Source: an optimization exercise on an open RTL-to-GDS flow (aim: small area). Production flows keep margins and buffers that such runs may drop. The RTL was checked by simulation tests, not by an equivalence proof against the original design. The series may have gaps, and a smaller design here may also do less where the tests do not look.

Run 1, the metal 1 layer:
Supply wires on this layer in grey.
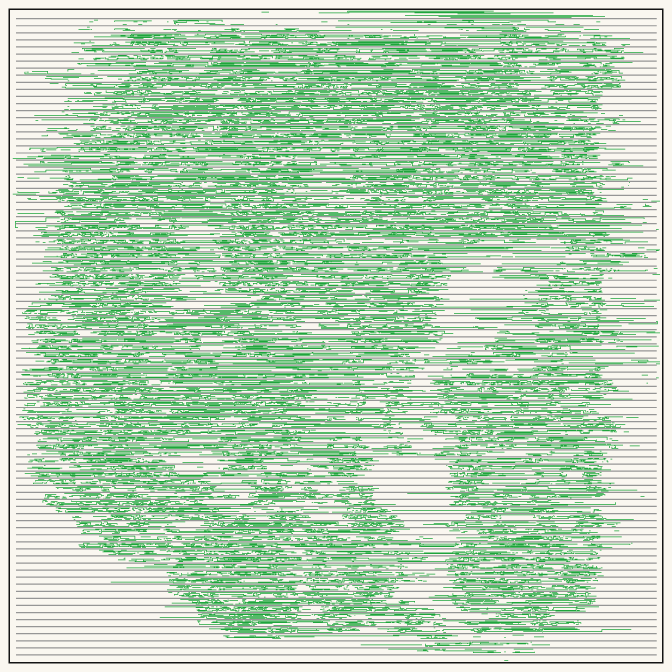
Run 1, met2 routing:
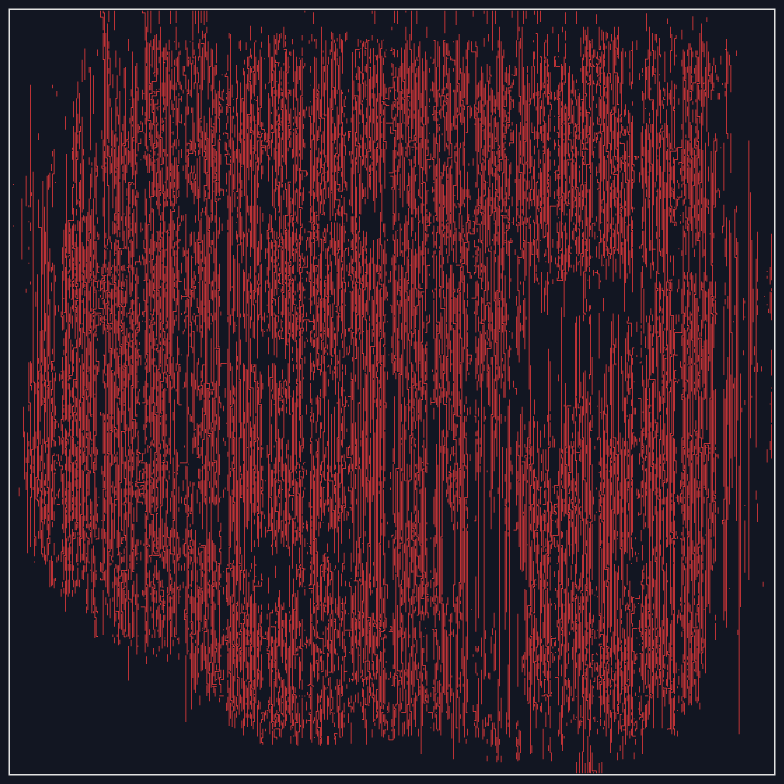
Run 1, metal 3:
Scale bar: 100 um. Cells faint in the background.
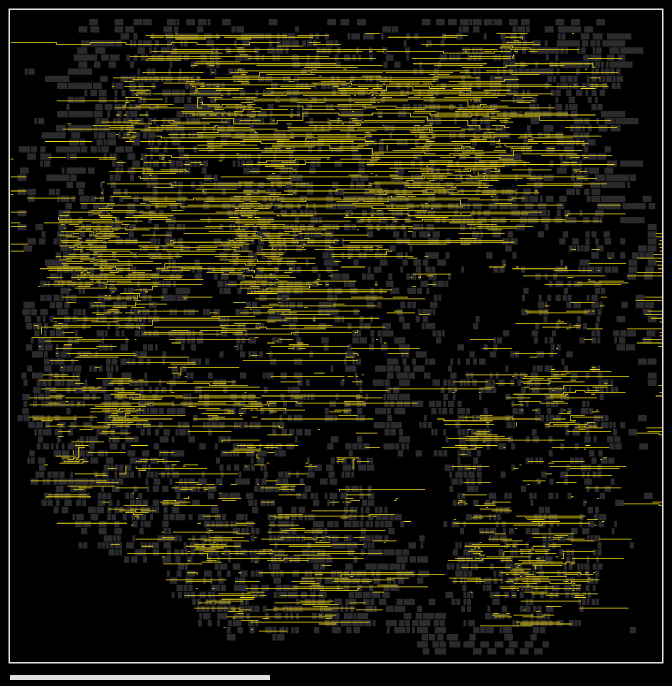
==> flow/design.v <==
`timescale 1ns / 1ps
module game(
	input clk,
	input move_en,  
	input load,  
	input [3:0] load_stage,  
	input [9:0] load_x, load_y,
	input load_grav, load_ckpt,
	input bright,
	input rst,
	input up, input down, input left, input right,
	input [9:0] hCount, vCount,
	output reg [11:0] rgb,
	output [9:0] char_x, char_y,  
	output [3:0] level  
	);
	wire main_charac;
	reg checkpointFlag;
	reg[11:0] background;
	reg gravity;
	parameter DOWN = 0;
	parameter UP   = 1;
	reg[8:0] stage;
	parameter LVL1 = 9'b000000001; 
	parameter LVL2 = 9'b000000010; 
	parameter LVL3 = 9'b000000100; 
	parameter LVL4 = 9'b000001000; 
	parameter LVL5 = 9'b000010000; 
	parameter LVL6 = 9'b000100000; 
	parameter LVL7 = 9'b001000000; 
	parameter LVL8 = 9'b010000000; 
	parameter WIN  = 9'b100000000;
	reg [9:0] xPos, yPos;
	assign char_x = xPos;
	assign char_y = yPos;
	assign level = {stage[8], stage[7] | stage[6] | stage[5] | stage[4],
	                stage[7] | stage[6] | stage[3] | stage[2],
	                stage[7] | stage[5] | stage[3] | stage[1]};
	wire [9:0] pos_bottom_left_x, pos_bottom_right_x;
	wire [9:0] pos_bottom_y;
	wire [9:0] pos_top_left_x, pos_top_right_x;
	wire [9:0] pos_top_y;
	wire [9:0] pos_right_x;
	wire [9:0] pos_right_bottom_y, pos_right_top_y;
	wire [9:0] pos_left_x;
	wire [9:0] pos_left_bottom_y, pos_left_top_y;
	assign main_charac = (vCount>=(yPos-5) && vCount<=(yPos+5) && hCount>=(xPos-5) && hCount<=(xPos+5)) ? 1 : 0;
	assign pos_bottom_left_x = xPos - 5;
	assign pos_bottom_right_x = xPos + 5;
	assign pos_bottom_y = yPos + 7;
	assign pos_top_left_x = xPos - 5;
	assign pos_top_right_x = xPos + 5;
	assign pos_top_y = yPos - 7;
	assign pos_right_x = xPos + 7;
	assign pos_right_bottom_y = yPos + 5;
	assign pos_right_top_y = yPos - 5;
	assign pos_left_x = xPos - 7;
	assign pos_left_bottom_y = yPos + 5;
	assign pos_left_top_y = yPos - 5;
	wire lvl1Block1;  
	wire lvl1Block2;  
	wire lvl1Block3;  
	wire lvl1Block4;  
	wire lvl1Block5;  
	wire lvl1Block6;  
	wire safelevel1;  
	wire lvl1Lava;
	wire lvl1_To_lvl2;
	assign lvl1Block1 = ((hCount >= 10'd144) && (hCount <= 10'd400)) && ((vCount >= 10'd259) && (vCount <= 10'd515)) ? 1 : 0;
	assign lvl1Block2 = ((hCount >= 10'd144) && (hCount <= 10'd208)) && ((vCount >= 10'd35) && (vCount <= 10'd258)) ? 1 : 0;
	assign lvl1Block3 = ((hCount >= 10'd209) && (hCount <= 10'd784)) && ((vCount >= 10'd35) && (vCount <= 10'd115)) ? 1 : 0;
	assign lvl1Block4 = ((hCount >= 10'd639) && (hCount <= 10'd784)) && ((vCount >= 10'd116) && (vCount <= 10'd163)) ? 1 : 0;
	assign lvl1Block5 = ((hCount >= 10'd703) && (hCount <= 10'd784)) && ((vCount >= 10'd227) && (vCount <= 10'd427)) ? 1 : 0;
	assign lvl1Block6 = ((hCount >= 10'd561) && (hCount <= 10'd784)) && ((vCount >= 10'd387) && (vCount <= 10'd515)) ? 1 : 0;
	assign lvl1Lava = ((hCount >= 10'd401) && (hCount <= 10'd560)) && ((vCount >= 10'd387) && (vCount <= 10'd515)) ? 1 : 0;
	assign lvl1_To_lvl2 = ((hCount >= 10'd767) && (hCount <= 10'd784)) && ((vCount >= 10'd164) && (vCount <= 10'd226)) ? 1 : 0;
	assign safelevel1 = lvl1Block1 || lvl1Block2 || lvl1Block3 || lvl1Block4 || lvl1Block5 || lvl1Block6;
	assign lvl1Block1_col_down1 = ((pos_bottom_left_x >= 10'd144) && (pos_bottom_left_x <= 10'd400)) && ((pos_bottom_y >= 10'd259) && (pos_bottom_y <= 10'd515)) ? 1 : 0;
	assign lvl1Block1_col_down2 = ((pos_bottom_right_x >= 10'd144) && (pos_bottom_right_x <= 10'd400)) && ((pos_bottom_y >= 10'd259) && (pos_bottom_y <= 10'd515)) ? 1 : 0;
	assign lvl1Block5_col_down1 = ((pos_bottom_left_x >= 10'd703) && (pos_bottom_left_x <= 10'd784)) && ((pos_bottom_y >= 10'd227) && (pos_bottom_y <= 10'd427)) ? 1 : 0;
	assign lvl1Block5_col_down2 = ((pos_bottom_right_x >= 10'd703) && (pos_bottom_right_x <= 10'd784)) && ((pos_bottom_y >= 10'd227) && (pos_bottom_y <= 10'd427)) ? 1 : 0;
	assign lvl1Block6_col_down1 = ((pos_bottom_left_x >= 10'd561) && (pos_bottom_left_x <= 10'd784)) && ((pos_bottom_y >= 10'd387) && (pos_bottom_y <= 10'd515)) ? 1 : 0;
	assign lvl1Block6_col_down2 = ((pos_bottom_right_x >= 10'd561) && (pos_bottom_right_x <= 10'd784)) && ((pos_bottom_y >= 10'd387) && (pos_bottom_y <= 10'd515)) ? 1 : 0;
	assign lvl1_col_down = lvl1Block1_col_down1 || lvl1Block1_col_down2 || lvl1Block5_col_down1 || lvl1Block5_col_down2 || lvl1Block6_col_down1 || lvl1Block6_col_down2;
	assign lvl1Block1_col_left1 = ((pos_left_x >= 10'd144) && (pos_left_x <= 10'd400)) && ((pos_left_bottom_y >= 10'd259) && (pos_left_bottom_y <= 10'd515)) ? 1 : 0;
	assign lvl1Block1_col_left2 = ((pos_left_x >= 10'd144) && (pos_left_x <= 10'd400)) && ((pos_left_top_y >= 10'd259) && (pos_left_top_y <= 10'd515)) ? 1 : 0;
	assign lvl1Block2_col_left1 = ((pos_left_x >= 10'd144) && (pos_left_x <= 10'd208)) && ((pos_left_bottom_y >= 10'd35) && (pos_left_bottom_y <= 10'd258)) ? 1 : 0;
	assign lvl1Block2_col_left2 = ((pos_left_x >= 10'd144) && (pos_left_x <= 10'd208)) && ((pos_left_top_y >= 10'd35) && (pos_left_top_y <= 10'd258)) ? 1 : 0;
	assign lvl1_col_left = lvl1Block1_col_left1 || lvl1Block1_col_left2 || lvl1Block2_col_left1 || lvl1Block2_col_left2;
	assign lvl1Block3_col_up1 = ((pos_top_left_x >= 10'd209) && (pos_top_left_x <= 10'd784)) && ((pos_top_y >= 10'd35) && (pos_top_y <= 10'd115)) ? 1 : 0;
	assign lvl1Block3_col_up2 = ((pos_top_right_x >= 10'd209) && (pos_top_right_x <= 10'd784)) && ((pos_top_y >= 10'd35) && (pos_top_y <= 10'd115)) ? 1 : 0;
	assign lvl1Block4_col_up1 = ((pos_top_left_x >= 10'd639) && (pos_top_left_x <= 10'd784)) && ((pos_top_y >= 10'd116) && (pos_top_y <= 10'd163)) ? 1 : 0;
	assign lvl1Block4_col_up2 = ((pos_top_right_x >= 10'd639) && (pos_top_right_x <= 10'd784)) && ((pos_top_y >= 10'd116) && (pos_top_y <= 10'd163)) ? 1 : 0;
	assign lvl1_col_up = lvl1Block3_col_up1 || lvl1Block3_col_up2 || lvl1Block4_col_up1 || lvl1Block4_col_up2;
	assign lvl1Block4_col_right1 = ((pos_right_x >= 10'd639) && (pos_right_x <= 10'd784)) && ((pos_right_bottom_y >= 10'd116) && (pos_right_bottom_y <= 10'd163)) ? 1 : 0;
	assign lvl1Block4_col_right2 = ((pos_right_x >= 10'd639) && (pos_right_x <= 10'd784)) && ((pos_right_top_y >= 10'd116) && (pos_right_top_y <= 10'd163)) ? 1 : 0;
	assign lvl1Block5_col_right1 = ((pos_right_x >= 10'd703) && (pos_right_x <= 10'd784)) && ((pos_right_bottom_y >= 10'd227) && (pos_right_bottom_y <= 10'd427)) ? 1 : 0;
	assign lvl1Block5_col_right2 = ((pos_right_x >= 10'd703) && (pos_right_x <= 10'd784)) && ((pos_right_top_y >= 10'd227) && (pos_right_top_y <= 10'd427)) ? 1 : 0;
	assign lvl1_col_right = lvl1Block4_col_right1 || lvl1Block4_col_right2 || lvl1Block5_col_right1 || lvl1Block5_col_right2;
	assign lvl1Lava_col = ((xPos >= 10'd401) && (xPos <= 10'd560)) && ((yPos >= 10'd387) && (yPos <= 10'd515)) ? 1 : 0;
	assign lvl1_To_lvl2_col = ((xPos >= 10'd767) && (xPos <= 10'd784)) && ((yPos >= 10'd164) && (yPos <= 10'd226)) ? 1 : 0;
    wire lvl2Block1;  
    wire lvl2Block2;  
    wire lvl2Block3;  
    wire lvl2Block4;  
    wire lvl2Block5;  
    wire lvl2Block6;  
	wire safelvl2;
    wire lvl2Lava;
    wire lvl2_To_lvl1;
    wire lvl2_To_lvl3;
    wire lvl2_To_lvl7;
    wire lvl2_To_lvl8;
    assign lvl2Block1 = ((hCount >= 10'd144) && (hCount <= 10'd400)) && ((vCount >= 10'd227) && (vCount <= 10'd515));
    assign lvl2Block2 = ((hCount >= 10'd144) && (hCount <= 10'd336)) && ((vCount >= 10'd35) && (vCount <= 10'd163)) ? 1 : 0;
    assign lvl2Block3 = ((hCount >= 10'd593) && (hCount <= 10'd656)) && ((vCount >= 10'd35) && (vCount <= 10'd163)) ? 1 : 0;
    assign lvl2Block4 = ((hCount >= 10'd529) && (hCount <= 10'd656)) && ((vCount >= 10'd227) && (vCount <= 10'd515)) ? 1 : 0;
    assign lvl2Block5 = ((hCount >= 10'd655) && (hCount <= 10'd784)) && ((vCount >= 10'd386) && (vCount <= 10'd515)) ? 1 : 0;
    assign lvl2Block6 = ((hCount >= 10'd719) && (hCount <= 10'd784)) && ((vCount >= 10'd35) && (vCount <= 10'd323)) ? 1 : 0;
	assign safelevel2 = lvl2Block1 || lvl2Block2 || lvl2Block3 || lvl2Block4 || lvl2Block5 || lvl2Block6;
    assign lvl2Lava = ((hCount >= 10'd337) && (hCount <= 10'd592)) && ((vCount >= 10'd35) && (vCount <= 10'd67)) ? 1 : 0;
    assign lvl2_To_lvl1 = ((hCount >= 10'd144) && (hCount <= 10'd160)) && ((vCount >= 10'd164) && (vCount <= 10'd226)) ? 1 : 0;
    assign lvl2_To_lvl3 = ((hCount >= 10'd401) && (hCount <= 10'd528)) && ((vCount >= 10'd499) && (vCount <= 10'd515)) ? 1 : 0;
    assign lvl2_To_lvl7 = ((hCount >= 10'd767) && (hCount <= 10'd784)) && ((vCount >= 10'd324) && (vCount <= 10'd387)) ? 1 : 0;
    assign lvl2_To_lvl8 = ((hCount >= 10'd657) && (hCount <= 10'd720)) && ((vCount >= 10'd35) && (vCount <= 10'd51)) ? 1 : 0;
	assign lvl2Block1_col_down1 = ((pos_bottom_left_x >= 10'd144) && (pos_bottom_left_x <= 10'd400)) && ((pos_bottom_y >= 10'd227) && (pos_bottom_y <= 10'd515)) ? 1 : 0;
	assign lvl2Block1_col_down2 = ((pos_bottom_right_x >= 10'd144) && (pos_bottom_right_x <= 10'd400)) && ((pos_bottom_y >= 10'd227) && (pos_bottom_y <= 10'd515)) ? 1 : 0;
	assign lvl2Block4_col_down1 = ((pos_bottom_left_x >= 10'd529) && (pos_bottom_left_x <= 10'd656)) && ((pos_bottom_y >= 10'd227) && (pos_bottom_y <= 10'd515)) ? 1 : 0;
	assign lvl2Block4_col_down2 = ((pos_bottom_right_x >= 10'd529) && (pos_bottom_right_x <= 10'd656)) && ((pos_bottom_y >= 10'd227) && (pos_bottom_y <= 10'd515)) ? 1 : 0;
	assign lvl2Block5_col_down1 = ((pos_bottom_left_x >= 10'd655) && (pos_bottom_left_x <= 10'd784)) && ((pos_bottom_y >= 10'd386) && (pos_bottom_y <= 10'd515)) ? 1 : 0;
	assign lvl2Block5_col_down2 = ((pos_bottom_right_x >= 10'd655) && (pos_bottom_right_x <= 10'd784)) && ((pos_bottom_y >= 10'd386) && (pos_bottom_y <= 10'd515)) ? 1 : 0;
	assign lvl2_col_down = lvl2Block1_col_down1 || lvl2Block1_col_down2 || lvl2Block4_col_down1 || lvl2Block4_col_down2 || lvl2Block5_col_down1 || lvl2Block5_col_down2;
	assign lvl2Block1_col_left1 = ((pos_left_x >= 10'd144) && (pos_left_x <= 10'd400)) && ((pos_left_bottom_y >= 10'd227) && (pos_left_bottom_y <= 10'd515)) ? 1 : 0;
	assign lvl2Block1_col_left2 = ((pos_left_x >= 10'd144) && (pos_left_x <= 10'd400)) && ((pos_left_top_y >= 10'd227) && (pos_left_top_y <= 10'd515)) ? 1 : 0;
	assign lvl2Block2_col_left1 = ((pos_left_x >= 10'd144) && (pos_left_x <= 10'd336)) && ((pos_left_bottom_y >= 10'd35) && (pos_left_bottom_y <= 10'd163)) ? 1 : 0;
	assign lvl2Block2_col_left2 = ((pos_left_x >= 10'd144) && (pos_left_x <= 10'd336)) && ((pos_left_top_y >= 10'd35) && (pos_left_top_y <= 10'd163)) ? 1 : 0;
	assign lvl2Block3_col_left1 = ((pos_left_x >= 10'd593) && (pos_left_x <= 10'd656)) && ((pos_left_bottom_y >= 10'd35) && (pos_left_bottom_y <= 10'd163)) ? 1 : 0;
	assign lvl2Block3_col_left2 = ((pos_left_x >= 10'd593) && (pos_left_x <= 10'd656)) && ((pos_left_top_y >= 10'd35) && (pos_left_top_y <= 10'd163)) ? 1 : 0;
	assign lvl2Block4_col_left1 = ((pos_left_x >= 10'd529) && (pos_left_x <= 10'd656)) && ((pos_left_bottom_y >= 10'd227) && (pos_left_bottom_y <= 10'd515)) ? 1 : 0;
	assign lvl2Block4_col_left2 = ((pos_left_x >= 10'd529) && (pos_left_x <= 10'd656)) && ((pos_left_top_y >= 10'd227) && (pos_left_top_y <= 10'd515)) ? 1 : 0;
	assign lvl2_col_left = lvl2Block1_col_left1 || lvl2Block1_col_left2 || lvl2Block2_col_left1 || lvl2Block2_col_left2 || lvl2Block3_col_left1 || lvl2Block3_col_left2 || lvl2Block4_col_left1 || lvl2Block4_col_left2;
	assign lvl2Block2_col_up1 = ((pos_top_left_x >= 10'd144) && (pos_top_left_x <= 10'd336)) && ((pos_top_y >= 10'd35) && (pos_top_y <= 10'd163)) ? 1 : 0;
	assign lvl2Block2_col_up2 = ((pos_top_right_x >= 10'd144) && (pos_top_right_x <= 10'd336)) && ((pos_top_y >= 10'd35) && (pos_top_y <= 10'd163)) ? 1 : 0;
	assign lvl2Block3_col_up1 = ((pos_top_left_x >= 10'd593) && (pos_top_left_x <= 10'd656)) && ((pos_top_y >= 10'd35) && (pos_top_y <= 10'd163)) ? 1 : 0;
	assign lvl2Block3_col_up2 = ((pos_top_right_x >= 10'd593) && (pos_top_right_x <= 10'd656)) && ((pos_top_y >= 10'd35) && (pos_top_y <= 10'd163)) ? 1 : 0;
	assign lvl2Block6_col_up1 = ((pos_top_left_x >= 10'd719) && (pos_top_left_x <= 10'd784)) && ((pos_top_y >= 10'd35) && (pos_top_y <= 10'd323)) ? 1 : 0;
	assign lvl2Block6_col_up2 = ((pos_top_right_x >= 10'd719) && (pos_top_right_x <= 10'd784)) && ((pos_top_y >= 10'd35) && (pos_top_y <= 10'd323)) ? 1 : 0;
	assign lvl2_col_up = lvl2Block2_col_up1 || lvl2Block2_col_up2 || lvl2Block3_col_up1 || lvl2Block3_col_up2 || lvl2Block6_col_up1 || lvl2Block6_col_up2;
	assign lvl2Block3_col_right1 = ((pos_right_x >= 10'd593) && (pos_right_x <= 10'd656)) && ((pos_right_bottom_y >= 10'd35) && (pos_right_bottom_y <= 10'd163)) ? 1 : 0;
	assign lvl2Block3_col_right2 = ((pos_right_x >= 10'd593) && (pos_right_x <= 10'd656)) && ((pos_right_top_y >= 10'd35) && (pos_right_top_y <= 10'd163)) ? 1 : 0;
	assign lvl2Block4_col_right1 = ((pos_right_x >= 10'd529) && (pos_right_x <= 10'd656)) && ((pos_right_bottom_y >= 10'd227) && (pos_right_bottom_y <= 10'd515)) ? 1 : 0;
	assign lvl2Block4_col_right2 = ((pos_right_x >= 10'd529) && (pos_right_x <= 10'd656)) && ((pos_right_top_y >= 10'd227) && (pos_right_top_y <= 10'd515)) ? 1 : 0;
	assign lvl2Block6_col_right1 = ((pos_right_x >= 10'd719) && (pos_right_x <= 10'd784)) && ((pos_right_bottom_y >= 10'd35) && (pos_right_bottom_y <= 10'd323)) ? 1 : 0;
	assign lvl2Block6_col_right2 = ((pos_right_x >= 10'd719) && (pos_right_x <= 10'd784)) && ((pos_right_top_y >= 10'd35) && (pos_right_top_y <= 10'd323)) ? 1 : 0;
	assign lvl2_col_right = lvl2Block3_col_right1 || lvl2Block3_col_right2 || lvl2Block4_col_right1 || lvl2Block4_col_right2 || lvl2Block6_col_right1 || lvl2Block6_col_right2;
	assign lvl2Lava_col = ((xPos >= 10'd337) && (xPos <= 10'd592)) && ((yPos >= 10'd35) && (yPos <= 10'd67)) ? 1 : 0;
	assign lvl2_To_lvl1_col = ((xPos >= 10'd144) && (xPos <= 10'd160)) && ((yPos >= 10'd164) && (yPos <= 10'd226)) ? 1 : 0;
	assign lvl2_To_lvl3_col = ((xPos >= 10'd401) && (xPos <= 10'd528)) && ((yPos >= 10'd499) && (yPos <= 10'd515)) ? 1 : 0;
	assign lvl2_To_lvl7_col = ((xPos >= 10'd767) && (xPos <= 10'd784)) && ((yPos >= 10'd324) && (yPos <= 10'd387)) ? 1 : 0;
	assign lvl2_To_lvl8_col = ((xPos >= 10'd657) && (xPos <= 10'd720)) && ((yPos >= 10'd35) && (yPos <= 10'd51)) ? 1 : 0;
    wire lvl3Block1;  
    wire lvl3Block2;  
	wire safelevel3;
    wire lvl3Lava;
    wire lvl3_To_lvl2;
    wire lvl3_To_lvl4;
    assign lvl3Block1 = ((hCount >= 10'd144) && (hCount <= 10'd400)) && ((vCount >= 10'd35) && (vCount <= 10'd515)) ? 1 : 0;
    assign lvl3Block2 = ((hCount >= 10'd529) && (hCount <= 10'd784)) && ((vCount >= 10'd35) && (vCount <= 10'd515)) ? 1 : 0;
	assign safelevel3 = lvl3Block1 || lvl3Block2;
    assign lvl3Lava = ((hCount >= 10'd448) && (hCount <= 10'd480)) && ((vCount >= 10'd355) && (vCount <= 10'd467)) ? 1 : 0;
    assign lvl3_To_lvl2 = ((hCount >= 10'd401) && (hCount <= 10'd528)) && ((vCount >= 10'd35) && (vCount <= 10'd51)) ? 1 : 0;
    assign lvl3_To_lvl4 = ((hCount >= 10'd401) && (hCount <= 10'd528)) && ((vCount >= 10'd499) && (vCount <= 10'd515)) ? 1 : 0;
	assign lvl3Block1_col_left1 = ((pos_left_x >= 10'd144) && (pos_left_x <= 10'd400)) && ((pos_left_bottom_y >= 10'd35) && (pos_left_bottom_y <= 10'd515)) ? 1 : 0;
	assign lvl3Block1_col_left2 = ((pos_left_x >= 10'd144) && (pos_left_x <= 10'd400)) && ((pos_left_top_y >= 10'd35) && (pos_left_top_y <= 10'd515)) ? 1 : 0;
	assign lvl3_col_left = lvl3Block1_col_left1 || lvl3Block1_col_left2;
	assign lvl3Block2_col_right1 = ((pos_right_x >= 10'd529) && (pos_right_x <= 10'd784)) && ((pos_right_bottom_y >= 10'd35) && (pos_right_bottom_y <= 10'd515)) ? 1 : 0;
	assign lvl3Block2_col_right2 = ((pos_right_x >= 10'd529) && (pos_right_x <= 10'd784)) && ((pos_right_top_y >= 10'd35) && (pos_right_top_y <= 10'd515)) ? 1 : 0;
	assign lvl3_col_right = lvl3Block2_col_right1 || lvl3Block2_col_right2;
	assign lvl3Lava_col = ((xPos >= 10'd448) && (xPos <= 10'd480)) && ((yPos >= 10'd355) && (yPos <= 10'd467)) ? 1 : 0;
	assign lvl3_To_lvl2_col = ((xPos >= 10'd401) && (xPos <= 10'd528)) && ((yPos >= 10'd35) && (yPos <= 10'd51)) ? 1 : 0;
	assign lvl3_To_lvl4_col = ((xPos >= 10'd401) && (xPos <= 10'd528)) && ((yPos >= 10'd499) && (yPos <= 10'd515)) ? 1 : 0;
    wire lvl4Block1;  
    wire lvl4Block2;  
    wire lvl4Block3;  
    wire lvl4Block4;  
    wire lvl4Block5;  
    wire lvl4Block6;  
	wire safelevel4;
    wire lvl4Lava1;
    wire lvl4Lava2;
    wire lvl4Lava3;
    wire lvl4Lava4;
	wire lvl4Lava;
    wire lvl4_To_lvl3;
    wire lvl4_To_lvl5;
    assign lvl4Block1 = ((hCount >= 10'd272) && (hCount <= 10'd784)) && ((vCount >= 10'd164) && (vCount <= 10'd275)) ? 1 : 0;
    assign lvl4Block2 = ((hCount >= 10'd144) && (hCount <= 10'd400)) && ((vCount >= 10'd35) && (vCount <= 10'd99)) ? 1 : 0;
    assign lvl4Block3 = ((hCount >= 10'd144) && (hCount <= 10'd208)) && ((vCount >= 10'd100) && (vCount <= 10'd515)) ? 1 : 0;
    assign lvl4Block4 = ((hCount >= 10'd209) && (hCount <= 10'd784)) && ((vCount >= 10'd451) && (vCount <= 10'd515)) ? 1 : 0;
    assign lvl4Block5 = ((hCount >= 10'd529) && (hCount <= 10'd784)) && ((vCount >= 10'd35) && (vCount <= 10'd163)) ? 1 : 0;
    assign lvl4Block6 = ((hCount >= 10'd719) && (hCount <= 10'd784)) && ((vCount >= 10'd276) && (vCount <= 10'd387)) ? 1 : 0;
	assign safelevel4 = lvl4Block1 || lvl4Block2 || lvl4Block3 || lvl4Block4 || lvl4Block5 || lvl4Block6;
    assign lvl4Lava1 = ((hCount >= 10'd288) && (hCount <= 10'd384)) && ((vCount >= 10'd434) && (vCount <= 10'd450)) ? 1 : 0;
    assign lvl4Lava2 = ((hCount >= 10'd400) && (hCount <= 10'd496)) && ((vCount >= 10'd276) && (vCount <= 10'd291)) ? 1 : 0;
    assign lvl4Lava3 = ((hCount >= 10'd512) && (hCount <= 10'd608)) && ((vCount >= 10'd434) && (vCount <= 10'd450)) ? 1 : 0;
    assign lvl4Lava4 = ((hCount >= 10'd624) && (hCount <= 10'd718)) && ((vCount >= 10'd276) && (vCount <= 10'd291)) ? 1 : 0;
	assign lvl4Lava = lvl4Lava1 || lvl4Lava2 || lvl4Lava3 || lvl4Lava4;
    assign lvl4_To_lvl3 = ((hCount >= 10'd401) && (hCount <= 10'd528)) && ((vCount >= 10'd35) && (vCount <= 10'd51)) ? 1 : 0;
    assign lvl4_To_lvl5 = ((hCount >= 10'd768) && (hCount <= 10'd784)) && ((vCount >= 10'd388) && (vCount <= 10'd450)) ? 1 : 0;
	assign lvl4Block1_col_down1 = ((pos_bottom_left_x >= 10'd272) && (pos_bottom_left_x <= 10'd784)) && ((pos_bottom_y >= 10'd164) && (pos_bottom_y <= 10'd275)) ? 1 : 0;
	assign lvl4Block1_col_down2 = ((pos_bottom_right_x >= 10'd272) && (pos_bottom_right_x <= 10'd784)) && ((pos_bottom_y >= 10'd164) && (pos_bottom_y <= 10'd275)) ? 1 : 0;
	assign lvl4Block4_col_down1 = ((pos_bottom_left_x >= 10'd209) && (pos_bottom_left_x <= 10'd784)) && ((pos_bottom_y >= 10'd451) && (pos_bottom_y <= 10'd515)) ? 1 : 0;
	assign lvl4Block4_col_down2 = ((pos_bottom_right_x >= 10'd209) && (pos_bottom_right_x <= 10'd784)) && ((pos_bottom_y >= 10'd451) && (pos_bottom_y <= 10'd515)) ? 1 : 0;
	assign lvl4_col_down = lvl4Block1_col_down1 || lvl4Block1_col_down2 || lvl4Block4_col_down1 || lvl4Block4_col_down2;
	assign lvl4Block2_col_left1 = ((pos_left_x >= 10'd144) && (pos_left_x <= 10'd400)) && ((pos_left_bottom_y >= 10'd35) && (pos_left_bottom_y <= 10'd99)) ? 1 : 0;
	assign lvl4Block2_col_left2 = ((pos_left_x >= 10'd144) && (pos_left_x <= 10'd400)) && ((pos_left_top_y >= 10'd35) && (pos_left_top_y <= 10'd99)) ? 1 : 0;
	assign lvl4Block3_col_left1 = ((pos_left_x >= 10'd144) && (pos_left_x <= 10'd208)) && ((pos_left_bottom_y >= 10'd100) && (pos_left_bottom_y <= 10'd515)) ? 1 : 0;
	assign lvl4Block3_col_left2 = ((pos_left_x >= 10'd144) && (pos_left_x <= 10'd208)) && ((pos_left_top_y >= 10'd100) && (pos_left_top_y <= 10'd515)) ? 1 : 0;
	assign lvl4_col_left = lvl4Block2_col_left1 || lvl4Block2_col_left2 || lvl4Block3_col_left1 || lvl4Block3_col_left2;
    assign lvl4Block1_col_up1 = ((pos_top_left_x >= 10'd272) && (pos_top_left_x <= 10'd784)) && ((pos_top_y >= 10'd164) && (pos_top_y <= 10'd275)) ? 1 : 0;
    assign lvl4Block1_col_up2 = ((pos_top_right_x >= 10'd272) && (pos_top_right_x <= 10'd784)) && ((pos_top_y >= 10'd164) && (pos_top_y <= 10'd275)) ? 1 : 0;
	assign lvl4Block2_col_up1 = ((pos_top_left_x >= 10'd144) && (pos_top_left_x <= 10'd400)) && ((pos_top_y >= 10'd35) && (pos_top_y <= 10'd99)) ? 1 : 0;
	assign lvl4Block2_col_up2 = ((pos_top_right_x >= 10'd144) && (pos_top_right_x <= 10'd400)) && ((pos_top_y >= 10'd35) && (pos_top_y <= 10'd99)) ? 1 : 0;
	assign lvl4Block6_col_up1 = ((pos_top_left_x >= 10'd719) && (pos_top_left_x <= 10'd784)) && ((pos_top_y >= 10'd276) && (pos_top_y <= 10'd387)) ? 1 : 0;
	assign lvl4Block6_col_up2 = ((pos_top_right_x >= 10'd719) && (pos_top_right_x <= 10'd784)) && ((pos_top_y >= 10'd276) && (pos_top_y <= 10'd387)) ? 1 : 0;
	assign lvl4_col_up = lvl4Block1_col_up1 || lvl4Block1_col_up2 || lvl4Block2_col_up1 || lvl4Block2_col_up2 || lvl4Block6_col_up1 || lvl4Block6_col_up2;
	assign lvl4Block1_col_right1 = ((pos_right_x >= 10'd272) && (pos_right_x <= 10'd784)) && ((pos_right_bottom_y >= 10'd164) && (pos_right_bottom_y <= 10'd275)) ? 1 : 0;
	assign lvl4Block1_col_right2 = ((pos_right_x >= 10'd272) && (pos_right_x <= 10'd784)) && ((pos_right_top_y >= 10'd164) && (pos_right_top_y <= 10'd275)) ? 1 : 0;
	assign lvl4Block5_col_right1 = ((pos_right_x >= 10'd529) && (pos_right_x <= 10'd784)) && ((pos_right_bottom_y >= 10'd35) && (pos_right_bottom_y <= 10'd163)) ? 1 : 0;
	assign lvl4Block5_col_right2 = ((pos_right_x >= 10'd529) && (pos_right_x <= 10'd784)) && ((pos_right_top_y >= 10'd35) && (pos_right_top_y <= 10'd163)) ? 1 : 0;
	assign lvl4Block6_col_right1 = ((pos_right_x >= 10'd719) && (pos_right_x <= 10'd784)) && ((pos_right_bottom_y >= 10'd276) && (pos_right_bottom_y <= 10'd387)) ? 1 : 0;
	assign lvl4Block6_col_right2 = ((pos_right_x >= 10'd719) && (pos_right_x <= 10'd784)) && ((pos_right_top_y >= 10'd276) && (pos_right_top_y <= 10'd387)) ? 1 : 0;
	assign lvl4_col_right = lvl4Block1_col_right1 || lvl4Block1_col_right2 || lvl4Block5_col_right1 || lvl4Block5_col_right2 || lvl4Block6_col_right1 || lvl4Block6_col_right2;
	assign lvl4Lava1_col = ((xPos >= 10'd288) && (xPos <= 10'd384)) && ((yPos >= 10'd434) && (yPos <= 10'd450)) ? 1 : 0;
    assign lvl4Lava2_col = ((xPos >= 10'd400) && (xPos <= 10'd496)) && ((yPos >= 10'd276) && (yPos <= 10'd291)) ? 1 : 0;
    assign lvl4Lava3_col = ((xPos >= 10'd512) && (xPos <= 10'd608)) && ((yPos >= 10'd434) && (yPos <= 10'd450)) ? 1 : 0;
    assign lvl4Lava4_col = ((xPos >= 10'd624) && (xPos <= 10'd718)) && ((yPos >= 10'd276) && (yPos <= 10'd291)) ? 1 : 0;
	assign lvl4Lava_col = lvl4Lava1_col || lvl4Lava2_col || lvl4Lava3_col || lvl4Lava4_col;
	assign lvl4_To_lvl3_col = ((xPos >= 10'd401) && (xPos <= 10'd528)) && ((yPos >= 10'd35) && (yPos <= 10'd51)) ? 1 : 0;
    assign lvl4_To_lvl5_col = ((xPos >= 10'd768) && (xPos <= 10'd784)) && ((yPos >= 10'd388) && (yPos <= 10'd450)) ? 1 : 0;
    wire lvl5Block1;  
    wire lvl5Block2;  
    wire lvl5Block3;  
    wire lvl5Block4;  
    wire lvl5Block5;  
    wire lvl5Block6;  
    wire lvl5Block7;  
    wire lvl5Block8;  
	wire safelevel5;
    wire lvl5Lava1;
    wire lvl5Lava2;
    wire lvl5Lava3;
    wire lvl5Lava4;
	wire lvl5Lava;
    wire lvl5_To_lvl4;
    wire lvl5_To_lvl6;
    wire checkpointLoc;
    assign lvl5Block1 = ((hCount >= 10'd144) && (hCount <= 10'd336)) && ((vCount >= 10'd35) && (vCount <= 10'd386)) ? 1 : 0;
    assign lvl5Block2 = ((hCount >= 10'd337) && (hCount <= 10'd400)) && ((vCount >= 10'd35) && (vCount <= 10'd354)) ? 1 : 0;
    assign lvl5Block3 = ((hCount >= 10'd401) && (hCount <= 10'd464)) && ((vCount >= 10'd35) && (vCount <= 10'd322)) ? 1 : 0;
    assign lvl5Block4 = ((hCount >= 10'd465) && (hCount <= 10'd528)) && ((vCount >= 10'd35) && (vCount <= 10'd290)) ? 1 : 0;
    assign lvl5Block5 = ((hCount >= 10'd529) && (hCount <= 10'd656)) && ((vCount >= 10'd35) && (vCount <= 10'd258)) ? 1 : 0;
    assign lvl5Block6 = ((hCount >= 10'd721) && (hCount <= 10'd784)) && ((vCount >= 10'd35) && (vCount <= 10'd450)) ? 1 : 0;
    assign lvl5Block7 = ((hCount >= 10'd592) && (hCount <= 10'd720)) && ((vCount >= 10'd323) && (vCount <= 10'd450)) ? 1 : 0;
    assign lvl5Block8 = ((hCount >= 10'd144) && (hCount <= 10'd784)) && ((vCount >= 10'd451) && (vCount <= 10'd515)) ? 1 : 0;
	assign safelevel5 = lvl5Block1 || lvl5Block2 || lvl5Block3 || lvl5Block4 || lvl5Block5 || lvl5Block6 || lvl5Block7 || lvl5Block8;
    assign lvl5Lava1 = ((hCount >= 10'd337) && (hCount <= 10'd400)) && ((vCount >= 10'd434) && (vCount <= 10'd450)) ? 1 : 0;
    assign lvl5Lava2 = ((hCount >= 10'd401) && (hCount <= 10'd464)) && ((vCount >= 10'd418) && (vCount <= 10'd450)) ? 1 : 0;
    assign lvl5Lava3 = ((hCount >= 10'd465) && (hCount <= 10'd528)) && ((vCount >= 10'd402) && (vCount <= 10'd450)) ? 1 : 0;
    assign lvl5Lava4 = ((hCount >= 10'd529) && (hCount <= 10'd591)) && ((vCount >= 10'd386) && (vCount <= 10'd450)) ? 1 : 0;
	assign lvl5Lava = lvl5Lava1 || lvl5Lava2 || lvl5Lava3 || lvl5Lava4;
    assign lvl5_To_lvl4 = ((hCount >= 10'd144) && (hCount <= 10'd160)) && ((vCount >= 10'd387) && (vCount <= 10'd450)) ? 1 : 0;
    assign lvl5_To_lvl6 = ((hCount >= 10'd657) && (hCount <= 10'd720)) && ((vCount >= 10'd35) && (vCount <= 10'd51)) ? 1 : 0;
    assign checkpointLoc = ((hCount >= 10'd687) && (hCount <= 10'd703)) && ((vCount >= 10'd307) && (vCount <= 10'd322)) ? 1 : 0;
	assign lvl5Block7_col_down1 = ((pos_bottom_left_x >= 10'd592) && (pos_bottom_left_x <= 10'd720)) && ((pos_bottom_y >= 10'd323) && (pos_bottom_y <= 10'd450)) ? 1 : 0;
	assign lvl5Block7_col_down2 = ((pos_bottom_right_x >= 10'd592) && (pos_bottom_right_x <= 10'd720)) && ((pos_bottom_y >= 10'd323) && (pos_bottom_y <= 10'd450)) ? 1 : 0;
	assign lvl5Block8_col_down1 = ((pos_bottom_left_x >= 10'd144) && (pos_bottom_left_x <= 10'd784)) && ((pos_bottom_y >= 10'd451) && (pos_bottom_y <= 10'd515)) ? 1 : 0;
	assign lvl5Block8_col_down2 = ((pos_bottom_right_x >= 10'd144) && (pos_bottom_right_x <= 10'd784)) && ((pos_bottom_y >= 10'd451) && (pos_bottom_y <= 10'd515)) ? 1 : 0;
	assign lvl5_col_down = lvl5Block7_col_down1 || lvl5Block7_col_down2 || lvl5Block8_col_down1 || lvl5Block8_col_down2;
	assign lvl5Block1_col_left1 = ((pos_left_x >= 10'd144) && (pos_left_x <= 10'd336)) && ((pos_left_bottom_y >= 10'd35) && (pos_left_bottom_y <= 10'd386)) ? 1 : 0;
	assign lvl5Block1_col_left2 = ((pos_left_x >= 10'd144) && (pos_left_x <= 10'd336)) && ((pos_left_top_y >= 10'd35) && (pos_left_top_y <= 10'd386)) ? 1 : 0;
    assign lvl5Block2_col_left1 = ((pos_left_x >= 10'd337) && (pos_left_x <= 10'd400)) && ((pos_left_bottom_y >= 10'd35) && (pos_left_bottom_y <= 10'd354)) ? 1 : 0;
    assign lvl5Block2_col_left2 = ((pos_left_x >= 10'd337) && (pos_left_x <= 10'd400)) && ((pos_left_top_y >= 10'd35) && (pos_left_top_y <= 10'd354)) ? 1 : 0;
	assign lvl5Block3_col_left1 = ((pos_left_x >= 10'd401) && (pos_left_x <= 10'd464)) && ((pos_left_bottom_y >= 10'd35) && (pos_left_bottom_y <= 10'd322)) ? 1 : 0;
	assign lvl5Block3_col_left2 = ((pos_left_x >= 10'd401) && (pos_left_x <= 10'd464)) && ((pos_left_top_y >= 10'd35) && (pos_left_top_y <= 10'd322)) ? 1 : 0;
	assign lvl5Block4_col_left1 = ((pos_left_x >= 10'd465) && (pos_left_x <= 10'd528)) && ((pos_left_bottom_y >= 10'd35) && (pos_left_bottom_y <= 10'd290)) ? 1 : 0;
	assign lvl5Block4_col_left2 = ((pos_left_x >= 10'd465) && (pos_left_x <= 10'd528)) && ((pos_left_top_y >= 10'd35) && (pos_left_top_y <= 10'd290)) ? 1 : 0;
	assign lvl5Block5_col_left1 = ((pos_left_x >= 10'd529) && (pos_left_x <= 10'd656)) && ((pos_left_bottom_y >= 10'd35) && (pos_left_bottom_y <= 10'd258)) ? 1 : 0;
	assign lvl5Block5_col_left2 = ((pos_left_x >= 10'd529) && (pos_left_x <= 10'd656)) && ((pos_left_top_y >= 10'd35) && (pos_left_top_y <= 10'd258)) ? 1 : 0;
	assign lvl5_col_left = lvl5Block1_col_left1 || lvl5Block1_col_left2 || lvl5Block2_col_left1 || lvl5Block2_col_left2 || lvl5Block3_col_left1 || lvl5Block3_col_left2 || lvl5Block4_col_left1 || lvl5Block4_col_left2 || lvl5Block5_col_left1 || lvl5Block5_col_left2;
    assign lvl5Block1_col_up1 = ((pos_top_left_x >= 10'd144) && (pos_top_left_x <= 10'd336)) && ((pos_top_y >= 10'd35) && (pos_top_y <= 10'd386)) ? 1 : 0;
	assign lvl5Block1_col_up2 = ((pos_top_right_x >= 10'd144) && (pos_top_right_x <= 10'd336)) && ((pos_top_y >= 10'd35) && (pos_top_y <= 10'd386)) ? 1 : 0;
    assign lvl5Block2_col_up1 = ((pos_top_left_x >= 10'd337) && (pos_top_left_x <= 10'd400)) && ((pos_top_y >= 10'd35) && (pos_top_y <= 10'd354)) ? 1 : 0;
    assign lvl5Block2_col_up2 = ((pos_top_right_x >= 10'd337) && (pos_top_right_x <= 10'd400)) && ((pos_top_y >= 10'd35) && (pos_top_y <= 10'd354)) ? 1 : 0;
	assign lvl5Block3_col_up1 = ((pos_top_left_x >= 10'd401) && (pos_top_left_x <= 10'd464)) && ((pos_top_y >= 10'd35) && (pos_top_y <= 10'd322)) ? 1 : 0;
	assign lvl5Block3_col_up2 = ((pos_top_right_x >= 10'd401) && (pos_top_right_x <= 10'd464)) && ((pos_top_y >= 10'd35) && (pos_top_y <= 10'd322)) ? 1 : 0;
	assign lvl5Block4_col_up1 = ((pos_top_left_x >= 10'd465) && (pos_top_left_x <= 10'd528)) && ((pos_top_y >= 10'd35) && (pos_top_y <= 10'd290)) ? 1 : 0;
	assign lvl5Block4_col_up2 = ((pos_top_right_x >= 10'd465) && (pos_top_right_x <= 10'd528)) && ((pos_top_y >= 10'd35) && (pos_top_y <= 10'd290)) ? 1 : 0;
	assign lvl5Block5_col_up1 = ((pos_top_left_x >= 10'd529) && (pos_top_left_x <= 10'd656)) && ((pos_top_y >= 10'd35) && (pos_top_y <= 10'd258)) ? 1 : 0;
	assign lvl5Block5_col_up2 = ((pos_top_right_x >= 10'd529) && (pos_top_right_x <= 10'd656)) && ((pos_top_y >= 10'd35) && (pos_top_y <= 10'd258)) ? 1 : 0;
	assign lvl5_col_up = lvl5Block1_col_up1 || lvl5Block1_col_up2 || lvl5Block2_col_up1 || lvl5Block2_col_up2 || lvl5Block3_col_up1 || lvl5Block3_col_up2 || lvl5Block4_col_up1 || lvl5Block4_col_up2 || lvl5Block5_col_up1 || lvl5Block5_col_up1;
	assign lvl5Block6_col_right1 = ((pos_right_x >= 10'd721) && (pos_right_x <= 10'd784)) && ((pos_right_bottom_y >= 10'd35) && (pos_right_bottom_y <= 10'd450)) ? 1 : 0;
	assign lvl5Block6_col_right2 = ((pos_right_x >= 10'd721) && (pos_right_x <= 10'd784)) && ((pos_right_top_y >= 10'd35) && (pos_right_top_y <= 10'd450)) ? 1 : 0;
	assign lvl5Block7_col_right1 = ((pos_right_x >= 10'd592) && (pos_right_x <= 10'd720)) && ((pos_right_bottom_y >= 10'd323) && (pos_right_bottom_y <= 10'd450)) ? 1 : 0;
	assign lvl5Block7_col_right2 = ((pos_right_x >= 10'd592) && (pos_right_x <= 10'd720)) && ((pos_right_top_y >= 10'd323) && (pos_right_top_y <= 10'd450)) ? 1 : 0;
	assign lvl5_col_right = lvl5Block6_col_right1 || lvl5Block6_col_right2 || lvl5Block7_col_right1 || lvl5Block7_col_right2;
    assign lvl5Lava1_col = ((xPos >= 10'd337) && (xPos <= 10'd400)) && ((yPos >= 10'd434) && (yPos <= 10'd450)) ? 1 : 0;
    assign lvl5Lava2_col = ((xPos >= 10'd401) && (xPos <= 10'd464)) && ((yPos >= 10'd418) && (yPos <= 10'd450)) ? 1 : 0;
    assign lvl5Lava3_col = ((xPos >= 10'd465) && (xPos <= 10'd528)) && ((yPos >= 10'd402) && (yPos <= 10'd450)) ? 1 : 0;
    assign lvl5Lava4_col = ((xPos >= 10'd529) && (xPos <= 10'd591)) && ((yPos >= 10'd386) && (yPos <= 10'd450)) ? 1 : 0;
	assign lvl5Lava_col = lvl5Lava1_col || lvl5Lava2_col || lvl5Lava3_col || lvl5Lava4_col;
	assign lvl5_To_lvl4_col = ((xPos >= 10'd144) && (xPos <= 10'd160)) && ((yPos >= 10'd387) && (yPos <= 10'd450)) ? 1 : 0;
    assign lvl5_To_lvl6_col = ((xPos >= 10'd657) && (xPos <= 10'd720)) && ((yPos >= 10'd35) && (yPos <= 10'd51)) ? 1 : 0;
	assign checkpointLoc_col = ((xPos >= 10'd687) && (xPos <= 10'd703)) && ((yPos >= 10'd307) && (yPos <= 10'd322)) ? 1 : 0;
    wire lvl6Block1;  
    wire lvl6Block2;  
    wire lvl6Block3;  
    wire lvl6Block4;  
    wire lvl6Block5;  
    wire lvl6Block6;  
    wire lvl6Block7;  
    wire lvl6Block8;  
	wire safelevel6;
    wire lvl6Lava1;
    wire lvl6Lava2;
    wire lvl6Lava3;
    wire lvl6Lava4;
	wire lvl6Lava;
    wire lvl6_To_lvl5;
    wire lvl6_To_lvl7;
    assign lvl6Block1 = ((hCount >= 10'd384) && (hCount <= 10'd576)) && ((vCount >= 10'd147) && (vCount <= 10'd163)) ? 1 : 0;
    assign lvl6Block2 = ((hCount >= 10'd272) && (hCount <= 10'd400)) && ((vCount >= 10'd324) && (vCount <= 10'd355)) ? 1 : 0;
    assign lvl6Block3 = ((hCount >= 10'd528) && (hCount <= 10'd656)) && ((vCount >= 10'd419) && (vCount <= 10'd450)) ? 1 : 0;
    assign lvl6Block4 = ((hCount >= 10'd209) && (hCount <= 10'd656)) && ((vCount >= 10'd451) && (vCount <= 10'd515)) ? 1 : 0;
    assign lvl6Block5 = ((hCount >= 10'd144) && (hCount <= 10'd208)) && ((vCount >= 10'd35) && (vCount <= 10'd515)) ? 1 : 0;
    assign lvl6Block6 = ((hCount >= 10'd209) && (hCount <= 10'd656)) && ((vCount >= 10'd35) && (vCount <= 10'd99)) ? 1 : 0;
    assign lvl6Block7 = ((hCount >= 10'd719) && (hCount <= 10'd784)) && ((vCount >= 10'd35) && (vCount <= 10'd515)) ? 1 : 0;
    assign lvl6Block8 = ((hCount >= 10'd272) && (hCount <= 10'd718)) && ((vCount >= 10'd227) && (vCount <= 10'd323)) ? 1 : 0;
	assign safelevel6 = lvl6Block1 || lvl6Block2 || lvl6Block3 || lvl6Block4 || lvl6Block5 || lvl6Block6 || lvl6Block7 || lvl6Block8;
    assign lvl6Lava1 = ((hCount >= 10'd528) && (hCount <= 10'd656)) && ((vCount >= 10'd402) && (vCount <= 10'd418)) ? 1 : 0;
    assign lvl6Lava2 = ((hCount >= 10'd272) && (hCount <= 10'd400)) && ((vCount >= 10'd356) && (vCount <= 10'd371)) ? 1 : 0;
    assign lvl6Lava3 = ((hCount >= 10'd432) && (hCount <= 10'd528)) && ((vCount >= 10'd211) && (vCount <= 10'd226)) ? 1 : 0;
    assign lvl6Lava4 = ((hCount >= 10'd336) && (hCount <= 10'd624)) && ((vCount >= 10'd100) && (vCount <= 10'd115)) ? 1 : 0;
	assign lvl6Lava = lvl6Lava1 || lvl6Lava2 || lvl6Lava3 || lvl6Lava4;
    assign lvl6_To_lvl5 = ((hCount >= 10'd657) && (hCount <= 10'd718)) && ((vCount >= 10'd499) && (vCount <= 10'd515)) ? 1 : 0;
    assign lvl6_To_lvl7 = ((hCount >= 10'd657) && (hCount <= 10'd718)) && ((vCount >= 10'd35) && (vCount <= 10'd51)) ? 1 : 0;
	assign lvl6Block1_col_down1 = ((pos_bottom_left_x >= 10'd384) && (pos_bottom_left_x <= 10'd576)) && ((pos_bottom_y >= 10'd147) && (pos_bottom_y <= 10'd163)) ? 1 : 0;
	assign lvl6Block1_col_down2 = ((pos_bottom_right_x >= 10'd384) && (pos_bottom_right_x <= 10'd576)) && ((pos_bottom_y >= 10'd147) && (pos_bottom_y <= 10'd163)) ? 1 : 0;
	assign lvl6Block4_col_down1 = ((pos_bottom_left_x >= 10'd209) && (pos_bottom_left_x <= 10'd656)) && ((pos_bottom_y >= 10'd451) && (pos_bottom_y <= 10'd515)) ? 1 : 0;
	assign lvl6Block4_col_down2 = ((pos_bottom_right_x >= 10'd209) && (pos_bottom_right_x <= 10'd656)) && ((pos_bottom_y >= 10'd451) && (pos_bottom_y <= 10'd515)) ? 1 : 0;
	assign lvl6Block8_col_down1 = ((pos_bottom_left_x >= 10'd272) && (pos_bottom_left_x <= 10'd718)) && ((pos_bottom_y >= 10'd227) && (pos_bottom_y <= 10'd323)) ? 1 : 0;
	assign lvl6Block8_col_down2 = ((pos_bottom_right_x >= 10'd272) && (pos_bottom_right_x <= 10'd718)) && ((pos_bottom_y >= 10'd227) && (pos_bottom_y <= 10'd323)) ? 1 : 0;
	assign lvl6_col_down = lvl6Block1_col_down1 || lvl6Block1_col_down2 || lvl6Block4_col_down1 || lvl6Block4_col_down2 || lvl6Block8_col_down1 || lvl6Block8_col_down2;
	assign lvl6Block1_col_left1 = ((pos_left_x >= 10'd384) && (pos_left_x <= 10'd576)) && ((pos_left_bottom_y >= 10'd147) && (pos_left_bottom_y <= 10'd163)) ? 1 : 0;
	assign lvl6Block1_col_left2 = ((pos_left_x >= 10'd384) && (pos_left_x <= 10'd576)) && ((pos_left_top_y >= 10'd147) && (pos_left_top_y <= 10'd163)) ? 1 : 0;
	assign lvl6Block2_col_left1 = ((pos_left_x >= 10'd272) && (pos_left_x <= 10'd400)) && ((pos_left_bottom_y >= 10'd324) && (pos_left_bottom_y <= 10'd355)) ? 1 : 0;
	assign lvl6Block2_col_left2 = ((pos_left_x >= 10'd272) && (pos_left_x <= 10'd400)) && ((pos_left_top_y >= 10'd324) && (pos_left_top_y <= 10'd355)) ? 1 : 0;
	assign lvl6Block3_col_left1 = ((pos_left_x >= 10'd528) && (pos_left_x <= 10'd656)) && ((pos_left_bottom_y >= 10'd419) && (pos_left_bottom_y <= 10'd450)) ? 1 : 0;
	assign lvl6Block3_col_left2 = ((pos_left_x >= 10'd528) && (pos_left_x <= 10'd656)) && ((pos_left_top_y >= 10'd419) && (pos_left_top_y <= 10'd450)) ? 1 : 0;
	assign lvl6Block4_col_left1 = ((pos_left_x >= 10'd209) && (pos_left_x <= 10'd656)) && ((pos_left_bottom_y >= 10'd451) && (pos_left_bottom_y <= 10'd515)) ? 1 : 0;
	assign lvl6Block4_col_left2 = ((pos_left_x >= 10'd209) && (pos_left_x <= 10'd656)) && ((pos_left_top_y >= 10'd451) && (pos_left_top_y <= 10'd515)) ? 1 : 0;
	assign lvl6Block5_col_left1 = ((pos_left_x >= 10'd144) && (pos_left_x <= 10'd208)) && ((pos_left_bottom_y >= 10'd35) && (pos_left_bottom_y <= 10'd515)) ? 1 : 0;
	assign lvl6Block5_col_left2 = ((pos_left_x >= 10'd144) && (pos_left_x <= 10'd208)) && ((pos_left_top_y >= 10'd35) && (pos_left_top_y <= 10'd515)) ? 1 : 0;
	assign lvl6Block6_col_left1 = ((pos_left_x >= 10'd209) && (pos_left_x <= 10'd656)) && ((pos_left_bottom_y >= 10'd35) && (pos_left_bottom_y <= 10'd99)) ? 1 : 0;
	assign lvl6Block6_col_left2 = ((pos_left_x >= 10'd209) && (pos_left_x <= 10'd656)) && ((pos_left_top_y >= 10'd35) && (pos_left_top_y <= 10'd99)) ? 1 : 0;
	assign lvl6_col_left = lvl6Block1_col_left1 || lvl6Block1_col_left2 || lvl6Block2_col_left1 || lvl6Block2_col_left2 || lvl6Block3_col_left1 || lvl6Block3_col_left2 || lvl6Block4_col_left1 || lvl6Block4_col_left2 || lvl6Block5_col_left1 || lvl6Block5_col_left2 || lvl6Block6_col_left1 || lvl6Block6_col_left2;
	assign lvl6Block1_col_up1 = ((pos_top_left_x >= 10'd384) && (pos_top_left_x <= 10'd576)) && ((pos_top_y >= 10'd147) && (pos_top_y <= 10'd163)) ? 1 : 0;
	assign lvl6Block1_col_up2 = ((pos_top_right_x >= 10'd384) && (pos_top_right_x <= 10'd576)) && ((pos_top_y >= 10'd147) && (pos_top_y <= 10'd163)) ? 1 : 0;
	assign lvl6Block6_col_up1 = ((pos_top_left_x >= 10'd209) && (pos_top_left_x <= 10'd656)) && ((pos_top_y >= 10'd35) && (pos_top_y <= 10'd99)) ? 1 : 0;
	assign lvl6Block6_col_up2 = ((pos_top_right_x >= 10'd209) && (pos_top_right_x <= 10'd656)) && ((pos_top_y >= 10'd35) && (pos_top_y <= 10'd99)) ? 1 : 0;
	assign lvl6Block8_col_up1 = ((pos_top_left_x >= 10'd272) && (pos_top_left_x <= 10'd718)) && ((pos_top_y >= 10'd227) && (pos_top_y <= 10'd323)) ? 1 : 0;
	assign lvl6Block8_col_up2 = ((pos_top_right_x >= 10'd272) && (pos_top_right_x <= 10'd718)) && ((pos_top_y >= 10'd227) && (pos_top_y <= 10'd323)) ? 1 : 0;
	assign lvl6_col_up = lvl6Block1_col_up1 || lvl6Block1_col_up2 || lvl6Block6_col_up1 || lvl6Block6_col_up2 || lvl6Block8_col_up1 || lvl6Block8_col_up2;
	assign lvl6Block1_col_right1 = ((pos_right_x >= 10'd384) && (pos_right_x <= 10'd576)) && ((pos_right_bottom_y >= 10'd147) && (pos_right_bottom_y <= 10'd163)) ? 1 : 0;
	assign lvl6Block1_col_right2 = ((pos_right_x >= 10'd384) && (pos_right_x <= 10'd576)) && ((pos_right_top_y >= 10'd147) && (pos_right_top_y <= 10'd163)) ? 1 : 0;
	assign lvl6Block2_col_right1 = ((pos_right_x >= 10'd272) && (pos_right_x <= 10'd400)) && ((pos_right_bottom_y >= 10'd324) && (pos_right_bottom_y <= 10'd355)) ? 1 : 0;
	assign lvl6Block2_col_right2 = ((pos_right_x >= 10'd272) && (pos_right_x <= 10'd400)) && ((pos_right_top_y >= 10'd324) && (pos_right_top_y <= 10'd355)) ? 1 : 0;
	assign lvl6Block3_col_right1 = ((pos_right_x >= 10'd528) && (pos_right_x <= 10'd656)) && ((pos_right_bottom_y >= 10'd419) && (pos_right_bottom_y <= 10'd450)) ? 1 : 0;
	assign lvl6Block3_col_right2 = ((pos_right_x >= 10'd528) && (pos_right_x <= 10'd656)) && ((pos_right_top_y >= 10'd419) && (pos_right_top_y <= 10'd450)) ? 1 : 0;
	assign lvl6Block7_col_right1 = ((pos_right_x >= 10'd719) && (pos_right_x <= 10'd784)) && ((pos_right_bottom_y >= 10'd35) && (pos_right_bottom_y <= 10'd515)) ? 1 : 0;
	assign lvl6Block7_col_right2 = ((pos_right_x >= 10'd719) && (pos_right_x <= 10'd784)) && ((pos_right_top_y >= 10'd35) && (pos_right_top_y <= 10'd515)) ? 1 : 0;
	assign lvl6Block8_col_right1 = ((pos_right_x >= 10'd272) && (pos_right_x <= 10'd718)) && ((pos_right_bottom_y >= 10'd227) && (pos_right_bottom_y <= 10'd323)) ? 1 : 0;
	assign lvl6Block8_col_right2 = ((pos_right_x >= 10'd272) && (pos_right_x <= 10'd718)) && ((pos_right_top_y >= 10'd227) && (pos_right_top_y <= 10'd323)) ? 1 : 0;
	assign lvl6_col_right = lvl6Block1_col_right1 || lvl6Block1_col_right2 || lvl6Block2_col_right1 || lvl6Block2_col_right2 || lvl6Block3_col_right1 || lvl6Block3_col_right2 || lvl6Block7_col_right1 || lvl6Block7_col_right2 || lvl6Block8_col_right1 || lvl6Block8_col_right2;
	assign lvl6Lava1_col = ((xPos >= 10'd528) && (xPos <= 10'd656)) && ((yPos >= 10'd402) && (yPos <= 10'd418)) ? 1 : 0;
    assign lvl6Lava2_col = ((xPos >= 10'd272) && (xPos <= 10'd400)) && ((yPos >= 10'd356) && (yPos <= 10'd371)) ? 1 : 0;
    assign lvl6Lava3_col = ((xPos >= 10'd432) && (xPos <= 10'd528)) && ((yPos >= 10'd211) && (yPos <= 10'd226)) ? 1 : 0;
    assign lvl6Lava4_col = ((xPos >= 10'd336) && (xPos <= 10'd624)) && ((yPos >= 10'd100) && (yPos <= 10'd115)) ? 1 : 0;
	assign lvl6Lava_col = lvl6Lava1_col || lvl6Lava2_col || lvl6Lava3_col || lvl6Lava4_col;
	assign lvl6_To_lvl5_col = ((xPos >= 10'd657) && (xPos <= 10'd718)) && ((yPos >= 10'd499) && (yPos <= 10'd515)) ? 1 : 0;
	assign lvl6_To_lvl7_col = ((xPos >= 10'd657) && (xPos <= 10'd718)) && ((yPos >= 10'd35) && (yPos <= 10'd51)) ? 1 : 0;
    wire lvl7Block1;  
    wire lvl7Block2;  
    wire lvl7Block3;  
    wire lvl7Block4;  
    wire lvl7Block5;  
    wire lvl7Block6;  
    wire lvl7Block7;  
    wire lvl7Block8;  
    wire lvl7Block9;  
	wire safelevel7;
    wire lvl7Lava1;
    wire lvl7Lava2;
    wire lvl7Lava3;
    wire lvl7Lava4;
	wire lvl7Lava;
    wire lvl7_To_lvl6;
    wire lvl7_To_lvl2;
    assign lvl7Block1 = ((hCount >= 10'd608) && (hCount <= 10'd720)) && ((vCount >= 10'd275) && (vCount <= 10'd339)) ? 1 : 0;
    assign lvl7Block2 = ((hCount >= 10'd432) && (hCount <= 10'd544)) && ((vCount >= 10'd244) && (vCount <= 10'd259)) ? 1 : 0;
    assign lvl7Block3 = ((hCount >= 10'd481) && (hCount <= 10'd496)) && ((vCount >= 10'd100) && (vCount <= 10'd243)) ? 1 : 0;
    assign lvl7Block4 = ((hCount >= 10'd144) && (hCount <= 10'd208)) && ((vCount >= 10'd386) && (vCount <= 10'd450)) ? 1 : 0;
    assign lvl7Block5 = ((hCount >= 10'd241) && (hCount <= 10'd368)) && ((vCount >= 10'd100) && (vCount <= 10'd163)) ? 1 : 0;
    assign lvl7Block6 = ((hCount >= 10'd144) && (hCount <= 10'd176)) && ((vCount >= 10'd100) && (vCount <= 10'd323)) ? 1 : 0;
    assign lvl7Block7 = ((hCount >= 10'd144) && (hCount <= 10'd720)) && ((vCount >= 10'd35) && (vCount <= 10'd99)) ? 1 : 0;
    assign lvl7Block8 = ((hCount >= 10'd721) && (hCount <= 10'd784)) && ((vCount >= 10'd35) && (vCount <= 10'd515)) ? 1 : 0;
    assign lvl7Block9 = ((hCount >= 10'd144) && (hCount <= 10'd656)) && ((vCount >= 10'd451) && (vCount <= 10'd515)) ? 1 : 0;
	assign safelevel7 = lvl7Block1 || lvl7Block2 || lvl7Block3 || lvl7Block4 || lvl7Block5 || lvl7Block6 || lvl7Block7 || lvl7Block8 || lvl7Block9;
    assign lvl7Lava1 = ((hCount >= 10'd209) && (hCount <= 10'd656)) && ((vCount >= 10'd418) && (vCount <= 10'd450)) ? 1 : 0;
    assign lvl7Lava2 = ((hCount >= 10'd177) && (hCount <= 10'd240)) && ((vCount >= 10'd100) && (vCount <= 10'd131)) ? 1 : 0;
    assign lvl7Lava3 = ((hCount >= 10'd369) && (hCount <= 10'd480)) && ((vCount >= 10'd100) && (vCount <= 10'd131)) ? 1 : 0;
    assign lvl7Lava4 = ((hCount >= 10'd497) && (hCount <= 10'd720)) && ((vCount >= 10'd100) && (vCount <= 10'd131)) ? 1 : 0;
	assign lvl7Lava = lvl7Lava1 || lvl7Lava2 || lvl7Lava3 || lvl7Lava4;
    assign lvl7_To_lvl6 = ((hCount >= 10'd657) && (hCount <= 10'd720)) && ((vCount >= 10'd499) && (vCount <= 10'd515)) ? 1 : 0;
    assign lvl7_To_lvl2 = ((hCount >= 10'd144) && (hCount <= 10'd160)) && ((vCount >= 10'd323) && (vCount <= 10'd385)) ? 1 : 0;
	assign lvl7Block1_col_down1 = ((pos_bottom_left_x >= 10'd608) && (pos_bottom_left_x <= 10'd720)) && ((pos_bottom_y >= 10'd275) && (pos_bottom_y <= 10'd339)) ? 1 : 0;
	assign lvl7Block1_col_down2 = ((pos_bottom_right_x >= 10'd608) && (pos_bottom_right_x <= 10'd720)) && ((pos_bottom_y >= 10'd275) && (pos_bottom_y <= 10'd339)) ? 1 : 0;
	assign lvl7Block2_col_down1 = ((pos_bottom_left_x >= 10'd432) && (pos_bottom_left_x <= 10'd544)) && ((pos_bottom_y >= 10'd244) && (pos_bottom_y <= 10'd259)) ? 1 : 0;
	assign lvl7Block2_col_down2 = ((pos_bottom_right_x >= 10'd432) && (pos_bottom_right_x <= 10'd544)) && ((pos_bottom_y >= 10'd244) && (pos_bottom_y <= 10'd259)) ? 1 : 0;
	assign lvl7Block4_col_down1 = ((pos_bottom_left_x >= 10'd144) && (pos_bottom_left_x <= 10'd208)) && ((pos_bottom_y >= 10'd386) && (pos_bottom_y <= 10'd450)) ? 1 : 0;
	assign lvl7Block4_col_down2 = ((pos_bottom_right_x >= 10'd144) && (pos_bottom_right_x <= 10'd208)) && ((pos_bottom_y >= 10'd386) && (pos_bottom_y <= 10'd450)) ? 1 : 0;
	assign lvl7Block9_col_down1 = ((pos_bottom_left_x >= 10'd144) && (pos_bottom_left_x <= 10'd656)) && ((pos_bottom_y >= 10'd451) && (pos_bottom_y <= 10'd515)) ? 1 : 0;
	assign lvl7Block9_col_down2 = ((pos_bottom_right_x >= 10'd144) && (pos_bottom_right_x <= 10'd656)) && ((pos_bottom_y >= 10'd451) && (pos_bottom_y <= 10'd515)) ? 1 : 0;
	assign lvl7_col_down = lvl7Block1_col_down1 || lvl7Block1_col_down2 || lvl7Block2_col_down1 || lvl7Block2_col_down2 ||lvl7Block4_col_down1 || lvl7Block4_col_down2 || lvl7Block9_col_down1 || lvl7Block9_col_down2;
	assign lvl7Block2_col_left1 = ((pos_left_x >= 10'd432) && (pos_left_x <= 10'd544)) && ((pos_left_bottom_y >= 10'd244) && (pos_left_bottom_y <= 10'd259)) ? 1 : 0;
	assign lvl7Block2_col_left2 = ((pos_left_x >= 10'd432) && (pos_left_x <= 10'd544)) && ((pos_left_top_y >= 10'd244) && (pos_left_top_y <= 10'd259)) ? 1 : 0;
	assign lvl7Block3_col_left1 = ((pos_left_x >= 10'd481) && (pos_left_x <= 10'd496)) && ((pos_left_bottom_y >= 10'd100) && (pos_left_bottom_y <= 10'd243)) ? 1 : 0;
	assign lvl7Block3_col_left2 = ((pos_left_x >= 10'd481) && (pos_left_x <= 10'd496)) && ((pos_left_top_y >= 10'd100) && (pos_left_top_y <= 10'd243)) ? 1 : 0;
	assign lvl7Block4_col_left1 = ((pos_left_x >= 10'd481) && (pos_left_x <= 10'd496)) && ((pos_left_bottom_y >= 10'd100) && (pos_left_bottom_y <= 10'd243)) ? 1 : 0;
	assign lvl7Block4_col_left2 = ((pos_left_x >= 10'd481) && (pos_left_x <= 10'd496)) && ((pos_left_top_y >= 10'd100) && (pos_left_top_y <= 10'd243)) ? 1 : 0;
	assign lvl7Block5_col_left1 = ((pos_left_x >= 10'd144) && (pos_left_x <= 10'd208)) && ((pos_left_bottom_y >= 10'd386) && (pos_left_bottom_y <= 10'd450)) ? 1 : 0;
	assign lvl7Block5_col_left2 = ((pos_left_x >= 10'd144) && (pos_left_x <= 10'd208)) && ((pos_left_top_y >= 10'd386) && (pos_left_top_y <= 10'd450)) ? 1 : 0;
	assign lvl7Block6_col_left1 = ((pos_left_x >= 10'd144) && (pos_left_x <= 10'd176)) && ((pos_left_bottom_y >= 10'd100) && (pos_left_bottom_y <= 10'd323)) ? 1 : 0;
	assign lvl7Block6_col_left2 = ((pos_left_x >= 10'd144) && (pos_left_x <= 10'd176)) && ((pos_left_top_y >= 10'd100) && (pos_left_top_y <= 10'd323)) ? 1 : 0;
	assign lvl7Block9_col_left1 = ((pos_left_x >= 10'd241) && (pos_left_x <= 10'd368)) && ((pos_left_bottom_y >= 10'd100) && (pos_left_bottom_y <= 10'd163)) ? 1 : 0;
	assign lvl7Block9_col_left2 = ((pos_left_x >= 10'd241) && (pos_left_x <= 10'd368)) && ((pos_left_top_y >= 10'd100) && (pos_left_top_y <= 10'd163)) ? 1 : 0;
	assign lvl7_col_left = lvl7Block2_col_left1 || lvl7Block2_col_left2 || lvl7Block3_col_left1 || lvl7Block3_col_left2|| lvl7Block4_col_left1 || lvl7Block6_col_left1 || lvl7Block6_col_left2 || lvl7Block4_col_left2 || lvl7Block5_col_left1 || lvl7Block5_col_left2|| lvl7Block9_col_left1 || lvl7Block9_col_left2;
    assign lvl7Block1_col_up1 = ((pos_top_left_x >= 10'd608) && (pos_top_left_x <= 10'd720)) && ((pos_top_y >= 10'd275) && (pos_top_y <= 10'd339)) ? 1 : 0;
    assign lvl7Block1_col_up2 = ((pos_top_right_x >= 10'd608) && (pos_top_right_x <= 10'd720)) && ((pos_top_y >= 10'd275) && (pos_top_y <= 10'd339)) ? 1 : 0;
	assign lvl7Block2_col_up1 = ((pos_top_left_x >= 10'd432) && (pos_top_left_x <= 10'd544)) && ((pos_top_y >= 10'd244) && (pos_top_y <= 10'd259)) ? 1 : 0;
	assign lvl7Block2_col_up2 = ((pos_top_right_x >= 10'd432) && (pos_top_right_x <= 10'd544)) && ((pos_top_y >= 10'd244) && (pos_top_y <= 10'd259)) ? 1 : 0;
	assign lvl7Block5_col_up1 = ((pos_top_left_x >= 10'd241) && (pos_top_left_x <= 10'd368)) && ((pos_top_y >= 10'd100) && (pos_top_y <= 10'd163)) ? 1 : 0;
	assign lvl7Block5_col_up2 = ((pos_top_right_x >= 10'd241) && (pos_top_right_x <= 10'd368)) && ((pos_top_y >= 10'd100) && (pos_top_y <= 10'd163)) ? 1 : 0;
	assign lvl7Block6_col_up1 = ((pos_top_left_x >= 10'd144) && (pos_top_left_x <= 10'd176)) && ((pos_top_y >= 10'd100) && (pos_top_y <= 10'd323)) ? 1 : 0;
	assign lvl7Block6_col_up2 = ((pos_top_right_x >= 10'd144) && (pos_top_right_x <= 10'd176)) && ((pos_top_y >= 10'd100) && (pos_top_y <= 10'd323)) ? 1 : 0;
	assign lvl7Block7_col_up1 = ((pos_top_left_x >= 10'd144) && (pos_top_left_x <= 10'd720)) && ((pos_top_y >= 10'd35) && (pos_top_y <= 10'd99)) ? 1 : 0;
	assign lvl7Block7_col_up2 = ((pos_top_right_x >= 10'd144) && (pos_top_right_x <= 10'd720)) && ((pos_top_y >= 10'd35) && (pos_top_y <= 10'd99)) ? 1 : 0;
	assign lvl7_col_up = lvl7Block1_col_up1 || lvl7Block1_col_up2 || lvl7Block2_col_up1 || lvl7Block2_col_up2 || lvl7Block5_col_up1 || lvl7Block5_col_up2 || lvl7Block6_col_up1 || lvl7Block6_col_up2 || lvl7Block7_col_up1 || lvl7Block7_col_up2;
	assign lvl7Block1_col_right1 = ((pos_right_x >= 10'd608) && (pos_right_x <= 10'd720)) && ((pos_right_bottom_y >= 10'd275) && (pos_right_bottom_y <= 10'd339)) ? 1 : 0;
	assign lvl7Block1_col_right2 = ((pos_right_x >= 10'd608) && (pos_right_x <= 10'd720)) && ((pos_right_top_y >= 10'd275) && (pos_right_top_y <= 10'd339)) ? 1 : 0;
	assign lvl7Block2_col_right1 = ((pos_right_x >= 10'd432) && (pos_right_x <= 10'd544)) && ((pos_right_bottom_y >= 10'd244) && (pos_right_bottom_y <= 10'd259)) ? 1 : 0;
	assign lvl7Block2_col_right2 = ((pos_right_x >= 10'd432) && (pos_right_x <= 10'd544)) && ((pos_right_top_y >= 10'd244) && (pos_right_top_y <= 10'd259)) ? 1 : 0;
	assign lvl7Block3_col_right1 = ((pos_right_x >= 10'd481) && (pos_right_x <= 10'd496)) && ((pos_right_bottom_y >= 10'd100) && (pos_right_bottom_y <= 10'd243)) ? 1 : 0;
	assign lvl7Block3_col_right2 = ((pos_right_x >= 10'd481) && (pos_right_x <= 10'd496)) && ((pos_right_top_y >= 10'd100) && (pos_right_top_y <= 10'd243)) ? 1 : 0;
	assign lvl7Block5_col_right1 = ((pos_right_x >= 10'd241) && (pos_right_x <= 10'd368)) && ((pos_right_bottom_y >= 10'd100) && (pos_right_bottom_y <= 10'd163)) ? 1 : 0;
	assign lvl7Block5_col_right2 = ((pos_right_x >= 10'd241) && (pos_right_x <= 10'd368)) && ((pos_right_top_y >= 10'd100) && (pos_right_top_y <= 10'd163)) ? 1 : 0;
	assign lvl7Block8_col_right1 = ((pos_right_x >= 10'd721) && (pos_right_x <= 10'd784)) && ((pos_right_bottom_y >= 10'd35) && (pos_right_bottom_y <= 10'd515)) ? 1 : 0;
	assign lvl7Block8_col_right2 = ((pos_right_x >= 10'd721) && (pos_right_x <= 10'd784)) && ((pos_right_top_y >= 10'd35) && (pos_right_top_y <= 10'd515)) ? 1 : 0;
	assign lvl7_col_right = lvl7Block1_col_right1 || lvl7Block1_col_right2 || lvl7Block2_col_right1 || lvl7Block2_col_right2 || lvl7Block3_col_right1 || lvl7Block3_col_right2|| lvl7Block5_col_right1 || lvl7Block5_col_right2 || lvl7Block8_col_right1 || lvl7Block8_col_right2; 
    assign lvl7Lava1_col = ((xPos >= 10'd209) && (xPos <= 10'd656)) && ((yPos >= 10'd418) && (yPos <= 10'd450)) ? 1 : 0;
    assign lvl7Lava2_col = ((xPos >= 10'd177) && (xPos <= 10'd240)) && ((yPos >= 10'd100) && (yPos <= 10'd131)) ? 1 : 0;
    assign lvl7Lava3_col = ((xPos >= 10'd369) && (xPos <= 10'd480)) && ((yPos >= 10'd100) && (yPos <= 10'd131)) ? 1 : 0;
    assign lvl7Lava4_col = ((xPos >= 10'd497) && (xPos <= 10'd720)) && ((yPos >= 10'd100) && (yPos <= 10'd131)) ? 1 : 0;
	assign lvl7Lava_col = lvl7Lava1_col || lvl7Lava2_col || lvl7Lava3_col || lvl7Lava4_col;
	assign lvl7_To_lvl6_col = ((xPos >= 10'd657) && (xPos <= 10'd720)) && ((yPos >= 10'd499) && (yPos <= 10'd515)) ? 1 : 0;
	assign lvl7_To_lvl2_col = ((xPos >= 10'd144) && (xPos <= 10'd160)) && ((yPos >= 10'd323) && (yPos <= 10'd385)) ? 1 : 0;
    wire lvl8Block1;  
    wire lvl8Block2;  
    wire lvl8Block3;  
    wire lvl8Block4;  
    wire lvl8Block5;  
    wire lvl8Block6;  
    wire lvl8Block7;  
    wire lvl8Block8;
    wire lvl8Block9;
    wire lvl8Block10;
    wire lvl8Block11;
    wire lvl8Block12;
    wire lvl8Block13;  
    wire lvl8Block14;
    wire lvl8Block15;
    wire lvl8Block16;
    wire lvl8Block17;
    wire lvl8Block18;
    wire lvl8Block19;  
    wire lvl8Block20;
    wire lvl8Block21;
    wire lvl8Block22;
    wire lvl8Block23;
    wire lvl8Block24;
    wire lvl8Block25;
    wire lvl8Block26;
    wire lvl8Block27;
    wire lvl8Block28;
    wire lvl8Block29;
    wire lvl8Block30;
    wire lvl8Block31;
    wire lvl8Block32;
    wire lvl8Block33;
	wire safelvl8;
    wire lvl8Lava1;  
    wire lvl8Lava2;
    wire lvl8Lava3;
    wire lvl8Lava4;
    wire lvl8Lava5;
    wire lvl8Lava6;
    wire lvl8Lava7;
    wire lvl8Lava8;  
    wire lvl8Lava9;
    wire lvl8Lava10;
    wire lvl8Lava11;
    wire lvl8Lava12;
    wire lvl8Lava13;
    wire lvl8Lava14;
    wire lvl8Lava15;  
    wire lvl8Lava16;
    wire lvl8Lava17;
    wire lvl8Lava18;
    wire lvl8Lava19;
    wire lvl8Lava20;
    wire lvl8Lava21;
    wire lvl8Lava22;
    wire lvl8Lava23;
    wire lvl8Lava24;
    wire lvl8Lava25;
    wire lvl8Lava26;
    wire lvl8Lava27;
    wire lvl8Lava28;
    wire lvl8Lava29;
    wire lvl8Lava30;
    wire lvl8Lava31;
	wire lvl8Lava;
    wire lvl8_To_lvl2;
    wire victoryZone;
	wire winText;
    assign lvl8Block1 = ((hCount >= 10'd209) && (hCount <= 10'd272)) && ((vCount >= 10'd35) && (vCount <= 10'd323)) ? 1 : 0;
    assign lvl8Block2 = ((hCount >= 10'd144) && (hCount <= 10'd208)) && ((vCount >= 10'd35) && (vCount <= 10'd387)) ? 1 : 0;
    assign lvl8Block3 = ((hCount >= 10'd273) && (hCount <= 10'd624)) && ((vCount >= 10'd35) && (vCount <= 10'd179)) ? 1 : 0;
    assign lvl8Block4 = ((hCount >= 10'd625) && (hCount <= 10'd720)) && ((vCount >= 10'd35) && (vCount <= 10'd323)) ? 1 : 0;
    assign lvl8Block5 = ((hCount >= 10'd721) && (hCount <= 10'd784)) && ((vCount >= 10'd35) && (vCount <= 10'd515)) ? 1 : 0;
    assign lvl8Block6 = ((hCount >= 10'd144) && (hCount <= 10'd656)) && ((vCount >= 10'd387) && (vCount <= 10'd515)) ? 1 : 0;
    assign lvl8Block7 = ((hCount >= 10'd273) && (hCount <= 10'd288)) && ((vCount >= 10'd180) && (vCount <= 10'd275)) ? 1 : 0;  
    assign lvl8Block8 = ((hCount >= 10'd289) && (hCount <= 10'd304)) && ((vCount >= 10'd180) && (vCount <= 10'd259)) ? 1 : 0;
    assign lvl8Block9 = ((hCount >= 10'd305) && (hCount <= 10'd320)) && ((vCount >= 10'd180) && (vCount <= 10'd243)) ? 1 : 0;
    assign lvl8Block10 = ((hCount >= 10'd321) && (hCount <= 10'd336)) && ((vCount >= 10'd180) && (vCount <= 10'd227)) ? 1 : 0;
    assign lvl8Block11 = ((hCount >= 10'd337) && (hCount <= 10'd352)) && ((vCount >= 10'd180) && (vCount <= 10'd211)) ? 1 : 0;
    assign lvl8Block12 = ((hCount >= 10'd353) && (hCount <= 10'd368)) && ((vCount >= 10'd180) && (vCount <= 10'd195)) ? 1 : 0;
    assign lvl8Block13 = ((hCount >= 10'd529) && (hCount <= 10'd544)) && ((vCount >= 10'd180) && (vCount <= 10'd195)) ? 1 : 0;  
    assign lvl8Block14 = ((hCount >= 10'd545) && (hCount <= 10'd560)) && ((vCount >= 10'd180) && (vCount <= 10'd211)) ? 1 : 0;
    assign lvl8Block15 = ((hCount >= 10'd561) && (hCount <= 10'd576)) && ((vCount >= 10'd180) && (vCount <= 10'd227)) ? 1 : 0;
    assign lvl8Block16 = ((hCount >= 10'd577) && (hCount <= 10'd592)) && ((vCount >= 10'd180) && (vCount <= 10'd243)) ? 1 : 0;
    assign lvl8Block17 = ((hCount >= 10'd593) && (hCount <= 10'd608)) && ((vCount >= 10'd180) && (vCount <= 10'd259)) ? 1 : 0;
    assign lvl8Block18 = ((hCount >= 10'd609) && (hCount <= 10'd719)) && ((vCount >= 10'd180) && (vCount <= 10'd275)) ? 1 : 0;
    assign lvl8Block19 = ((hCount >= 10'd321) && (hCount <= 10'd336)) && ((vCount >= 10'd370) && (vCount <= 10'd386)) ? 1 : 0;  
    assign lvl8Block20 = ((hCount >= 10'd337) && (hCount <= 10'd352)) && ((vCount >= 10'd354) && (vCount <= 10'd386)) ? 1 : 0;
    assign lvl8Block21 = ((hCount >= 10'd353) && (hCount <= 10'd368)) && ((vCount >= 10'd338) && (vCount <= 10'd386)) ? 1 : 0;
    assign lvl8Block22 = ((hCount >= 10'd369) && (hCount <= 10'd384)) && ((vCount >= 10'd322) && (vCount <= 10'd386)) ? 1 : 0;
    assign lvl8Block23 = ((hCount >= 10'd385) && (hCount <= 10'd400)) && ((vCount >= 10'd306) && (vCount <= 10'd386)) ? 1 : 0;
    assign lvl8Block24 = ((hCount >= 10'd401) && (hCount <= 10'd416)) && ((vCount >= 10'd290) && (vCount <= 10'd386)) ? 1 : 0;
    assign lvl8Block25 = ((hCount >= 10'd417) && (hCount <= 10'd432)) && ((vCount >= 10'd274) && (vCount <= 10'd386)) ? 1 : 0;
    assign lvl8Block26 = ((hCount >= 10'd433) && (hCount <= 10'd464)) && ((vCount >= 10'd258) && (vCount <= 10'd386)) ? 1 : 0;  
    assign lvl8Block27 = ((hCount >= 10'd465) && (hCount <= 10'd480)) && ((vCount >= 10'd274) && (vCount <= 10'd386)) ? 1 : 0;
    assign lvl8Block28 = ((hCount >= 10'd481) && (hCount <= 10'd496)) && ((vCount >= 10'd290) && (vCount <= 10'd386)) ? 1 : 0;
    assign lvl8Block29 = ((hCount >= 10'd497) && (hCount <= 10'd512)) && ((vCount >= 10'd306) && (vCount <= 10'd386)) ? 1 : 0;
    assign lvl8Block30 = ((hCount >= 10'd513) && (hCount <= 10'd528)) && ((vCount >= 10'd322) && (vCount <= 10'd386)) ? 1 : 0;
    assign lvl8Block31 = ((hCount >= 10'd529) && (hCount <= 10'd544)) && ((vCount >= 10'd338) && (vCount <= 10'd386)) ? 1 : 0;
    assign lvl8Block32 = ((hCount >= 10'd545) && (hCount <= 10'd560)) && ((vCount >= 10'd354) && (vCount <= 10'd386)) ? 1 : 0;
    assign lvl8Block33 = ((hCount >= 10'd561) && (hCount <= 10'd576)) && ((vCount >= 10'd370) && (vCount <= 10'd386)) ? 1 : 0;
	assign safelevel8 = lvl8Block1 || lvl8Block2 || lvl8Block3 || lvl8Block4 || lvl8Block5 || lvl8Block6 || lvl8Block7 || lvl8Block8 || lvl8Block9 || lvl8Block10 || lvl8Block11 || lvl8Block12 || lvl8Block13 || lvl8Block14 || lvl8Block15 || lvl8Block16 || lvl8Block17 || lvl8Block18 || lvl8Block19 || lvl8Block20 || lvl8Block21 || lvl8Block22 || lvl8Block23 || lvl8Block24 || lvl8Block25 || lvl8Block26 || lvl8Block27 || lvl8Block28 || lvl8Block29 || lvl8Block30 || lvl8Block31 || lvl8Block32 || lvl8Block33;
    assign lvl8Lava1 = ((hCount >= 10'd273) && (hCount <= 10'd288)) && ((vCount >= 10'd276) && (vCount <= 10'd291)) ? 1 : 0;  
    assign lvl8Lava2 = ((hCount >= 10'd289) && (hCount <= 10'd304)) && ((vCount >= 10'd260) && (vCount <= 10'd275)) ? 1 : 0;
    assign lvl8Lava3 = ((hCount >= 10'd305) && (hCount <= 10'd320)) && ((vCount >= 10'd244) && (vCount <= 10'd259)) ? 1 : 0;
    assign lvl8Lava4 = ((hCount >= 10'd321) && (hCount <= 10'd336)) && ((vCount >= 10'd228) && (vCount <= 10'd243)) ? 1 : 0;
    assign lvl8Lava5 = ((hCount >= 10'd337) && (hCount <= 10'd352)) && ((vCount >= 10'd212) && (vCount <= 10'd227)) ? 1 : 0;
    assign lvl8Lava6 = ((hCount >= 10'd353) && (hCount <= 10'd368)) && ((vCount >= 10'd196) && (vCount <= 10'd211)) ? 1 : 0;
    assign lvl8Lava7 = ((hCount >= 10'd369) && (hCount <= 10'd384)) && ((vCount >= 10'd180) && (vCount <= 10'd195)) ? 1 : 0;
    assign lvl8Lava8 = ((hCount >= 10'd513) && (hCount <= 10'd528)) && ((vCount >= 10'd180) && (vCount <= 10'd195)) ? 1 : 0;  
    assign lvl8Lava9 = ((hCount >= 10'd529) && (hCount <= 10'd544)) && ((vCount >= 10'd196) && (vCount <= 10'd211)) ? 1 : 0;
    assign lvl8Lava10 = ((hCount >= 10'd545) && (hCount <= 10'd560)) && ((vCount >= 10'd212) && (vCount <= 10'd227)) ? 1 : 0;
    assign lvl8Lava11 = ((hCount >= 10'd561) && (hCount <= 10'd576)) && ((vCount >= 10'd228) && (vCount <= 10'd243)) ? 1 : 0;
    assign lvl8Lava12 = ((hCount >= 10'd577) && (hCount <= 10'd592)) && ((vCount >= 10'd244) && (vCount <= 10'd259)) ? 1 : 0;
    assign lvl8Lava13 = ((hCount >= 10'd593) && (hCount <= 10'd608)) && ((vCount >= 10'd260) && (vCount <= 10'd275)) ? 1 : 0;
    assign lvl8Lava14 = ((hCount >= 10'd609) && (hCount <= 10'd719)) && ((vCount >= 10'd276) && (vCount <= 10'd291)) ? 1 : 0;
    assign lvl8Lava15 = ((hCount >= 10'd305) && (hCount <= 10'd320)) && ((vCount >= 10'd370) && (vCount <= 10'd386)) ? 1 : 0;  
    assign lvl8Lava16 = ((hCount >= 10'd321) && (hCount <= 10'd336)) && ((vCount >= 10'd354) && (vCount <= 10'd369)) ? 1 : 0;
    assign lvl8Lava17 = ((hCount >= 10'd337) && (hCount <= 10'd352)) && ((vCount >= 10'd338) && (vCount <= 10'd353)) ? 1 : 0;
    assign lvl8Lava18 = ((hCount >= 10'd353) && (hCount <= 10'd368)) && ((vCount >= 10'd322) && (vCount <= 10'd337)) ? 1 : 0;
    assign lvl8Lava19 = ((hCount >= 10'd369) && (hCount <= 10'd384)) && ((vCount >= 10'd306) && (vCount <= 10'd321)) ? 1 : 0;
    assign lvl8Lava20 = ((hCount >= 10'd385) && (hCount <= 10'd400)) && ((vCount >= 10'd290) && (vCount <= 10'd305)) ? 1 : 0;
    assign lvl8Lava21 = ((hCount >= 10'd401) && (hCount <= 10'd416)) && ((vCount >= 10'd274) && (vCount <= 10'd289)) ? 1 : 0;
    assign lvl8Lava22 = ((hCount >= 10'd417) && (hCount <= 10'd432)) && ((vCount >= 10'd258) && (vCount <= 10'd273)) ? 1 : 0;
    assign lvl8Lava23 = ((hCount >= 10'd433) && (hCount <= 10'd464)) && ((vCount >= 10'd242) && (vCount <= 10'd257)) ? 1 : 0;  
    assign lvl8Lava24 = ((hCount >= 10'd465) && (hCount <= 10'd480)) && ((vCount >= 10'd258) && (vCount <= 10'd273)) ? 1 : 0;
    assign lvl8Lava25 = ((hCount >= 10'd481) && (hCount <= 10'd496)) && ((vCount >= 10'd274) && (vCount <= 10'd289)) ? 1 : 0;
    assign lvl8Lava26 = ((hCount >= 10'd497) && (hCount <= 10'd512)) && ((vCount >= 10'd290) && (vCount <= 10'd305)) ? 1 : 0;
    assign lvl8Lava27 = ((hCount >= 10'd513) && (hCount <= 10'd528)) && ((vCount >= 10'd306) && (vCount <= 10'd321)) ? 1 : 0;
    assign lvl8Lava28 = ((hCount >= 10'd529) && (hCount <= 10'd544)) && ((vCount >= 10'd322) && (vCount <= 10'd337)) ? 1 : 0;
    assign lvl8Lava29 = ((hCount >= 10'd545) && (hCount <= 10'd560)) && ((vCount >= 10'd338) && (vCount <= 10'd353)) ? 1 : 0;
    assign lvl8Lava30 = ((hCount >= 10'd561) && (hCount <= 10'd576)) && ((vCount >= 10'd354) && (vCount <= 10'd369)) ? 1 : 0;
    assign lvl8Lava31 = ((hCount >= 10'd577) && (hCount <= 10'd592)) && ((vCount >= 10'd370) && (vCount <= 10'd386)) ? 1 : 0;
	assign lvl8Lava = lvl8Lava1 || lvl8Lava2 || lvl8Lava3 || lvl8Lava4 || lvl8Lava5 || lvl8Lava6 || lvl8Lava7 || lvl8Lava8 || lvl8Lava9 || lvl8Lava10 || lvl8Lava11 || lvl8Lava12 || lvl8Lava13 || lvl8Lava14 || lvl8Lava15 || lvl8Lava16 || lvl8Lava17 || lvl8Lava18 || lvl8Lava19 || lvl8Lava20 || lvl8Lava21 || lvl8Lava22 || lvl8Lava23 || lvl8Lava24 || lvl8Lava25 || lvl8Lava26 || lvl8Lava27 || lvl8Lava28 || lvl8Lava29 || lvl8Lava30 || lvl8Lava31;
    assign lvl8_To_lvl2 = ((hCount >= 10'd657) && (hCount <= 10'd720)) && ((vCount >= 10'd499) && (vCount <= 10'd515)) ? 1 : 0;
    assign victoryZone = ((hCount >= 10'd224) && (hCount <= 10'd239)) && ((vCount >= 10'd371) && (vCount <= 10'd386)) ? 1 : 0;
	assign winTextBlock1 = ((hCount >= 10'd144) && (hCount <= 10'd208)) && ((vCount >= 10'd259) && (vCount <= 10'd291)) ? 1 : 0;  
	assign winTextBlock2 = ((hCount >= 10'd704) && (hCount <= 10'd784)) && ((vCount >= 10'd259) && (vCount <= 10'd291)) ? 1 : 0;
	assign winTextBlock3 = ((hCount >= 10'd304) && (hCount <= 10'd608)) && ((vCount >= 10'd115) && (vCount <= 10'd131)) ? 1 : 0;
	assign winTextBlock4 = ((hCount >= 10'd304) && (hCount <= 10'd608)) && ((vCount >= 10'd419) && (vCount <= 10'd435)) ? 1 : 0;
	assign winTextBlock5 = ((hCount >= 10'd208) && (hCount <= 10'd224)) && ((vCount >= 10'd195) && (vCount <= 10'd355)) ? 1 : 0;  
	assign winTextBlock6 = ((hCount >= 10'd225) && (hCount <= 10'd240)) && ((vCount >= 10'd179) && (vCount <= 10'd371)) ? 1 : 0;
	assign winTextBlock7 = ((hCount >= 10'd241) && (hCount <= 10'd256)) && ((vCount >= 10'd163) && (vCount <= 10'd387)) ? 1 : 0;
	assign winTextBlock8 = ((hCount >= 10'd257) && (hCount <= 10'd272)) && ((vCount >= 10'd147) && (vCount <= 10'd403)) ? 1 : 0;
	assign winTextBlock9 = ((hCount >= 10'd273) && (hCount <= 10'd288)) && ((vCount >= 10'd131) && (vCount <= 10'd419)) ? 1 : 0;
	assign winTextBlock10 = ((hCount >= 10'd289) && (hCount <= 10'd303)) && ((vCount >= 10'd115) && (vCount <= 10'd435)) ? 1 : 0;
	assign winTextBlock11 = ((hCount >= 10'd609) && (hCount <= 10'd624)) && ((vCount >= 10'd115) && (vCount <= 10'd435)) ? 1 : 0;  
	assign winTextBlock12 = ((hCount >= 10'd625) && (hCount <= 10'd640)) && ((vCount >= 10'd131) && (vCount <= 10'd419)) ? 1 : 0;
	assign winTextBlock13 = ((hCount >= 10'd641) && (hCount <= 10'd656)) && ((vCount >= 10'd147) && (vCount <= 10'd403)) ? 1 : 0;
	assign winTextBlock14 = ((hCount >= 10'd657) && (hCount <= 10'd672)) && ((vCount >= 10'd163) && (vCount <= 10'd387)) ? 1 : 0;
	assign winTextBlock15 = ((hCount >= 10'd673) && (hCount <= 10'd688)) && ((vCount >= 10'd179) && (vCount <= 10'd371)) ? 1 : 0;
	assign winTextBlock16 = ((hCount >= 10'd689) && (hCount <= 10'd703)) && ((vCount >= 10'd195) && (vCount <= 10'd355)) ? 1 : 0;
	assign winText_Y_block1 = ((hCount >= 10'd320) && (hCount <= 10'd336)) && ((vCount >= 10'd147) && (vCount <= 10'd211)) ? 1 : 0;
	assign winText_Y_block2 = ((hCount >= 10'd337) && (hCount <= 10'd384)) && ((vCount >= 10'd195) && (vCount <= 10'd211)) ? 1 : 0;
	assign winText_Y_block3 = ((hCount >= 10'd385) && (hCount <= 10'd400)) && ((vCount >= 10'd147) && (vCount <= 10'd211)) ? 1 : 0;
	assign winText_Y_block4 = ((hCount >= 10'd352) && (hCount <= 10'd368)) && ((vCount >= 10'd212) && (vCount <= 10'd259)) ? 1 : 0;
	assign winText_O_block1 = ((hCount >= 10'd416) && (hCount <= 10'd432)) && ((vCount >= 10'd147) && (vCount <= 10'd259)) ? 1 : 0;
	assign winText_O_block2 = ((hCount >= 10'd433) && (hCount <= 10'd480)) && ((vCount >= 10'd147) && (vCount <= 10'd162)) ? 1 : 0;
	assign winText_O_block3 = ((hCount >= 10'd433) && (hCount <= 10'd480)) && ((vCount >= 10'd243) && (vCount <= 10'd259)) ? 1 : 0;
	assign winText_O_block4 = ((hCount >= 10'd481) && (hCount <= 10'd496)) && ((vCount >= 10'd147) && (vCount <= 10'd259)) ? 1 : 0;
	assign winText_U_block1 = ((hCount >= 10'd512) && (hCount <= 10'd528)) && ((vCount >= 10'd147) && (vCount <= 10'd259)) ? 1 : 0;
	assign winText_U_block2 = ((hCount >= 10'd529) && (hCount <= 10'd576)) && ((vCount >= 10'd243) && (vCount <= 10'd259)) ? 1 : 0;
	assign winText_U_block3 = ((hCount >= 10'd577) && (hCount <= 10'd592)) && ((vCount >= 10'd147) && (vCount <= 10'd259)) ? 1 : 0;
	assign winText_W_block1 = ((hCount >= 10'd320) && (hCount <= 10'd336)) && ((vCount >= 10'd291) && (vCount <= 10'd403)) ? 1 : 0;
	assign winText_W_block2 = ((hCount >= 10'd337) && (hCount <= 10'd352)) && ((vCount >= 10'd371) && (vCount <= 10'd403)) ? 1 : 0;
	assign winText_W_block3 = ((hCount >= 10'd353) && (hCount <= 10'd368)) && ((vCount >= 10'd355) && (vCount <= 10'd387)) ? 1 : 0;
	assign winText_W_block4 = ((hCount >= 10'd369) && (hCount <= 10'd384)) && ((vCount >= 10'd371) && (vCount <= 10'd403)) ? 1 : 0;
	assign winText_W_block5 = ((hCount >= 10'd385) && (hCount <= 10'd400)) && ((vCount >= 10'd291) && (vCount <= 10'd403)) ? 1 : 0;
	assign winText_I_block1 = ((hCount >= 10'd416) && (hCount <= 10'd496)) && ((vCount >= 10'd291) && (vCount <= 10'd306)) ? 1 : 0;
	assign winText_I_block2 = ((hCount >= 10'd448) && (hCount <= 10'd464)) && ((vCount >= 10'd307) && (vCount <= 10'd386)) ? 1 : 0;
	assign winText_I_block3 = ((hCount >= 10'd416) && (hCount <= 10'd496)) && ((vCount >= 10'd387) && (vCount <= 10'd403)) ? 1 : 0;
	assign winText_N_block1 = ((hCount >= 10'd512) && (hCount <= 10'd528)) && ((vCount >= 10'd291) && (vCount <= 10'd403)) ? 1 : 0;
	assign winText_N_block2 = ((hCount >= 10'd529) && (hCount <= 10'd544)) && ((vCount >= 10'd307) && (vCount <= 10'd323)) ? 1 : 0;
	assign winText_N_block3 = ((hCount >= 10'd545) && (hCount <= 10'd560)) && ((vCount >= 10'd324) && (vCount <= 10'd371)) ? 1 : 0;
	assign winText_N_block4 = ((hCount >= 10'd561) && (hCount <= 10'd576)) && ((vCount >= 10'd372) && (vCount <= 10'd387)) ? 1 : 0;
	assign winText_N_block5 = ((hCount >= 10'd577) && (hCount <= 10'd592)) && ((vCount >= 10'd291) && (vCount <= 10'd403)) ? 1 : 0;
	assign winText = winTextBlock1 || winTextBlock2 || winTextBlock3 || winTextBlock4 || winTextBlock5 || winTextBlock6 || winTextBlock7 || winTextBlock8 || winTextBlock9 || winTextBlock10 || winTextBlock11 || winTextBlock12 || winTextBlock13 || winTextBlock14 || winTextBlock15 || winTextBlock16 || winText_Y_block1 || winText_Y_block2 || winText_Y_block3 || winText_Y_block4 || winText_O_block1 || winText_O_block2 || winText_O_block3 || winText_O_block4 || winText_U_block1 || winText_U_block2 || winText_U_block3 || winText_W_block1 || winText_W_block2 || winText_W_block3 || winText_W_block4 || winText_W_block5 || winText_I_block1 || winText_I_block2 || winText_I_block3 || winText_N_block1 || winText_N_block2 || winText_N_block3 || winText_N_block4 || winText_N_block5;
	assign lvl8Block6_col_down1 = ((pos_bottom_left_x >= 10'd144) && (pos_bottom_left_x <= 10'd656)) && ((pos_bottom_y >= 10'd387) && (pos_bottom_y <= 10'd515)) ? 1 : 0;
	assign lvl8Block6_col_down2 = ((pos_bottom_right_x >= 10'd144) && (pos_bottom_right_x <= 10'd656)) && ((pos_bottom_y >= 10'd387) && (pos_bottom_y <= 10'd515)) ? 1 : 0;
	assign lvl8_col_down = lvl8Block6_col_down1 || lvl8Block6_col_down2;
	assign lvl8Block1_col_left1 = ((pos_left_x >= 10'd209) && (pos_left_x <= 10'd272)) && ((pos_left_bottom_y >= 10'd35) && (pos_left_bottom_y <= 10'd323)) ? 1 : 0;
	assign lvl8Block1_col_left2 = ((pos_left_x >= 10'd209) && (pos_left_x <= 10'd272)) && ((pos_left_top_y >= 10'd35) && (pos_left_top_y <= 10'd323)) ? 1 : 0;
	assign lvl8Block2_col_left1 = ((pos_left_x >= 10'd144) && (pos_left_x <= 10'd208)) && ((pos_left_bottom_y >= 10'd35) && (pos_left_bottom_y <= 10'd387)) ? 1 : 0;
	assign lvl8Block2_col_left2 = ((pos_left_x >= 10'd144) && (pos_left_x <= 10'd208)) && ((pos_left_top_y >= 10'd35) && (pos_left_top_y <= 10'd387)) ? 1 : 0;
	assign lvl8Block6_col_left1 = ((pos_left_x >= 10'd144) && (pos_left_x <= 10'd656)) && ((pos_left_bottom_y >= 10'd387) && (pos_left_bottom_y <= 10'd515)) ? 1 : 0;
	assign lvl8Block6_col_left2 = ((pos_left_x >= 10'd144) && (pos_left_x <= 10'd656)) && ((pos_left_top_y >= 10'd387) && (pos_left_top_y <= 10'd515)) ? 1 : 0;
	assign lvl8_col_left = lvl8Block1_col_left1 || lvl8Block1_col_left2 || lvl8Block2_col_left1 || lvl8Block2_col_left2 || lvl8Block6_col_left1 || lvl8Block6_col_left2;
    assign lvl8Block1_col_up1 = ((pos_top_left_x >= 10'd209) && (pos_top_left_x <= 10'd272)) && ((pos_top_y >= 10'd35) && (pos_top_y <= 10'd323)) ? 1 : 0;
    assign lvl8Block1_col_up2 = ((pos_top_right_x >= 10'd209) && (pos_top_right_x <= 10'd272)) && ((pos_top_y >= 10'd35) && (pos_top_y <= 10'd323)) ? 1 : 0;
	assign lvl8Block3_col_up1 = ((pos_top_left_x >= 10'd273) && (pos_top_left_x <= 10'd624)) && ((pos_top_y >= 10'd35) && (pos_top_y <= 10'd179)) ? 1 : 0;
	assign lvl8Block3_col_up2 = ((pos_top_right_x >= 10'd273) && (pos_top_right_x <= 10'd624)) && ((pos_top_y >= 10'd35) && (pos_top_y <= 10'd179)) ? 1 : 0;
	assign lvl8Block4_col_up1 = ((pos_top_left_x >= 10'd625) && (pos_top_left_x <= 10'd720)) && ((pos_top_y >= 10'd35) && (pos_top_y <= 10'd323)) ? 1 : 0;
	assign lvl8Block4_col_up2 = ((pos_top_right_x >= 10'd625) && (pos_top_right_x <= 10'd720)) && ((pos_top_y >= 10'd35) && (pos_top_y <= 10'd323)) ? 1 : 0;
	assign lvl8_col_up = lvl8Block1_col_up1 || lvl8Block1_col_up2 || lvl8Block3_col_up1 || lvl8Block3_col_up2 || lvl8Block4_col_up1 || lvl8Block4_col_up2;
	assign lvl8Block4_col_right1 = ((pos_right_x >= 10'd625) && (pos_right_x <= 10'd720)) && ((pos_right_bottom_y >= 10'd35) && (pos_right_bottom_y <= 10'd323)) ? 1 : 0;
	assign lvl8Block4_col_right2 = ((pos_right_x >= 10'd625) && (pos_right_x <= 10'd720)) && ((pos_right_top_y >= 10'd35) && (pos_right_top_y <= 10'd323)) ? 1 : 0;
	assign lvl8Block5_col_right1 = ((pos_right_x >= 10'd721) && (pos_right_x <= 10'd784)) && ((pos_right_bottom_y >= 10'd35) && (pos_right_bottom_y <= 10'd515)) ? 1 : 0;
	assign lvl8Block5_col_right2 = ((pos_right_x >= 10'd721) && (pos_right_x <= 10'd784)) && ((pos_right_top_y >= 10'd35) && (pos_right_top_y <= 10'd515)) ? 1 : 0;
	assign lvl8_col_right = lvl8Block4_col_right1 || lvl8Block4_col_right2 || lvl8Block5_col_right1 || lvl8Block5_col_right2; 
	assign lvl8Lava1_col = ((xPos >= 10'd273) && (xPos <= 10'd288)) && ((yPos >= 10'd276) && (yPos <= 10'd291)) ? 1 : 0;  
	assign lvl8Lava2_col = ((xPos >= 10'd289) && (xPos <= 10'd304)) && ((yPos >= 10'd260) && (yPos <= 10'd275)) ? 1 : 0;
	assign lvl8Lava3_col = ((xPos >= 10'd305) && (xPos <= 10'd320)) && ((yPos >= 10'd244) && (yPos <= 10'd259)) ? 1 : 0;
	assign lvl8Lava4_col = ((xPos >= 10'd321) && (xPos <= 10'd336)) && ((yPos >= 10'd228) && (yPos <= 10'd243)) ? 1 : 0;
	assign lvl8Lava5_col = ((xPos >= 10'd337) && (xPos <= 10'd352)) && ((yPos >= 10'd212) && (yPos <= 10'd227)) ? 1 : 0;
	assign lvl8Lava6_col = ((xPos >= 10'd353) && (xPos <= 10'd368)) && ((yPos >= 10'd196) && (yPos <= 10'd211)) ? 1 : 0;
	assign lvl8Lava7_col = ((xPos >= 10'd369) && (xPos <= 10'd384)) && ((yPos >= 10'd180) && (yPos <= 10'd195)) ? 1 : 0;
	assign lvl8Lava8_col = ((xPos >= 10'd513) && (xPos <= 10'd528)) && ((yPos >= 10'd180) && (yPos <= 10'd195)) ? 1 : 0;  
	assign lvl8Lava9_col = ((xPos >= 10'd529) && (xPos <= 10'd544)) && ((yPos >= 10'd196) && (yPos <= 10'd211)) ? 1 : 0;
	assign lvl8Lava10_col = ((xPos >= 10'd545) && (xPos <= 10'd560)) && ((yPos >= 10'd212) && (yPos <= 10'd227)) ? 1 : 0;
	assign lvl8Lava11_col = ((xPos >= 10'd561) && (xPos <= 10'd576)) && ((yPos >= 10'd228) && (yPos <= 10'd243)) ? 1 : 0;
	assign lvl8Lava12_col = ((xPos >= 10'd577) && (xPos <= 10'd592)) && ((yPos >= 10'd244) && (yPos <= 10'd259)) ? 1 : 0;
	assign lvl8Lava13_col = ((xPos >= 10'd593) && (xPos <= 10'd608)) && ((yPos >= 10'd260) && (yPos <= 10'd275)) ? 1 : 0;
	assign lvl8Lava14_col = ((xPos >= 10'd609) && (xPos <= 10'd719)) && ((yPos >= 10'd276) && (yPos <= 10'd291)) ? 1 : 0;
	assign lvl8Lava15_col = ((xPos >= 10'd305) && (xPos <= 10'd320)) && ((yPos >= 10'd370) && (yPos <= 10'd386)) ? 1 : 0;  
	assign lvl8Lava16_col = ((xPos >= 10'd321) && (xPos <= 10'd336)) && ((yPos >= 10'd354) && (yPos <= 10'd369)) ? 1 : 0;
	assign lvl8Lava17_col = ((xPos >= 10'd337) && (xPos <= 10'd352)) && ((yPos >= 10'd338) && (yPos <= 10'd353)) ? 1 : 0;
	assign lvl8Lava18_col = ((xPos >= 10'd353) && (xPos <= 10'd368)) && ((yPos >= 10'd322) && (yPos <= 10'd337)) ? 1 : 0;
	assign lvl8Lava19_col = ((xPos >= 10'd369) && (xPos <= 10'd384)) && ((yPos >= 10'd306) && (yPos <= 10'd321)) ? 1 : 0;
	assign lvl8Lava20_col = ((xPos >= 10'd385) && (xPos <= 10'd400)) && ((yPos >= 10'd290) && (yPos <= 10'd305)) ? 1 : 0;
	assign lvl8Lava21_col = ((xPos >= 10'd401) && (xPos <= 10'd416)) && ((yPos >= 10'd274) && (yPos <= 10'd289)) ? 1 : 0;
	assign lvl8Lava22_col = ((xPos >= 10'd417) && (xPos <= 10'd432)) && ((yPos >= 10'd258) && (yPos <= 10'd273)) ? 1 : 0;
	assign lvl8Lava23_col = ((xPos >= 10'd433) && (xPos <= 10'd464)) && ((yPos >= 10'd242) && (yPos <= 10'd257)) ? 1 : 0;  
	assign lvl8Lava24_col = ((xPos >= 10'd465) && (xPos <= 10'd480)) && ((yPos >= 10'd258) && (yPos <= 10'd273)) ? 1 : 0;
	assign lvl8Lava25_col = ((xPos >= 10'd481) && (xPos <= 10'd496)) && ((yPos >= 10'd274) && (yPos <= 10'd289)) ? 1 : 0;
	assign lvl8Lava26_col = ((xPos >= 10'd497) && (xPos <= 10'd512)) && ((yPos >= 10'd290) && (yPos <= 10'd305)) ? 1 : 0;
	assign lvl8Lava27_col = ((xPos >= 10'd513) && (xPos <= 10'd528)) && ((yPos >= 10'd306) && (yPos <= 10'd321)) ? 1 : 0;
	assign lvl8Lava28_col = ((xPos >= 10'd529) && (xPos <= 10'd544)) && ((yPos >= 10'd322) && (yPos <= 10'd337)) ? 1 : 0;
	assign lvl8Lava29_col = ((xPos >= 10'd545) && (xPos <= 10'd560)) && ((yPos >= 10'd338) && (yPos <= 10'd353)) ? 1 : 0;
	assign lvl8Lava30_col = ((xPos >= 10'd561) && (xPos <= 10'd576)) && ((yPos >= 10'd354) && (yPos <= 10'd369)) ? 1 : 0;
	assign lvl8Lava31_col = ((xPos >= 10'd577) && (xPos <= 10'd592)) && ((yPos >= 10'd370) && (yPos <= 10'd386)) ? 1 : 0;
	assign lvl8Lava_col = lvl8Lava1_col || lvl8Lava2_col || lvl8Lava3_col || lvl8Lava4_col || lvl8Lava5_col || lvl8Lava6_col || lvl8Lava7_col || lvl8Lava8_col || lvl8Lava9_col || lvl8Lava10_col || lvl8Lava11_col || lvl8Lava12_col || lvl8Lava13_col || lvl8Lava14_col || lvl8Lava15_col || lvl8Lava16_col || lvl8Lava17_col || lvl8Lava18_col || lvl8Lava19_col || lvl8Lava20_col || lvl8Lava21_col || lvl8Lava22_col || lvl8Lava23_col || lvl8Lava24_col || lvl8Lava25_col || lvl8Lava26_col || lvl8Lava27_col || lvl8Lava28_col || lvl8Lava29_col || lvl8Lava30_col || lvl8Lava31_col;
	assign lvl8_To_lvl2_col = ((xPos >= 10'd657) && (xPos <= 10'd720)) && ((yPos >= 10'd499) && (yPos <= 10'd515)) ? 1 : 0;
	assign victoryZone_col = ((xPos >= 10'd224) && (xPos <= 10'd239)) && ((yPos >= 10'd371) && (yPos <= 10'd386)) ? 1 : 0;
	parameter RED     = 12'b1111_0000_0000;  
	parameter BLACK   = 12'b0000_0000_0000;  
	parameter GREEN   = 12'b0000_1111_0000;  
	parameter YELLOW  = 12'b1111_1111_0000;  
	parameter ORANGE  = 12'b1111_0111_0000;  
	parameter PURPLE  = 12'b1010_0000_1111;  
	parameter BLUE    = 12'b0000_0000_1111;  
	always@ (*) begin
    	if(~bright)	 
			rgb = BLACK;
		else begin
			rgb = background;  
			if (stage == LVL1) begin
				if (safelevel1 == 1)
					rgb = BLUE;
				else if (lvl1Lava == 1)
					rgb = RED;
				else if (lvl1_To_lvl2 == 1)
					rgb = GREEN;
				else
					rgb = background;
			end
			else if (stage == LVL2) begin
				if (safelevel2 == 1)
					rgb = BLUE;
				else if (lvl2Lava == 1)
					rgb = RED;
				else if (lvl2_To_lvl3 || lvl2_To_lvl7 || lvl2_To_lvl8 || lvl2_To_lvl1)
					rgb = GREEN;
				else
					rgb = background;
			end
			else if (stage == LVL3) begin
				if (safelevel3 == 1)
					rgb = BLUE;
				else if (lvl3Lava == 1)
					rgb = RED;
				else if (lvl3_To_lvl2 || lvl3_To_lvl4)
					rgb = GREEN;
				else
					rgb = background;
			end
			else if (stage == LVL4) begin
				if (safelevel4 == 1)
					rgb = BLUE;
				else if (lvl4Lava == 1)
					rgb = RED;
				else if (lvl4_To_lvl3 || lvl4_To_lvl5)
					rgb = GREEN;
				else
					rgb = background;
			end
			else if (stage == LVL5) begin
				if (safelevel5 == 1)
					rgb = BLUE;
				else if (lvl5Lava == 1)
					rgb = RED;
				else if (lvl5_To_lvl4 || lvl5_To_lvl6)
					rgb = GREEN;
				else if (checkpointLoc)
					rgb = PURPLE;
				else
					rgb = background;
			end
			else if (stage == LVL6) begin
				if (safelevel6 == 1)
					rgb = BLUE;
				else if (lvl6Lava == 1)
					rgb = RED;
				else if (lvl6_To_lvl5 || lvl6_To_lvl7)
					rgb = GREEN;
				else
					rgb = background;
			end
			else if (stage == LVL7) begin
				if (safelevel7 == 1)
					rgb = BLUE;
				else if (lvl7Lava == 1)
					rgb = RED;
				else if (lvl7_To_lvl6 || lvl7_To_lvl2)
					rgb = GREEN;
				else
					rgb = background;
			end
			else if (stage == LVL8) begin
				if (safelevel8 == 1)
					rgb = BLUE;
				else if (lvl8Lava == 1)
					rgb = RED;
				else if (lvl8_To_lvl2 == 1)
					rgb = GREEN;
				else if (victoryZone)
					rgb = YELLOW;
				else
					rgb = background;
			end
			else if (stage == WIN)  begin
				if (winText == 1)
					rgb = YELLOW;
				else
					rgb = background;
			end
			if (main_charac == 1)  
				rgb = ORANGE;
		end
	end
	always@(posedge clk, posedge rst) 
     begin
		if(rst) begin
			xPos <= 304;
			yPos <= 220;
			stage <= LVL1;
			gravity <= DOWN;
			background <= BLACK;
			checkpointFlag <= 0;
		end
		else if (load) begin
			xPos <= load_x;
			yPos <= load_y;
			stage <= (load_stage <= 4'd8) ? (9'b1 << load_stage) : LVL1;
			gravity <= load_grav;
			checkpointFlag <= load_ckpt;
		end
		else if (move_en) begin
			if (stage == LVL1) begin
				if(gravity == DOWN && ~lvl1_col_down) begin
					yPos <= yPos + 2;  
				end
				else if (gravity == DOWN && up) begin
					gravity <= UP;
				end
				if (gravity == UP && ~lvl1_col_up) begin
					yPos <= yPos - 2;  
				end
				else if (gravity == UP && up) begin
					gravity <= DOWN;
				end
				if (right && left) begin
					xPos <= xPos;
				end
				else if (right && ~lvl1_col_right) begin
					xPos <= xPos + 2;  
				end
				else if (left && ~lvl1_col_left) begin
					xPos <= xPos - 2;  
				end
				if (lvl1Lava_col) begin
					if (~checkpointFlag) begin  
						xPos <= 304;
						yPos <= 220;
					end
					else begin  
						stage <= LVL5;
						xPos <= 695;
						yPos <= 307;
					end
					gravity <= DOWN;
				end
				if (lvl1_To_lvl2_col) begin
					stage <= LVL2;
					xPos <= 176;
					yPos <= yPos;
				end
			end
			else if (stage == LVL2) begin
				if(gravity == DOWN && ~lvl2_col_down) begin
					yPos <= yPos + 2;  
				end
				else if (gravity == DOWN && up) begin
					gravity <= UP;
				end
				if (gravity == UP && ~lvl2_col_up) begin
					yPos <= yPos - 2;  
				end
				else if (gravity == UP && up) begin
					gravity <= DOWN;
				end
				if (right && left) begin
					xPos <= xPos;
				end
				else if (right && ~lvl2_col_right) begin
					xPos <= xPos + 2;  
				end
				else if (left && ~lvl2_col_left) begin
					xPos <= xPos - 2;  
				end
				if (lvl2Lava_col) begin
					if (~checkpointFlag) begin  
						stage <= LVL1;
						xPos <= 304;
						yPos <= 220;
					end
					else begin  
						stage <= LVL5;
						xPos <= 695;
						yPos <= 307;
					end
					gravity <= DOWN;
				end
				if (lvl2_To_lvl3_col) begin
					stage <= LVL3;
					xPos <= xPos;
					yPos <= 61;
					gravity <= DOWN;
				end
				else if (lvl2_To_lvl8_col) begin
					stage <= LVL8;
					xPos <= xPos;
					yPos <= 489;
					gravity <= UP;
				end
				else if (lvl2_To_lvl1_col) begin
					stage <= LVL1;
					xPos <= 758;
					yPos <= yPos;
				end
				else if (lvl2_To_lvl7_col) begin
					stage <= LVL7;
					xPos <= 170;
					yPos <= yPos;
				end
			end
			else if (stage == LVL3) begin
				if (gravity == DOWN)
					yPos <= yPos + 2;
				else
					yPos <= yPos - 2;
				if (right && left) begin
					xPos <= xPos;
				end
				else if (right && ~lvl3_col_right) begin
					xPos <= xPos + 2;  
				end
				else if (left && ~lvl3_col_left) begin
					xPos <= xPos - 2;  
				end
				if (lvl3Lava_col) begin
					if (~checkpointFlag) begin  
						stage <= LVL1;
						xPos <= 304;
						yPos <= 220;
					end
					else begin  
						stage <= LVL5;
						xPos <= 695;
						yPos <= 307;
					end
					gravity <= DOWN;
				end
				if (lvl3_To_lvl4_col) begin
					stage <= LVL4;
					xPos <= xPos;
					yPos <= 61;
					gravity <= DOWN;
				end
				else if (lvl3_To_lvl2_col) begin
					stage <= LVL2;
					xPos <= xPos;
					yPos <= 489;
					gravity <= UP;
				end
			end
			else if (stage == LVL4) begin
				if(gravity == DOWN && ~lvl4_col_down) begin
					yPos <= yPos + 2;  
				end
				else if (gravity == DOWN && up) begin
					gravity <= UP;
				end
				if (gravity == UP && ~lvl4_col_up) begin
					yPos <= yPos - 2;  
				end
				else if (gravity == UP && up) begin
					gravity <= DOWN;
				end
				if (right && left) begin
					xPos <= xPos;
				end
				else if (right && ~lvl4_col_right) begin
					xPos <= xPos + 2;  
				end
				else if (left && ~lvl4_col_left) begin
					xPos <= xPos - 2;  
				end
				if (lvl4Lava_col) begin
					if (~checkpointFlag) begin  
						stage <= LVL1;
						xPos <= 304;
						yPos <= 220;
					end
					else begin  
						stage <= LVL5;
						xPos <= 695;
						yPos <= 307;
					end
					gravity <= DOWN;
				end
				if (lvl4_To_lvl5_col) begin
					stage <= LVL5;
					xPos <= 170;
					yPos <= yPos;
				end
				else if (lvl4_To_lvl3_col) begin
					stage <= LVL3;
					xPos <= xPos;
					yPos <= 489;
					gravity <= UP;
				end
			end
			else if (stage == LVL5) begin
				if(gravity == DOWN && ~lvl5_col_down) begin
					yPos <= yPos + 2;  
				end
				else if (gravity == DOWN && up) begin
					gravity <= UP;
				end
				if (gravity == UP && ~lvl5_col_up) begin
					yPos <= yPos - 2;  
				end
				else if (gravity == UP && up) begin
					gravity <= DOWN;
				end
				if (right && left) begin
					xPos <= xPos;
				end
				else if (right && ~lvl5_col_right) begin
					xPos <= xPos + 2;  
				end
				else if (left && ~lvl5_col_left) begin
					xPos <= xPos - 2;  
				end
				if (lvl5Lava_col) begin
					if (~checkpointFlag) begin  
						stage <= LVL1;
						xPos <= 304;
						yPos <= 220;
					end
					else begin  
						stage <= LVL5;
						xPos <= 695;
						yPos <= 307;
					end
					gravity <= DOWN;
				end
				if (lvl5_To_lvl6_col) begin
					stage <= LVL6;
					xPos <= xPos;
					yPos <= 489;
					gravity <= UP;
				end
				else if (lvl5_To_lvl4_col) begin
					stage <= LVL4;
					xPos <= 758;
					yPos <= yPos;
				end
				else if (checkpointLoc_col) begin
					checkpointFlag <= 1;
				end
			end
			else if (stage == LVL6) begin
				if(gravity == DOWN && ~lvl6_col_down) begin
					yPos <= yPos + 2;  
				end
				else if (gravity == DOWN && up) begin
					gravity <= UP;
				end
				if (gravity == UP && ~lvl6_col_up) begin
					yPos <= yPos - 2;  
				end
				else if (gravity == UP && up) begin
					gravity <= DOWN;
				end
				if (right && left) begin
					xPos <= xPos;
				end
				else if (right && ~lvl6_col_right) begin
					xPos <= xPos + 2;  
				end
				else if (left && ~lvl6_col_left) begin
					xPos <= xPos - 2;  
				end
				if (lvl6Lava_col) begin
					if (~checkpointFlag) begin  
						stage <= LVL1;
						xPos <= 304;
						yPos <= 220;
					end
					else begin  
						stage <= LVL5;
						xPos <= 695;
						yPos <= 307;
					end
					gravity <= DOWN;
				end
				if (lvl6_To_lvl7_col) begin
					stage <= LVL7;
					xPos <= xPos;
					yPos <= 489;
					gravity <= UP;
				end
				else if (lvl6_To_lvl5_col) begin
					stage <= LVL5;
					xPos <= xPos;
					yPos <= 61;
					gravity <= DOWN;
				end
			end
			else if (stage == LVL7) begin
				if(gravity == DOWN && ~lvl7_col_down) begin
					yPos <= yPos + 2;  
				end
				else if (gravity == DOWN && up) begin
					gravity <= UP;
				end
				if (gravity == UP && ~lvl7_col_up) begin
					yPos <= yPos - 2;  
				end
				else if (gravity == UP && up) begin
					gravity <= DOWN;
				end
				if (right && left) begin
					xPos <= xPos;
				end
				else if (right && ~lvl7_col_right) begin
					xPos <= xPos + 2;  
				end
				else if (left && ~lvl7_col_left) begin
					xPos <= xPos - 2;  
				end
				if (lvl7Lava_col) begin
					if (~checkpointFlag) begin  
						stage <= LVL1;
						xPos <= 304;
						yPos <= 220;
					end
					else begin  
						stage <= LVL5;
						xPos <= 695;
						yPos <= 307;
					end
					gravity <= DOWN;
				end
				if (lvl7_To_lvl2_col) begin
					stage <= LVL2;
					xPos <= 758;
					yPos <= yPos;
				end
				else if (lvl7_To_lvl6_col) begin
					stage <= LVL6;
					xPos <= xPos;
					yPos <= 61;
					gravity <= DOWN;
				end
			end
			else if (stage == LVL8) begin
				if(gravity == DOWN && ~lvl8_col_down) begin
					yPos <= yPos + 2;  
				end
				else if (gravity == DOWN && up) begin
					gravity <= UP;
				end
				if (gravity == UP && ~lvl8_col_up) begin
					yPos <= yPos - 2;  
				end
				else if (gravity == UP && up) begin
					gravity <= DOWN;
				end
				if (right && left) begin
					xPos <= xPos;
				end
				else if (right && ~lvl8_col_right) begin
					xPos <= xPos + 2;  
				end
				else if (left && ~lvl8_col_left) begin
					xPos <= xPos - 2;  
				end
				if (lvl8Lava_col) begin
					if (~checkpointFlag) begin  
						stage <= LVL1;
						xPos <= 304;
						yPos <= 220;
					end
					else begin  
						stage <= LVL5;
						xPos <= 695;
						yPos <= 307;
					end
					gravity <= DOWN;
				end
				if (lvl8_To_lvl2_col) begin
					stage <= LVL2;
					xPos <= xPos;
					yPos <= 61;
				end
				else if (victoryZone_col) begin
					stage <= WIN;
					xPos <= 464;
					yPos <= 275;
				end
			end
			else if (stage == WIN) begin
				if (up && down) 
					yPos <= yPos;
				else if (up && yPos >= 41) 
					yPos <= yPos - 2;
				else if (down && yPos <= 509)
					yPos <= yPos + 2;
				if (right && left)
					xPos <= xPos;
				else if (right && xPos <= 778)
					xPos <= xPos + 2;
				else if (left && xPos >= 150)
					xPos <= xPos - 2;
			end
		end
	end
endmodule
==> flow/run.sh <==
#!/bin/bash
# synth_recipe.tcl (not shown) runs the flow's synth.tcl, then flattens the netlist and writes it again
# the make line also repeats each setting of config.mk as NAME=value (left out here)
make -C /OpenROAD-flow-scripts/flow DESIGN_CONFIG=/design/flow/config.mk WORK_HOME=/design/flow/orfs CLKGATE_MAP_FILE= SYNTH_SCRIPT=/design/flow/synth_recipe.tcl finish
==> flow/config.mk <==
export PLATFORM = sky130hd
export DESIGN_NAME = game
export DESIGN_NICKNAME = game
export VERILOG_FILES = /design/flow/design.v
export SDC_FILE = /design/flow/constraint.sdc
export NUM_CORES = 4
export LEC_CHECK = 0
export CAP_MARGIN = 40
export CORE_MARGIN = 2
export CORE_UTILIZATION = 35
export SLEW_MARGIN = 20
==> flow/constraint.sdc <==
create_clock -name core_clock -period 10.0 [get_ports {clk}]
set_input_delay 2.0000 -clock core_clock [delete_from_list [all_inputs] [get_ports {clk}]]
set_output_delay 2.0000 -clock core_clock [all_outputs]
set_load 0.01 [all_outputs]
==> reports/metrics.cfg, run 1 <==
[final_layout]
finalNonFillerCells = 4167
multiInputGateArea_um2 = 18990
area_growth_pct = 9.040
multi_input_area_share = 0.8163
top_regs = xPos (10), yPos (10), stage (9)
clkbuf_count = 6
nFlopsAndLatches = 31
antenna_cells = 5
seq_share = 0.03405
fin_util = 0.3853
fillers = 6703
multi_input_cells = 3020
drive_gt1_frac = 0.09112
clk_share = 0.007478

[setup_path]
path_max_fanout = 15
max_stage_delay_ns = 0.81
cp.arrival_ns = 6.95
crit_chain = clkdlybuf4s50_1 > or4_1 > a21oi_1 > nand2_1 > and3_1 > o21ai_0 > a311oi_1 > nand4_1 > nor4_1 > a21oi_1 > nor3_1 > o41ai_1 > o21a_1 > clkdlybuf4s50_1
crit_end = rgb[6]
crit_family = compound AO/OA/AOI/OAI gates
cp.depth = 14
reg2reg_depth = 15
r2r_slack_ns = 3.12
startpoint_type = primary input
r2r_end = xPos[9]

[clock_network]
cts_setup_buffers = 0
holdBufCountCts = 0
cts_resized = 0
cts_tree = built

[synth]
ys_warn_count = 334
yosysMostFrequentCell = nand2_1
synth_edf_count = 0
async_flop_share = 1.000
syn_area_um2 = 21330
synth_seq_cells = 31
synth-seq-area-share = 0.03690
synth.mux.area_fraction = 0.04716
avgSynthCellArea_um2 = 6.242
synth_ff_type = dfrtp_1
synthAdderAreaFrac = 0.03520
synth_top_area_frac = 0.06406
synth_top_cells_by_area = a21oi_1 (6.4%), o21ai_0 (6.3%), nand2_1 (6.2%), nor2_1 (6.1%), nand3_1 (3.8%)
synth.net_count = 3532
synth_top_cells_by_count = nand2_1 (352), nor2_1 (346), a21oi_1 (273)
synth_top_area_cell = a21oi_1

[sta]
period_share = 0.8949
rsz0062_at_grt = false
slew_headroom = 0.1909
setup-violations-final = 0
clock.fmax_mhz = 111.7
setup_ws_ns = 1.051
worstMarginPinSlew_ns = 1.183
skew_ns = 0.01534
fin_setup_tns_ns = 0
holdWs_ns = 0.6456

[floorplan]
pin_count = 91
tapCellCount = 782
die_h_um = 250.9
coreArea_um2 = 60360
start_util = 0.3534

[route]
m1WireLength_mm = 54.56
drc = 0
wire_per_inst_um = 33.47
routed.top_layer = met4
dr.pass1.iters = 9
dr_wl_met2_mm = 54.45

[run_status]
status = no timing/DRC/antenna violations

[worst_hold_path]
hold_class = flip-flop to flip-flop
hold-path-endpoint = stage[8]
hold_path_startpoint = stage[8]

[placed_design]
placed_area_um2 = 23020
place_ws_ns = 1.229
numPortBuffers = 90
dpl.cell_count = 4145

[global_routing]
grt_usage = 0.4218
grt_pass1_vias = 28040
grt_max_degree = 62
grt_use_met3 = 0.1210

About 'the metal 1 layer':
The longest straight run is 93.6 um. The layer holds 39% of the routed length. The layer carries 54.6 mm of wire. 3283 nets have wire on it. The wires run mostly horizontal.

About 'met2 routing':
The layer carries 54.4 mm of wire. The layer holds 39% of the routed length. The longest straight run is 144 um. The wires run mostly vertical.
routed wire length: 139.5 mm
Vias: 31060
M2 GR Usage: 0.5977

About 'metal 3':
The wires run mostly horizontal. The layer carries 18600 um of wire. The longest straight run is 152 um. 825 nets have wire on it. The layer holds 13% of the routed length.

Run 1, wires after detailed routing:
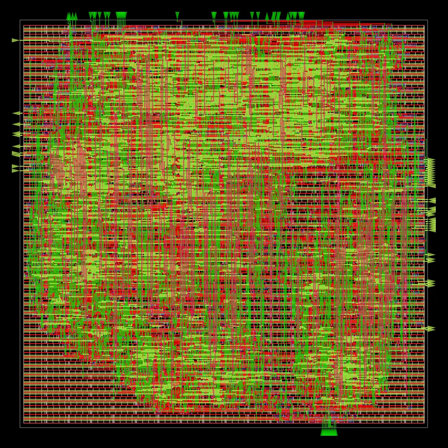

## Run 2: files that changed since run 1, shown whole
==> flow/design.v <==
`timescale 1ns / 1ps
module game(
	input clk,
	input move_en,
	input load,
	input [3:0] load_stage,
	input [9:0] load_x, load_y,
	input load_grav, load_ckpt,
	input bright,
	input rst,
	input up, input down, input left, input right,
	input [9:0] hCount, vCount,
	output reg [11:0] rgb,
	output [9:0] char_x, char_y,
	output [3:0] level
	);
	reg [9:0] xPos, yPos;
	reg [3:0] stage;  
	reg gravity, checkpointFlag;
	assign char_x = xPos;
	assign char_y = yPos;
	assign level = stage;
	wire s8 = stage[3];
	wire s0 = ~stage[3] & (stage[2:0] == 3'd0);
	wire s1 = stage[2:0] == 3'd1;
	wire s2 = stage[2:0] == 3'd2;
	wire s3 = stage[2:0] == 3'd3;
	wire s4 = stage[2:0] == 3'd4;
	wire s5 = stage[2:0] == 3'd5;
	wire s6 = stage[2:0] == 3'd6;
	wire s7 = stage[2:0] == 3'd7;
	wire ge_h_144 = hCount >= 10'd144;
	wire ge_h_161 = hCount >= 10'd161;
	wire ge_h_177 = hCount >= 10'd177;
	wire ge_h_208 = hCount >= 10'd208;
	wire ge_h_209 = hCount >= 10'd209;
	wire ge_h_224 = hCount >= 10'd224;
	wire ge_h_225 = hCount >= 10'd225;
	wire ge_h_240 = hCount >= 10'd240;
	wire ge_h_241 = hCount >= 10'd241;
	wire ge_h_257 = hCount >= 10'd257;
	wire ge_h_272 = hCount >= 10'd272;
	wire ge_h_273 = hCount >= 10'd273;
	wire ge_h_288 = hCount >= 10'd288;
	wire ge_h_289 = hCount >= 10'd289;
	wire ge_h_304 = hCount >= 10'd304;
	wire ge_h_305 = hCount >= 10'd305;
	wire ge_h_320 = hCount >= 10'd320;
	wire ge_h_321 = hCount >= 10'd321;
	wire ge_h_336 = hCount >= 10'd336;
	wire ge_h_337 = hCount >= 10'd337;
	wire ge_h_352 = hCount >= 10'd352;
	wire ge_h_353 = hCount >= 10'd353;
	wire ge_h_369 = hCount >= 10'd369;
	wire ge_h_384 = hCount >= 10'd384;
	wire ge_h_385 = hCount >= 10'd385;
	wire ge_h_400 = hCount >= 10'd400;
	wire ge_h_401 = hCount >= 10'd401;
	wire ge_h_416 = hCount >= 10'd416;
	wire ge_h_417 = hCount >= 10'd417;
	wire ge_h_432 = hCount >= 10'd432;
	wire ge_h_433 = hCount >= 10'd433;
	wire ge_h_448 = hCount >= 10'd448;
	wire ge_h_465 = hCount >= 10'd465;
	wire ge_h_481 = hCount >= 10'd481;
	wire ge_h_497 = hCount >= 10'd497;
	wire ge_h_512 = hCount >= 10'd512;
	wire ge_h_513 = hCount >= 10'd513;
	wire ge_h_528 = hCount >= 10'd528;
	wire ge_h_529 = hCount >= 10'd529;
	wire ge_h_545 = hCount >= 10'd545;
	wire ge_h_561 = hCount >= 10'd561;
	wire ge_h_577 = hCount >= 10'd577;
	wire ge_h_592 = hCount >= 10'd592;
	wire ge_h_593 = hCount >= 10'd593;
	wire ge_h_608 = hCount >= 10'd608;
	wire ge_h_609 = hCount >= 10'd609;
	wire ge_h_624 = hCount >= 10'd624;
	wire ge_h_625 = hCount >= 10'd625;
	wire ge_h_639 = hCount >= 10'd639;
	wire ge_h_641 = hCount >= 10'd641;
	wire ge_h_657 = hCount >= 10'd657;
	wire ge_h_673 = hCount >= 10'd673;
	wire ge_h_687 = hCount >= 10'd687;
	wire ge_h_689 = hCount >= 10'd689;
	wire ge_h_703 = hCount >= 10'd703;
	wire ge_h_704 = hCount >= 10'd704;
	wire ge_h_719 = hCount >= 10'd719;
	wire ge_h_721 = hCount >= 10'd721;
	wire ge_h_767 = hCount >= 10'd767;
	wire ge_h_768 = hCount >= 10'd768;
	wire ge_h_785 = hCount >= 10'd785;
	wire ge_v_35 = vCount >= 10'd35;
	wire ge_v_52 = vCount >= 10'd52;
	wire ge_v_68 = vCount >= 10'd68;
	wire ge_v_100 = vCount >= 10'd100;
	wire ge_v_115 = vCount >= 10'd115;
	wire ge_v_116 = vCount >= 10'd116;
	wire ge_v_131 = vCount >= 10'd131;
	wire ge_v_132 = vCount >= 10'd132;
	wire ge_v_147 = vCount >= 10'd147;
	wire ge_v_163 = vCount >= 10'd163;
	wire ge_v_164 = vCount >= 10'd164;
	wire ge_v_179 = vCount >= 10'd179;
	wire ge_v_180 = vCount >= 10'd180;
	wire ge_v_195 = vCount >= 10'd195;
	wire ge_v_196 = vCount >= 10'd196;
	wire ge_v_211 = vCount >= 10'd211;
	wire ge_v_212 = vCount >= 10'd212;
	wire ge_v_227 = vCount >= 10'd227;
	wire ge_v_228 = vCount >= 10'd228;
	wire ge_v_242 = vCount >= 10'd242;
	wire ge_v_243 = vCount >= 10'd243;
	wire ge_v_244 = vCount >= 10'd244;
	wire ge_v_258 = vCount >= 10'd258;
	wire ge_v_259 = vCount >= 10'd259;
	wire ge_v_260 = vCount >= 10'd260;
	wire ge_v_274 = vCount >= 10'd274;
	wire ge_v_275 = vCount >= 10'd275;
	wire ge_v_276 = vCount >= 10'd276;
	wire ge_v_290 = vCount >= 10'd290;
	wire ge_v_291 = vCount >= 10'd291;
	wire ge_v_292 = vCount >= 10'd292;
	wire ge_v_306 = vCount >= 10'd306;
	wire ge_v_307 = vCount >= 10'd307;
	wire ge_v_322 = vCount >= 10'd322;
	wire ge_v_323 = vCount >= 10'd323;
	wire ge_v_324 = vCount >= 10'd324;
	wire ge_v_338 = vCount >= 10'd338;
	wire ge_v_340 = vCount >= 10'd340;
	wire ge_v_354 = vCount >= 10'd354;
	wire ge_v_355 = vCount >= 10'd355;
	wire ge_v_356 = vCount >= 10'd356;
	wire ge_v_370 = vCount >= 10'd370;
	wire ge_v_371 = vCount >= 10'd371;
	wire ge_v_372 = vCount >= 10'd372;
	wire ge_v_386 = vCount >= 10'd386;
	wire ge_v_387 = vCount >= 10'd387;
	wire ge_v_388 = vCount >= 10'd388;
	wire ge_v_402 = vCount >= 10'd402;
	wire ge_v_404 = vCount >= 10'd404;
	wire ge_v_418 = vCount >= 10'd418;
	wire ge_v_419 = vCount >= 10'd419;
	wire ge_v_420 = vCount >= 10'd420;
	wire ge_v_434 = vCount >= 10'd434;
	wire ge_v_436 = vCount >= 10'd436;
	wire ge_v_451 = vCount >= 10'd451;
	wire ge_v_468 = vCount >= 10'd468;
	wire ge_v_499 = vCount >= 10'd499;
	wire ge_v_516 = vCount >= 10'd516;
	wire ge_x_139 = xPos >= 10'd139;
	wire ge_x_144 = xPos >= 10'd144;
	wire ge_x_150 = xPos >= 10'd150;
	wire ge_x_151 = xPos >= 10'd151;
	wire ge_x_161 = xPos >= 10'd161;
	wire ge_x_177 = xPos >= 10'd177;
	wire ge_x_182 = xPos >= 10'd182;
	wire ge_x_184 = xPos >= 10'd184;
	wire ge_x_204 = xPos >= 10'd204;
	wire ge_x_209 = xPos >= 10'd209;
	wire ge_x_214 = xPos >= 10'd214;
	wire ge_x_216 = xPos >= 10'd216;
	wire ge_x_224 = xPos >= 10'd224;
	wire ge_x_234 = xPos >= 10'd234;
	wire ge_x_236 = xPos >= 10'd236;
	wire ge_x_240 = xPos >= 10'd240;
	wire ge_x_241 = xPos >= 10'd241;
	wire ge_x_248 = xPos >= 10'd248;
	wire ge_x_265 = xPos >= 10'd265;
	wire ge_x_267 = xPos >= 10'd267;
	wire ge_x_272 = xPos >= 10'd272;
	wire ge_x_273 = xPos >= 10'd273;
	wire ge_x_278 = xPos >= 10'd278;
	wire ge_x_279 = xPos >= 10'd279;
	wire ge_x_280 = xPos >= 10'd280;
	wire ge_x_288 = xPos >= 10'd288;
	wire ge_x_289 = xPos >= 10'd289;
	wire ge_x_305 = xPos >= 10'd305;
	wire ge_x_321 = xPos >= 10'd321;
	wire ge_x_336 = xPos >= 10'd336;
	wire ge_x_337 = xPos >= 10'd337;
	wire ge_x_342 = xPos >= 10'd342;
	wire ge_x_344 = xPos >= 10'd344;
	wire ge_x_353 = xPos >= 10'd353;
	wire ge_x_362 = xPos >= 10'd362;
	wire ge_x_369 = xPos >= 10'd369;
	wire ge_x_374 = xPos >= 10'd374;
	wire ge_x_376 = xPos >= 10'd376;
	wire ge_x_377 = xPos >= 10'd377;
	wire ge_x_379 = xPos >= 10'd379;
	wire ge_x_385 = xPos >= 10'd385;
	wire ge_x_391 = xPos >= 10'd391;
	wire ge_x_394 = xPos >= 10'd394;
	wire ge_x_400 = xPos >= 10'd400;
	wire ge_x_401 = xPos >= 10'd401;
	wire ge_x_406 = xPos >= 10'd406;
	wire ge_x_408 = xPos >= 10'd408;
	wire ge_x_417 = xPos >= 10'd417;
	wire ge_x_425 = xPos >= 10'd425;
	wire ge_x_427 = xPos >= 10'd427;
	wire ge_x_432 = xPos >= 10'd432;
	wire ge_x_433 = xPos >= 10'd433;
	wire ge_x_439 = xPos >= 10'd439;
	wire ge_x_448 = xPos >= 10'd448;
	wire ge_x_465 = xPos >= 10'd465;
	wire ge_x_470 = xPos >= 10'd470;
	wire ge_x_472 = xPos >= 10'd472;
	wire ge_x_474 = xPos >= 10'd474;
	wire ge_x_481 = xPos >= 10'd481;
	wire ge_x_488 = xPos >= 10'd488;
	wire ge_x_490 = xPos >= 10'd490;
	wire ge_x_497 = xPos >= 10'd497;
	wire ge_x_504 = xPos >= 10'd504;
	wire ge_x_512 = xPos >= 10'd512;
	wire ge_x_513 = xPos >= 10'd513;
	wire ge_x_521 = xPos >= 10'd521;
	wire ge_x_522 = xPos >= 10'd522;
	wire ge_x_524 = xPos >= 10'd524;
	wire ge_x_528 = xPos >= 10'd528;
	wire ge_x_529 = xPos >= 10'd529;
	wire ge_x_534 = xPos >= 10'd534;
	wire ge_x_535 = xPos >= 10'd535;
	wire ge_x_536 = xPos >= 10'd536;
	wire ge_x_538 = xPos >= 10'd538;
	wire ge_x_545 = xPos >= 10'd545;
	wire ge_x_550 = xPos >= 10'd550;
	wire ge_x_552 = xPos >= 10'd552;
	wire ge_x_556 = xPos >= 10'd556;
	wire ge_x_561 = xPos >= 10'd561;
	wire ge_x_570 = xPos >= 10'd570;
	wire ge_x_577 = xPos >= 10'd577;
	wire ge_x_582 = xPos >= 10'd582;
	wire ge_x_584 = xPos >= 10'd584;
	wire ge_x_585 = xPos >= 10'd585;
	wire ge_x_586 = xPos >= 10'd586;
	wire ge_x_587 = xPos >= 10'd587;
	wire ge_x_588 = xPos >= 10'd588;
	wire ge_x_592 = xPos >= 10'd592;
	wire ge_x_593 = xPos >= 10'd593;
	wire ge_x_600 = xPos >= 10'd600;
	wire ge_x_601 = xPos >= 10'd601;
	wire ge_x_603 = xPos >= 10'd603;
	wire ge_x_609 = xPos >= 10'd609;
	wire ge_x_618 = xPos >= 10'd618;
	wire ge_x_620 = xPos >= 10'd620;
	wire ge_x_624 = xPos >= 10'd624;
	wire ge_x_625 = xPos >= 10'd625;
	wire ge_x_632 = xPos >= 10'd632;
	wire ge_x_634 = xPos >= 10'd634;
	wire ge_x_650 = xPos >= 10'd650;
	wire ge_x_657 = xPos >= 10'd657;
	wire ge_x_662 = xPos >= 10'd662;
	wire ge_x_664 = xPos >= 10'd664;
	wire ge_x_687 = xPos >= 10'd687;
	wire ge_x_696 = xPos >= 10'd696;
	wire ge_x_698 = xPos >= 10'd698;
	wire ge_x_704 = xPos >= 10'd704;
	wire ge_x_712 = xPos >= 10'd712;
	wire ge_x_714 = xPos >= 10'd714;
	wire ge_x_719 = xPos >= 10'd719;
	wire ge_x_720 = xPos >= 10'd720;
	wire ge_x_721 = xPos >= 10'd721;
	wire ge_x_724 = xPos >= 10'd724;
	wire ge_x_726 = xPos >= 10'd726;
	wire ge_x_767 = xPos >= 10'd767;
	wire ge_x_768 = xPos >= 10'd768;
	wire ge_x_778 = xPos >= 10'd778;
	wire ge_x_779 = xPos >= 10'd779;
	wire ge_x_785 = xPos >= 10'd785;
	wire ge_x_790 = xPos >= 10'd790;
	wire ge_y_30 = yPos >= 10'd30;
	wire ge_y_35 = yPos >= 10'd35;
	wire ge_y_41 = yPos >= 10'd41;
	wire ge_y_42 = yPos >= 10'd42;
	wire ge_y_52 = yPos >= 10'd52;
	wire ge_y_68 = yPos >= 10'd68;
	wire ge_y_95 = yPos >= 10'd95;
	wire ge_y_100 = yPos >= 10'd100;
	wire ge_y_105 = yPos >= 10'd105;
	wire ge_y_107 = yPos >= 10'd107;
	wire ge_y_111 = yPos >= 10'd111;
	wire ge_y_116 = yPos >= 10'd116;
	wire ge_y_123 = yPos >= 10'd123;
	wire ge_y_132 = yPos >= 10'd132;
	wire ge_y_140 = yPos >= 10'd140;
	wire ge_y_142 = yPos >= 10'd142;
	wire ge_y_154 = yPos >= 10'd154;
	wire ge_y_157 = yPos >= 10'd157;
	wire ge_y_159 = yPos >= 10'd159;
	wire ge_y_164 = yPos >= 10'd164;
	wire ge_y_169 = yPos >= 10'd169;
	wire ge_y_171 = yPos >= 10'd171;
	wire ge_y_180 = yPos >= 10'd180;
	wire ge_y_187 = yPos >= 10'd187;
	wire ge_y_196 = yPos >= 10'd196;
	wire ge_y_211 = yPos >= 10'd211;
	wire ge_y_212 = yPos >= 10'd212;
	wire ge_y_220 = yPos >= 10'd220;
	wire ge_y_222 = yPos >= 10'd222;
	wire ge_y_227 = yPos >= 10'd227;
	wire ge_y_228 = yPos >= 10'd228;
	wire ge_y_234 = yPos >= 10'd234;
	wire ge_y_237 = yPos >= 10'd237;
	wire ge_y_239 = yPos >= 10'd239;
	wire ge_y_242 = yPos >= 10'd242;
	wire ge_y_244 = yPos >= 10'd244;
	wire ge_y_251 = yPos >= 10'd251;
	wire ge_y_252 = yPos >= 10'd252;
	wire ge_y_253 = yPos >= 10'd253;
	wire ge_y_254 = yPos >= 10'd254;
	wire ge_y_258 = yPos >= 10'd258;
	wire ge_y_260 = yPos >= 10'd260;
	wire ge_y_264 = yPos >= 10'd264;
	wire ge_y_265 = yPos >= 10'd265;
	wire ge_y_266 = yPos >= 10'd266;
	wire ge_y_267 = yPos >= 10'd267;
	wire ge_y_268 = yPos >= 10'd268;
	wire ge_y_269 = yPos >= 10'd269;
	wire ge_y_270 = yPos >= 10'd270;
	wire ge_y_274 = yPos >= 10'd274;
	wire ge_y_276 = yPos >= 10'd276;
	wire ge_y_281 = yPos >= 10'd281;
	wire ge_y_282 = yPos >= 10'd282;
	wire ge_y_283 = yPos >= 10'd283;
	wire ge_y_290 = yPos >= 10'd290;
	wire ge_y_292 = yPos >= 10'd292;
	wire ge_y_296 = yPos >= 10'd296;
	wire ge_y_298 = yPos >= 10'd298;
	wire ge_y_306 = yPos >= 10'd306;
	wire ge_y_307 = yPos >= 10'd307;
	wire ge_y_316 = yPos >= 10'd316;
	wire ge_y_317 = yPos >= 10'd317;
	wire ge_y_318 = yPos >= 10'd318;
	wire ge_y_319 = yPos >= 10'd319;
	wire ge_y_322 = yPos >= 10'd322;
	wire ge_y_323 = yPos >= 10'd323;
	wire ge_y_324 = yPos >= 10'd324;
	wire ge_y_328 = yPos >= 10'd328;
	wire ge_y_329 = yPos >= 10'd329;
	wire ge_y_330 = yPos >= 10'd330;
	wire ge_y_331 = yPos >= 10'd331;
	wire ge_y_333 = yPos >= 10'd333;
	wire ge_y_338 = yPos >= 10'd338;
	wire ge_y_345 = yPos >= 10'd345;
	wire ge_y_347 = yPos >= 10'd347;
	wire ge_y_354 = yPos >= 10'd354;
	wire ge_y_355 = yPos >= 10'd355;
	wire ge_y_356 = yPos >= 10'd356;
	wire ge_y_360 = yPos >= 10'd360;
	wire ge_y_361 = yPos >= 10'd361;
	wire ge_y_362 = yPos >= 10'd362;
	wire ge_y_370 = yPos >= 10'd370;
	wire ge_y_371 = yPos >= 10'd371;
	wire ge_y_372 = yPos >= 10'd372;
	wire ge_y_379 = yPos >= 10'd379;
	wire ge_y_380 = yPos >= 10'd380;
	wire ge_y_381 = yPos >= 10'd381;
	wire ge_y_382 = yPos >= 10'd382;
	wire ge_y_386 = yPos >= 10'd386;
	wire ge_y_387 = yPos >= 10'd387;
	wire ge_y_388 = yPos >= 10'd388;
	wire ge_y_392 = yPos >= 10'd392;
	wire ge_y_393 = yPos >= 10'd393;
	wire ge_y_394 = yPos >= 10'd394;
	wire ge_y_395 = yPos >= 10'd395;
	wire ge_y_402 = yPos >= 10'd402;
	wire ge_y_414 = yPos >= 10'd414;
	wire ge_y_418 = yPos >= 10'd418;
	wire ge_y_419 = yPos >= 10'd419;
	wire ge_y_433 = yPos >= 10'd433;
	wire ge_y_434 = yPos >= 10'd434;
	wire ge_y_444 = yPos >= 10'd444;
	wire ge_y_446 = yPos >= 10'd446;
	wire ge_y_451 = yPos >= 10'd451;
	wire ge_y_456 = yPos >= 10'd456;
	wire ge_y_468 = yPos >= 10'd468;
	wire ge_y_499 = yPos >= 10'd499;
	wire ge_y_509 = yPos >= 10'd509;
	wire ge_y_510 = yPos >= 10'd510;
	wire ge_y_516 = yPos >= 10'd516;
	wire ge_y_521 = yPos >= 10'd521;
	wire r0 = ge_h_144 & ~ge_h_209 & ge_v_35 & ~ge_v_516;
	wire r1 = ge_h_144 & ~ge_h_785 & ge_v_35 & ~ge_v_116;
	wire r2 = ge_h_144 & ~ge_h_401 & ge_v_259 & ~ge_v_516;
	wire r3 = ge_h_561 & ~ge_h_785 & ge_v_387 & ~ge_v_516;
	wire r4 = ge_h_639 & ~ge_h_785 & ge_v_35 & ~ge_v_164;
	wire r5 = ge_h_703 & ~ge_h_785 & ge_v_227 & ~ge_v_516;
	wire r6 = ge_h_144 & ~ge_h_337 & ge_v_35 & ~ge_v_164;
	wire r7 = ge_h_144 & ~ge_h_401 & ge_v_227 & ~ge_v_516;
	wire r8 = ge_h_529 & ~ge_h_657 & ge_v_227 & ~ge_v_516;
	wire r9 = ge_h_593 & ~ge_h_657 & ge_v_35 & ~ge_v_164;
	wire r10 = ge_h_529 & ~ge_h_785 & ge_v_386 & ~ge_v_516;
	wire r11 = ge_h_719 & ~ge_h_785 & ge_v_35 & ~ge_v_324;
	wire r12 = ge_h_144 & ~ge_h_401 & ge_v_35 & ~ge_v_516;
	wire r13 = ge_h_529 & ~ge_h_785 & ge_v_35 & ~ge_v_516;
	wire r14 = ge_h_144 & ~ge_h_401 & ge_v_35 & ~ge_v_100;
	wire r15 = ge_h_144 & ~ge_h_785 & ge_v_451 & ~ge_v_516;
	wire r16 = ge_h_272 & ~ge_h_785 & ge_v_164 & ~ge_v_276;
	wire r17 = ge_h_529 & ~ge_h_785 & ge_v_35 & ~ge_v_276;
	wire r18 = ge_h_719 & ~ge_h_785 & ge_v_35 & ~ge_v_388;
	wire r19 = ge_h_144 & ~ge_h_465 & ge_v_35 & ~ge_v_323;
	wire r20 = ge_h_144 & ~ge_h_337 & ge_v_35 & ~ge_v_387;
	wire r21 = ge_h_144 & ~ge_h_401 & ge_v_35 & ~ge_v_355;
	wire r22 = ge_h_144 & ~ge_h_657 & ge_v_35 & ~ge_v_259;
	wire r23 = ge_h_144 & ~ge_h_529 & ge_v_35 & ~ge_v_291;
	wire r24 = ge_h_592 & ~ge_h_785 & ge_v_323 & ~ge_v_516;
	wire r25 = ge_h_687 & ~ge_h_704 & ge_v_307 & ~ge_v_516;
	wire r26 = ge_h_721 & ~ge_h_785 & ge_v_35 & ~ge_v_516;
	wire r27 = ge_h_144 & ~ge_h_657 & ge_v_35 & ~ge_v_100;
	wire r28 = ge_h_144 & ~ge_h_657 & ge_v_451 & ~ge_v_516;
	wire r29 = ge_h_272 & ~ge_h_785 & ge_v_227 & ~ge_v_324;
	wire r30 = ge_h_272 & ~ge_h_401 & ge_v_227 & ~ge_v_356;
	wire r31 = ge_h_384 & ~ge_h_577 & ge_v_147 & ~ge_v_164;
	wire r32 = ge_h_528 & ~ge_h_657 & ge_v_419 & ~ge_v_516;
	wire r33 = ge_h_719 & ~ge_h_785 & ge_v_35 & ~ge_v_516;
	wire r34 = ge_h_144 & ~ge_h_785 & ge_v_35 & ~ge_v_100;
	wire r35 = ge_h_144 & ~ge_h_177 & ge_v_35 & ~ge_v_324;
	wire r36 = ge_h_144 & ~ge_h_209 & ge_v_386 & ~ge_v_516;
	wire r37 = ge_h_241 & ~ge_h_369 & ge_v_35 & ~ge_v_164;
	wire r38 = ge_h_432 & ~ge_h_545 & ge_v_244 & ~ge_v_260;
	wire r39 = ge_h_481 & ~ge_h_497 & ge_v_35 & ~ge_v_260;
	wire r40 = ge_h_608 & ~ge_h_785 & ge_v_275 & ~ge_v_340;
	wire r41 = ge_h_144 & ~ge_h_305 & ge_v_35 & ~ge_v_260;
	wire r42 = ge_h_144 & ~ge_h_273 & ge_v_35 & ~ge_v_324;
	wire r43 = ge_h_144 & ~ge_h_657 & ge_v_387 & ~ge_v_516;
	wire r44 = ge_h_144 & ~ge_h_289 & ge_v_35 & ~ge_v_276;
	wire r45 = ge_h_144 & ~ge_h_785 & ge_v_35 & ~ge_v_180;
	wire r46 = ge_h_144 & ~ge_h_337 & ge_v_35 & ~ge_v_228;
	wire r47 = ge_h_144 & ~ge_h_321 & ge_v_35 & ~ge_v_244;
	wire r48 = ge_h_321 & ~ge_h_577 & ge_v_370 & ~ge_v_516;
	wire r49 = ge_h_144 & ~ge_h_353 & ge_v_35 & ~ge_v_212;
	wire r50 = ge_h_337 & ~ge_h_561 & ge_v_354 & ~ge_v_516;
	wire r51 = ge_h_144 & ~ge_h_369 & ge_v_35 & ~ge_v_196;
	wire r52 = ge_h_353 & ~ge_h_545 & ge_v_338 & ~ge_v_516;
	wire r53 = ge_h_369 & ~ge_h_529 & ge_v_322 & ~ge_v_516;
	wire r54 = ge_h_385 & ~ge_h_513 & ge_v_306 & ~ge_v_516;
	wire r55 = ge_h_401 & ~ge_h_497 & ge_v_290 & ~ge_v_516;
	wire r56 = ge_h_417 & ~ge_h_481 & ge_v_274 & ~ge_v_516;
	wire r57 = ge_h_433 & ~ge_h_465 & ge_v_258 & ~ge_v_516;
	wire r58 = ge_h_529 & ~ge_h_785 & ge_v_35 & ~ge_v_196;
	wire r59 = ge_h_545 & ~ge_h_785 & ge_v_35 & ~ge_v_212;
	wire r60 = ge_h_561 & ~ge_h_785 & ge_v_35 & ~ge_v_228;
	wire r61 = ge_h_577 & ~ge_h_785 & ge_v_35 & ~ge_v_244;
	wire r62 = ge_h_593 & ~ge_h_785 & ge_v_35 & ~ge_v_260;
	wire r63 = ge_h_609 & ~ge_h_785 & ge_v_35 & ~ge_v_276;
	wire r64 = ge_h_625 & ~ge_h_785 & ge_v_35 & ~ge_v_324;
	wire r65 = ge_h_401 & ~ge_h_561 & ge_v_387 & ~ge_v_516;
	wire r66 = ge_h_337 & ~ge_h_593 & ge_v_35 & ~ge_v_68;
	wire r67 = ge_h_448 & ~ge_h_481 & ge_v_355 & ~ge_v_468;
	wire r68 = ge_h_288 & ~ge_h_385 & ge_v_434 & ~ge_v_451;
	wire r69 = ge_h_400 & ~ge_h_497 & ge_v_276 & ~ge_v_292;
	wire r70 = ge_h_512 & ~ge_h_609 & ge_v_434 & ~ge_v_451;
	wire r71 = ge_h_624 & ~ge_h_719 & ge_v_276 & ~ge_v_292;
	wire r72 = ge_h_337 & ~ge_h_592 & ge_v_434 & ~ge_v_451;
	wire r73 = ge_h_401 & ~ge_h_592 & ge_v_418 & ~ge_v_451;
	wire r74 = ge_h_465 & ~ge_h_592 & ge_v_402 & ~ge_v_451;
	wire r75 = ge_h_529 & ~ge_h_592 & ge_v_386 & ~ge_v_451;
	wire r76 = ge_h_687 & ~ge_h_704 & ge_v_307 & ~ge_v_323;
	wire r77 = ge_h_272 & ~ge_h_401 & ge_v_356 & ~ge_v_372;
	wire r78 = ge_h_336 & ~ge_h_625 & ge_v_100 & ~ge_v_116;
	wire r79 = ge_h_432 & ~ge_h_529 & ge_v_211 & ~ge_v_227;
	wire r80 = ge_h_528 & ~ge_h_657 & ge_v_402 & ~ge_v_419;
	wire r81 = ge_h_177 & ~ge_h_241 & ge_v_100 & ~ge_v_132;
	wire r82 = ge_h_209 & ~ge_h_657 & ge_v_418 & ~ge_v_451;
	wire r83 = ge_h_369 & ~ge_h_481 & ge_v_100 & ~ge_v_132;
	wire r84 = ge_h_497 & ~ge_h_721 & ge_v_100 & ~ge_v_132;
	wire r85 = ge_h_224 & ~ge_h_240 & ge_v_371 & ~ge_v_387;
	wire r86 = ge_h_273 & ~ge_h_289 & ge_v_276 & ~ge_v_292;
	wire r87 = ge_h_289 & ~ge_h_305 & ge_v_260 & ~ge_v_276;
	wire r88 = ge_h_305 & ~ge_h_321 & ge_v_244 & ~ge_v_260;
	wire r89 = ge_h_305 & ~ge_h_321 & ge_v_370 & ~ge_v_387;
	wire r90 = ge_h_321 & ~ge_h_337 & ge_v_228 & ~ge_v_244;
	wire r91 = ge_h_321 & ~ge_h_337 & ge_v_354 & ~ge_v_370;
	wire r92 = ge_h_337 & ~ge_h_353 & ge_v_212 & ~ge_v_228;
	wire r93 = ge_h_337 & ~ge_h_353 & ge_v_338 & ~ge_v_354;
	wire r94 = ge_h_353 & ~ge_h_369 & ge_v_196 & ~ge_v_212;
	wire r95 = ge_h_353 & ~ge_h_369 & ge_v_322 & ~ge_v_338;
	wire r96 = ge_h_369 & ~ge_h_385 & ge_v_180 & ~ge_v_196;
	wire r97 = ge_h_369 & ~ge_h_385 & ge_v_306 & ~ge_v_322;
	wire r98 = ge_h_385 & ~ge_h_401 & ge_v_290 & ~ge_v_306;
	wire r99 = ge_h_401 & ~ge_h_417 & ge_v_274 & ~ge_v_290;
	wire r100 = ge_h_417 & ~ge_h_433 & ge_v_258 & ~ge_v_274;
	wire r101 = ge_h_433 & ~ge_h_465 & ge_v_242 & ~ge_v_258;
	wire r102 = ge_h_465 & ~ge_h_481 & ge_v_258 & ~ge_v_274;
	wire r103 = ge_h_481 & ~ge_h_497 & ge_v_274 & ~ge_v_290;
	wire r104 = ge_h_497 & ~ge_h_513 & ge_v_290 & ~ge_v_306;
	wire r105 = ge_h_513 & ~ge_h_529 & ge_v_180 & ~ge_v_196;
	wire r106 = ge_h_513 & ~ge_h_529 & ge_v_306 & ~ge_v_322;
	wire r107 = ge_h_529 & ~ge_h_545 & ge_v_196 & ~ge_v_212;
	wire r108 = ge_h_529 & ~ge_h_545 & ge_v_322 & ~ge_v_338;
	wire r109 = ge_h_545 & ~ge_h_561 & ge_v_212 & ~ge_v_228;
	wire r110 = ge_h_545 & ~ge_h_561 & ge_v_338 & ~ge_v_354;
	wire r111 = ge_h_561 & ~ge_h_577 & ge_v_228 & ~ge_v_244;
	wire r112 = ge_h_561 & ~ge_h_577 & ge_v_354 & ~ge_v_370;
	wire r113 = ge_h_577 & ~ge_h_593 & ge_v_244 & ~ge_v_260;
	wire r114 = ge_h_577 & ~ge_h_593 & ge_v_370 & ~ge_v_387;
	wire r115 = ge_h_593 & ~ge_h_609 & ge_v_260 & ~ge_v_276;
	wire r116 = ge_h_609 & ~ge_h_625 & ge_v_276 & ~ge_v_292;
	wire r117 = ge_h_144 & ~ge_h_304 & ge_v_259 & ~ge_v_292;
	wire r118 = ge_h_208 & ~ge_h_304 & ge_v_195 & ~ge_v_356;
	wire r119 = ge_h_225 & ~ge_h_304 & ge_v_179 & ~ge_v_372;
	wire r120 = ge_h_241 & ~ge_h_304 & ge_v_163 & ~ge_v_388;
	wire r121 = ge_h_257 & ~ge_h_304 & ge_v_147 & ~ge_v_404;
	wire r122 = ge_h_273 & ~ge_h_641 & ge_v_131 & ~ge_v_132;
	wire r123 = ge_h_273 & ~ge_h_304 & ge_v_131 & ~ge_v_420;
	wire r124 = ge_h_289 & ~ge_h_625 & ge_v_115 & ~ge_v_132;
	wire r125 = ge_h_289 & ~ge_h_625 & ge_v_419 & ~ge_v_436;
	wire r126 = ge_h_320 & ~ge_h_337 & ge_v_147 & ~ge_v_212;
	wire r127 = ge_h_320 & ~ge_h_337 & ge_v_291 & ~ge_v_404;
	wire r128 = ge_h_320 & ~ge_h_401 & ge_v_195 & ~ge_v_212;
	wire r129 = ge_h_320 & ~ge_h_401 & ge_v_371 & ~ge_v_388;
	wire r130 = ge_h_320 & ~ge_h_353 & ge_v_371 & ~ge_v_404;
	wire r131 = ge_h_352 & ~ge_h_369 & ge_v_195 & ~ge_v_260;
	wire r132 = ge_h_353 & ~ge_h_369 & ge_v_355 & ~ge_v_388;
	wire r133 = ge_h_369 & ~ge_h_401 & ge_v_371 & ~ge_v_404;
	wire r134 = ge_h_385 & ~ge_h_401 & ge_v_147 & ~ge_v_212;
	wire r135 = ge_h_385 & ~ge_h_401 & ge_v_291 & ~ge_v_404;
	wire r136 = ge_h_416 & ~ge_h_433 & ge_v_147 & ~ge_v_260;
	wire r137 = ge_h_416 & ~ge_h_497 & ge_v_291 & ~ge_v_307;
	wire r138 = ge_h_416 & ~ge_h_497 & ge_v_387 & ~ge_v_404;
	wire r139 = ge_h_416 & ~ge_h_497 & ge_v_147 & ~ge_v_163;
	wire r140 = ge_h_416 & ~ge_h_497 & ge_v_243 & ~ge_v_260;
	wire r141 = ge_h_448 & ~ge_h_465 & ge_v_291 & ~ge_v_404;
	wire r142 = ge_h_481 & ~ge_h_497 & ge_v_147 & ~ge_v_260;
	wire r143 = ge_h_512 & ~ge_h_529 & ge_v_147 & ~ge_v_260;
	wire r144 = ge_h_512 & ~ge_h_529 & ge_v_291 & ~ge_v_404;
	wire r145 = ge_h_512 & ~ge_h_593 & ge_v_243 & ~ge_v_260;
	wire r146 = ge_h_512 & ~ge_h_545 & ge_v_307 & ~ge_v_324;
	wire r147 = ge_h_545 & ~ge_h_561 & ge_v_324 & ~ge_v_372;
	wire r148 = ge_h_561 & ~ge_h_593 & ge_v_372 & ~ge_v_388;
	wire r149 = ge_h_577 & ~ge_h_593 & ge_v_147 & ~ge_v_260;
	wire r150 = ge_h_577 & ~ge_h_593 & ge_v_291 & ~ge_v_404;
	wire r151 = ge_h_609 & ~ge_h_641 & ge_v_131 & ~ge_v_420;
	wire r152 = ge_h_609 & ~ge_h_657 & ge_v_147 & ~ge_v_404;
	wire r153 = ge_h_609 & ~ge_h_673 & ge_v_163 & ~ge_v_388;
	wire r154 = ge_h_609 & ~ge_h_689 & ge_v_179 & ~ge_v_372;
	wire r155 = ge_h_609 & ~ge_h_704 & ge_v_195 & ~ge_v_356;
	wire r156 = ge_h_609 & ~ge_h_785 & ge_v_259 & ~ge_v_292;
	wire r157 = ge_h_767 & ~ge_h_785 & ge_v_164 & ~ge_v_227;
	wire r158 = ge_h_144 & ~ge_h_161 & ge_v_164 & ~ge_v_227;
	wire r159 = ge_h_401 & ~ge_h_529 & ge_v_499 & ~ge_v_516;
	wire r160 = ge_h_657 & ~ge_h_719 & ge_v_35 & ~ge_v_52;
	wire r161 = ge_h_767 & ~ge_h_785 & ge_v_324 & ~ge_v_386;
	wire r162 = ge_h_401 & ~ge_h_529 & ge_v_35 & ~ge_v_52;
	wire r163 = ge_h_768 & ~ge_h_785 & ge_v_388 & ~ge_v_451;
	wire r164 = ge_h_144 & ~ge_h_161 & ge_v_387 & ~ge_v_451;
	wire r165 = ge_h_657 & ~ge_h_721 & ge_v_35 & ~ge_v_52;
	wire r166 = ge_h_657 & ~ge_h_719 & ge_v_499 & ~ge_v_516;
	wire r167 = ge_h_144 & ~ge_h_161 & ge_v_324 & ~ge_v_386;
	wire r168 = ge_h_657 & ~ge_h_721 & ge_v_499 & ~ge_v_516;
	wire r169 = ge_x_139 & ~ge_x_406 & ge_y_252 & ~ge_y_509;
	wire r170 = ge_x_556 & ~ge_x_790 & ge_y_380 & ~ge_y_509;
	wire r171 = ge_x_698 & ~ge_x_790 & ge_y_220 & ~ge_y_509;
	wire r172 = ge_x_139 & ~ge_x_406 & ge_y_220 & ~ge_y_509;
	wire r173 = ge_x_524 & ~ge_x_662 & ge_y_220 & ~ge_y_509;
	wire r174 = ge_x_524 & ~ge_x_790 & ge_y_379 & ~ge_y_509;
	wire r175 = ge_x_204 & ~ge_x_790 & ge_y_444 & ~ge_y_509;
	wire r176 = ge_x_267 & ~ge_x_790 & ge_y_157 & ~ge_y_269;
	wire r177 = ge_x_139 & ~ge_x_790 & ge_y_444 & ~ge_y_509;
	wire r178 = ge_x_587 & ~ge_x_726 & ge_y_316 & ~ge_y_509;
	wire r179 = ge_x_204 & ~ge_x_662 & ge_y_444 & ~ge_y_509;
	wire r180 = ge_x_267 & ~ge_x_724 & ge_y_220 & ~ge_y_317;
	wire r181 = ge_x_379 & ~ge_x_582 & ge_y_140 & ~ge_y_157;
	wire r182 = ge_x_139 & ~ge_x_214 & ge_y_379 & ~ge_y_509;
	wire r183 = ge_x_139 & ~ge_x_662 & ge_y_444 & ~ge_y_509;
	wire r184 = ge_x_427 & ~ge_x_550 & ge_y_237 & ~ge_y_253;
	wire r185 = ge_x_603 & ~ge_x_726 & ge_y_268 & ~ge_y_333;
	wire r186 = ge_x_139 & ~ge_x_662 & ge_y_380 & ~ge_y_509;
	wire r187 = ge_y_510;
	wire r188 = ge_x_204 & ~ge_x_790 & ge_y_42 & ~ge_y_123;
	wire r189 = ge_x_634 & ~ge_x_790 & ge_y_42 & ~ge_y_171;
	wire r190 = ge_x_139 & ~ge_x_342 & ge_y_42 & ~ge_y_171;
	wire r191 = ge_x_588 & ~ge_x_662 & ge_y_42 & ~ge_y_171;
	wire r192 = ge_x_714 & ~ge_x_790 & ge_y_42 & ~ge_y_331;
	wire r193 = ge_x_139 & ~ge_x_406 & ge_y_42 & ~ge_y_107;
	wire r194 = ge_x_267 & ~ge_x_790 & ge_y_171 & ~ge_y_283;
	wire r195 = ge_x_714 & ~ge_x_790 & ge_y_171 & ~ge_y_395;
	wire r196 = ge_x_139 & ~ge_x_470 & ge_y_42 & ~ge_y_330;
	wire r197 = ge_x_139 & ~ge_x_342 & ge_y_42 & ~ge_y_394;
	wire r198 = ge_x_139 & ~ge_x_406 & ge_y_42 & ~ge_y_362;
	wire r199 = ge_x_139 & ~ge_x_534 & ge_y_42 & ~ge_y_298;
	wire r200 = ge_x_139 & ~ge_x_662 & ge_y_42 & ~ge_y_266;
	wire r201 = ge_x_204 & ~ge_x_662 & ge_y_42 & ~ge_y_107;
	wire r202 = ge_x_267 & ~ge_x_724 & ge_y_234 & ~ge_y_331;
	wire r203 = ge_x_379 & ~ge_x_582 & ge_y_154 & ~ge_y_171;
	wire r204 = ge_x_139 & ~ge_x_726 & ge_y_42 & ~ge_y_107;
	wire r205 = ge_x_139 & ~ge_x_182 & ge_y_42 & ~ge_y_331;
	wire r206 = ge_x_236 & ~ge_x_374 & ge_y_42 & ~ge_y_171;
	wire r207 = ge_x_427 & ~ge_x_550 & ge_y_251 & ~ge_y_267;
	wire r208 = ge_x_603 & ~ge_x_726 & ge_y_282 & ~ge_y_347;
	wire r209 = ge_x_204 & ~ge_x_726 & ge_y_42 & ~ge_y_187;
	wire r210 = ge_x_204 & ~ge_x_278 & ge_y_42 & ~ge_y_331;
	wire r211 = ge_x_620 & ~ge_x_726 & ge_y_42 & ~ge_y_331;
	wire r212 = ~ge_y_41;
	wire r213 = ge_x_151 & ~ge_x_216 & ge_y_30 & ~ge_y_521;
	wire r214 = ge_x_151 & ~ge_x_408 & ge_y_254 & ~ge_y_521;
	wire r215 = ge_x_151 & ~ge_x_344 & ge_y_30 & ~ge_y_169;
	wire r216 = ge_x_151 & ~ge_x_408 & ge_y_222 & ~ge_y_521;
	wire r217 = ge_x_536 & ~ge_x_664 & ge_y_222 & ~ge_y_521;
	wire r218 = ge_x_600 & ~ge_x_664 & ge_y_30 & ~ge_y_169;
	wire r219 = ge_x_151 & ~ge_x_408 & ge_y_30 & ~ge_y_521;
	wire r220 = ge_x_151 & ~ge_x_408 & ge_y_30 & ~ge_y_105;
	wire r221 = ge_x_151 & ~ge_x_472 & ge_y_30 & ~ge_y_328;
	wire r222 = ge_x_151 & ~ge_x_344 & ge_y_30 & ~ge_y_392;
	wire r223 = ge_x_151 & ~ge_x_408 & ge_y_30 & ~ge_y_360;
	wire r224 = ge_x_151 & ~ge_x_536 & ge_y_30 & ~ge_y_296;
	wire r225 = ge_x_151 & ~ge_x_664 & ge_y_30 & ~ge_y_264;
	wire r226 = ge_x_151 & ~ge_x_664 & ge_y_30 & ~ge_y_105;
	wire r227 = ge_x_151 & ~ge_x_664 & ge_y_446 & ~ge_y_521;
	wire r228 = ge_x_279 & ~ge_x_408 & ge_y_319 & ~ge_y_361;
	wire r229 = ge_x_391 & ~ge_x_584 & ge_y_142 & ~ge_y_169;
	wire r230 = ge_x_535 & ~ge_x_664 & ge_y_414 & ~ge_y_521;
	wire r231 = ge_x_151 & ~ge_x_184 & ge_y_95 & ~ge_y_329;
	wire r232 = ge_x_151 & ~ge_x_216 & ge_y_381 & ~ge_y_456;
	wire r233 = ge_x_248 & ~ge_x_376 & ge_y_95 & ~ge_y_169;
	wire r234 = ge_x_439 & ~ge_x_552 & ge_y_239 & ~ge_y_265;
	wire r235 = ge_x_488 & ~ge_x_504 & ge_y_95 & ~ge_y_265;
	wire r236 = ge_x_151 & ~ge_x_280 & ge_y_30 & ~ge_y_329;
	wire r237 = ge_x_151 & ~ge_x_664 & ge_y_382 & ~ge_y_521;
	wire r238 = ~ge_x_150;
	wire r239 = ge_x_632 & ~ge_x_778 & ge_y_111 & ~ge_y_169;
	wire r240 = ge_x_696 & ~ge_x_778 & ge_y_222 & ~ge_y_433;
	wire r241 = ge_x_522 & ~ge_x_650 & ge_y_222 & ~ge_y_521;
	wire r242 = ge_x_586 & ~ge_x_650 & ge_y_30 & ~ge_y_169;
	wire r243 = ge_x_712 & ~ge_x_778 & ge_y_30 & ~ge_y_329;
	wire r244 = ge_x_522 & ~ge_x_778 & ge_y_30 & ~ge_y_521;
	wire r245 = ge_x_265 & ~ge_x_778 & ge_y_159 & ~ge_y_281;
	wire r246 = ge_x_522 & ~ge_x_778 & ge_y_30 & ~ge_y_281;
	wire r247 = ge_x_712 & ~ge_x_778 & ge_y_30 & ~ge_y_393;
	wire r248 = ge_x_585 & ~ge_x_778 & ge_y_318 & ~ge_y_456;
	wire r249 = ge_x_714 & ~ge_x_778 & ge_y_30 & ~ge_y_456;
	wire r250 = ge_x_265 & ~ge_x_778 & ge_y_222 & ~ge_y_329;
	wire r251 = ge_x_265 & ~ge_x_394 & ge_y_222 & ~ge_y_361;
	wire r252 = ge_x_377 & ~ge_x_570 & ge_y_142 & ~ge_y_169;
	wire r253 = ge_x_521 & ~ge_x_650 & ge_y_414 & ~ge_y_456;
	wire r254 = ge_x_712 & ~ge_x_778 & ge_y_30 & ~ge_y_521;
	wire r255 = ge_x_234 & ~ge_x_362 & ge_y_95 & ~ge_y_169;
	wire r256 = ge_x_425 & ~ge_x_538 & ge_y_239 & ~ge_y_265;
	wire r257 = ge_x_474 & ~ge_x_490 & ge_y_95 & ~ge_y_265;
	wire r258 = ge_x_601 & ~ge_x_778 & ge_y_270 & ~ge_y_345;
	wire r259 = ge_x_714 & ~ge_x_778 & ge_y_30 & ~ge_y_521;
	wire r260 = ge_x_618 & ~ge_x_778 & ge_y_30 & ~ge_y_329;
	wire r261 = ge_x_779;
	wire r262 = ge_x_401 & ~ge_x_561 & ge_y_387 & ~ge_y_516;
	wire r263 = ge_x_337 & ~ge_x_593 & ge_y_35 & ~ge_y_68;
	wire r264 = ge_x_448 & ~ge_x_481 & ge_y_355 & ~ge_y_468;
	wire r265 = ge_x_288 & ~ge_x_385 & ge_y_434 & ~ge_y_451;
	wire r266 = ge_x_400 & ~ge_x_497 & ge_y_276 & ~ge_y_292;
	wire r267 = ge_x_512 & ~ge_x_609 & ge_y_434 & ~ge_y_451;
	wire r268 = ge_x_624 & ~ge_x_719 & ge_y_276 & ~ge_y_292;
	wire r269 = ge_x_337 & ~ge_x_592 & ge_y_434 & ~ge_y_451;
	wire r270 = ge_x_401 & ~ge_x_592 & ge_y_418 & ~ge_y_451;
	wire r271 = ge_x_465 & ~ge_x_592 & ge_y_402 & ~ge_y_451;
	wire r272 = ge_x_529 & ~ge_x_592 & ge_y_386 & ~ge_y_451;
	wire r273 = ge_x_272 & ~ge_x_401 & ge_y_356 & ~ge_y_372;
	wire r274 = ge_x_336 & ~ge_x_625 & ge_y_100 & ~ge_y_116;
	wire r275 = ge_x_432 & ~ge_x_529 & ge_y_211 & ~ge_y_227;
	wire r276 = ge_x_528 & ~ge_x_657 & ge_y_402 & ~ge_y_419;
	wire r277 = ge_x_177 & ~ge_x_241 & ge_y_100 & ~ge_y_132;
	wire r278 = ge_x_209 & ~ge_x_657 & ge_y_418 & ~ge_y_451;
	wire r279 = ge_x_369 & ~ge_x_481 & ge_y_100 & ~ge_y_132;
	wire r280 = ge_x_497 & ~ge_x_721 & ge_y_100 & ~ge_y_132;
	wire r281 = ge_x_273 & ~ge_x_289 & ge_y_276 & ~ge_y_292;
	wire r282 = ge_x_289 & ~ge_x_305 & ge_y_260 & ~ge_y_276;
	wire r283 = ge_x_305 & ~ge_x_321 & ge_y_244 & ~ge_y_260;
	wire r284 = ge_x_305 & ~ge_x_321 & ge_y_370 & ~ge_y_387;
	wire r285 = ge_x_321 & ~ge_x_337 & ge_y_228 & ~ge_y_244;
	wire r286 = ge_x_321 & ~ge_x_337 & ge_y_354 & ~ge_y_370;
	wire r287 = ge_x_337 & ~ge_x_353 & ge_y_212 & ~ge_y_228;
	wire r288 = ge_x_337 & ~ge_x_353 & ge_y_338 & ~ge_y_354;
	wire r289 = ge_x_353 & ~ge_x_369 & ge_y_196 & ~ge_y_212;
	wire r290 = ge_x_353 & ~ge_x_369 & ge_y_322 & ~ge_y_338;
	wire r291 = ge_x_369 & ~ge_x_385 & ge_y_180 & ~ge_y_196;
	wire r292 = ge_x_369 & ~ge_x_385 & ge_y_306 & ~ge_y_322;
	wire r293 = ge_x_385 & ~ge_x_401 & ge_y_290 & ~ge_y_306;
	wire r294 = ge_x_401 & ~ge_x_417 & ge_y_274 & ~ge_y_290;
	wire r295 = ge_x_417 & ~ge_x_433 & ge_y_258 & ~ge_y_274;
	wire r296 = ge_x_433 & ~ge_x_465 & ge_y_242 & ~ge_y_258;
	wire r297 = ge_x_465 & ~ge_x_481 & ge_y_258 & ~ge_y_274;
	wire r298 = ge_x_481 & ~ge_x_497 & ge_y_274 & ~ge_y_290;
	wire r299 = ge_x_497 & ~ge_x_513 & ge_y_290 & ~ge_y_306;
	wire r300 = ge_x_513 & ~ge_x_529 & ge_y_180 & ~ge_y_196;
	wire r301 = ge_x_513 & ~ge_x_529 & ge_y_306 & ~ge_y_322;
	wire r302 = ge_x_529 & ~ge_x_545 & ge_y_196 & ~ge_y_212;
	wire r303 = ge_x_529 & ~ge_x_545 & ge_y_322 & ~ge_y_338;
	wire r304 = ge_x_545 & ~ge_x_561 & ge_y_212 & ~ge_y_228;
	wire r305 = ge_x_545 & ~ge_x_561 & ge_y_338 & ~ge_y_354;
	wire r306 = ge_x_561 & ~ge_x_577 & ge_y_228 & ~ge_y_244;
	wire r307 = ge_x_561 & ~ge_x_577 & ge_y_354 & ~ge_y_370;
	wire r308 = ge_x_577 & ~ge_x_593 & ge_y_244 & ~ge_y_260;
	wire r309 = ge_x_577 & ~ge_x_593 & ge_y_370 & ~ge_y_387;
	wire r310 = ge_x_593 & ~ge_x_609 & ge_y_260 & ~ge_y_276;
	wire r311 = ge_x_609 & ~ge_x_720 & ge_y_276 & ~ge_y_292;
	wire r312 = ge_x_767 & ~ge_x_785 & ge_y_164 & ~ge_y_227;
	wire r313 = ge_x_401 & ~ge_x_529 & ge_y_499 & ~ge_y_516;
	wire r314 = ge_x_657 & ~ge_x_721 & ge_y_35 & ~ge_y_52;
	wire r315 = ge_x_144 & ~ge_x_161 & ge_y_164 & ~ge_y_227;
	wire r316 = ge_x_767 & ~ge_x_785 & ge_y_324 & ~ge_y_388;
	wire r317 = ge_x_401 & ~ge_x_529 & ge_y_35 & ~ge_y_52;
	wire r318 = ge_x_768 & ~ge_x_785 & ge_y_388 & ~ge_y_451;
	wire r319 = ge_x_144 & ~ge_x_161 & ge_y_387 & ~ge_y_451;
	wire r320 = ge_x_687 & ~ge_x_704 & ge_y_307 & ~ge_y_323;
	wire r321 = ge_x_657 & ~ge_x_719 & ge_y_35 & ~ge_y_52;
	wire r322 = ge_x_657 & ~ge_x_719 & ge_y_499 & ~ge_y_516;
	wire r323 = ge_x_144 & ~ge_x_161 & ge_y_323 & ~ge_y_386;
	wire r324 = ge_x_657 & ~ge_x_721 & ge_y_499 & ~ge_y_516;
	wire r325 = ge_x_224 & ~ge_x_240 & ge_y_371 & ~ge_y_387;
	wire mB = ((s0 | s3 | s5 | s7) & r0) | ((s0) & r1) | ((s0) & r2) | ((s0) & r3) | ((s0) & r4) | ((s0) & r5) | ((s1) & r6) | ((s1) & r7) | ((s1) & r8) | ((s1) & r9) | ((s1) & r10) | ((s1) & r11) | ((s2) & r12) | ((s2) & r13) | ((s3) & r14) | ((s3 | s4) & r15) | ((s3) & r16) | ((s3) & r17) | ((s3) & r18) | ((s4) & r19) | ((s4) & r20) | ((s4) & r21) | ((s4) & r22) | ((s4) & r23) | ((s4) & r24) | ((s4) & r25) | ((s4 | s6 | s7) & r26) | ((s5) & r27) | ((s5 | s6) & r28) | ((s5) & r29) | ((s5) & r30) | ((s5) & r31) | ((s5) & r32) | ((s5) & r33) | ((s6) & r34) | ((s6) & r35) | ((s6) & r36) | ((s6) & r37) | ((s6) & r38) | ((s6) & r39) | ((s6) & r40) | ((s7) & r41) | ((s7) & r42) | ((s7) & r43) | ((s7) & r44) | ((s7) & r45) | ((s7) & r46) | ((s7) & r47) | ((s7) & r48) | ((s7) & r49) | ((s7) & r50) | ((s7) & r51) | ((s7) & r52) | ((s7) & r53) | ((s7) & r54) | ((s7) & r55) | ((s7) & r56) | ((s7) & r57) | ((s7) & r58) | ((s7) & r59) | ((s7) & r60) | ((s7) & r61) | ((s7) & r62) | ((s7) & r63) | ((s7) & r64);
	wire mRH = ((s0) & r65) | ((s1) & r66) | ((s2) & r67) | ((s3) & r68) | ((s3) & r69) | ((s3) & r70) | ((s3) & r71) | ((s4) & r72) | ((s4) & r73) | ((s4) & r74) | ((s4) & r75) | ((s4) & r76) | ((s5) & r77) | ((s5) & r78) | ((s5) & r79) | ((s5) & r80) | ((s6) & r81) | ((s6) & r82) | ((s6) & r83) | ((s6) & r84) | ((s7) & r85) | ((s7) & r86) | ((s7) & r87) | ((s7) & r88) | ((s7) & r89) | ((s7) & r90) | ((s7) & r91) | ((s7) & r92) | ((s7) & r93) | ((s7) & r94) | ((s7) & r95) | ((s7) & r96) | ((s7) & r97) | ((s7) & r98) | ((s7) & r99) | ((s7) & r100) | ((s7) & r101) | ((s7) & r102) | ((s7) & r103) | ((s7) & r104) | ((s7) & r105) | ((s7) & r106) | ((s7) & r107) | ((s7) & r108) | ((s7) & r109) | ((s7) & r110) | ((s7) & r111) | ((s7) & r112) | ((s7) & r113) | ((s7) & r114) | ((s7) & r115) | ((s7) & r116) | ((s8) & r117) | ((s8) & r118) | ((s8) & r119) | ((s8) & r120) | ((s8) & r121) | ((s8) & r122) | ((s8) & r123) | ((s8) & r124) | ((s8) & r125) | ((s8) & r126) | ((s8) & r127) | ((s8) & r128) | ((s8) & r129) | ((s8) & r130) | ((s8) & r131) | ((s8) & r132) | ((s8) & r133) | ((s8) & r134) | ((s8) & r135) | ((s8) & r136) | ((s8) & r137) | ((s8) & r138) | ((s8) & r139) | ((s8) & r140) | ((s8) & r141) | ((s8) & r142) | ((s8) & r143) | ((s8) & r144) | ((s8) & r145) | ((s8) & r146) | ((s8) & r147) | ((s8) & r148) | ((s8) & r149) | ((s8) & r150) | ((s8) & r151) | ((s8) & r152) | ((s8) & r153) | ((s8) & r154) | ((s8) & r155) | ((s8) & r156);
	wire mRL = ((s0) & r65) | ((s1) & r66) | ((s2) & r67) | ((s3) & r68) | ((s3) & r69) | ((s3) & r70) | ((s3) & r71) | ((s4) & r72) | ((s4) & r73) | ((s4) & r74) | ((s4) & r75) | ((s5) & r77) | ((s5) & r78) | ((s5) & r79) | ((s5) & r80) | ((s6) & r81) | ((s6) & r82) | ((s6) & r83) | ((s6) & r84) | ((s7) & r85) | ((s7) & r86) | ((s7) & r87) | ((s7) & r88) | ((s7) & r89) | ((s7) & r90) | ((s7) & r91) | ((s7) & r92) | ((s7) & r93) | ((s7) & r94) | ((s7) & r95) | ((s7) & r96) | ((s7) & r97) | ((s7) & r98) | ((s7) & r99) | ((s7) & r100) | ((s7) & r101) | ((s7) & r102) | ((s7) & r103) | ((s7) & r104) | ((s7) & r105) | ((s7) & r106) | ((s7) & r107) | ((s7) & r108) | ((s7) & r109) | ((s7) & r110) | ((s7) & r111) | ((s7) & r112) | ((s7) & r113) | ((s7) & r114) | ((s7) & r115) | ((s7) & r116) | ((s8) & r117) | ((s8) & r118) | ((s8) & r119) | ((s8) & r120) | ((s8) & r121) | ((s8) & r122) | ((s8) & r123) | ((s8) & r124) | ((s8) & r125) | ((s8) & r126) | ((s8) & r127) | ((s8) & r128) | ((s8) & r129) | ((s8) & r130) | ((s8) & r131) | ((s8) & r132) | ((s8) & r133) | ((s8) & r134) | ((s8) & r135) | ((s8) & r136) | ((s8) & r137) | ((s8) & r138) | ((s8) & r139) | ((s8) & r140) | ((s8) & r141) | ((s8) & r142) | ((s8) & r143) | ((s8) & r144) | ((s8) & r145) | ((s8) & r146) | ((s8) & r147) | ((s8) & r148) | ((s8) & r149) | ((s8) & r150) | ((s8) & r151) | ((s8) & r152) | ((s8) & r153) | ((s8) & r154) | ((s8) & r155) | ((s8) & r156);
	wire mG = ((s0) & r157) | ((s1) & r158) | ((s1 | s2) & r159) | ((s1 | s5) & r160) | ((s1) & r161) | ((s2 | s3) & r162) | ((s3) & r163) | ((s4) & r164) | ((s4) & r165) | ((s5) & r166) | ((s6) & r167) | ((s6 | s7) & r168) | ((s7) & r85) | ((s8) & r117) | ((s8) & r118) | ((s8) & r119) | ((s8) & r120) | ((s8) & r121) | ((s8) & r122) | ((s8) & r123) | ((s8) & r124) | ((s8) & r125) | ((s8) & r126) | ((s8) & r127) | ((s8) & r128) | ((s8) & r129) | ((s8) & r130) | ((s8) & r131) | ((s8) & r132) | ((s8) & r133) | ((s8) & r134) | ((s8) & r135) | ((s8) & r136) | ((s8) & r137) | ((s8) & r138) | ((s8) & r139) | ((s8) & r140) | ((s8) & r141) | ((s8) & r142) | ((s8) & r143) | ((s8) & r144) | ((s8) & r145) | ((s8) & r146) | ((s8) & r147) | ((s8) & r148) | ((s8) & r149) | ((s8) & r150) | ((s8) & r151) | ((s8) & r152) | ((s8) & r153) | ((s8) & r154) | ((s8) & r155) | ((s8) & r156);
	wire cD = ((s0) & r169) | ((s0) & r170) | ((s0) & r171) | ((s1) & r172) | ((s1) & r173) | ((s1) & r174) | ((s3) & r175) | ((s3) & r176) | ((s4) & r177) | ((s4) & r178) | ((s5) & r179) | ((s5) & r180) | ((s5) & r181) | ((s6) & r182) | ((s6) & r183) | ((s6) & r184) | ((s6) & r185) | ((s7) & r186) | ((s8) & r187);
	wire cU = ((s0) & r188) | ((s0) & r189) | ((s1) & r190) | ((s1) & r191) | ((s1) & r192) | ((s3) & r193) | ((s3) & r194) | ((s3) & r195) | ((s4) & r196) | ((s4) & r197) | ((s4) & r198) | ((s4) & r199) | ((s4) & r200) | ((s5) & r201) | ((s5) & r202) | ((s5) & r203) | ((s6) & r204) | ((s6) & r205) | ((s6) & r206) | ((s6) & r207) | ((s6) & r208) | ((s7) & r209) | ((s7) & r210) | ((s7) & r211) | ((s8) & r212);
	wire cL = ((s0 | s3 | s5 | s7) & r213) | ((s0) & r214) | ((s1) & r215) | ((s1) & r216) | ((s1) & r217) | ((s1) & r218) | ((s2) & r219) | ((s3) & r220) | ((s4) & r221) | ((s4) & r222) | ((s4) & r223) | ((s4) & r224) | ((s4) & r225) | ((s5) & r226) | ((s5) & r227) | ((s5) & r228) | ((s5) & r229) | ((s5) & r230) | ((s6) & r231) | ((s6) & r232) | ((s6) & r233) | ((s6) & r234) | ((s6) & r235) | ((s7) & r236) | ((s7) & r237) | ((s8) & r238);
	wire cR = ((s0) & r239) | ((s0) & r240) | ((s1) & r241) | ((s1) & r242) | ((s1) & r243) | ((s2) & r244) | ((s3) & r245) | ((s3) & r246) | ((s3) & r247) | ((s4) & r248) | ((s4) & r249) | ((s5) & r250) | ((s5) & r251) | ((s5) & r252) | ((s5) & r253) | ((s5) & r254) | ((s6) & r255) | ((s6) & r256) | ((s6) & r257) | ((s6) & r258) | ((s6 | s7) & r259) | ((s7) & r260) | ((s8) & r261);
	wire lava = ((s0) & r262) | ((s1) & r263) | ((s2) & r264) | ((s3) & r265) | ((s3) & r266) | ((s3) & r267) | ((s3) & r268) | ((s4) & r269) | ((s4) & r270) | ((s4) & r271) | ((s4) & r272) | ((s5) & r273) | ((s5) & r274) | ((s5) & r275) | ((s5) & r276) | ((s6) & r277) | ((s6) & r278) | ((s6) & r279) | ((s6) & r280) | ((s7) & r281) | ((s7) & r282) | ((s7) & r283) | ((s7) & r284) | ((s7) & r285) | ((s7) & r286) | ((s7) & r287) | ((s7) & r288) | ((s7) & r289) | ((s7) & r290) | ((s7) & r291) | ((s7) & r292) | ((s7) & r293) | ((s7) & r294) | ((s7) & r295) | ((s7) & r296) | ((s7) & r297) | ((s7) & r298) | ((s7) & r299) | ((s7) & r300) | ((s7) & r301) | ((s7) & r302) | ((s7) & r303) | ((s7) & r304) | ((s7) & r305) | ((s7) & r306) | ((s7) & r307) | ((s7) & r308) | ((s7) & r309) | ((s7) & r310) | ((s7) & r311);
	wire t12 = ((s0) & r312);
	wire t23 = ((s1) & r313);
	wire t28 = ((s1) & r314);
	wire t21 = ((s1) & r315);
	wire t27 = ((s1) & r316);
	wire t34 = ((s2) & r313);
	wire t32 = ((s2) & r317);
	wire t45 = ((s3) & r318);
	wire t43 = ((s3) & r317);
	wire t56 = ((s4) & r314);
	wire t54 = ((s4) & r319);
	wire ck = ((s4) & r320);
	wire t67 = ((s5) & r321);
	wire t65 = ((s5) & r322);
	wire t72 = ((s6) & r323);
	wire t76 = ((s6) & r324);
	wire t82 = ((s7) & r324);
	wire vic = ((s7) & r325);
	wire [10:0] dh = {1'b0, hCount} - {1'b0, xPos};
	wire [10:0] dv = {1'b0, vCount} - {1'b0, yPos};
	wire inh = xPos >= 10'd5 && (dh[10] ? dh[9:0] >= 10'd1019 : dh[9:0] <= 10'd5);
	wire inv = yPos >= 10'd5 && (dv[10] ? dv[9:0] >= 10'd1019 : dv[9:0] <= 10'd5);
	wire main_charac = inh & inv;
	always @(*) begin
		if (~bright) rgb = 12'h000;
		else if (main_charac) rgb = 12'hF70;
		else rgb = {mRH, mRL, mRH, mRL, mG, mG, mG, mG, mB, mB, mB, mB};
	end
	reg [9:0] nx, ny;
	reg [3:0] nst;
	reg ng, nc;
	wire incY = s8 ? (down & ~up & ~cD) : (~gravity & ~cD);
	wire decY = s8 ? (up & ~down & ~cU) : (gravity & ~cU);
	wire incX = right & ~left & ~cR;
	wire decX = left & ~right & ~cL;
	wire flip = ~s8 & up & (gravity ? cU : cD);
	always @(*) begin
		nx = incX ? xPos + 10'd2 : decX ? xPos - 10'd2 : xPos;
		ny = incY ? yPos + 10'd2 : decY ? yPos - 10'd2 : yPos;
		ng = gravity ^ flip;
		nst = stage;
		nc = checkpointFlag;
		if (lava) begin
			nst = checkpointFlag ? 4'd4 : 4'd0;
			nx = checkpointFlag ? 10'd695 : 10'd304;
			ny = checkpointFlag ? 10'd307 : 10'd220;
			ng = 1'b0;
		end
		if (t12) begin nst = 4'd1; nx = 10'd176; ny = yPos; end
		if (t23) begin nst = 4'd2; nx = xPos; ny = 10'd61; ng = 1'b0; end
		else if (t28) begin nst = 4'd7; nx = xPos; ny = 10'd489; ng = 1'b1; end
		else if (t21) begin nst = 4'd0; nx = 10'd758; ny = yPos; end
		else if (t27) begin nst = 4'd6; nx = 10'd170; ny = yPos; end
		if (t34) begin nst = 4'd3; nx = xPos; ny = 10'd61; ng = 1'b0; end
		else if (t32) begin nst = 4'd1; nx = xPos; ny = 10'd489; ng = 1'b1; end
		if (t45) begin nst = 4'd4; nx = 10'd170; ny = yPos; end
		else if (t43) begin nst = 4'd2; nx = xPos; ny = 10'd489; ng = 1'b1; end
		if (t56) begin nst = 4'd5; nx = xPos; ny = 10'd489; ng = 1'b1; end
		else if (t54) begin nst = 4'd3; nx = 10'd758; ny = yPos; end
		else if (ck) nc = 1'b1;
		if (t67) begin nst = 4'd6; nx = xPos; ny = 10'd489; ng = 1'b1; end
		else if (t65) begin nst = 4'd4; nx = xPos; ny = 10'd61; ng = 1'b0; end
		if (t72) begin nst = 4'd1; nx = 10'd758; ny = yPos; end
		else if (t76) begin nst = 4'd5; nx = xPos; ny = 10'd61; ng = 1'b0; end
		if (t82) begin nst = 4'd1; nx = xPos; ny = 10'd61; end
		else if (vic) begin nst = 4'd8; nx = 10'd464; ny = 10'd275; end
	end
	always @(posedge clk or posedge rst) begin
		if (rst) begin
			xPos <= 10'd304;
			yPos <= 10'd220;
			stage <= 4'd0;
			gravity <= 1'b0;
			checkpointFlag <= 1'b0;
		end else if (load) begin
			xPos <= load_x;
			yPos <= load_y;
			stage <= (load_stage <= 4'd8) ? load_stage : 4'd0;
			gravity <= load_grav;
			checkpointFlag <= load_ckpt;
		end else if (move_en) begin
			xPos <= nx;
			yPos <= ny;
			stage <= nst;
			gravity <= ng;
			checkpointFlag <= nc;
		end
	end
endmodule
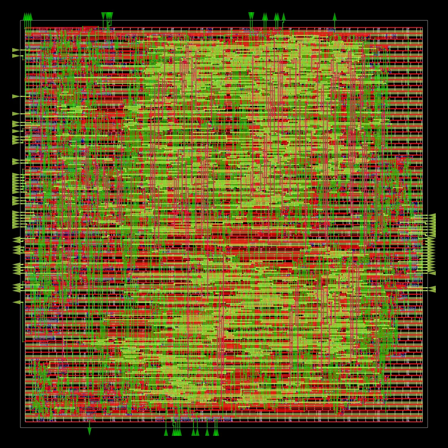
Run 2: wires after detailed routing
drt wl/cell: 33.38 um
Post-Route M1 WL: 32.13 mm
met3 WL: 12.29 mm
all-layer global routing usage: 0.4161
met2 WL post-DR: 30.51 mm

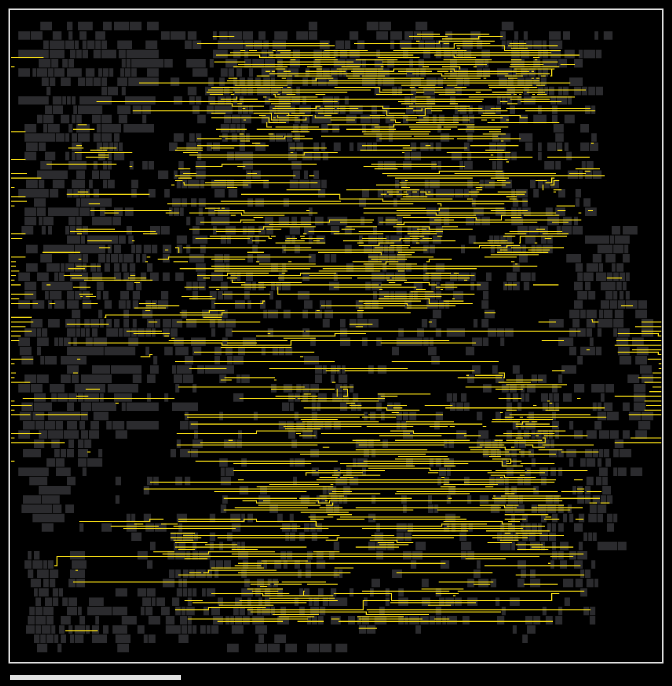
Run 2: metal 3
Scale bar: 50 um. Cells faint in the background.
The layer carries 12300 um of wire. The longest straight run is 141 um. The wires run mostly horizontal. 517 nets have wire on it.
Vias: 17850
routed wire length: 78.78 mm
GRT met3 Usage: 0.1516

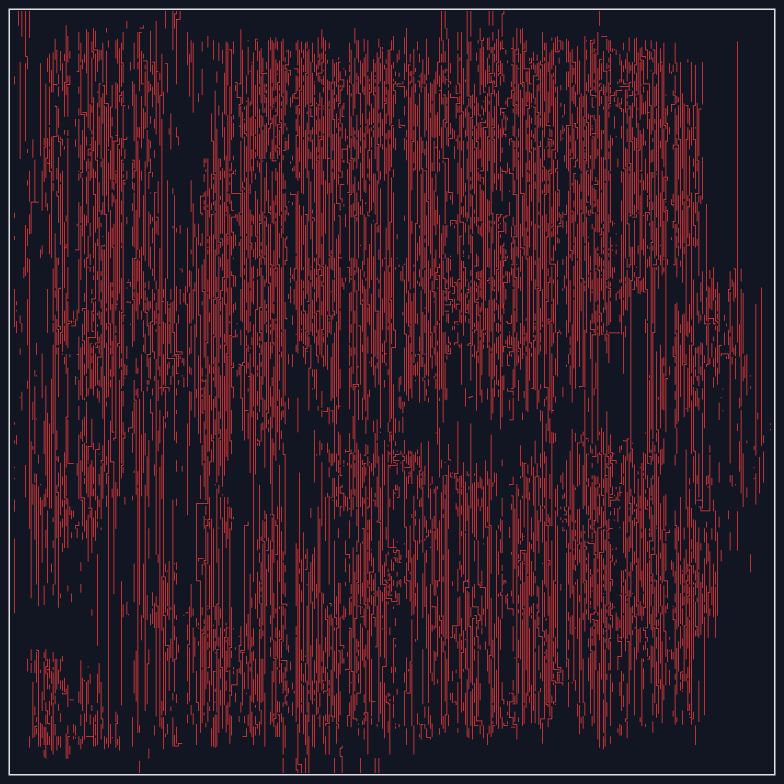
Run 2: met2 routing
The wires run mostly vertical. The longest straight run is 75.1 um. 1735 nets have wire on it.

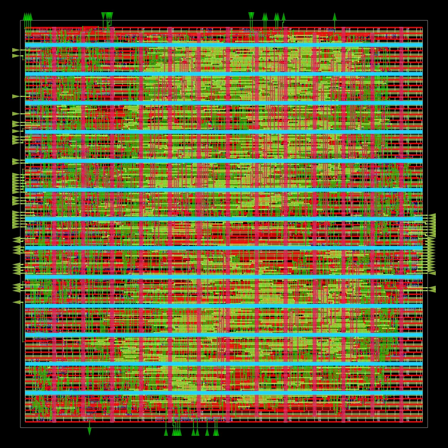
Run 2: top view of the die
Final Cell Area: 13530 um^2
Die Height: 191.0 um
Rows: 68
I/O pins: 91
Die W: 191.0 um

==> run 2 against run 1 <==
Effect of this change:
- highest routed layer unchanged
- synthesized area shrank 43%
- routed wire length down 44%
- hold slack got worse by 0.070 ns
- critical endpoint is now rgb[1]
- setup slack gained 0.23 ns
- utilization up 0.72 points
- global-route usage fell by 0.57 points
- cell count is 43% lower
- largest cell class unchanged
- critical path type unchanged
==> reports/metrics.cfg, run 2 <==
[run_status]
status = no timing/DRC/antenna violations

[sta]
setup-violations-final = 0  ; unchanged
rsz0062_at_grt = false
hold_violations = 0
holdWs_ns = 0.5758  ; -0.06978 ns
fin_setup_tns_ns = 0  ; unchanged
slew_headroom = 0.3325  ; +0.1416
period_share = 0.8718  ; -0.02316
setup_ws_ns = 1.282  ; +0.2316 ns
clock.fmax_mhz = 114.7  ; +2.7%
skew_ns = 0.008957  ; -0.006386 ns
worstMarginPinSlew_ns = 1.001  ; -0.1818 ns

[worst_hold_path]
hold-path-endpoint = stage[0]
hold_path_startpoint = stage[0]
hold_class = flip-flop to flip-flop

[final_layout]
buf_share = 0.1068
clkbuf_count = 3  ; -3
clk_share = 0.007771  ; +0.0002926
multi_input_cells = 1660  ; -45%
top_regs = xPos (10), yPos (10), stage (4)
seqCellArea_um2 = 660.6
multi_input_area_share = 0.7797  ; -0.03659
largest_cell_class = multi-input gates
area_growth_pct = 10.46
nFlopsAndLatches = 26  ; -16%
multiInputGateArea_um2 = 10550  ; -44%
nNonClkInverters = 53
seq_share = 0.04884  ; +0.01479
layout_commonest_cell = nand2_1
fin_util = 0.3925  ; +0.007197
nNonClkBuffers = 162
fin_nets = 1999
finalNonFillerCells = 2360  ; -43%
drive_gt1_frac = 0.09501  ; +0.003889
antenna_cells = 0  ; -5
fillers = 3775  ; -44%

[setup_path]
crit_path_frequent_cell = nor2_1
path_buf_inv = 2
r2r_end = yPos[9]
cp.depth = 12  ; -2
crit_start = vCount[1]
startpoint_type = primary input
r2r-start = yPos[8]
path_max_fanout = 15  ; unchanged
max_stage_delay_ns = 0.75  ; -0.06 ns
crit_family = compound AO/OA/AOI/OAI gates
r2r_slack_ns = 3.31  ; +0.19 ns
crit_slowest_cell = clkdlybuf4s50_1
required_ns = 8.00
crit_chain = clkdlybuf4s50_1 > a2111oi_0 > nor2_1 > nor2_1 > nor2_1 > nand3_1 > o21ai_0 > a221oi_1 > o21ai_0 > a2111oi_0 > a31oi_1 > clkdlybuf4s50_1
reg2reg_depth = 19  ; +4
cp.arrival_ns = 6.72  ; -0.23 ns
crit_end = rgb[1]

[global_routing]
antenna_found_initial = 0
grt_max_degree = 49  ; -21%
met1_usage = 0.5783
met2_usage = 0.5765  ; -0.02119
grt-busiest-layer = met1
grt_pass1_vias = 16220  ; -42%

[placed_design]
place_congestion = 1.094
placed_area_um2 = 13380  ; -42%
dp_hpwl_mm = 60.74
dpl.cell_count = 2351  ; -43%
numPortBuffers = 90  ; unchanged
place_ws_ns = 1.484  ; +0.2551 ns

[floorplan]
start_util = 0.3553  ; +0.001959
tapCellCount = 455  ; -42%
die-area_um2 = 36500
coreArea_um2 = 34460  ; -43%

[synth]
async_flop_share = 1.000  ; unchanged
synth-seq-area-share = 0.05395  ; +0.01706
synthSimpleGateAreaFrac = 0.3513
syn_area_um2 = 12240  ; -43%
ys_warn_count = 1  ; -99.7%
synth.net_count = 1995  ; -44%
synth_ff_type = dfrtp_1
synth_top_cells_by_count = nand2_1 (192), a21oi_1 (179), nor2_1 (159)
synth_top_family_by_area = compound AO/OA/AOI/OAI gates
synth_compound_area_frac = 0.4219
synth-xor-area-share = 0.02146
synth_top_cells_by_area = a21oi_1 (7.3%), o21ai_0 (6.5%), nand2_1 (5.9%), nor2_1 (4.9%), dfrtp_1 (3.7%)
yosysMostFrequentCell = nand2_1
synth.mux.area_fraction = 0.02187  ; -0.02530
synth_top_area_cell = a21oi_1
synth_seq_cells = 26  ; -16%
synth_edf_count = 0  ; unchanged
synth_top_area_frac = 0.07317  ; +0.009108
synthAdderAreaFrac = 0.04374  ; +0.008539
avgSynthCellArea_um2 = 6.438  ; +3.1%
ys_types = 122

[clock_network]
clock_latency_ns = 0.27
cts_setup_buffers = 0  ; unchanged
holdBufCountCts = 0  ; unchanged
cts_resized = 0  ; unchanged
cts.sinks = 26
cts_tree = built
clkTransAtPathRegs_ns = 0.07

[route]
dr.pass1.iters = 9  ; unchanged
drt_iter0_markers = 3529
routed.top_layer = met4
drtAntennaViolNets = 0
drc = 0  ; unchanged

[job]
maxCapViolCount = 0

Run 2, signal wires on met4:
Supply wires on this layer in grey.
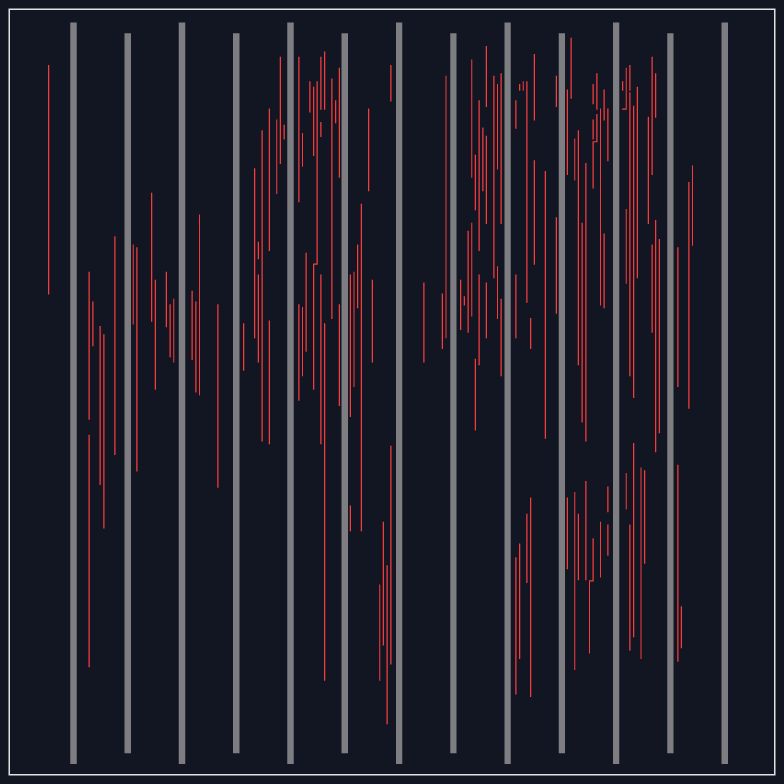

==> run 3: too many edits to list; what changed since run 2 <==
flow/design.v: 805 -> 834 lines; modules unchanged: 0
  game: edited, 804 -> 833 lines
==> flow/flow/run.sh (new file) <==
#!/bin/bash
# Standard layout, with the smallest buffer cell used for the port buffers.
set -euo pipefail
bash standard.sh BUFFER_PORTS_ARGS="-buffer_cell sky130_fd_sc_hd__buf_1" finish > standard.log 2>&1
==> flow/standard.sh (new file) <==
#!/bin/bash
# synth_recipe.tcl (not shown) runs the flow's synth.tcl, then flattens the netlist and writes it again
# the make line also repeats each setting of config.mk as NAME=value (left out here)
make -C /OpenROAD-flow-scripts/flow DESIGN_CONFIG=/design/flow/config.mk WORK_HOME=/design/flow/orfs CLKGATE_MAP_FILE= SYNTH_SCRIPT=/design/flow/synth_recipe.tcl "${@:-finish}"
--- a/flow/config.mk
+++ b/flow/config.mk
@@ -6,4 +6,5 @@
 export NUM_CORES = 4
 export LEC_CHECK = 0
+export ABC_AREA = 1
 export CAP_MARGIN = 40
 export CORE_MARGIN = 2
removed: flow/run.sh
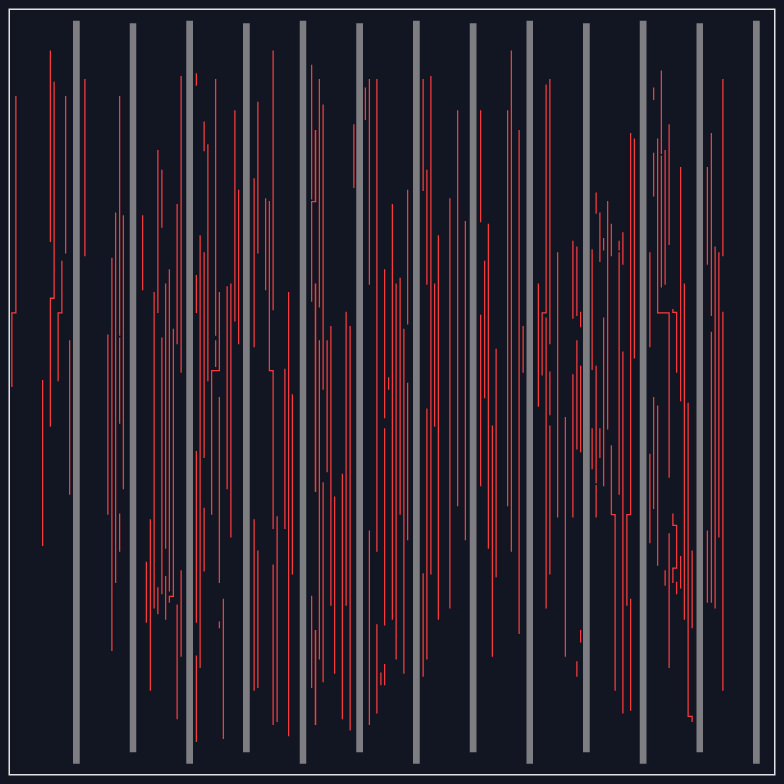
Run 3: signal wires on met4
Supply wires on this layer in grey.
The layer carries 7680 um of wire. The wires run mostly vertical. The layer holds 11% of the routed length.

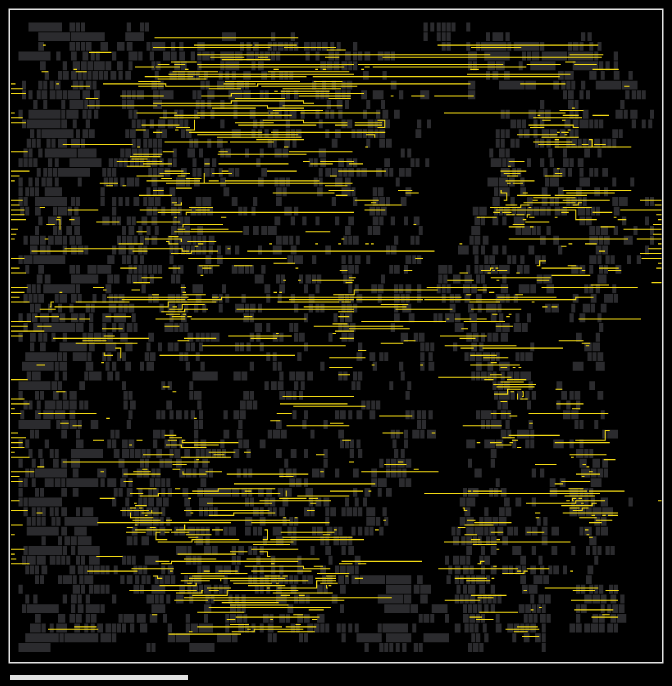
Run 3: metal 3
Scale bar: 50 um. Cells faint in the background.
The wires run mostly horizontal. The longest straight run is 81.9 um. The layer carries 6630 um of wire.
GRT met3 Usage: 0.07049
routed wire length: 71.99 mm
Vias: 17040

==> run 3 against run 2 <==
Effect of this change:
- non-clock buffer count is 35 lower
- cell count increased by 14%
- count of clock-buffer cells in the layout grew 1
- clock skew shrank 0.0062 ns
- first-iteration DRC count is 31% lower
- maximum frequency down 9.7%
- cell area shrank 11%
- register-to-register slack gained 1.6 ns
- hold slack got worse by 0.039 ns
==> reports/metrics.cfg, run 3 <==
[run_status]
status = no timing/DRC/antenna violations

[floorplan]
rows = 65  ; -4.4%
coreArea_um2 = 31560  ; -8.4%
pin_count = 91  ; unchanged
die-area_um2 = 33460  ; -8.3%
tapCellCount = 402  ; -12%
start_util = 0.3550  ; about the same

[final_layout]
fillers = 3799  ; +0.64%
multi_input_area_share = 0.7616  ; -0.01812
seqCellArea_um2 = 660.6  ; unchanged
layout_commonest_cell = nand2_1
clk_share = 0.007404  ; -0.0003670
layout_common_cells = nand2_1 (628), nor2_1 (354), nand3_1 (246)
area_growth_pct = 7.103
clkbuf_count = 4  ; +1
nNonClkInverters = 263  ; +400%
multiInputGateArea_um2 = 9139  ; -13%
finalNonFillerCells = 2697  ; +14%
nNonClkBuffers = 127  ; -22%
seq_share = 0.05506  ; +0.006214
largest_cell_class = multi-input gates
drive_gt1_frac = 0.07015  ; -0.02486
top_regs = xPos (10), yPos (10), stage (4)
nFlopsAndLatches = 26  ; unchanged
fin_nets = 2371  ; +19%
antenna_cells = 0  ; unchanged
fin_util = 0.3803  ; -0.01227
buf_share = 0.05099  ; -0.05585
multi_input_cells = 1875  ; +13%

[synth]
synthSimpleGateAreaFrac = 0.5613  ; +0.2100
ys_warn_count = 1  ; unchanged
synth_top_cells_by_count = nand2_1 (628), nor2_1 (355), nand3_1 (246)
synth_top_area_cell = nand2_1
synth.net_count = 2310  ; +16%
ys_types = 62  ; -49%
synth_compound_area_frac = 0.2143  ; -0.2076
synth-xor-area-share = 0.005472  ; -0.01599
synthAdderAreaFrac = 0.03440  ; -0.009338
yosysMostFrequentCell = nand2_1
synth_seq_cells = 26  ; unchanged
synth_top_cells_by_area = nand2_1 (21%), nor2_1 (12%), nand3_1 (11%), inv_1 (7.6%), o21ai_0 (6.3%)
synth-seq-area-share = 0.05897  ; +0.005013
synth_top_area_frac = 0.2104  ; +0.1372
synth_edf_count = 0  ; unchanged
synth_ff_type = dfrtp_1
avgSynthCellArea_um2 = 5.013  ; -22%
synth_top_family_by_area = simple AND/OR/NAND/NOR gates
synth.mux.area_fraction = 0  ; -0.02187
async_flop_share = 1.000  ; unchanged
synthCells = 2235
syn_area_um2 = 11200  ; -8.5%

[setup_path]
crit_type = primary input to primary output
max_stage_delay_ns = 0.51  ; -0.24 ns
crit_family = adder cells
r2r-start = yPos[9]
crit_end = rgb[4]
path_buf_inv = 5  ; +3
worstSetupEndpointType = primary output
crit_path_frequent_cell = fa_1
path_max_fanout = 4  ; -11
cp.arrival_ns = 7.65  ; +0.93 ns
r2r_slack_ns = 4.93  ; +1.62 ns
cp.depth = 19  ; +7
reg2reg_depth = 22  ; +3
crit_chain = buf_1 > inv_1 > ha_1 > inv_1 > fa_1 > fa_1 > fa_1 > fa_1 > fa_1 > fa_1 > fa_1 > fa_1 > fa_1 > nand3_1 > o41ai_1 > buf_4 > nand4_1 > a21boi_0 > buf_1
crit_start = vCount[0]
required_ns = 8.00  ; about the same
crit_slowest_cell = fa_1
startpoint_type = primary input
r2r_end = xPos[5]

[sta]
slew_headroom = 0.3858  ; +0.05331
clock.fmax_mhz = 103.6  ; -9.7%
fin_setup_tns_ns = 0  ; unchanged
rsz0062_at_grt = false
hold_violations = 0  ; unchanged
setup_ws_ns = 0.3490  ; -0.9334 ns
skew_ns = 0.002735  ; -0.006222 ns
worstMarginPinSlew_ns = 0.9143  ; -0.08700 ns
slew_violations = 0
holdWs_ns = 0.5373  ; -0.03854 ns
period_share = 0.9651  ; +0.09334
setup-violations-final = 0  ; unchanged

[placed_design]
placed_area_um2 = 11870  ; -11%
numPortBuffers = 90  ; unchanged
place_ws_ns = 0.3224  ; -1.162 ns
dpl.cell_count = 2686  ; +14%
place_congestion = 1.117  ; +2.2%
dp_hpwl_mm = 58.52  ; -3.6%

[clock_network]
cts_made_buffers = 3
clock_latency_ns = 0.27  ; about the same
cts_tree = built
cts_resized = 0  ; unchanged
cts_setup_buffers = 0  ; unchanged
cts.sinks = 26  ; unchanged
root_buffer = clkbuf_16
h-tree-depth = 1
clk_path_buf_depth = 2
holdBufCountCts = 0  ; unchanged
clkTransAtPathRegs_ns = 0.07  ; about the same

[global_routing]
overflow = 0
grt-busiest-layer = met2
met2_usage = 0.7095  ; +0.1330
met1_usage = 0.4684  ; -0.1098
grt_max_degree = 31  ; -37%
antenna_found_initial = 1  ; +1
grt_usage = 0.4239  ; +0.007805
grt_pass1_vias = 16070  ; -0.88%
grt_pass1_wl_mm = 105.1

[route]
drt_iter0_markers = 2427  ; -31%
drc = 0  ; unchanged
drtAntennaViolNets = 0  ; unchanged
wire_per_inst_um = 26.69  ; -20%
m1WireLength_mm = 24.73  ; -23%
dr.pass1.iters = 8  ; -1
wl_met3_mm = 6.625  ; -46%
routed.top_layer = met5
dr_wl_met2_mm = 32.94  ; +8.0%
via_per_inst = 6.317

[worst_hold_path]
min_path_cells = 2
hold-path-endpoint = gravity
hold_path_startpoint = gravity
hold_class = flip-flop to flip-flop

[job]
maxCapViolCount = 0  ; unchanged

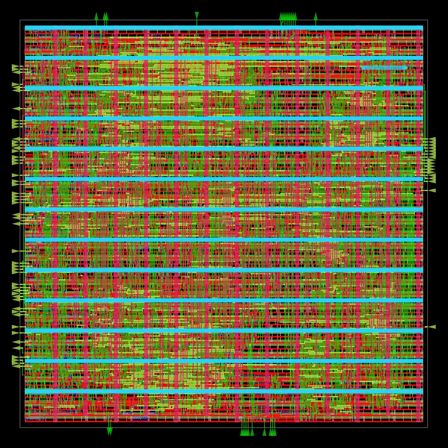
Run 3: top view of the die
Final Cell Area: 12000 um^2
Die Height: 182.9 um
Die W: 182.9 um

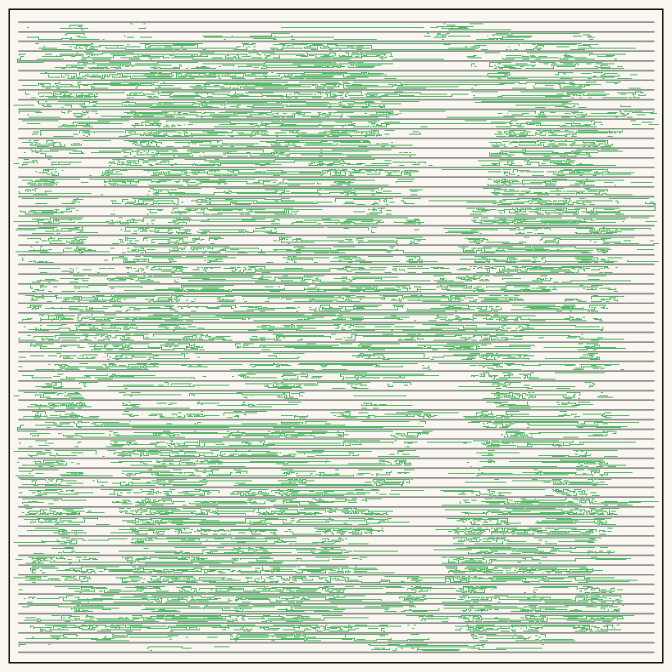
Run 3: the metal 1 layer
Supply wires on this layer in grey.
The longest straight run is 97.5 um. 2205 nets have wire on it.

Run 3, wires after detailed routing:
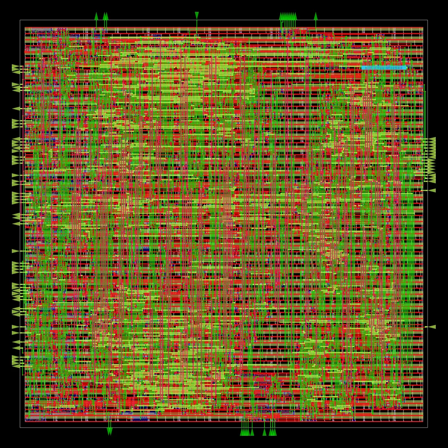

--- run 4 (diff from run 3) ---
==> flow/run.sh (new file) <==
#!/bin/bash
# synth_recipe.tcl (not shown) runs the flow's synth.tcl, then flattens the netlist and writes it again
# the make line also repeats each setting of config.mk as NAME=value (left out here)
make -C /OpenROAD-flow-scripts/flow DESIGN_CONFIG=/design/flow/config.mk WORK_HOME=/design/flow/orfs CLKGATE_MAP_FILE= SYNTH_SCRIPT=/design/flow/synth_recipe.tcl finish
removed: flow/flow/run.sh
removed: flow/standard.sh
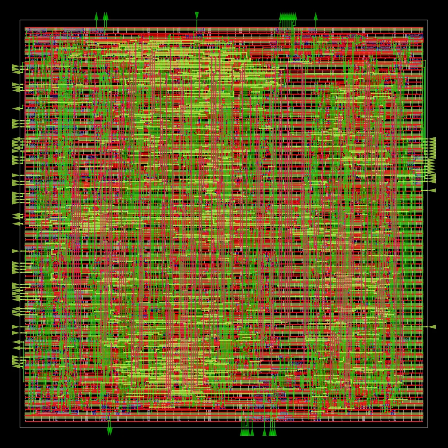
Run 4: wires after detailed routing
routed wire length: 71.14 mm
Vias: 17010
all-layer global routing usage: 0.4150
drt wl/cell: 26.36 um
met2 WL post-DR: 32.12 mm

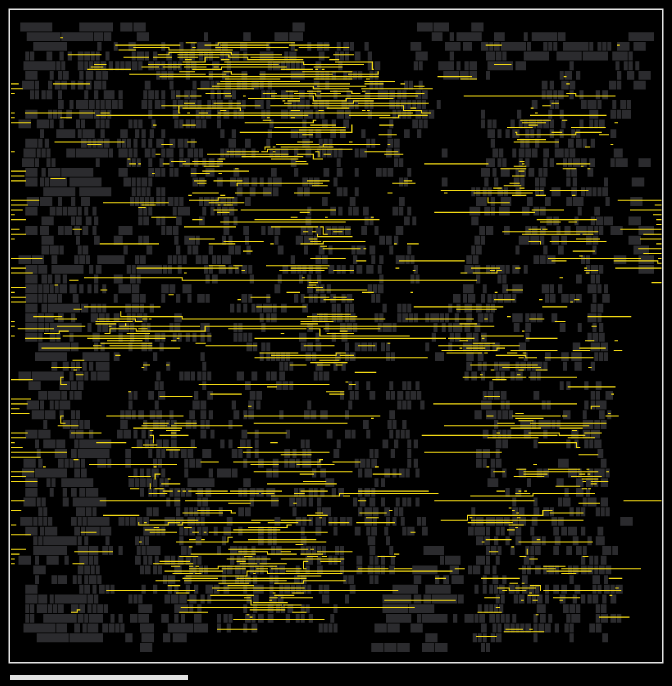
Run 4: metal 3
Scale bar: 50 um. Cells faint in the background.
The wires run mostly horizontal. The longest straight run is 82.6 um. The layer holds 9.5% of the routed length. The layer carries 6740 um of wire.
GRT met3 Usage: 0.07764

==> run 4 against run 3 <==
Effect of this change:
- maximum frequency down 1.6%
- synthesized cell count unchanged
- hold slack better by 0.015 ns
- via count down 0.14%
==> reports/metrics.cfg, run 4 <==
[run_status]
status = no timing/DRC/antenna violations

[synth]
avgSynthCellArea_um2 = 5.013  ; unchanged
syn_area_um2 = 11200  ; unchanged
synth-xor-area-share = 0.005472  ; unchanged
synth_top_cells_by_count = nand2_1 (628), nor2_1 (355), nand3_1 (246)
synthSimpleGateAreaFrac = 0.5613  ; unchanged
async_flop_share = 1.000  ; unchanged
synth_ff_type = dfrtp_1
synth_top_family_by_area = simple AND/OR/NAND/NOR gates
synth_top_area_frac = 0.2104  ; unchanged
ys_warn_count = 1  ; unchanged
synth_seq_cells = 26  ; unchanged
yosysMostFrequentCell = nand2_1
synth_top_cells_by_area = nand2_1 (21%), nor2_1 (12%), nand3_1 (11%), inv_1 (7.6%), o21ai_0 (6.3%)
synth-seq-area-share = 0.05897  ; unchanged
synth_top_area_cell = nand2_1
synth.net_count = 2310  ; unchanged
ys_types = 62  ; unchanged
synthAdderAreaFrac = 0.03440  ; unchanged
synth_edf_count = 0  ; unchanged
synth_compound_area_frac = 0.2143  ; unchanged
synth.mux.area_fraction = 0  ; unchanged

[clock_network]
holdBufCountCts = 0  ; unchanged
clkTransAtPathRegs_ns = 0.07  ; about the same
cts_resized = 6  ; +6
clk_path_buf_depth = 2  ; unchanged
cts_setup_buffers = 0  ; unchanged
root_buffer = clkbuf_16
cts_made_buffers = 3  ; unchanged
cts_tree = built

[setup_path]
crit_end = rgb[7]
worstSetupEndpointType = primary output
crit_family = adder cells
r2r_end = xPos[5]
crit_type = primary input to primary output
crit_chain = clkdlybuf4s50_1 > inv_2 > ha_1 > inv_1 > fa_1 > fa_1 > fa_1 > fa_1 > fa_1 > fa_2 > fa_1 > fa_1 > fa_1 > nand3_1 > o41ai_2 > buf_4 > nand4_1 > nand2_2 > nor2_1 > clkdlybuf4s50_1
reg2reg_depth = 22  ; unchanged
required_ns = 8.00  ; about the same
crit_start = vCount[0]
max_stage_delay_ns = 0.53  ; +0.02 ns
cp.arrival_ns = 7.81  ; +0.16 ns
crit_path_frequent_cell = fa_1
cp.depth = 20  ; +1
crit_slowest_cell = fa_1
r2r-start = yPos[9]
startpoint_type = primary input
path_max_fanout = 3  ; -1

[final_layout]
antenna_cells = 0  ; unchanged
finalNonFillerCells = 2699  ; +0.074%
top_regs = xPos (10), yPos (10), stage (4)
fin_util = 0.3995  ; +0.01923
drive_gt1_frac = 0.07357  ; +0.003422
multi_input_area_share = 0.7267  ; -0.03497
largest_cell_class = multi-input gates
buf_share = 0.09499  ; +0.04400
area_growth_pct = 12.52
clk_share = 0.007047  ; -0.0003564
nFlopsAndLatches = 26  ; unchanged
nNonClkInverters = 263  ; unchanged
fillers = 3665  ; -3.5%
multi_input_cells = 1875  ; unchanged
layout_common_cells = nand2_1 (627), nor2_1 (354), nand3_1 (246)
fin_nets = 2373  ; +0.084%
clkbuf_count = 4  ; unchanged
multiInputGateArea_um2 = 9160  ; +0.23%
layout_commonest_cell = nand2_1

[route]
dr.pass1.iters = 6  ; -2
m1WireLength_mm = 24.43  ; -1.2%
wl_met3_mm = 6.743  ; +1.8%
drtAntennaViolNets = 0  ; unchanged
drc = 0  ; unchanged
via_per_inst = 6.303  ; -0.21%
drt_iter0_markers = 2617  ; +7.8%
routed.top_layer = met4

[sta]
slew_violations = 0  ; unchanged
worstMarginPinSlew_ns = 0.9567  ; +0.04241 ns
setup_ws_ns = 0.1896  ; -0.1593 ns
clock.fmax_mhz = 101.9  ; -1.6%
period_share = 0.9810  ; +0.01593
skew_ns = 0.003232  ; +0.0004967 ns
slew_headroom = 0.3555  ; -0.03032
hold_violations = 0  ; unchanged
holdWs_ns = 0.5526  ; +0.01529 ns
fin_setup_tns_ns = 0  ; unchanged
setup-violations-final = 0  ; unchanged

[worst_hold_path]
hold-path-endpoint = gravity
hold_path_startpoint = gravity
min_path_cells = 2  ; unchanged

[floorplan]
die_h_um = 182.9  ; unchanged
pin_count = 91  ; unchanged
tapCellCount = 402  ; unchanged
coreArea_um2 = 31560  ; unchanged
die_w_um = 182.9  ; unchanged
start_util = 0.3550  ; unchanged
rows = 65  ; unchanged

[job]
maxCapViolCount = 0  ; unchanged

[global_routing]
met1_usage = 0.4495  ; -0.01889
antenna_found_initial = 0  ; -1
grt_pass1_vias = 16260  ; +1.1%
grt_pass1_wl_mm = 103.1  ; -1.9%
overflow = 0  ; unchanged
grt_max_degree = 31  ; unchanged
grt-busiest-layer = met2

[placed_design]
place_congestion = 1.118  ; about the same
dpl.cell_count = 2687  ; +0.037%
place_ws_ns = -0.1291  ; -0.4515 ns

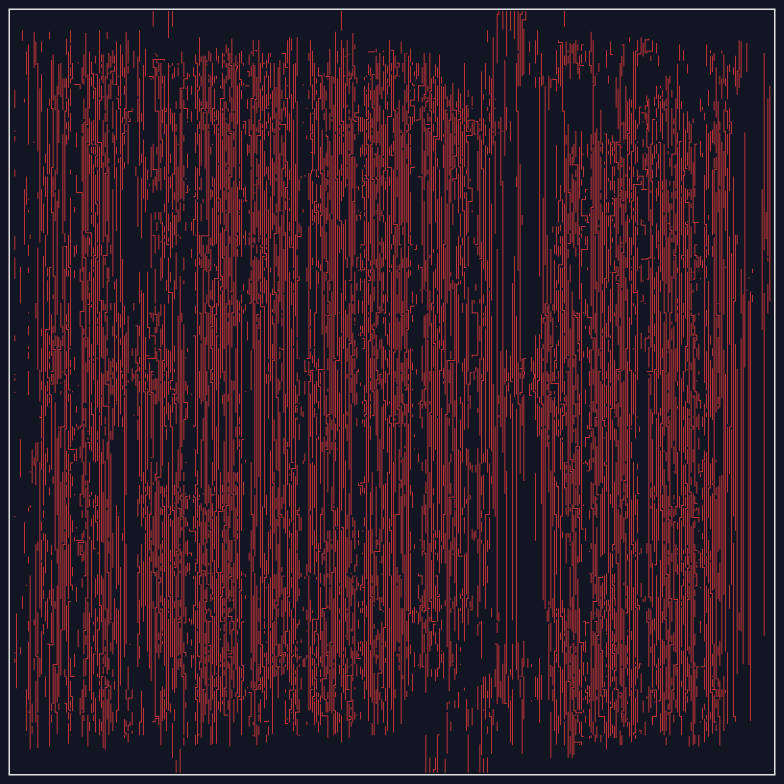
Run 4: met2 routing
The wires run mostly vertical. 1907 nets have wire on it.
M2 GR Usage: 0.6979

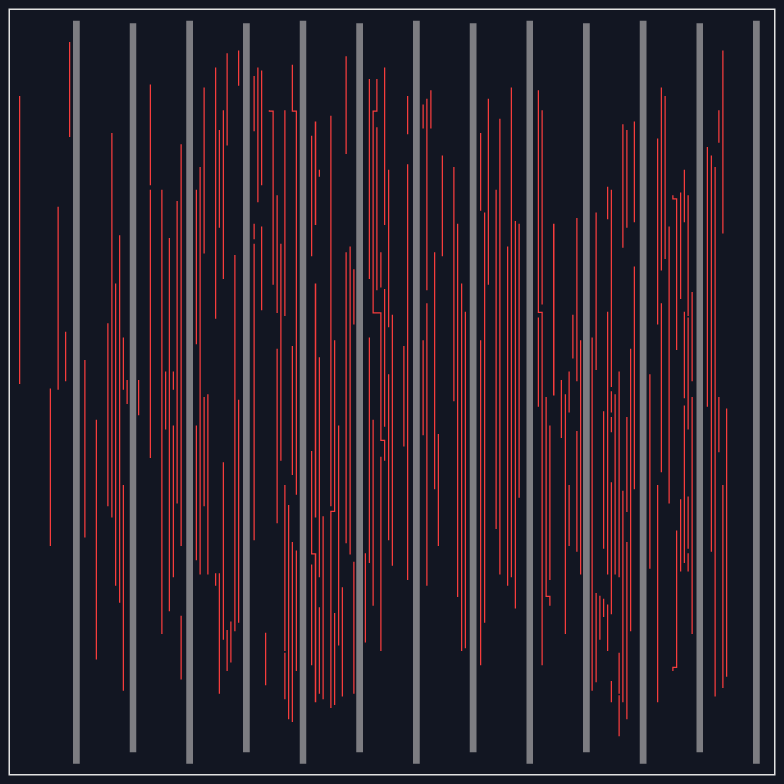
Run 4: signal wires on met4
Supply wires on this layer in grey.
163 nets have wire on it. The longest straight run is 127 um. The layer holds 11% of the routed length.

Run 4, the metal 1 layer:
Supply wires on this layer in grey.
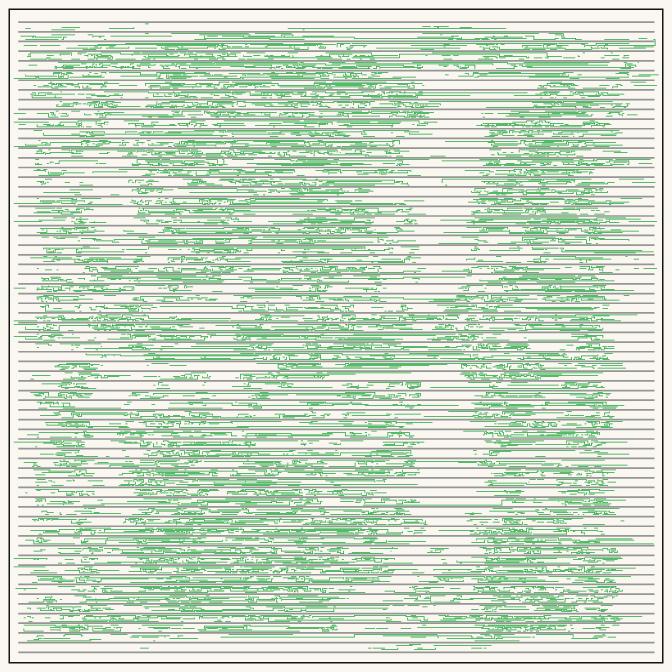

--- run 5 (diff from run 4) ---
==> flow/flow/run.sh (new file) <==
#!/bin/bash
# Standard synthesis, then an area-oriented re-mapping of the combinational logic only
# (registers, their names and cell types untouched), then the standard layout with the
# smallest buffer cell for the port buffers.
set -euo pipefail
R=orfs/results/${FLOW_PLATFORM}/game/base
L=orfs/logs/${FLOW_PLATFORM}/game/base
LIB=${FLOW_HOME}/platforms/${FLOW_PLATFORM}/lib/sky130_fd_sc_hd__tt_025C_1v80.lib
bash standard.sh synth > standard_synth.log 2>&1
cp $R/1_2_yosys.v standard_1_2_yosys.v
python3 flow/mkcells.py cells_comb.v > mkcells.log 2>&1
DU=$(grep -o -- "-dont_use [^ ]*" $L/1_2_yosys.log | sort -u | tr '\n' ' ')
cat > remap.abc <<'EOA'
strash
dc2
dch -f
map -a
strash
dch -f
amap
EOA
yosys -l remap_yosys.log -p "read_liberty -lib $LIB; \
  read_verilog standard_1_2_yosys.v; hierarchy -top ${FLOW_TOP}; techmap -map cells_comb.v; opt -purge; techmap; opt -fast -purge; \
  abc -liberty $LIB $DU -script remap.abc; opt_clean -purge; \
  hilomap -singleton -hicell sky130_fd_sc_hd__conb_1 HI -locell sky130_fd_sc_hd__conb_1 LO; \
  splitnets; opt_clean -purge; check -assert; stat -liberty $LIB; \
  write_verilog -noattr -noexpr -nohex -nodec remapped.v" > /dev/null 2>&1
cp remapped.v $R/1_2_yosys.v
bash standard.sh BUFFER_PORTS_ARGS="-buffer_cell sky130_fd_sc_hd__buf_1" finish > standard_finish.log 2>&1
==> flow/flow/mkcells.py (new file) <==
# Write Verilog models (assign from the liberty 'function') of the combinational sky130hd cells.
import re, sys
lib = open('/OpenROAD-flow-scripts/flow/platforms/sky130hd/lib/sky130_fd_sc_hd__tt_025C_1v80.lib').read()
out = []
for m in re.finditer(r'\n\s*cell\s*\(\s*"?(sky130_fd_sc_hd__\w+)"?\s*\)\s*\{', lib):
    name = m.group(1)
    start = m.end()
    # find the cell body by brace matching
    depth = 1; i = start
    while depth:
        c = lib[i]
        if c == '{': depth += 1
        elif c == '}': depth -= 1
        i += 1
    body = lib[start:i]
    if re.search(r'\b(ff|latch|statetable)\s*\(', body): continue
    pins = []
    for pm in re.finditer(r'\n\s*pin\s*\(\s*"?(\w+)"?\s*\)\s*\{', body):
        s = pm.end(); d = 1; j = s
        while d:
            if body[j] == '{': d += 1
            elif body[j] == '}': d -= 1
            j += 1
        pb = body[s:j]
        dirm = re.search(r'direction\s*:\s*"?(\w+)"?', pb)
        fm = re.search(r'function\s*:\s*"([^"]*)"', pb)
        pins.append((pm.group(1), dirm.group(1) if dirm else None, fm.group(1) if fm else None))
    outs = [p for p in pins if p[1] == 'output']
    ins = [p for p in pins if p[1] == 'input']
    if not outs or any(o[2] is None for o in outs): continue
    def conv(f):
        f = f.replace('!', '~').replace('+', '|').replace('*', '&').replace('^', '^')
        # implicit AND by space between operands
        f = re.sub(r'(\w|\))\s+(?=[\w(~])', r'\1 & ', f)
        return f
    ports = ', '.join(['input ' + p[0] for p in ins] + ['output ' + o[0] for o in outs])
    lines = ['module %s(%s);' % (name, ports)]
    for o in outs: lines.append('  assign %s = %s;' % (o[0], conv(o[2])))
    lines.append('endmodule')
    out.append('\n'.join(lines))
open(sys.argv[1], 'w').write('\n'.join(out) + '\n')
print(len(out), 'cells')
==> flow/standard.sh (new file) <==
#!/bin/bash
# synth_recipe.tcl (not shown) runs the flow's synth.tcl, then flattens the netlist and writes it again
# the make line also repeats each setting of config.mk as NAME=value (left out here)
make -C /OpenROAD-flow-scripts/flow DESIGN_CONFIG=/design/flow/config.mk WORK_HOME=/design/flow/orfs CLKGATE_MAP_FILE= SYNTH_SCRIPT=/design/flow/synth_recipe.tcl "${@:-finish}"
removed: flow/run.sh
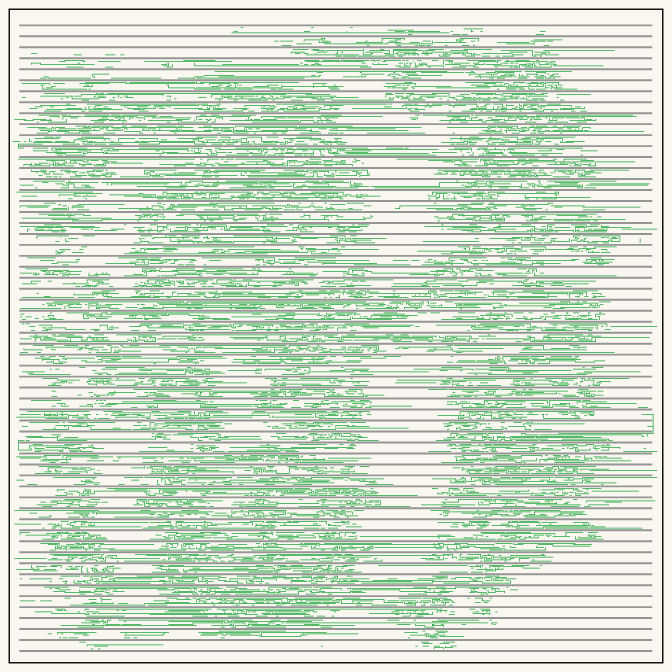
Run 5: the metal 1 layer
Supply wires on this layer in grey.
The layer holds 33% of the routed length. 1699 nets have wire on it.

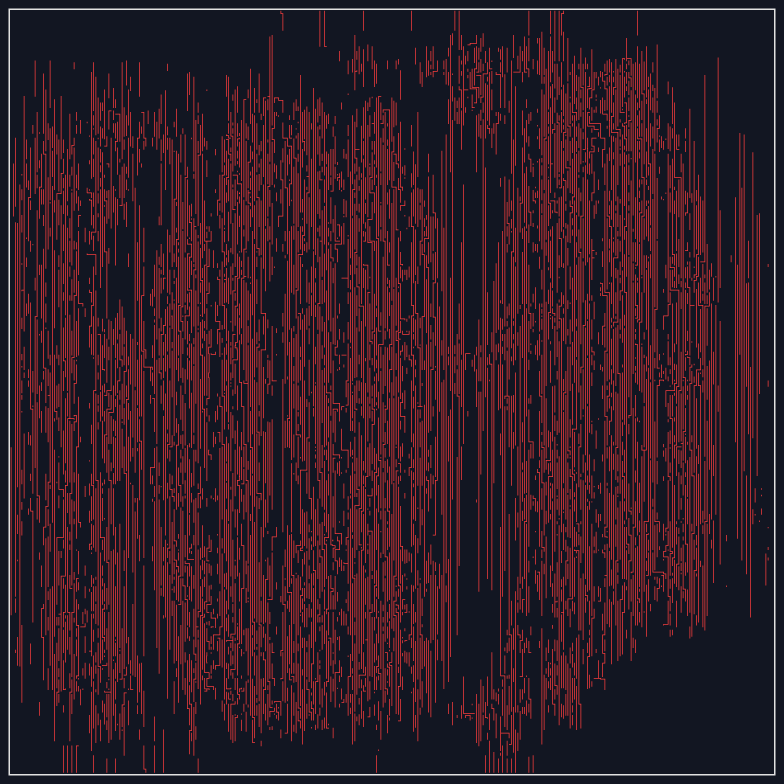
Run 5: met2 routing
1562 nets have wire on it. The layer holds 42% of the routed length. The layer carries 24.5 mm of wire.

==> run 5 against run 4 <==
Effect of this change:
- still clean on timing, DRC and antenna
- largest cell class unchanged
- synthesized area decreased by 22%
- highest routed layer unchanged
==> reports/metrics.cfg, run 5 <==
[run_status]
status = no timing/DRC/antenna violations

[setup_path]
crit_start = vCount[2]
max_stage_delay_ns = 0.68  ; +0.15 ns
worstSetupEndpointType = primary output
crit_chain = buf_1 > nor2_1 > clkinv_1 > o21ai_0 > clkinv_1 > nor3_1 > nand2_1 > clkinv_1 > nor2_1 > clkinv_1 > nor2_1 > o21ai_0 > o221ai_1 > nand2_1 > o31ai_1 > nor4_1 > nand2_1 > a21oi_1 > nor2_1 > nor2_1 > a21o_1 > buf_1
required_ns = 8.00  ; about the same
r2r_end = yPos[9]
r2r_slack_ns = 1.92
r2r-start = xPos[6]
crit_path_frequent_cell = nor2_1
startpoint_type = primary input
crit_family = simple AND/OR/NAND/NOR gates
crit_type = primary input to primary output
path_max_fanout = 10  ; +7
cp.arrival_ns = 6.86  ; -0.95 ns
crit_end = rgb[11]
crit_slowest_cell = o21ai_0
reg2reg_depth = 29  ; +32%
cp.depth = 22  ; +10%
path_buf_inv = 6

[global_routing]
grt_pass1_wl_mm = 86.36  ; -16%
antenna_found_initial = 1  ; +1
grt-busiest-layer = met2
grt_usage = 0.4350  ; +0.01999
grt_max_degree = 25  ; -19%
met2_usage = 0.6845  ; -0.01341
grt_use_met3 = 0.1197  ; +0.04203
overflow = 0  ; unchanged
met1_usage = 0.4866  ; +0.03703
grt_pass1_vias = 13890  ; -15%

[final_layout]
layout_common_cells = nor2_1 (417), clkinv_1 (202), o21ai_0 (167)
nFlopsAndLatches = 26  ; unchanged
clk_share = 0.008038  ; +0.0009906
seq_share = 0.06736
drive_gt1_frac = 0.02763  ; -0.04594
fin_nets = 1793  ; -24%
nNonClkBuffers = 128
design_area_um2 = 9807
multi_input_cells = 1377  ; -27%
antenna_cells = 1  ; +1
buf_share = 0.06430  ; -0.03069
multi_input_area_share = 0.7414  ; +0.01473
nNonClkInverters = 202  ; -23%
area_growth_pct = 12.86
fillers = 2734  ; -25%
finalNonFillerCells = 2062  ; -24%
seqCellArea_um2 = 660.6
layout_commonest_cell = nor2_1
top_regs = xPos (10), yPos (10), stage (4)
clkbuf_count = 4  ; unchanged
largest_cell_class = multi-input gates
multiInputGateArea_um2 = 7271  ; -21%
fin_util = 0.4033  ; +0.003767

[clock_network]
root_buffer = clkbuf_16
cts.sinks = 26
clk_path_buf_depth = 2  ; unchanged
holdBufCountCts = 0  ; unchanged
cts_made_buffers = 3  ; unchanged
cts_setup_buffers = 0  ; unchanged
clkTransAtPathRegs_ns = 0.06  ; about the same
cts_resized = 0  ; -6
h-tree-depth = 1
cts_tree = built
clock_latency_ns = 0.27

[synth]
syn_area_um2 = 8690  ; -22%
avgSynthCellArea_um2 = 5.414  ; +8.0%
synth.net_count = 1660  ; -28%
ys_warn_count = 1  ; unchanged
synthCells = 1605

[worst_hold_path]
hold_path_startpoint = gravity
hold_class = flip-flop to flip-flop
hold-path-endpoint = gravity
min_path_cells = 2  ; unchanged

[route]
drc = 0  ; unchanged
dr_wl_met2_mm = 24.54  ; -24%
m1WireLength_mm = 19.39  ; -21%
wire_per_inst_um = 28.31  ; +7.4%
via_per_inst = 7.215  ; +14%
dr.pass1.iters = 9  ; +3
routed.top_layer = met4
drt_iter0_markers = 2676  ; +2.3%
vias = 14880  ; -13%
drtAntennaViolNets = 0  ; unchanged

[floorplan]
die_w_um = 161.6  ; -12%
die_h_um = 161.6  ; -12%
tapCellCount = 324  ; -19%
coreArea_um2 = 24320  ; -23%
pin_count = 91  ; unchanged
start_util = 0.3573  ; +0.002273

[placed_design]
placed_area_um2 = 9678
dpl.cell_count = 2050  ; -24%
dp_hpwl_mm = 45.00
numPortBuffers = 90
place_congestion = 1.160  ; +3.8%
place_ws_ns = 1.432  ; +1.561 ns

[sta]
setup_ws_ns = 1.141  ; +0.9516 ns
setup-violations-final = 0  ; unchanged
clock.fmax_mhz = 112.9  ; +11%
skew_ns = 0.003606  ; +0.0003746 ns
slew_headroom = 0.3711  ; +0.01562
period_share = 0.8859  ; -0.09516
finalCriticalPeriod_ns = 8.859
worstMarginPinSlew_ns = 0.9196  ; -0.03710 ns
holdWs_ns = 0.5840  ; +0.03143 ns
slew_violations = 0  ; unchanged
rsz0062_at_grt = false
hold_violations = 0  ; unchanged
fin_setup_tns_ns = 0  ; unchanged

[job]
maxCapViolCount = 0  ; unchanged

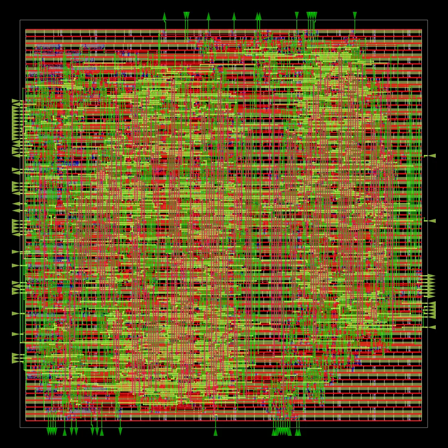
Run 5: wires after detailed routing
met3 WL: 7.544 mm
routed wire length: 58.37 mm

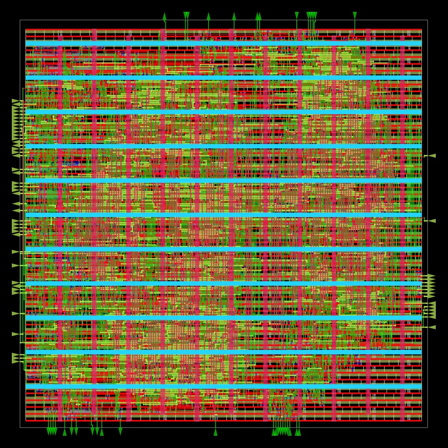
Run 5: top view of the die
Rows: 57
total die area: 26100 um^2

Run 5, metal 3:
Scale bar: 50 um. Cells faint in the background.
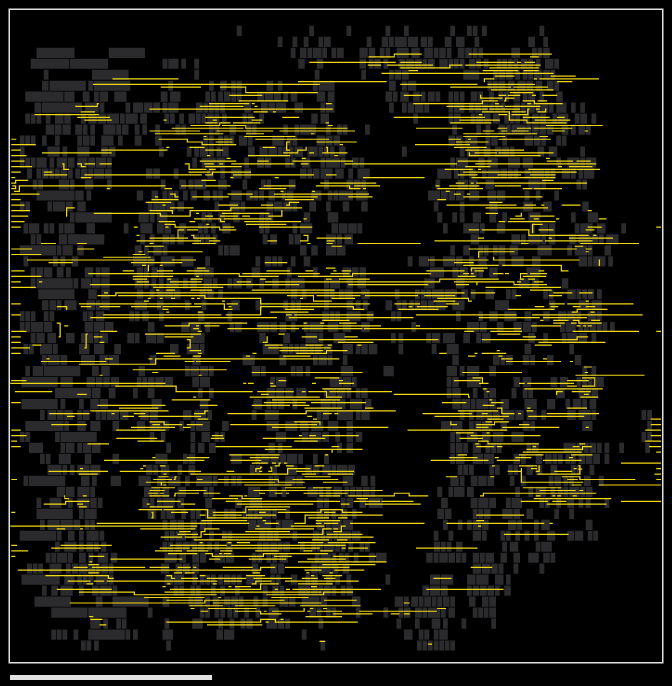

--- run 6 (diff from run 5) ---
==> flow/flow/run.sh (replaced) <==
#!/bin/bash
# Standard synthesis; then the combinational logic alone is re-synthesised for area with ABC
# (&deepsyn from several seeds in parallel, area mapping, smallest result kept). Registers, their
# names and cell types are left exactly as the standard synthesis made them. Then the standard
# layout, with the smallest buffer cell for the port buffers.
set -euo pipefail
R=orfs/results/${FLOW_PLATFORM}/game/base
L=orfs/logs/${FLOW_PLATFORM}/game/base
LIB=${FLOW_HOME}/platforms/${FLOW_PLATFORM}/lib/sky130_fd_sc_hd__tt_025C_1v80.lib
DST=${DEEPSYN_T:-30}
bash standard.sh synth > standard_synth.log 2>&1
cp $R/1_2_yosys.v standard_1_2_yosys.v
python3 flow/mkcells.py cells_comb.v > mkcells.log 2>&1
DU=$(grep -o -- "-dont_use [^ ]*" $L/1_2_yosys.log | sort -u | tr '\n' ' ')
remap() { # $1 = tag, $2 = abc script
  printf '%s\n' "$2" | tr ';' '\n' > remap_$1.abc
  yosys -l remap_$1_yosys.log -p "read_liberty -lib $LIB; \
    read_verilog standard_1_2_yosys.v; hierarchy -top ${FLOW_TOP}; techmap -map cells_comb.v; \
    opt -purge; techmap; opt -fast -purge; \
    abc -liberty $LIB $DU -script remap_$1.abc; opt_clean -purge; \
    hilomap -singleton -hicell sky130_fd_sc_hd__conb_1 HI -locell sky130_fd_sc_hd__conb_1 LO; \
    splitnets; opt_clean -purge; check -assert; tee -o remap_$1.stat stat -liberty $LIB; \
    write_verilog -noattr -noexpr -nohex -nodec remapped_$1.v" > /dev/null 2>&1 || true
}
remap a "strash; dc2; dch -f; map -a; strash; dch -f; amap" &
for S in 1 2 3; do
  remap s$S "strash; &get -n; &deepsyn -T $DST -S $S; &put; dch -f; amap" &
done
wait
best=""; besta=""
for t in a s1 s2 s3; do
  [[ -s remapped_$t.v && -s remap_$t.stat ]] || continue
  a=$(grep -i "chip area" remap_$t.stat | awk '{print $NF}')
  echo "$t $a" >> remap_areas.log
  if [[ -z "$best" ]] || python3 -c "import sys; sys.exit(0 if $a < $besta else 1)"; then best=$t; besta=$a; fi
done
echo "best $best $besta" >> remap_areas.log
cp remapped_$best.v $R/1_2_yosys.v
bash standard.sh BUFFER_PORTS_ARGS="-buffer_cell sky130_fd_sc_hd__buf_1" finish > standard_finish.log 2>&1
--- a/flow/config.mk
+++ b/flow/config.mk
@@ -7,6 +7,8 @@
 export LEC_CHECK = 0
 export ABC_AREA = 1
-export CAP_MARGIN = 40
+export CAP_MARGIN = 10
 export CORE_MARGIN = 2
 export CORE_UTILIZATION = 35
-export SLEW_MARGIN = 20
+export CTS_BUF_LIST = sky130_fd_sc_hd__clkbuf_4 sky130_fd_sc_hd__clkbuf_8
+export GPL_TIMING_DRIVEN = 0
+export SLEW_MARGIN = 10
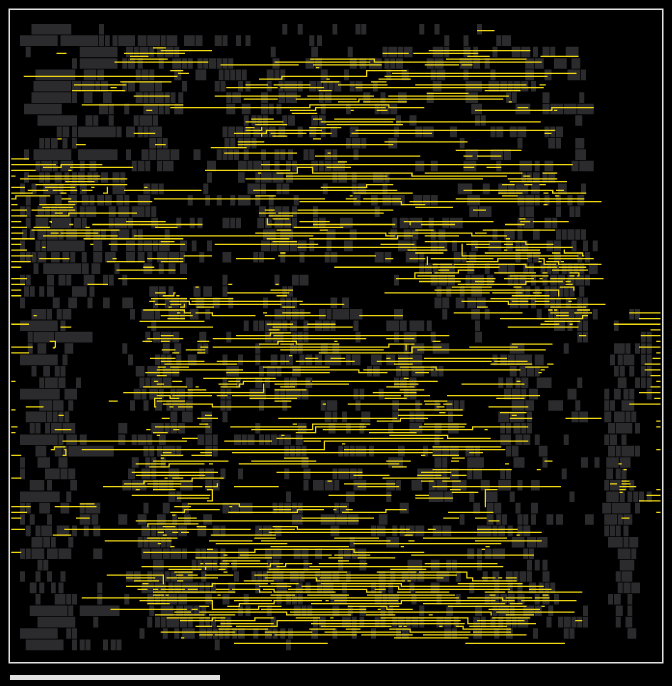
Run 6: metal 3
Scale bar: 50 um. Cells faint in the background.
The layer carries 8430 um of wire. The wires run mostly horizontal. The longest straight run is 89.7 um. The layer holds 15% of the routed length. 470 nets have wire on it.

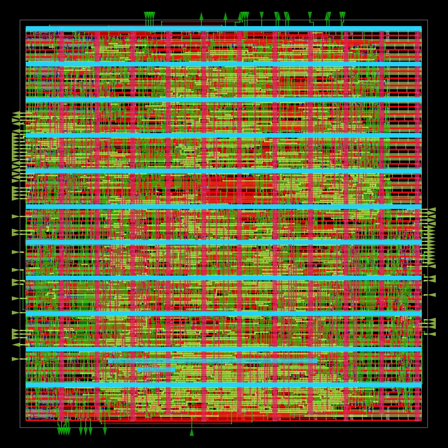
Run 6: top view of the die
Final Cell Area: 8821 um^2
Die W: 155.6 um
total die area: 24200 um^2

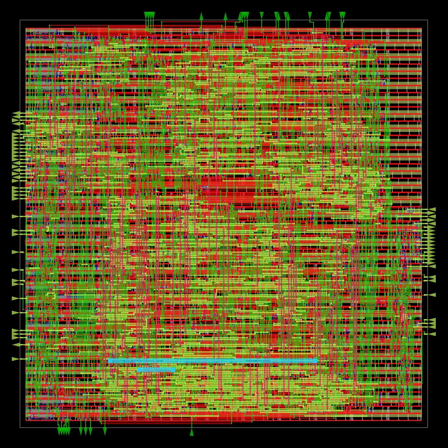
Run 6: wires after detailed routing
all-layer global routing usage: 0.4501
Highest Signal Layer: met5
Vias: 13500
met3 WL: 8.426 mm

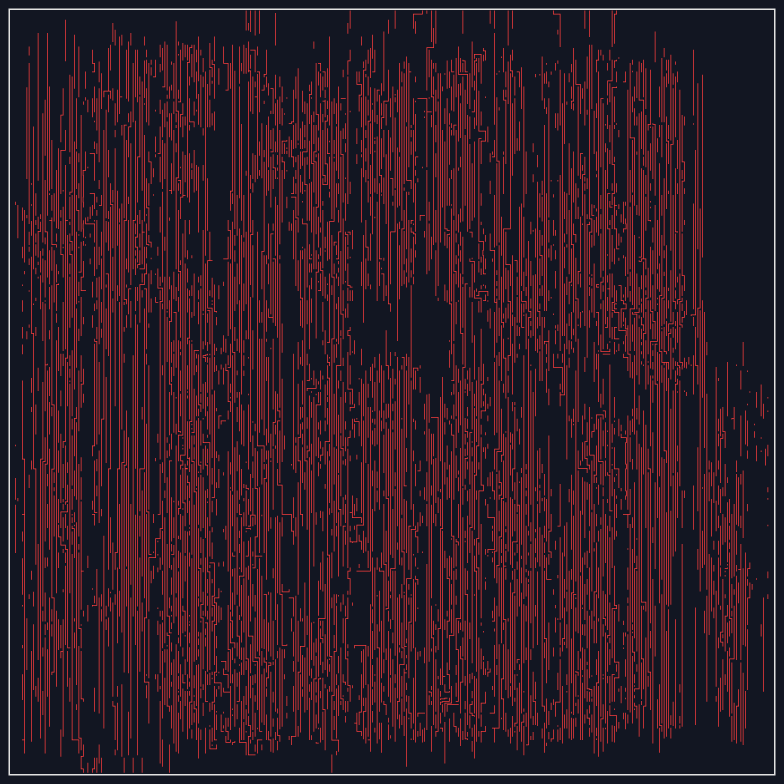
Run 6: met2 routing
The longest straight run is 59.8 um. The layer carries 22.7 mm of wire. 1398 nets have wire on it. The layer holds 40% of the routed length.
M2 GR Usage: 0.6614
routed wire length: 56.79 mm

==> run 6 against run 5 <==
Effect of this change:
- sequential share of layout area up 0.75 points
- setup slack worse by 0.89 ns
- highest routed layer is now met5
- die area down 7.3%
- sequential cell count unchanged
- global-route usage up 1.5 points
- synthesized area down 7.5%
- clock skew about the same
- hold slack worse by 0.0068 ns
- non-clock buffer count down 37
- cell area down 10%
- still clean on timing, DRC and antenna
==> reports/metrics.cfg, run 6 <==
[route]
via_per_inst = 7.235  ; +0.28%
drt_iter0_markers = 2337  ; -13%
wire_per_inst_um = 30.44  ; +7.5%
dr_wl_met2_mm = 22.70  ; -7.5%
dr.pass1.iters = 8  ; -1
drc = 0  ; unchanged
drtAntennaViolNets = 0  ; unchanged
m1WireLength_mm = 22.16  ; +14%

[final_layout]
top_regs = xPos (10), yPos (10), stage (4)
seqCellArea_um2 = 660.6  ; unchanged
finalNonFillerCells = 1866  ; -9.5%
clkbuf_count = 3  ; -1
fillers = 2632  ; -3.7%
layout_common_cells = nor2_1 (413), clkinv_1 (195), o21ai_0 (127)
nNonClkInverters = 195  ; -3.5%
antenna_cells = 1  ; unchanged
area_growth_pct = 9.728
multiInputGateArea_um2 = 6653  ; -8.5%
fin_util = 0.3908  ; -0.01245
nFlopsAndLatches = 26  ; unchanged
buf_share = 0.03915  ; -0.02515
multi_input_cells = 1264  ; -8.2%
drive_gt1_frac = 0.008861  ; -0.01877
clk_share = 0.008085  ; +0.00004735
fin_nets = 1636  ; -8.8%
largest_cell_class = multi-input gates
layout_commonest_cell = nor2_1
multi_input_area_share = 0.7542  ; +0.01280
nNonClkBuffers = 91  ; -29%
seq_share = 0.07489  ; +0.007530

[worst_hold_path]
min_path_cells = 1  ; -1
hold_path_startpoint = checkpointFlag
hold-path-endpoint = checkpointFlag
hold_class = flip-flop to flip-flop

[placed_design]
numPortBuffers = 90  ; unchanged
placed_area_um2 = 8741  ; -9.7%
place_ws_ns = 0.5854  ; -0.8466 ns
place_congestion = 1.049  ; -9.6%
dp_hpwl_mm = 44.99  ; about the same
dpl.cell_count = 1861  ; -9.2%

[setup_path]
crit_slowest_cell = a21oi_1
r2r-start = xPos[6]
max_stage_delay_ns = 1.02  ; +0.34 ns
worstSetupEndpointType = primary output
crit_family = compound AO/OA/AOI/OAI gates
cp.depth = 22  ; unchanged
r2r_end = yPos[9]
path_max_fanout = 9  ; -1
cp.arrival_ns = 7.75  ; +0.89 ns
reg2reg_depth = 26  ; -10%
crit_start = hCount[5]
startpoint_type = primary input
crit_chain = buf_1 > nor2_1 > clkinv_1 > nor2_1 > clkinv_1 > a21oi_1 > nor2_1 > clkinv_1 > nor2_1 > o21ai_0 > clkinv_1 > o21ai_0 > o221ai_1 > a21oi_1 > o221ai_1 > nor3_1 > o21ai_0 > o21bai_1 > or2_0 > nor4_1 > o21a_1 > buf_1
path_buf_inv = 6  ; unchanged
crit_end = rgb[2]
required_ns = 8.00  ; about the same
r2r_slack_ns = 1.17  ; -0.75 ns
crit_type = primary input to primary output

[floorplan]
pin_count = 91  ; unchanged
coreArea_um2 = 22570  ; -7.2%
tapCellCount = 285  ; -12%
rows = 55  ; -3.5%
start_util = 0.3562  ; -0.001155

[synth]
synth.net_count = 1540  ; -7.2%
ys_warn_count = 1  ; unchanged
synthCells = 1485  ; -7.5%
avgSynthCellArea_um2 = 5.413  ; about the same
syn_area_um2 = 8039  ; -7.5%

[clock_network]
h-tree-depth = 1  ; unchanged
cts_made_buffers = 3  ; unchanged
clk_path_buf_depth = 2  ; unchanged
clock_latency_ns = 0.28  ; about the same
clkTransAtPathRegs_ns = 0.09  ; +0.03 ns
root_buffer = clkbuf_8
holdBufCountCts = 0  ; unchanged
cts_tree = built
cts.sinks = 26  ; unchanged
cts_setup_buffers = 0  ; unchanged
cts_resized = 0  ; unchanged

[global_routing]
grt_pass1_vias = 12310  ; -11%
grt-busiest-layer = met2
antenna_found_initial = 2  ; +1
grt_pass1_wl_mm = 81.11  ; -6.1%
overflow = 0  ; unchanged
met1_usage = 0.6099  ; +0.1233
grt_max_degree = 29  ; +16%
grt_use_met3 = 0.1236  ; +0.003940

[sta]
holdWs_ns = 0.5772  ; -0.006799 ns
slew_violations = 0  ; unchanged
setup-violations-final = 0  ; unchanged
period_share = 0.9752  ; +0.08933
finalCriticalPeriod_ns = 9.752  ; +0.8933 ns
slew_headroom = 0.1471  ; -0.2239
clock.fmax_mhz = 102.5  ; -9.2%
hold_violations = 0  ; unchanged
rsz0062_at_grt = false
setup_ws_ns = 0.2479  ; -0.8933 ns
worstMarginPinSlew_ns = 1.279  ; +0.3597 ns
fin_setup_tns_ns = 0  ; unchanged
skew_ns = 0.003122  ; -0.0004842 ns

[run_status]
status = no timing/DRC/antenna violations

[job]
maxCapViolCount = 0  ; unchanged

Run 6, the metal 1 layer:
Supply wires on this layer in grey.
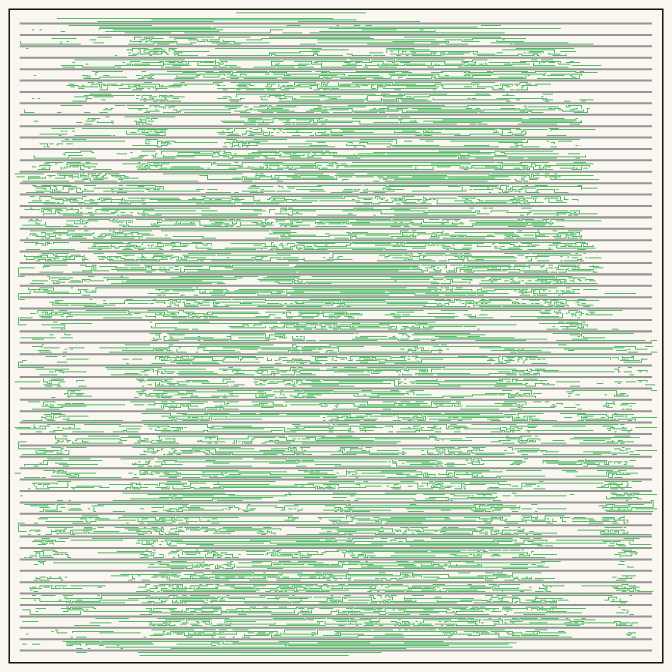

--- run 7 (diff from run 6) ---
--- a/flow/flow/run.sh
+++ b/flow/flow/run.sh
@@ -8,5 +8,5 @@
 L=orfs/logs/${FLOW_PLATFORM}/game/base
 LIB=${FLOW_HOME}/platforms/${FLOW_PLATFORM}/lib/sky130_fd_sc_hd__tt_025C_1v80.lib
-DST=${DEEPSYN_T:-30}
+DST=${DEEPSYN_T:-720}
 bash standard.sh synth > standard_synth.log 2>&1
 cp $R/1_2_yosys.v standard_1_2_yosys.v
--- a/flow/config.mk
+++ b/flow/config.mk
@@ -11,4 +11,3 @@
 export CORE_UTILIZATION = 35
 export CTS_BUF_LIST = sky130_fd_sc_hd__clkbuf_4 sky130_fd_sc_hd__clkbuf_8
-export GPL_TIMING_DRIVEN = 0
 export SLEW_MARGIN = 10
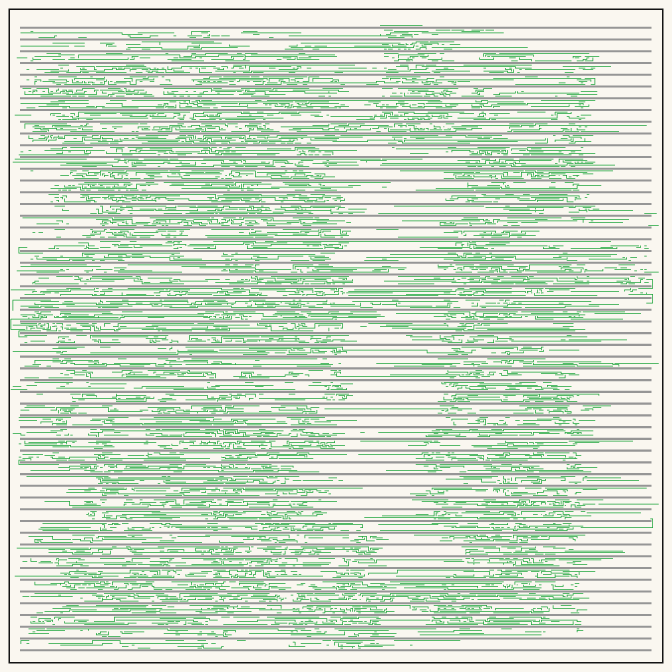
Run 7: the metal 1 layer
Supply wires on this layer in grey.
The layer holds 31% of the routed length. The longest straight run is 44.6 um. 1496 nets have wire on it. The wires run mostly horizontal. The layer carries 17700 um of wire.
routed wire length: 56.86 mm
GRT met1 Usage: 0.5364

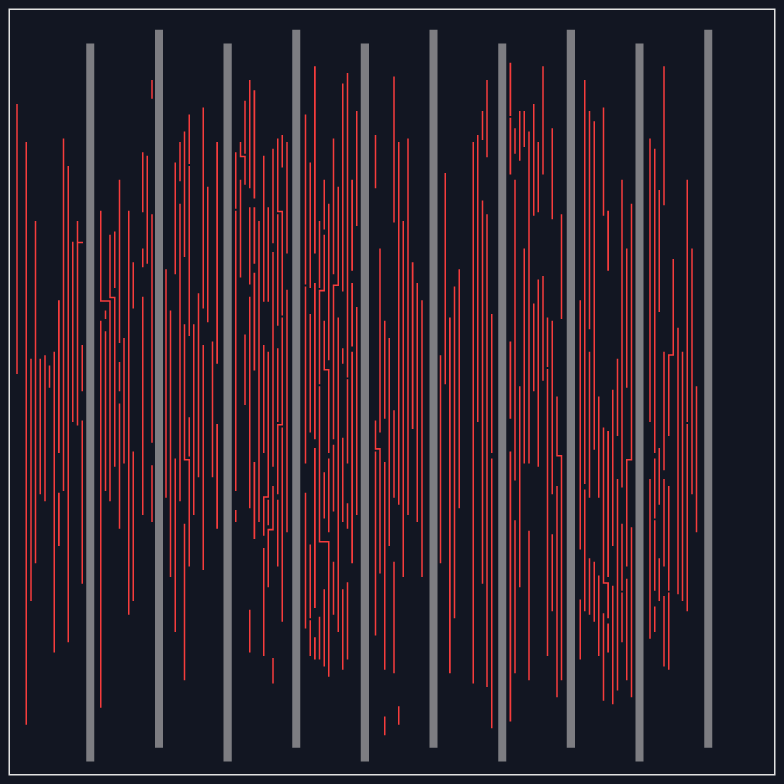
Run 7: signal wires on met4
Supply wires on this layer in grey.
The longest straight run is 115 um. The layer carries 7220 um of wire.
Vias: 13300

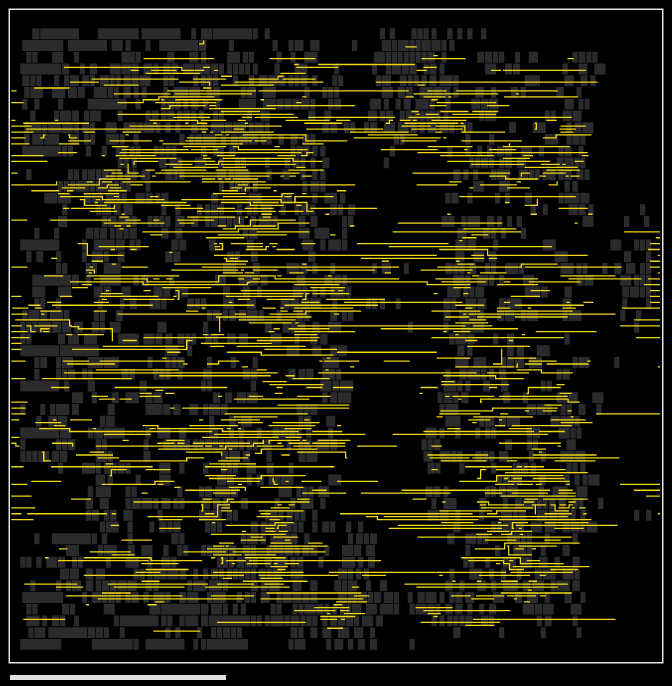
Run 7: metal 3
Scale bar: 50 um. Cells faint in the background.
The layer carries 7680 um of wire. The wires run mostly horizontal. The longest straight run is 51.3 um. 485 nets have wire on it.
GRT met3 Usage: 0.1910

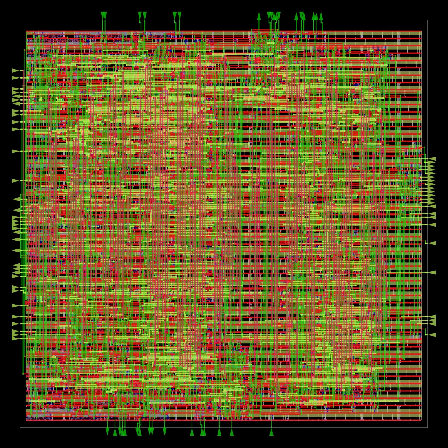
Run 7: wires after detailed routing
Post-Route M1 WL: 17.70 mm
met3 WL: 7.675 mm
met2 WL post-DR: 24.27 mm
all-layer global routing usage: 0.5084

==> run 7 against run 6 <==
Effect of this change:
- still clean on timing, DRC and antenna
- register-to-register slack gained 0.93 ns
- cell count shrank 2.8%
- synthesized cell count shrank 5.3%
- count of clock-buffer cells in the layout grew 1
==> reports/metrics.cfg, run 7 <==
[setup_path]
crit_family = simple AND/OR/NAND/NOR gates
cp.arrival_ns = 7.43  ; -0.32 ns
max_stage_delay_ns = 1.00  ; -0.02 ns
r2r_slack_ns = 2.10  ; +0.93 ns
crit_start = hCount[3]
reg2reg_depth = 35  ; +35%
crit_type = primary input to primary output
crit_slowest_cell = a211oi_1
startpoint_type = primary input
cp.depth = 20  ; -9.1%
r2r_end = xPos[9]
crit_chain = buf_1 > nor4_1 > nor2_1 > nor2_1 > clkinv_1 > nor2_1 > o21ai_0 > or2_0 > nor2_1 > nor2_1 > a211oi_1 > a31oi_1 > o22ai_1 > nor2_1 > a21oi_1 > a41o_1 > a221oi_1 > nor3_1 > o21a_1 > buf_1
path_max_fanout = 6  ; -3
r2r-start = yPos[3]
crit_end = rgb[6]

[route]
via_per_inst = 7.337  ; +1.4%
wire_per_inst_um = 31.36  ; +3.0%
routed.top_layer = met4
drt_iter0_markers = 2268  ; -3.0%
drc = 0  ; unchanged

[sta]
fin_setup_tns_ns = 0  ; unchanged
slew_headroom = 0.1203  ; -0.02685
period_share = 0.9429  ; -0.03230
skew_ns = 0.01067  ; +0.007545 ns
setup_ws_ns = 0.5709  ; +0.3230 ns
slew_violations = 0  ; unchanged
clock.fmax_mhz = 106.1  ; +3.4%
holdWs_ns = 0.6651  ; +0.08791 ns
setup-violations-final = 0  ; unchanged
rsz0062_at_grt = false

[worst_hold_path]
min_path_cells = 2  ; +1
hold_path_startpoint = yPos[7]
hold_class = flip-flop to flip-flop
hold-path-endpoint = yPos[7]

[final_layout]
buf_share = 0.07169  ; +0.03254
antenna_cells = 1  ; unchanged
clk_share = 0.006411  ; -0.001674
nNonClkBuffers = 127  ; +40%
design_area_um2 = 8587  ; -2.7%
drive_gt1_frac = 0.03253  ; +0.02367
finalNonFillerCells = 1813  ; -2.8%
top_regs = xPos (10), yPos (10), stage (4)
seqCellArea_um2 = 660.6  ; unchanged
multi_input_cells = 1186  ; -6.2%
clkbuf_count = 4  ; +1
multiInputGateArea_um2 = 6181  ; -7.1%
largest_cell_class = multi-input gates
layout_commonest_cell = nor2_1
fillers = 2432  ; -7.6%
area_growth_pct = 13.53
seq_share = 0.07693  ; +0.002041
fin_nets = 1593  ; -2.6%

[placed_design]
dpl.cell_count = 1808  ; -2.8%
place_congestion = 1.230  ; +17%
dp_hpwl_mm = 43.26  ; -3.9%

[clock_network]
clk_path_buf_depth = 2  ; unchanged
clkTransAtPathRegs_ns = 0.11  ; +0.02 ns
cts.sinks = 26  ; unchanged
cts_tree = built
holdBufCountCts = 0  ; unchanged
root_buffer = clkbuf_8
clock_latency_ns = 0.30  ; +0.02 ns
cts_setup_buffers = 0  ; unchanged

[synth]
synth.net_count = 1461  ; -5.1%
syn_area_um2 = 7564  ; -5.9%
avgSynthCellArea_um2 = 5.379  ; -0.63%
synthCells = 1406  ; -5.3%
ys_warn_count = 1  ; unchanged

[floorplan]
coreArea_um2 = 21090  ; -6.6%
rows = 53  ; -3.6%
start_util = 0.3587  ; +0.002516
die-area_um2 = 22800  ; -5.8%
pin_count = 91  ; unchanged

[global_routing]
grt_pass1_vias = 12600  ; +2.4%
met2_usage = 0.7875  ; +0.1261
antenna_found_initial = 1  ; -1
grt_pass1_wl_mm = 84.46  ; +4.1%
grt_max_degree = 27  ; -6.9%
overflow = 0  ; unchanged

[run_status]
status = no timing/DRC/antenna violations


==> layout pictures side by side <==
Signal wires on met4.
Supply wires on this layer in grey.
shot_01.png
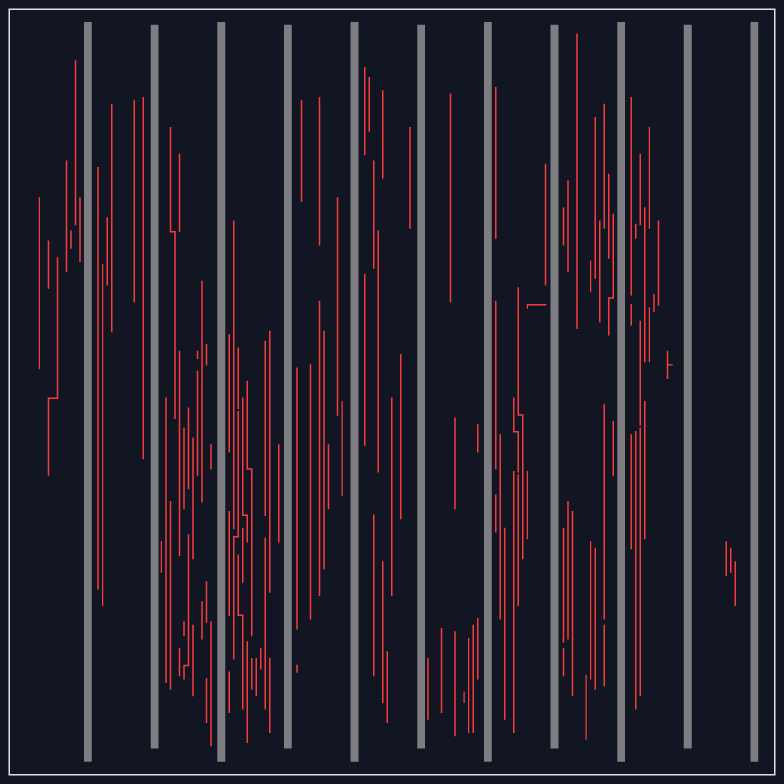
shot_02.png
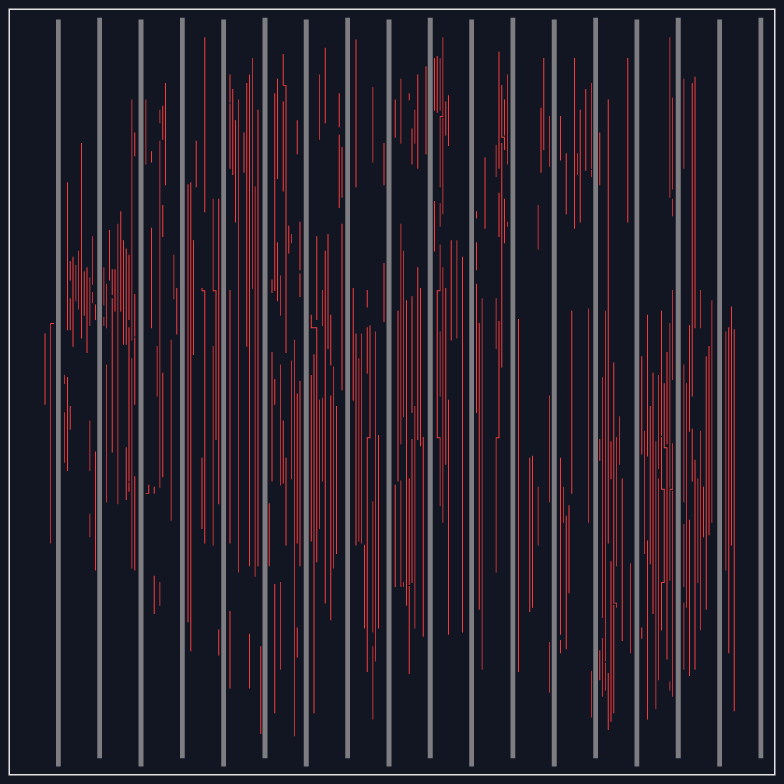
shot_03.png
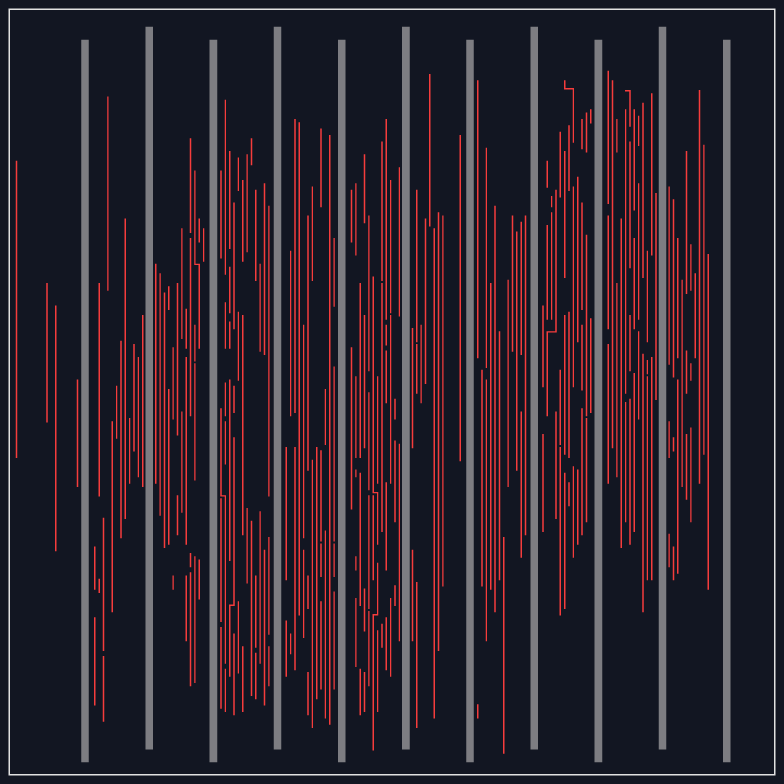
- shot_03.png = run 5
- shot_02.png = run 1
- shot_01.png = run 6


==> notes/layouts.md <==
Pictures saved along the way, in no particular order.

Top view of the die.
image #1
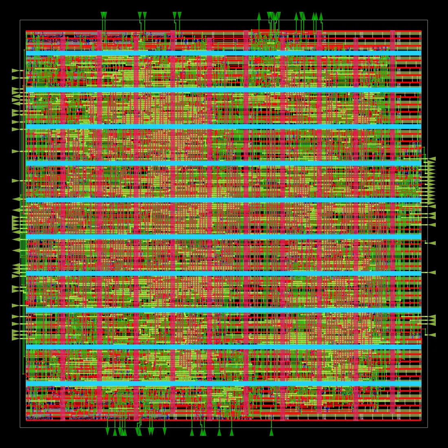
image #2
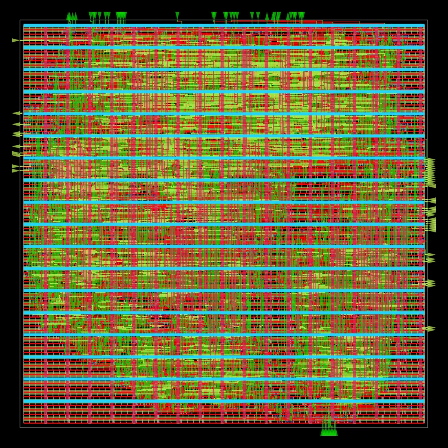
image #3
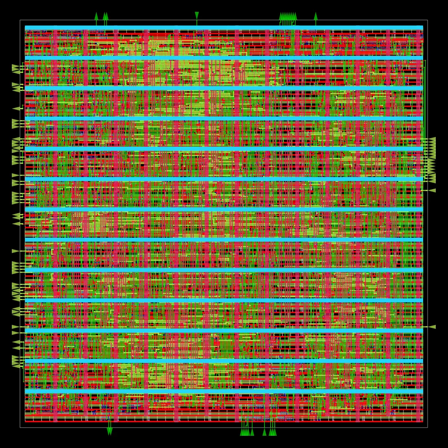
Run 1 is image #2.
Run 4 is image #3.
Run 7 is image #1.
- largest die: image #2

==> static timing again, ports no longer ideal <==
The flow's constraints put no driver on any port. The routed layouts listed below were extracted and timed again, unchanged, in two steps. Step 1 (the two cells are an assumption about what drives the block):
set clk [get_ports {clk}]
set_driving_cell -lib_cell sky130_fd_sc_hd__clkbuf_16 $clk
set_driving_cell -lib_cell sky130_fd_sc_hd__buf_2 [delete_from_list [all_inputs] $clk]
Step 2 moves the port delays by t, midway between the first and last clock arrival at a register: inputs arrive t later, outputs are due t later. That takes back most of the time a late clock gives input paths. Slacks: no drivers / after step 1 / after step 2; pairs: no drivers / after step 1.
run | t, ns | setup WS [ns] | hold slack, ns
run 1 | 0.362 | 1.051 / 1.023 / 1.023 | 0.646 / 0.646 / 0.646
run 2 | 0.307 | 1.282 / 1.255 / 1.255 | 0.576 / 0.576 / 0.576
run 3 | 0.305 | 0.349 / 0.326 / 0.326 | 0.537 / 0.537 / 0.537
run 4 | 0.309 | 0.190 / 0.161 / 0.161 | 0.553 / 0.553 / 0.553
run 5 | 0.299 | 1.141 / 1.118 / 1.118 | 0.584 / 0.584 / 0.584
run 6 | 0.306 | 0.248 / 0.227 / 0.227 | 0.577 / 0.577 / 0.577
run 7 | 0.331 | 0.571 / 0.548 / 0.548 | 0.665 / 0.665 / 0.665
After both steps setup and hold are still met in every run listed. The setup slack of run 4, which loses most, moves by -0.029 ns with the drivers and by -0.029 ns with both steps.
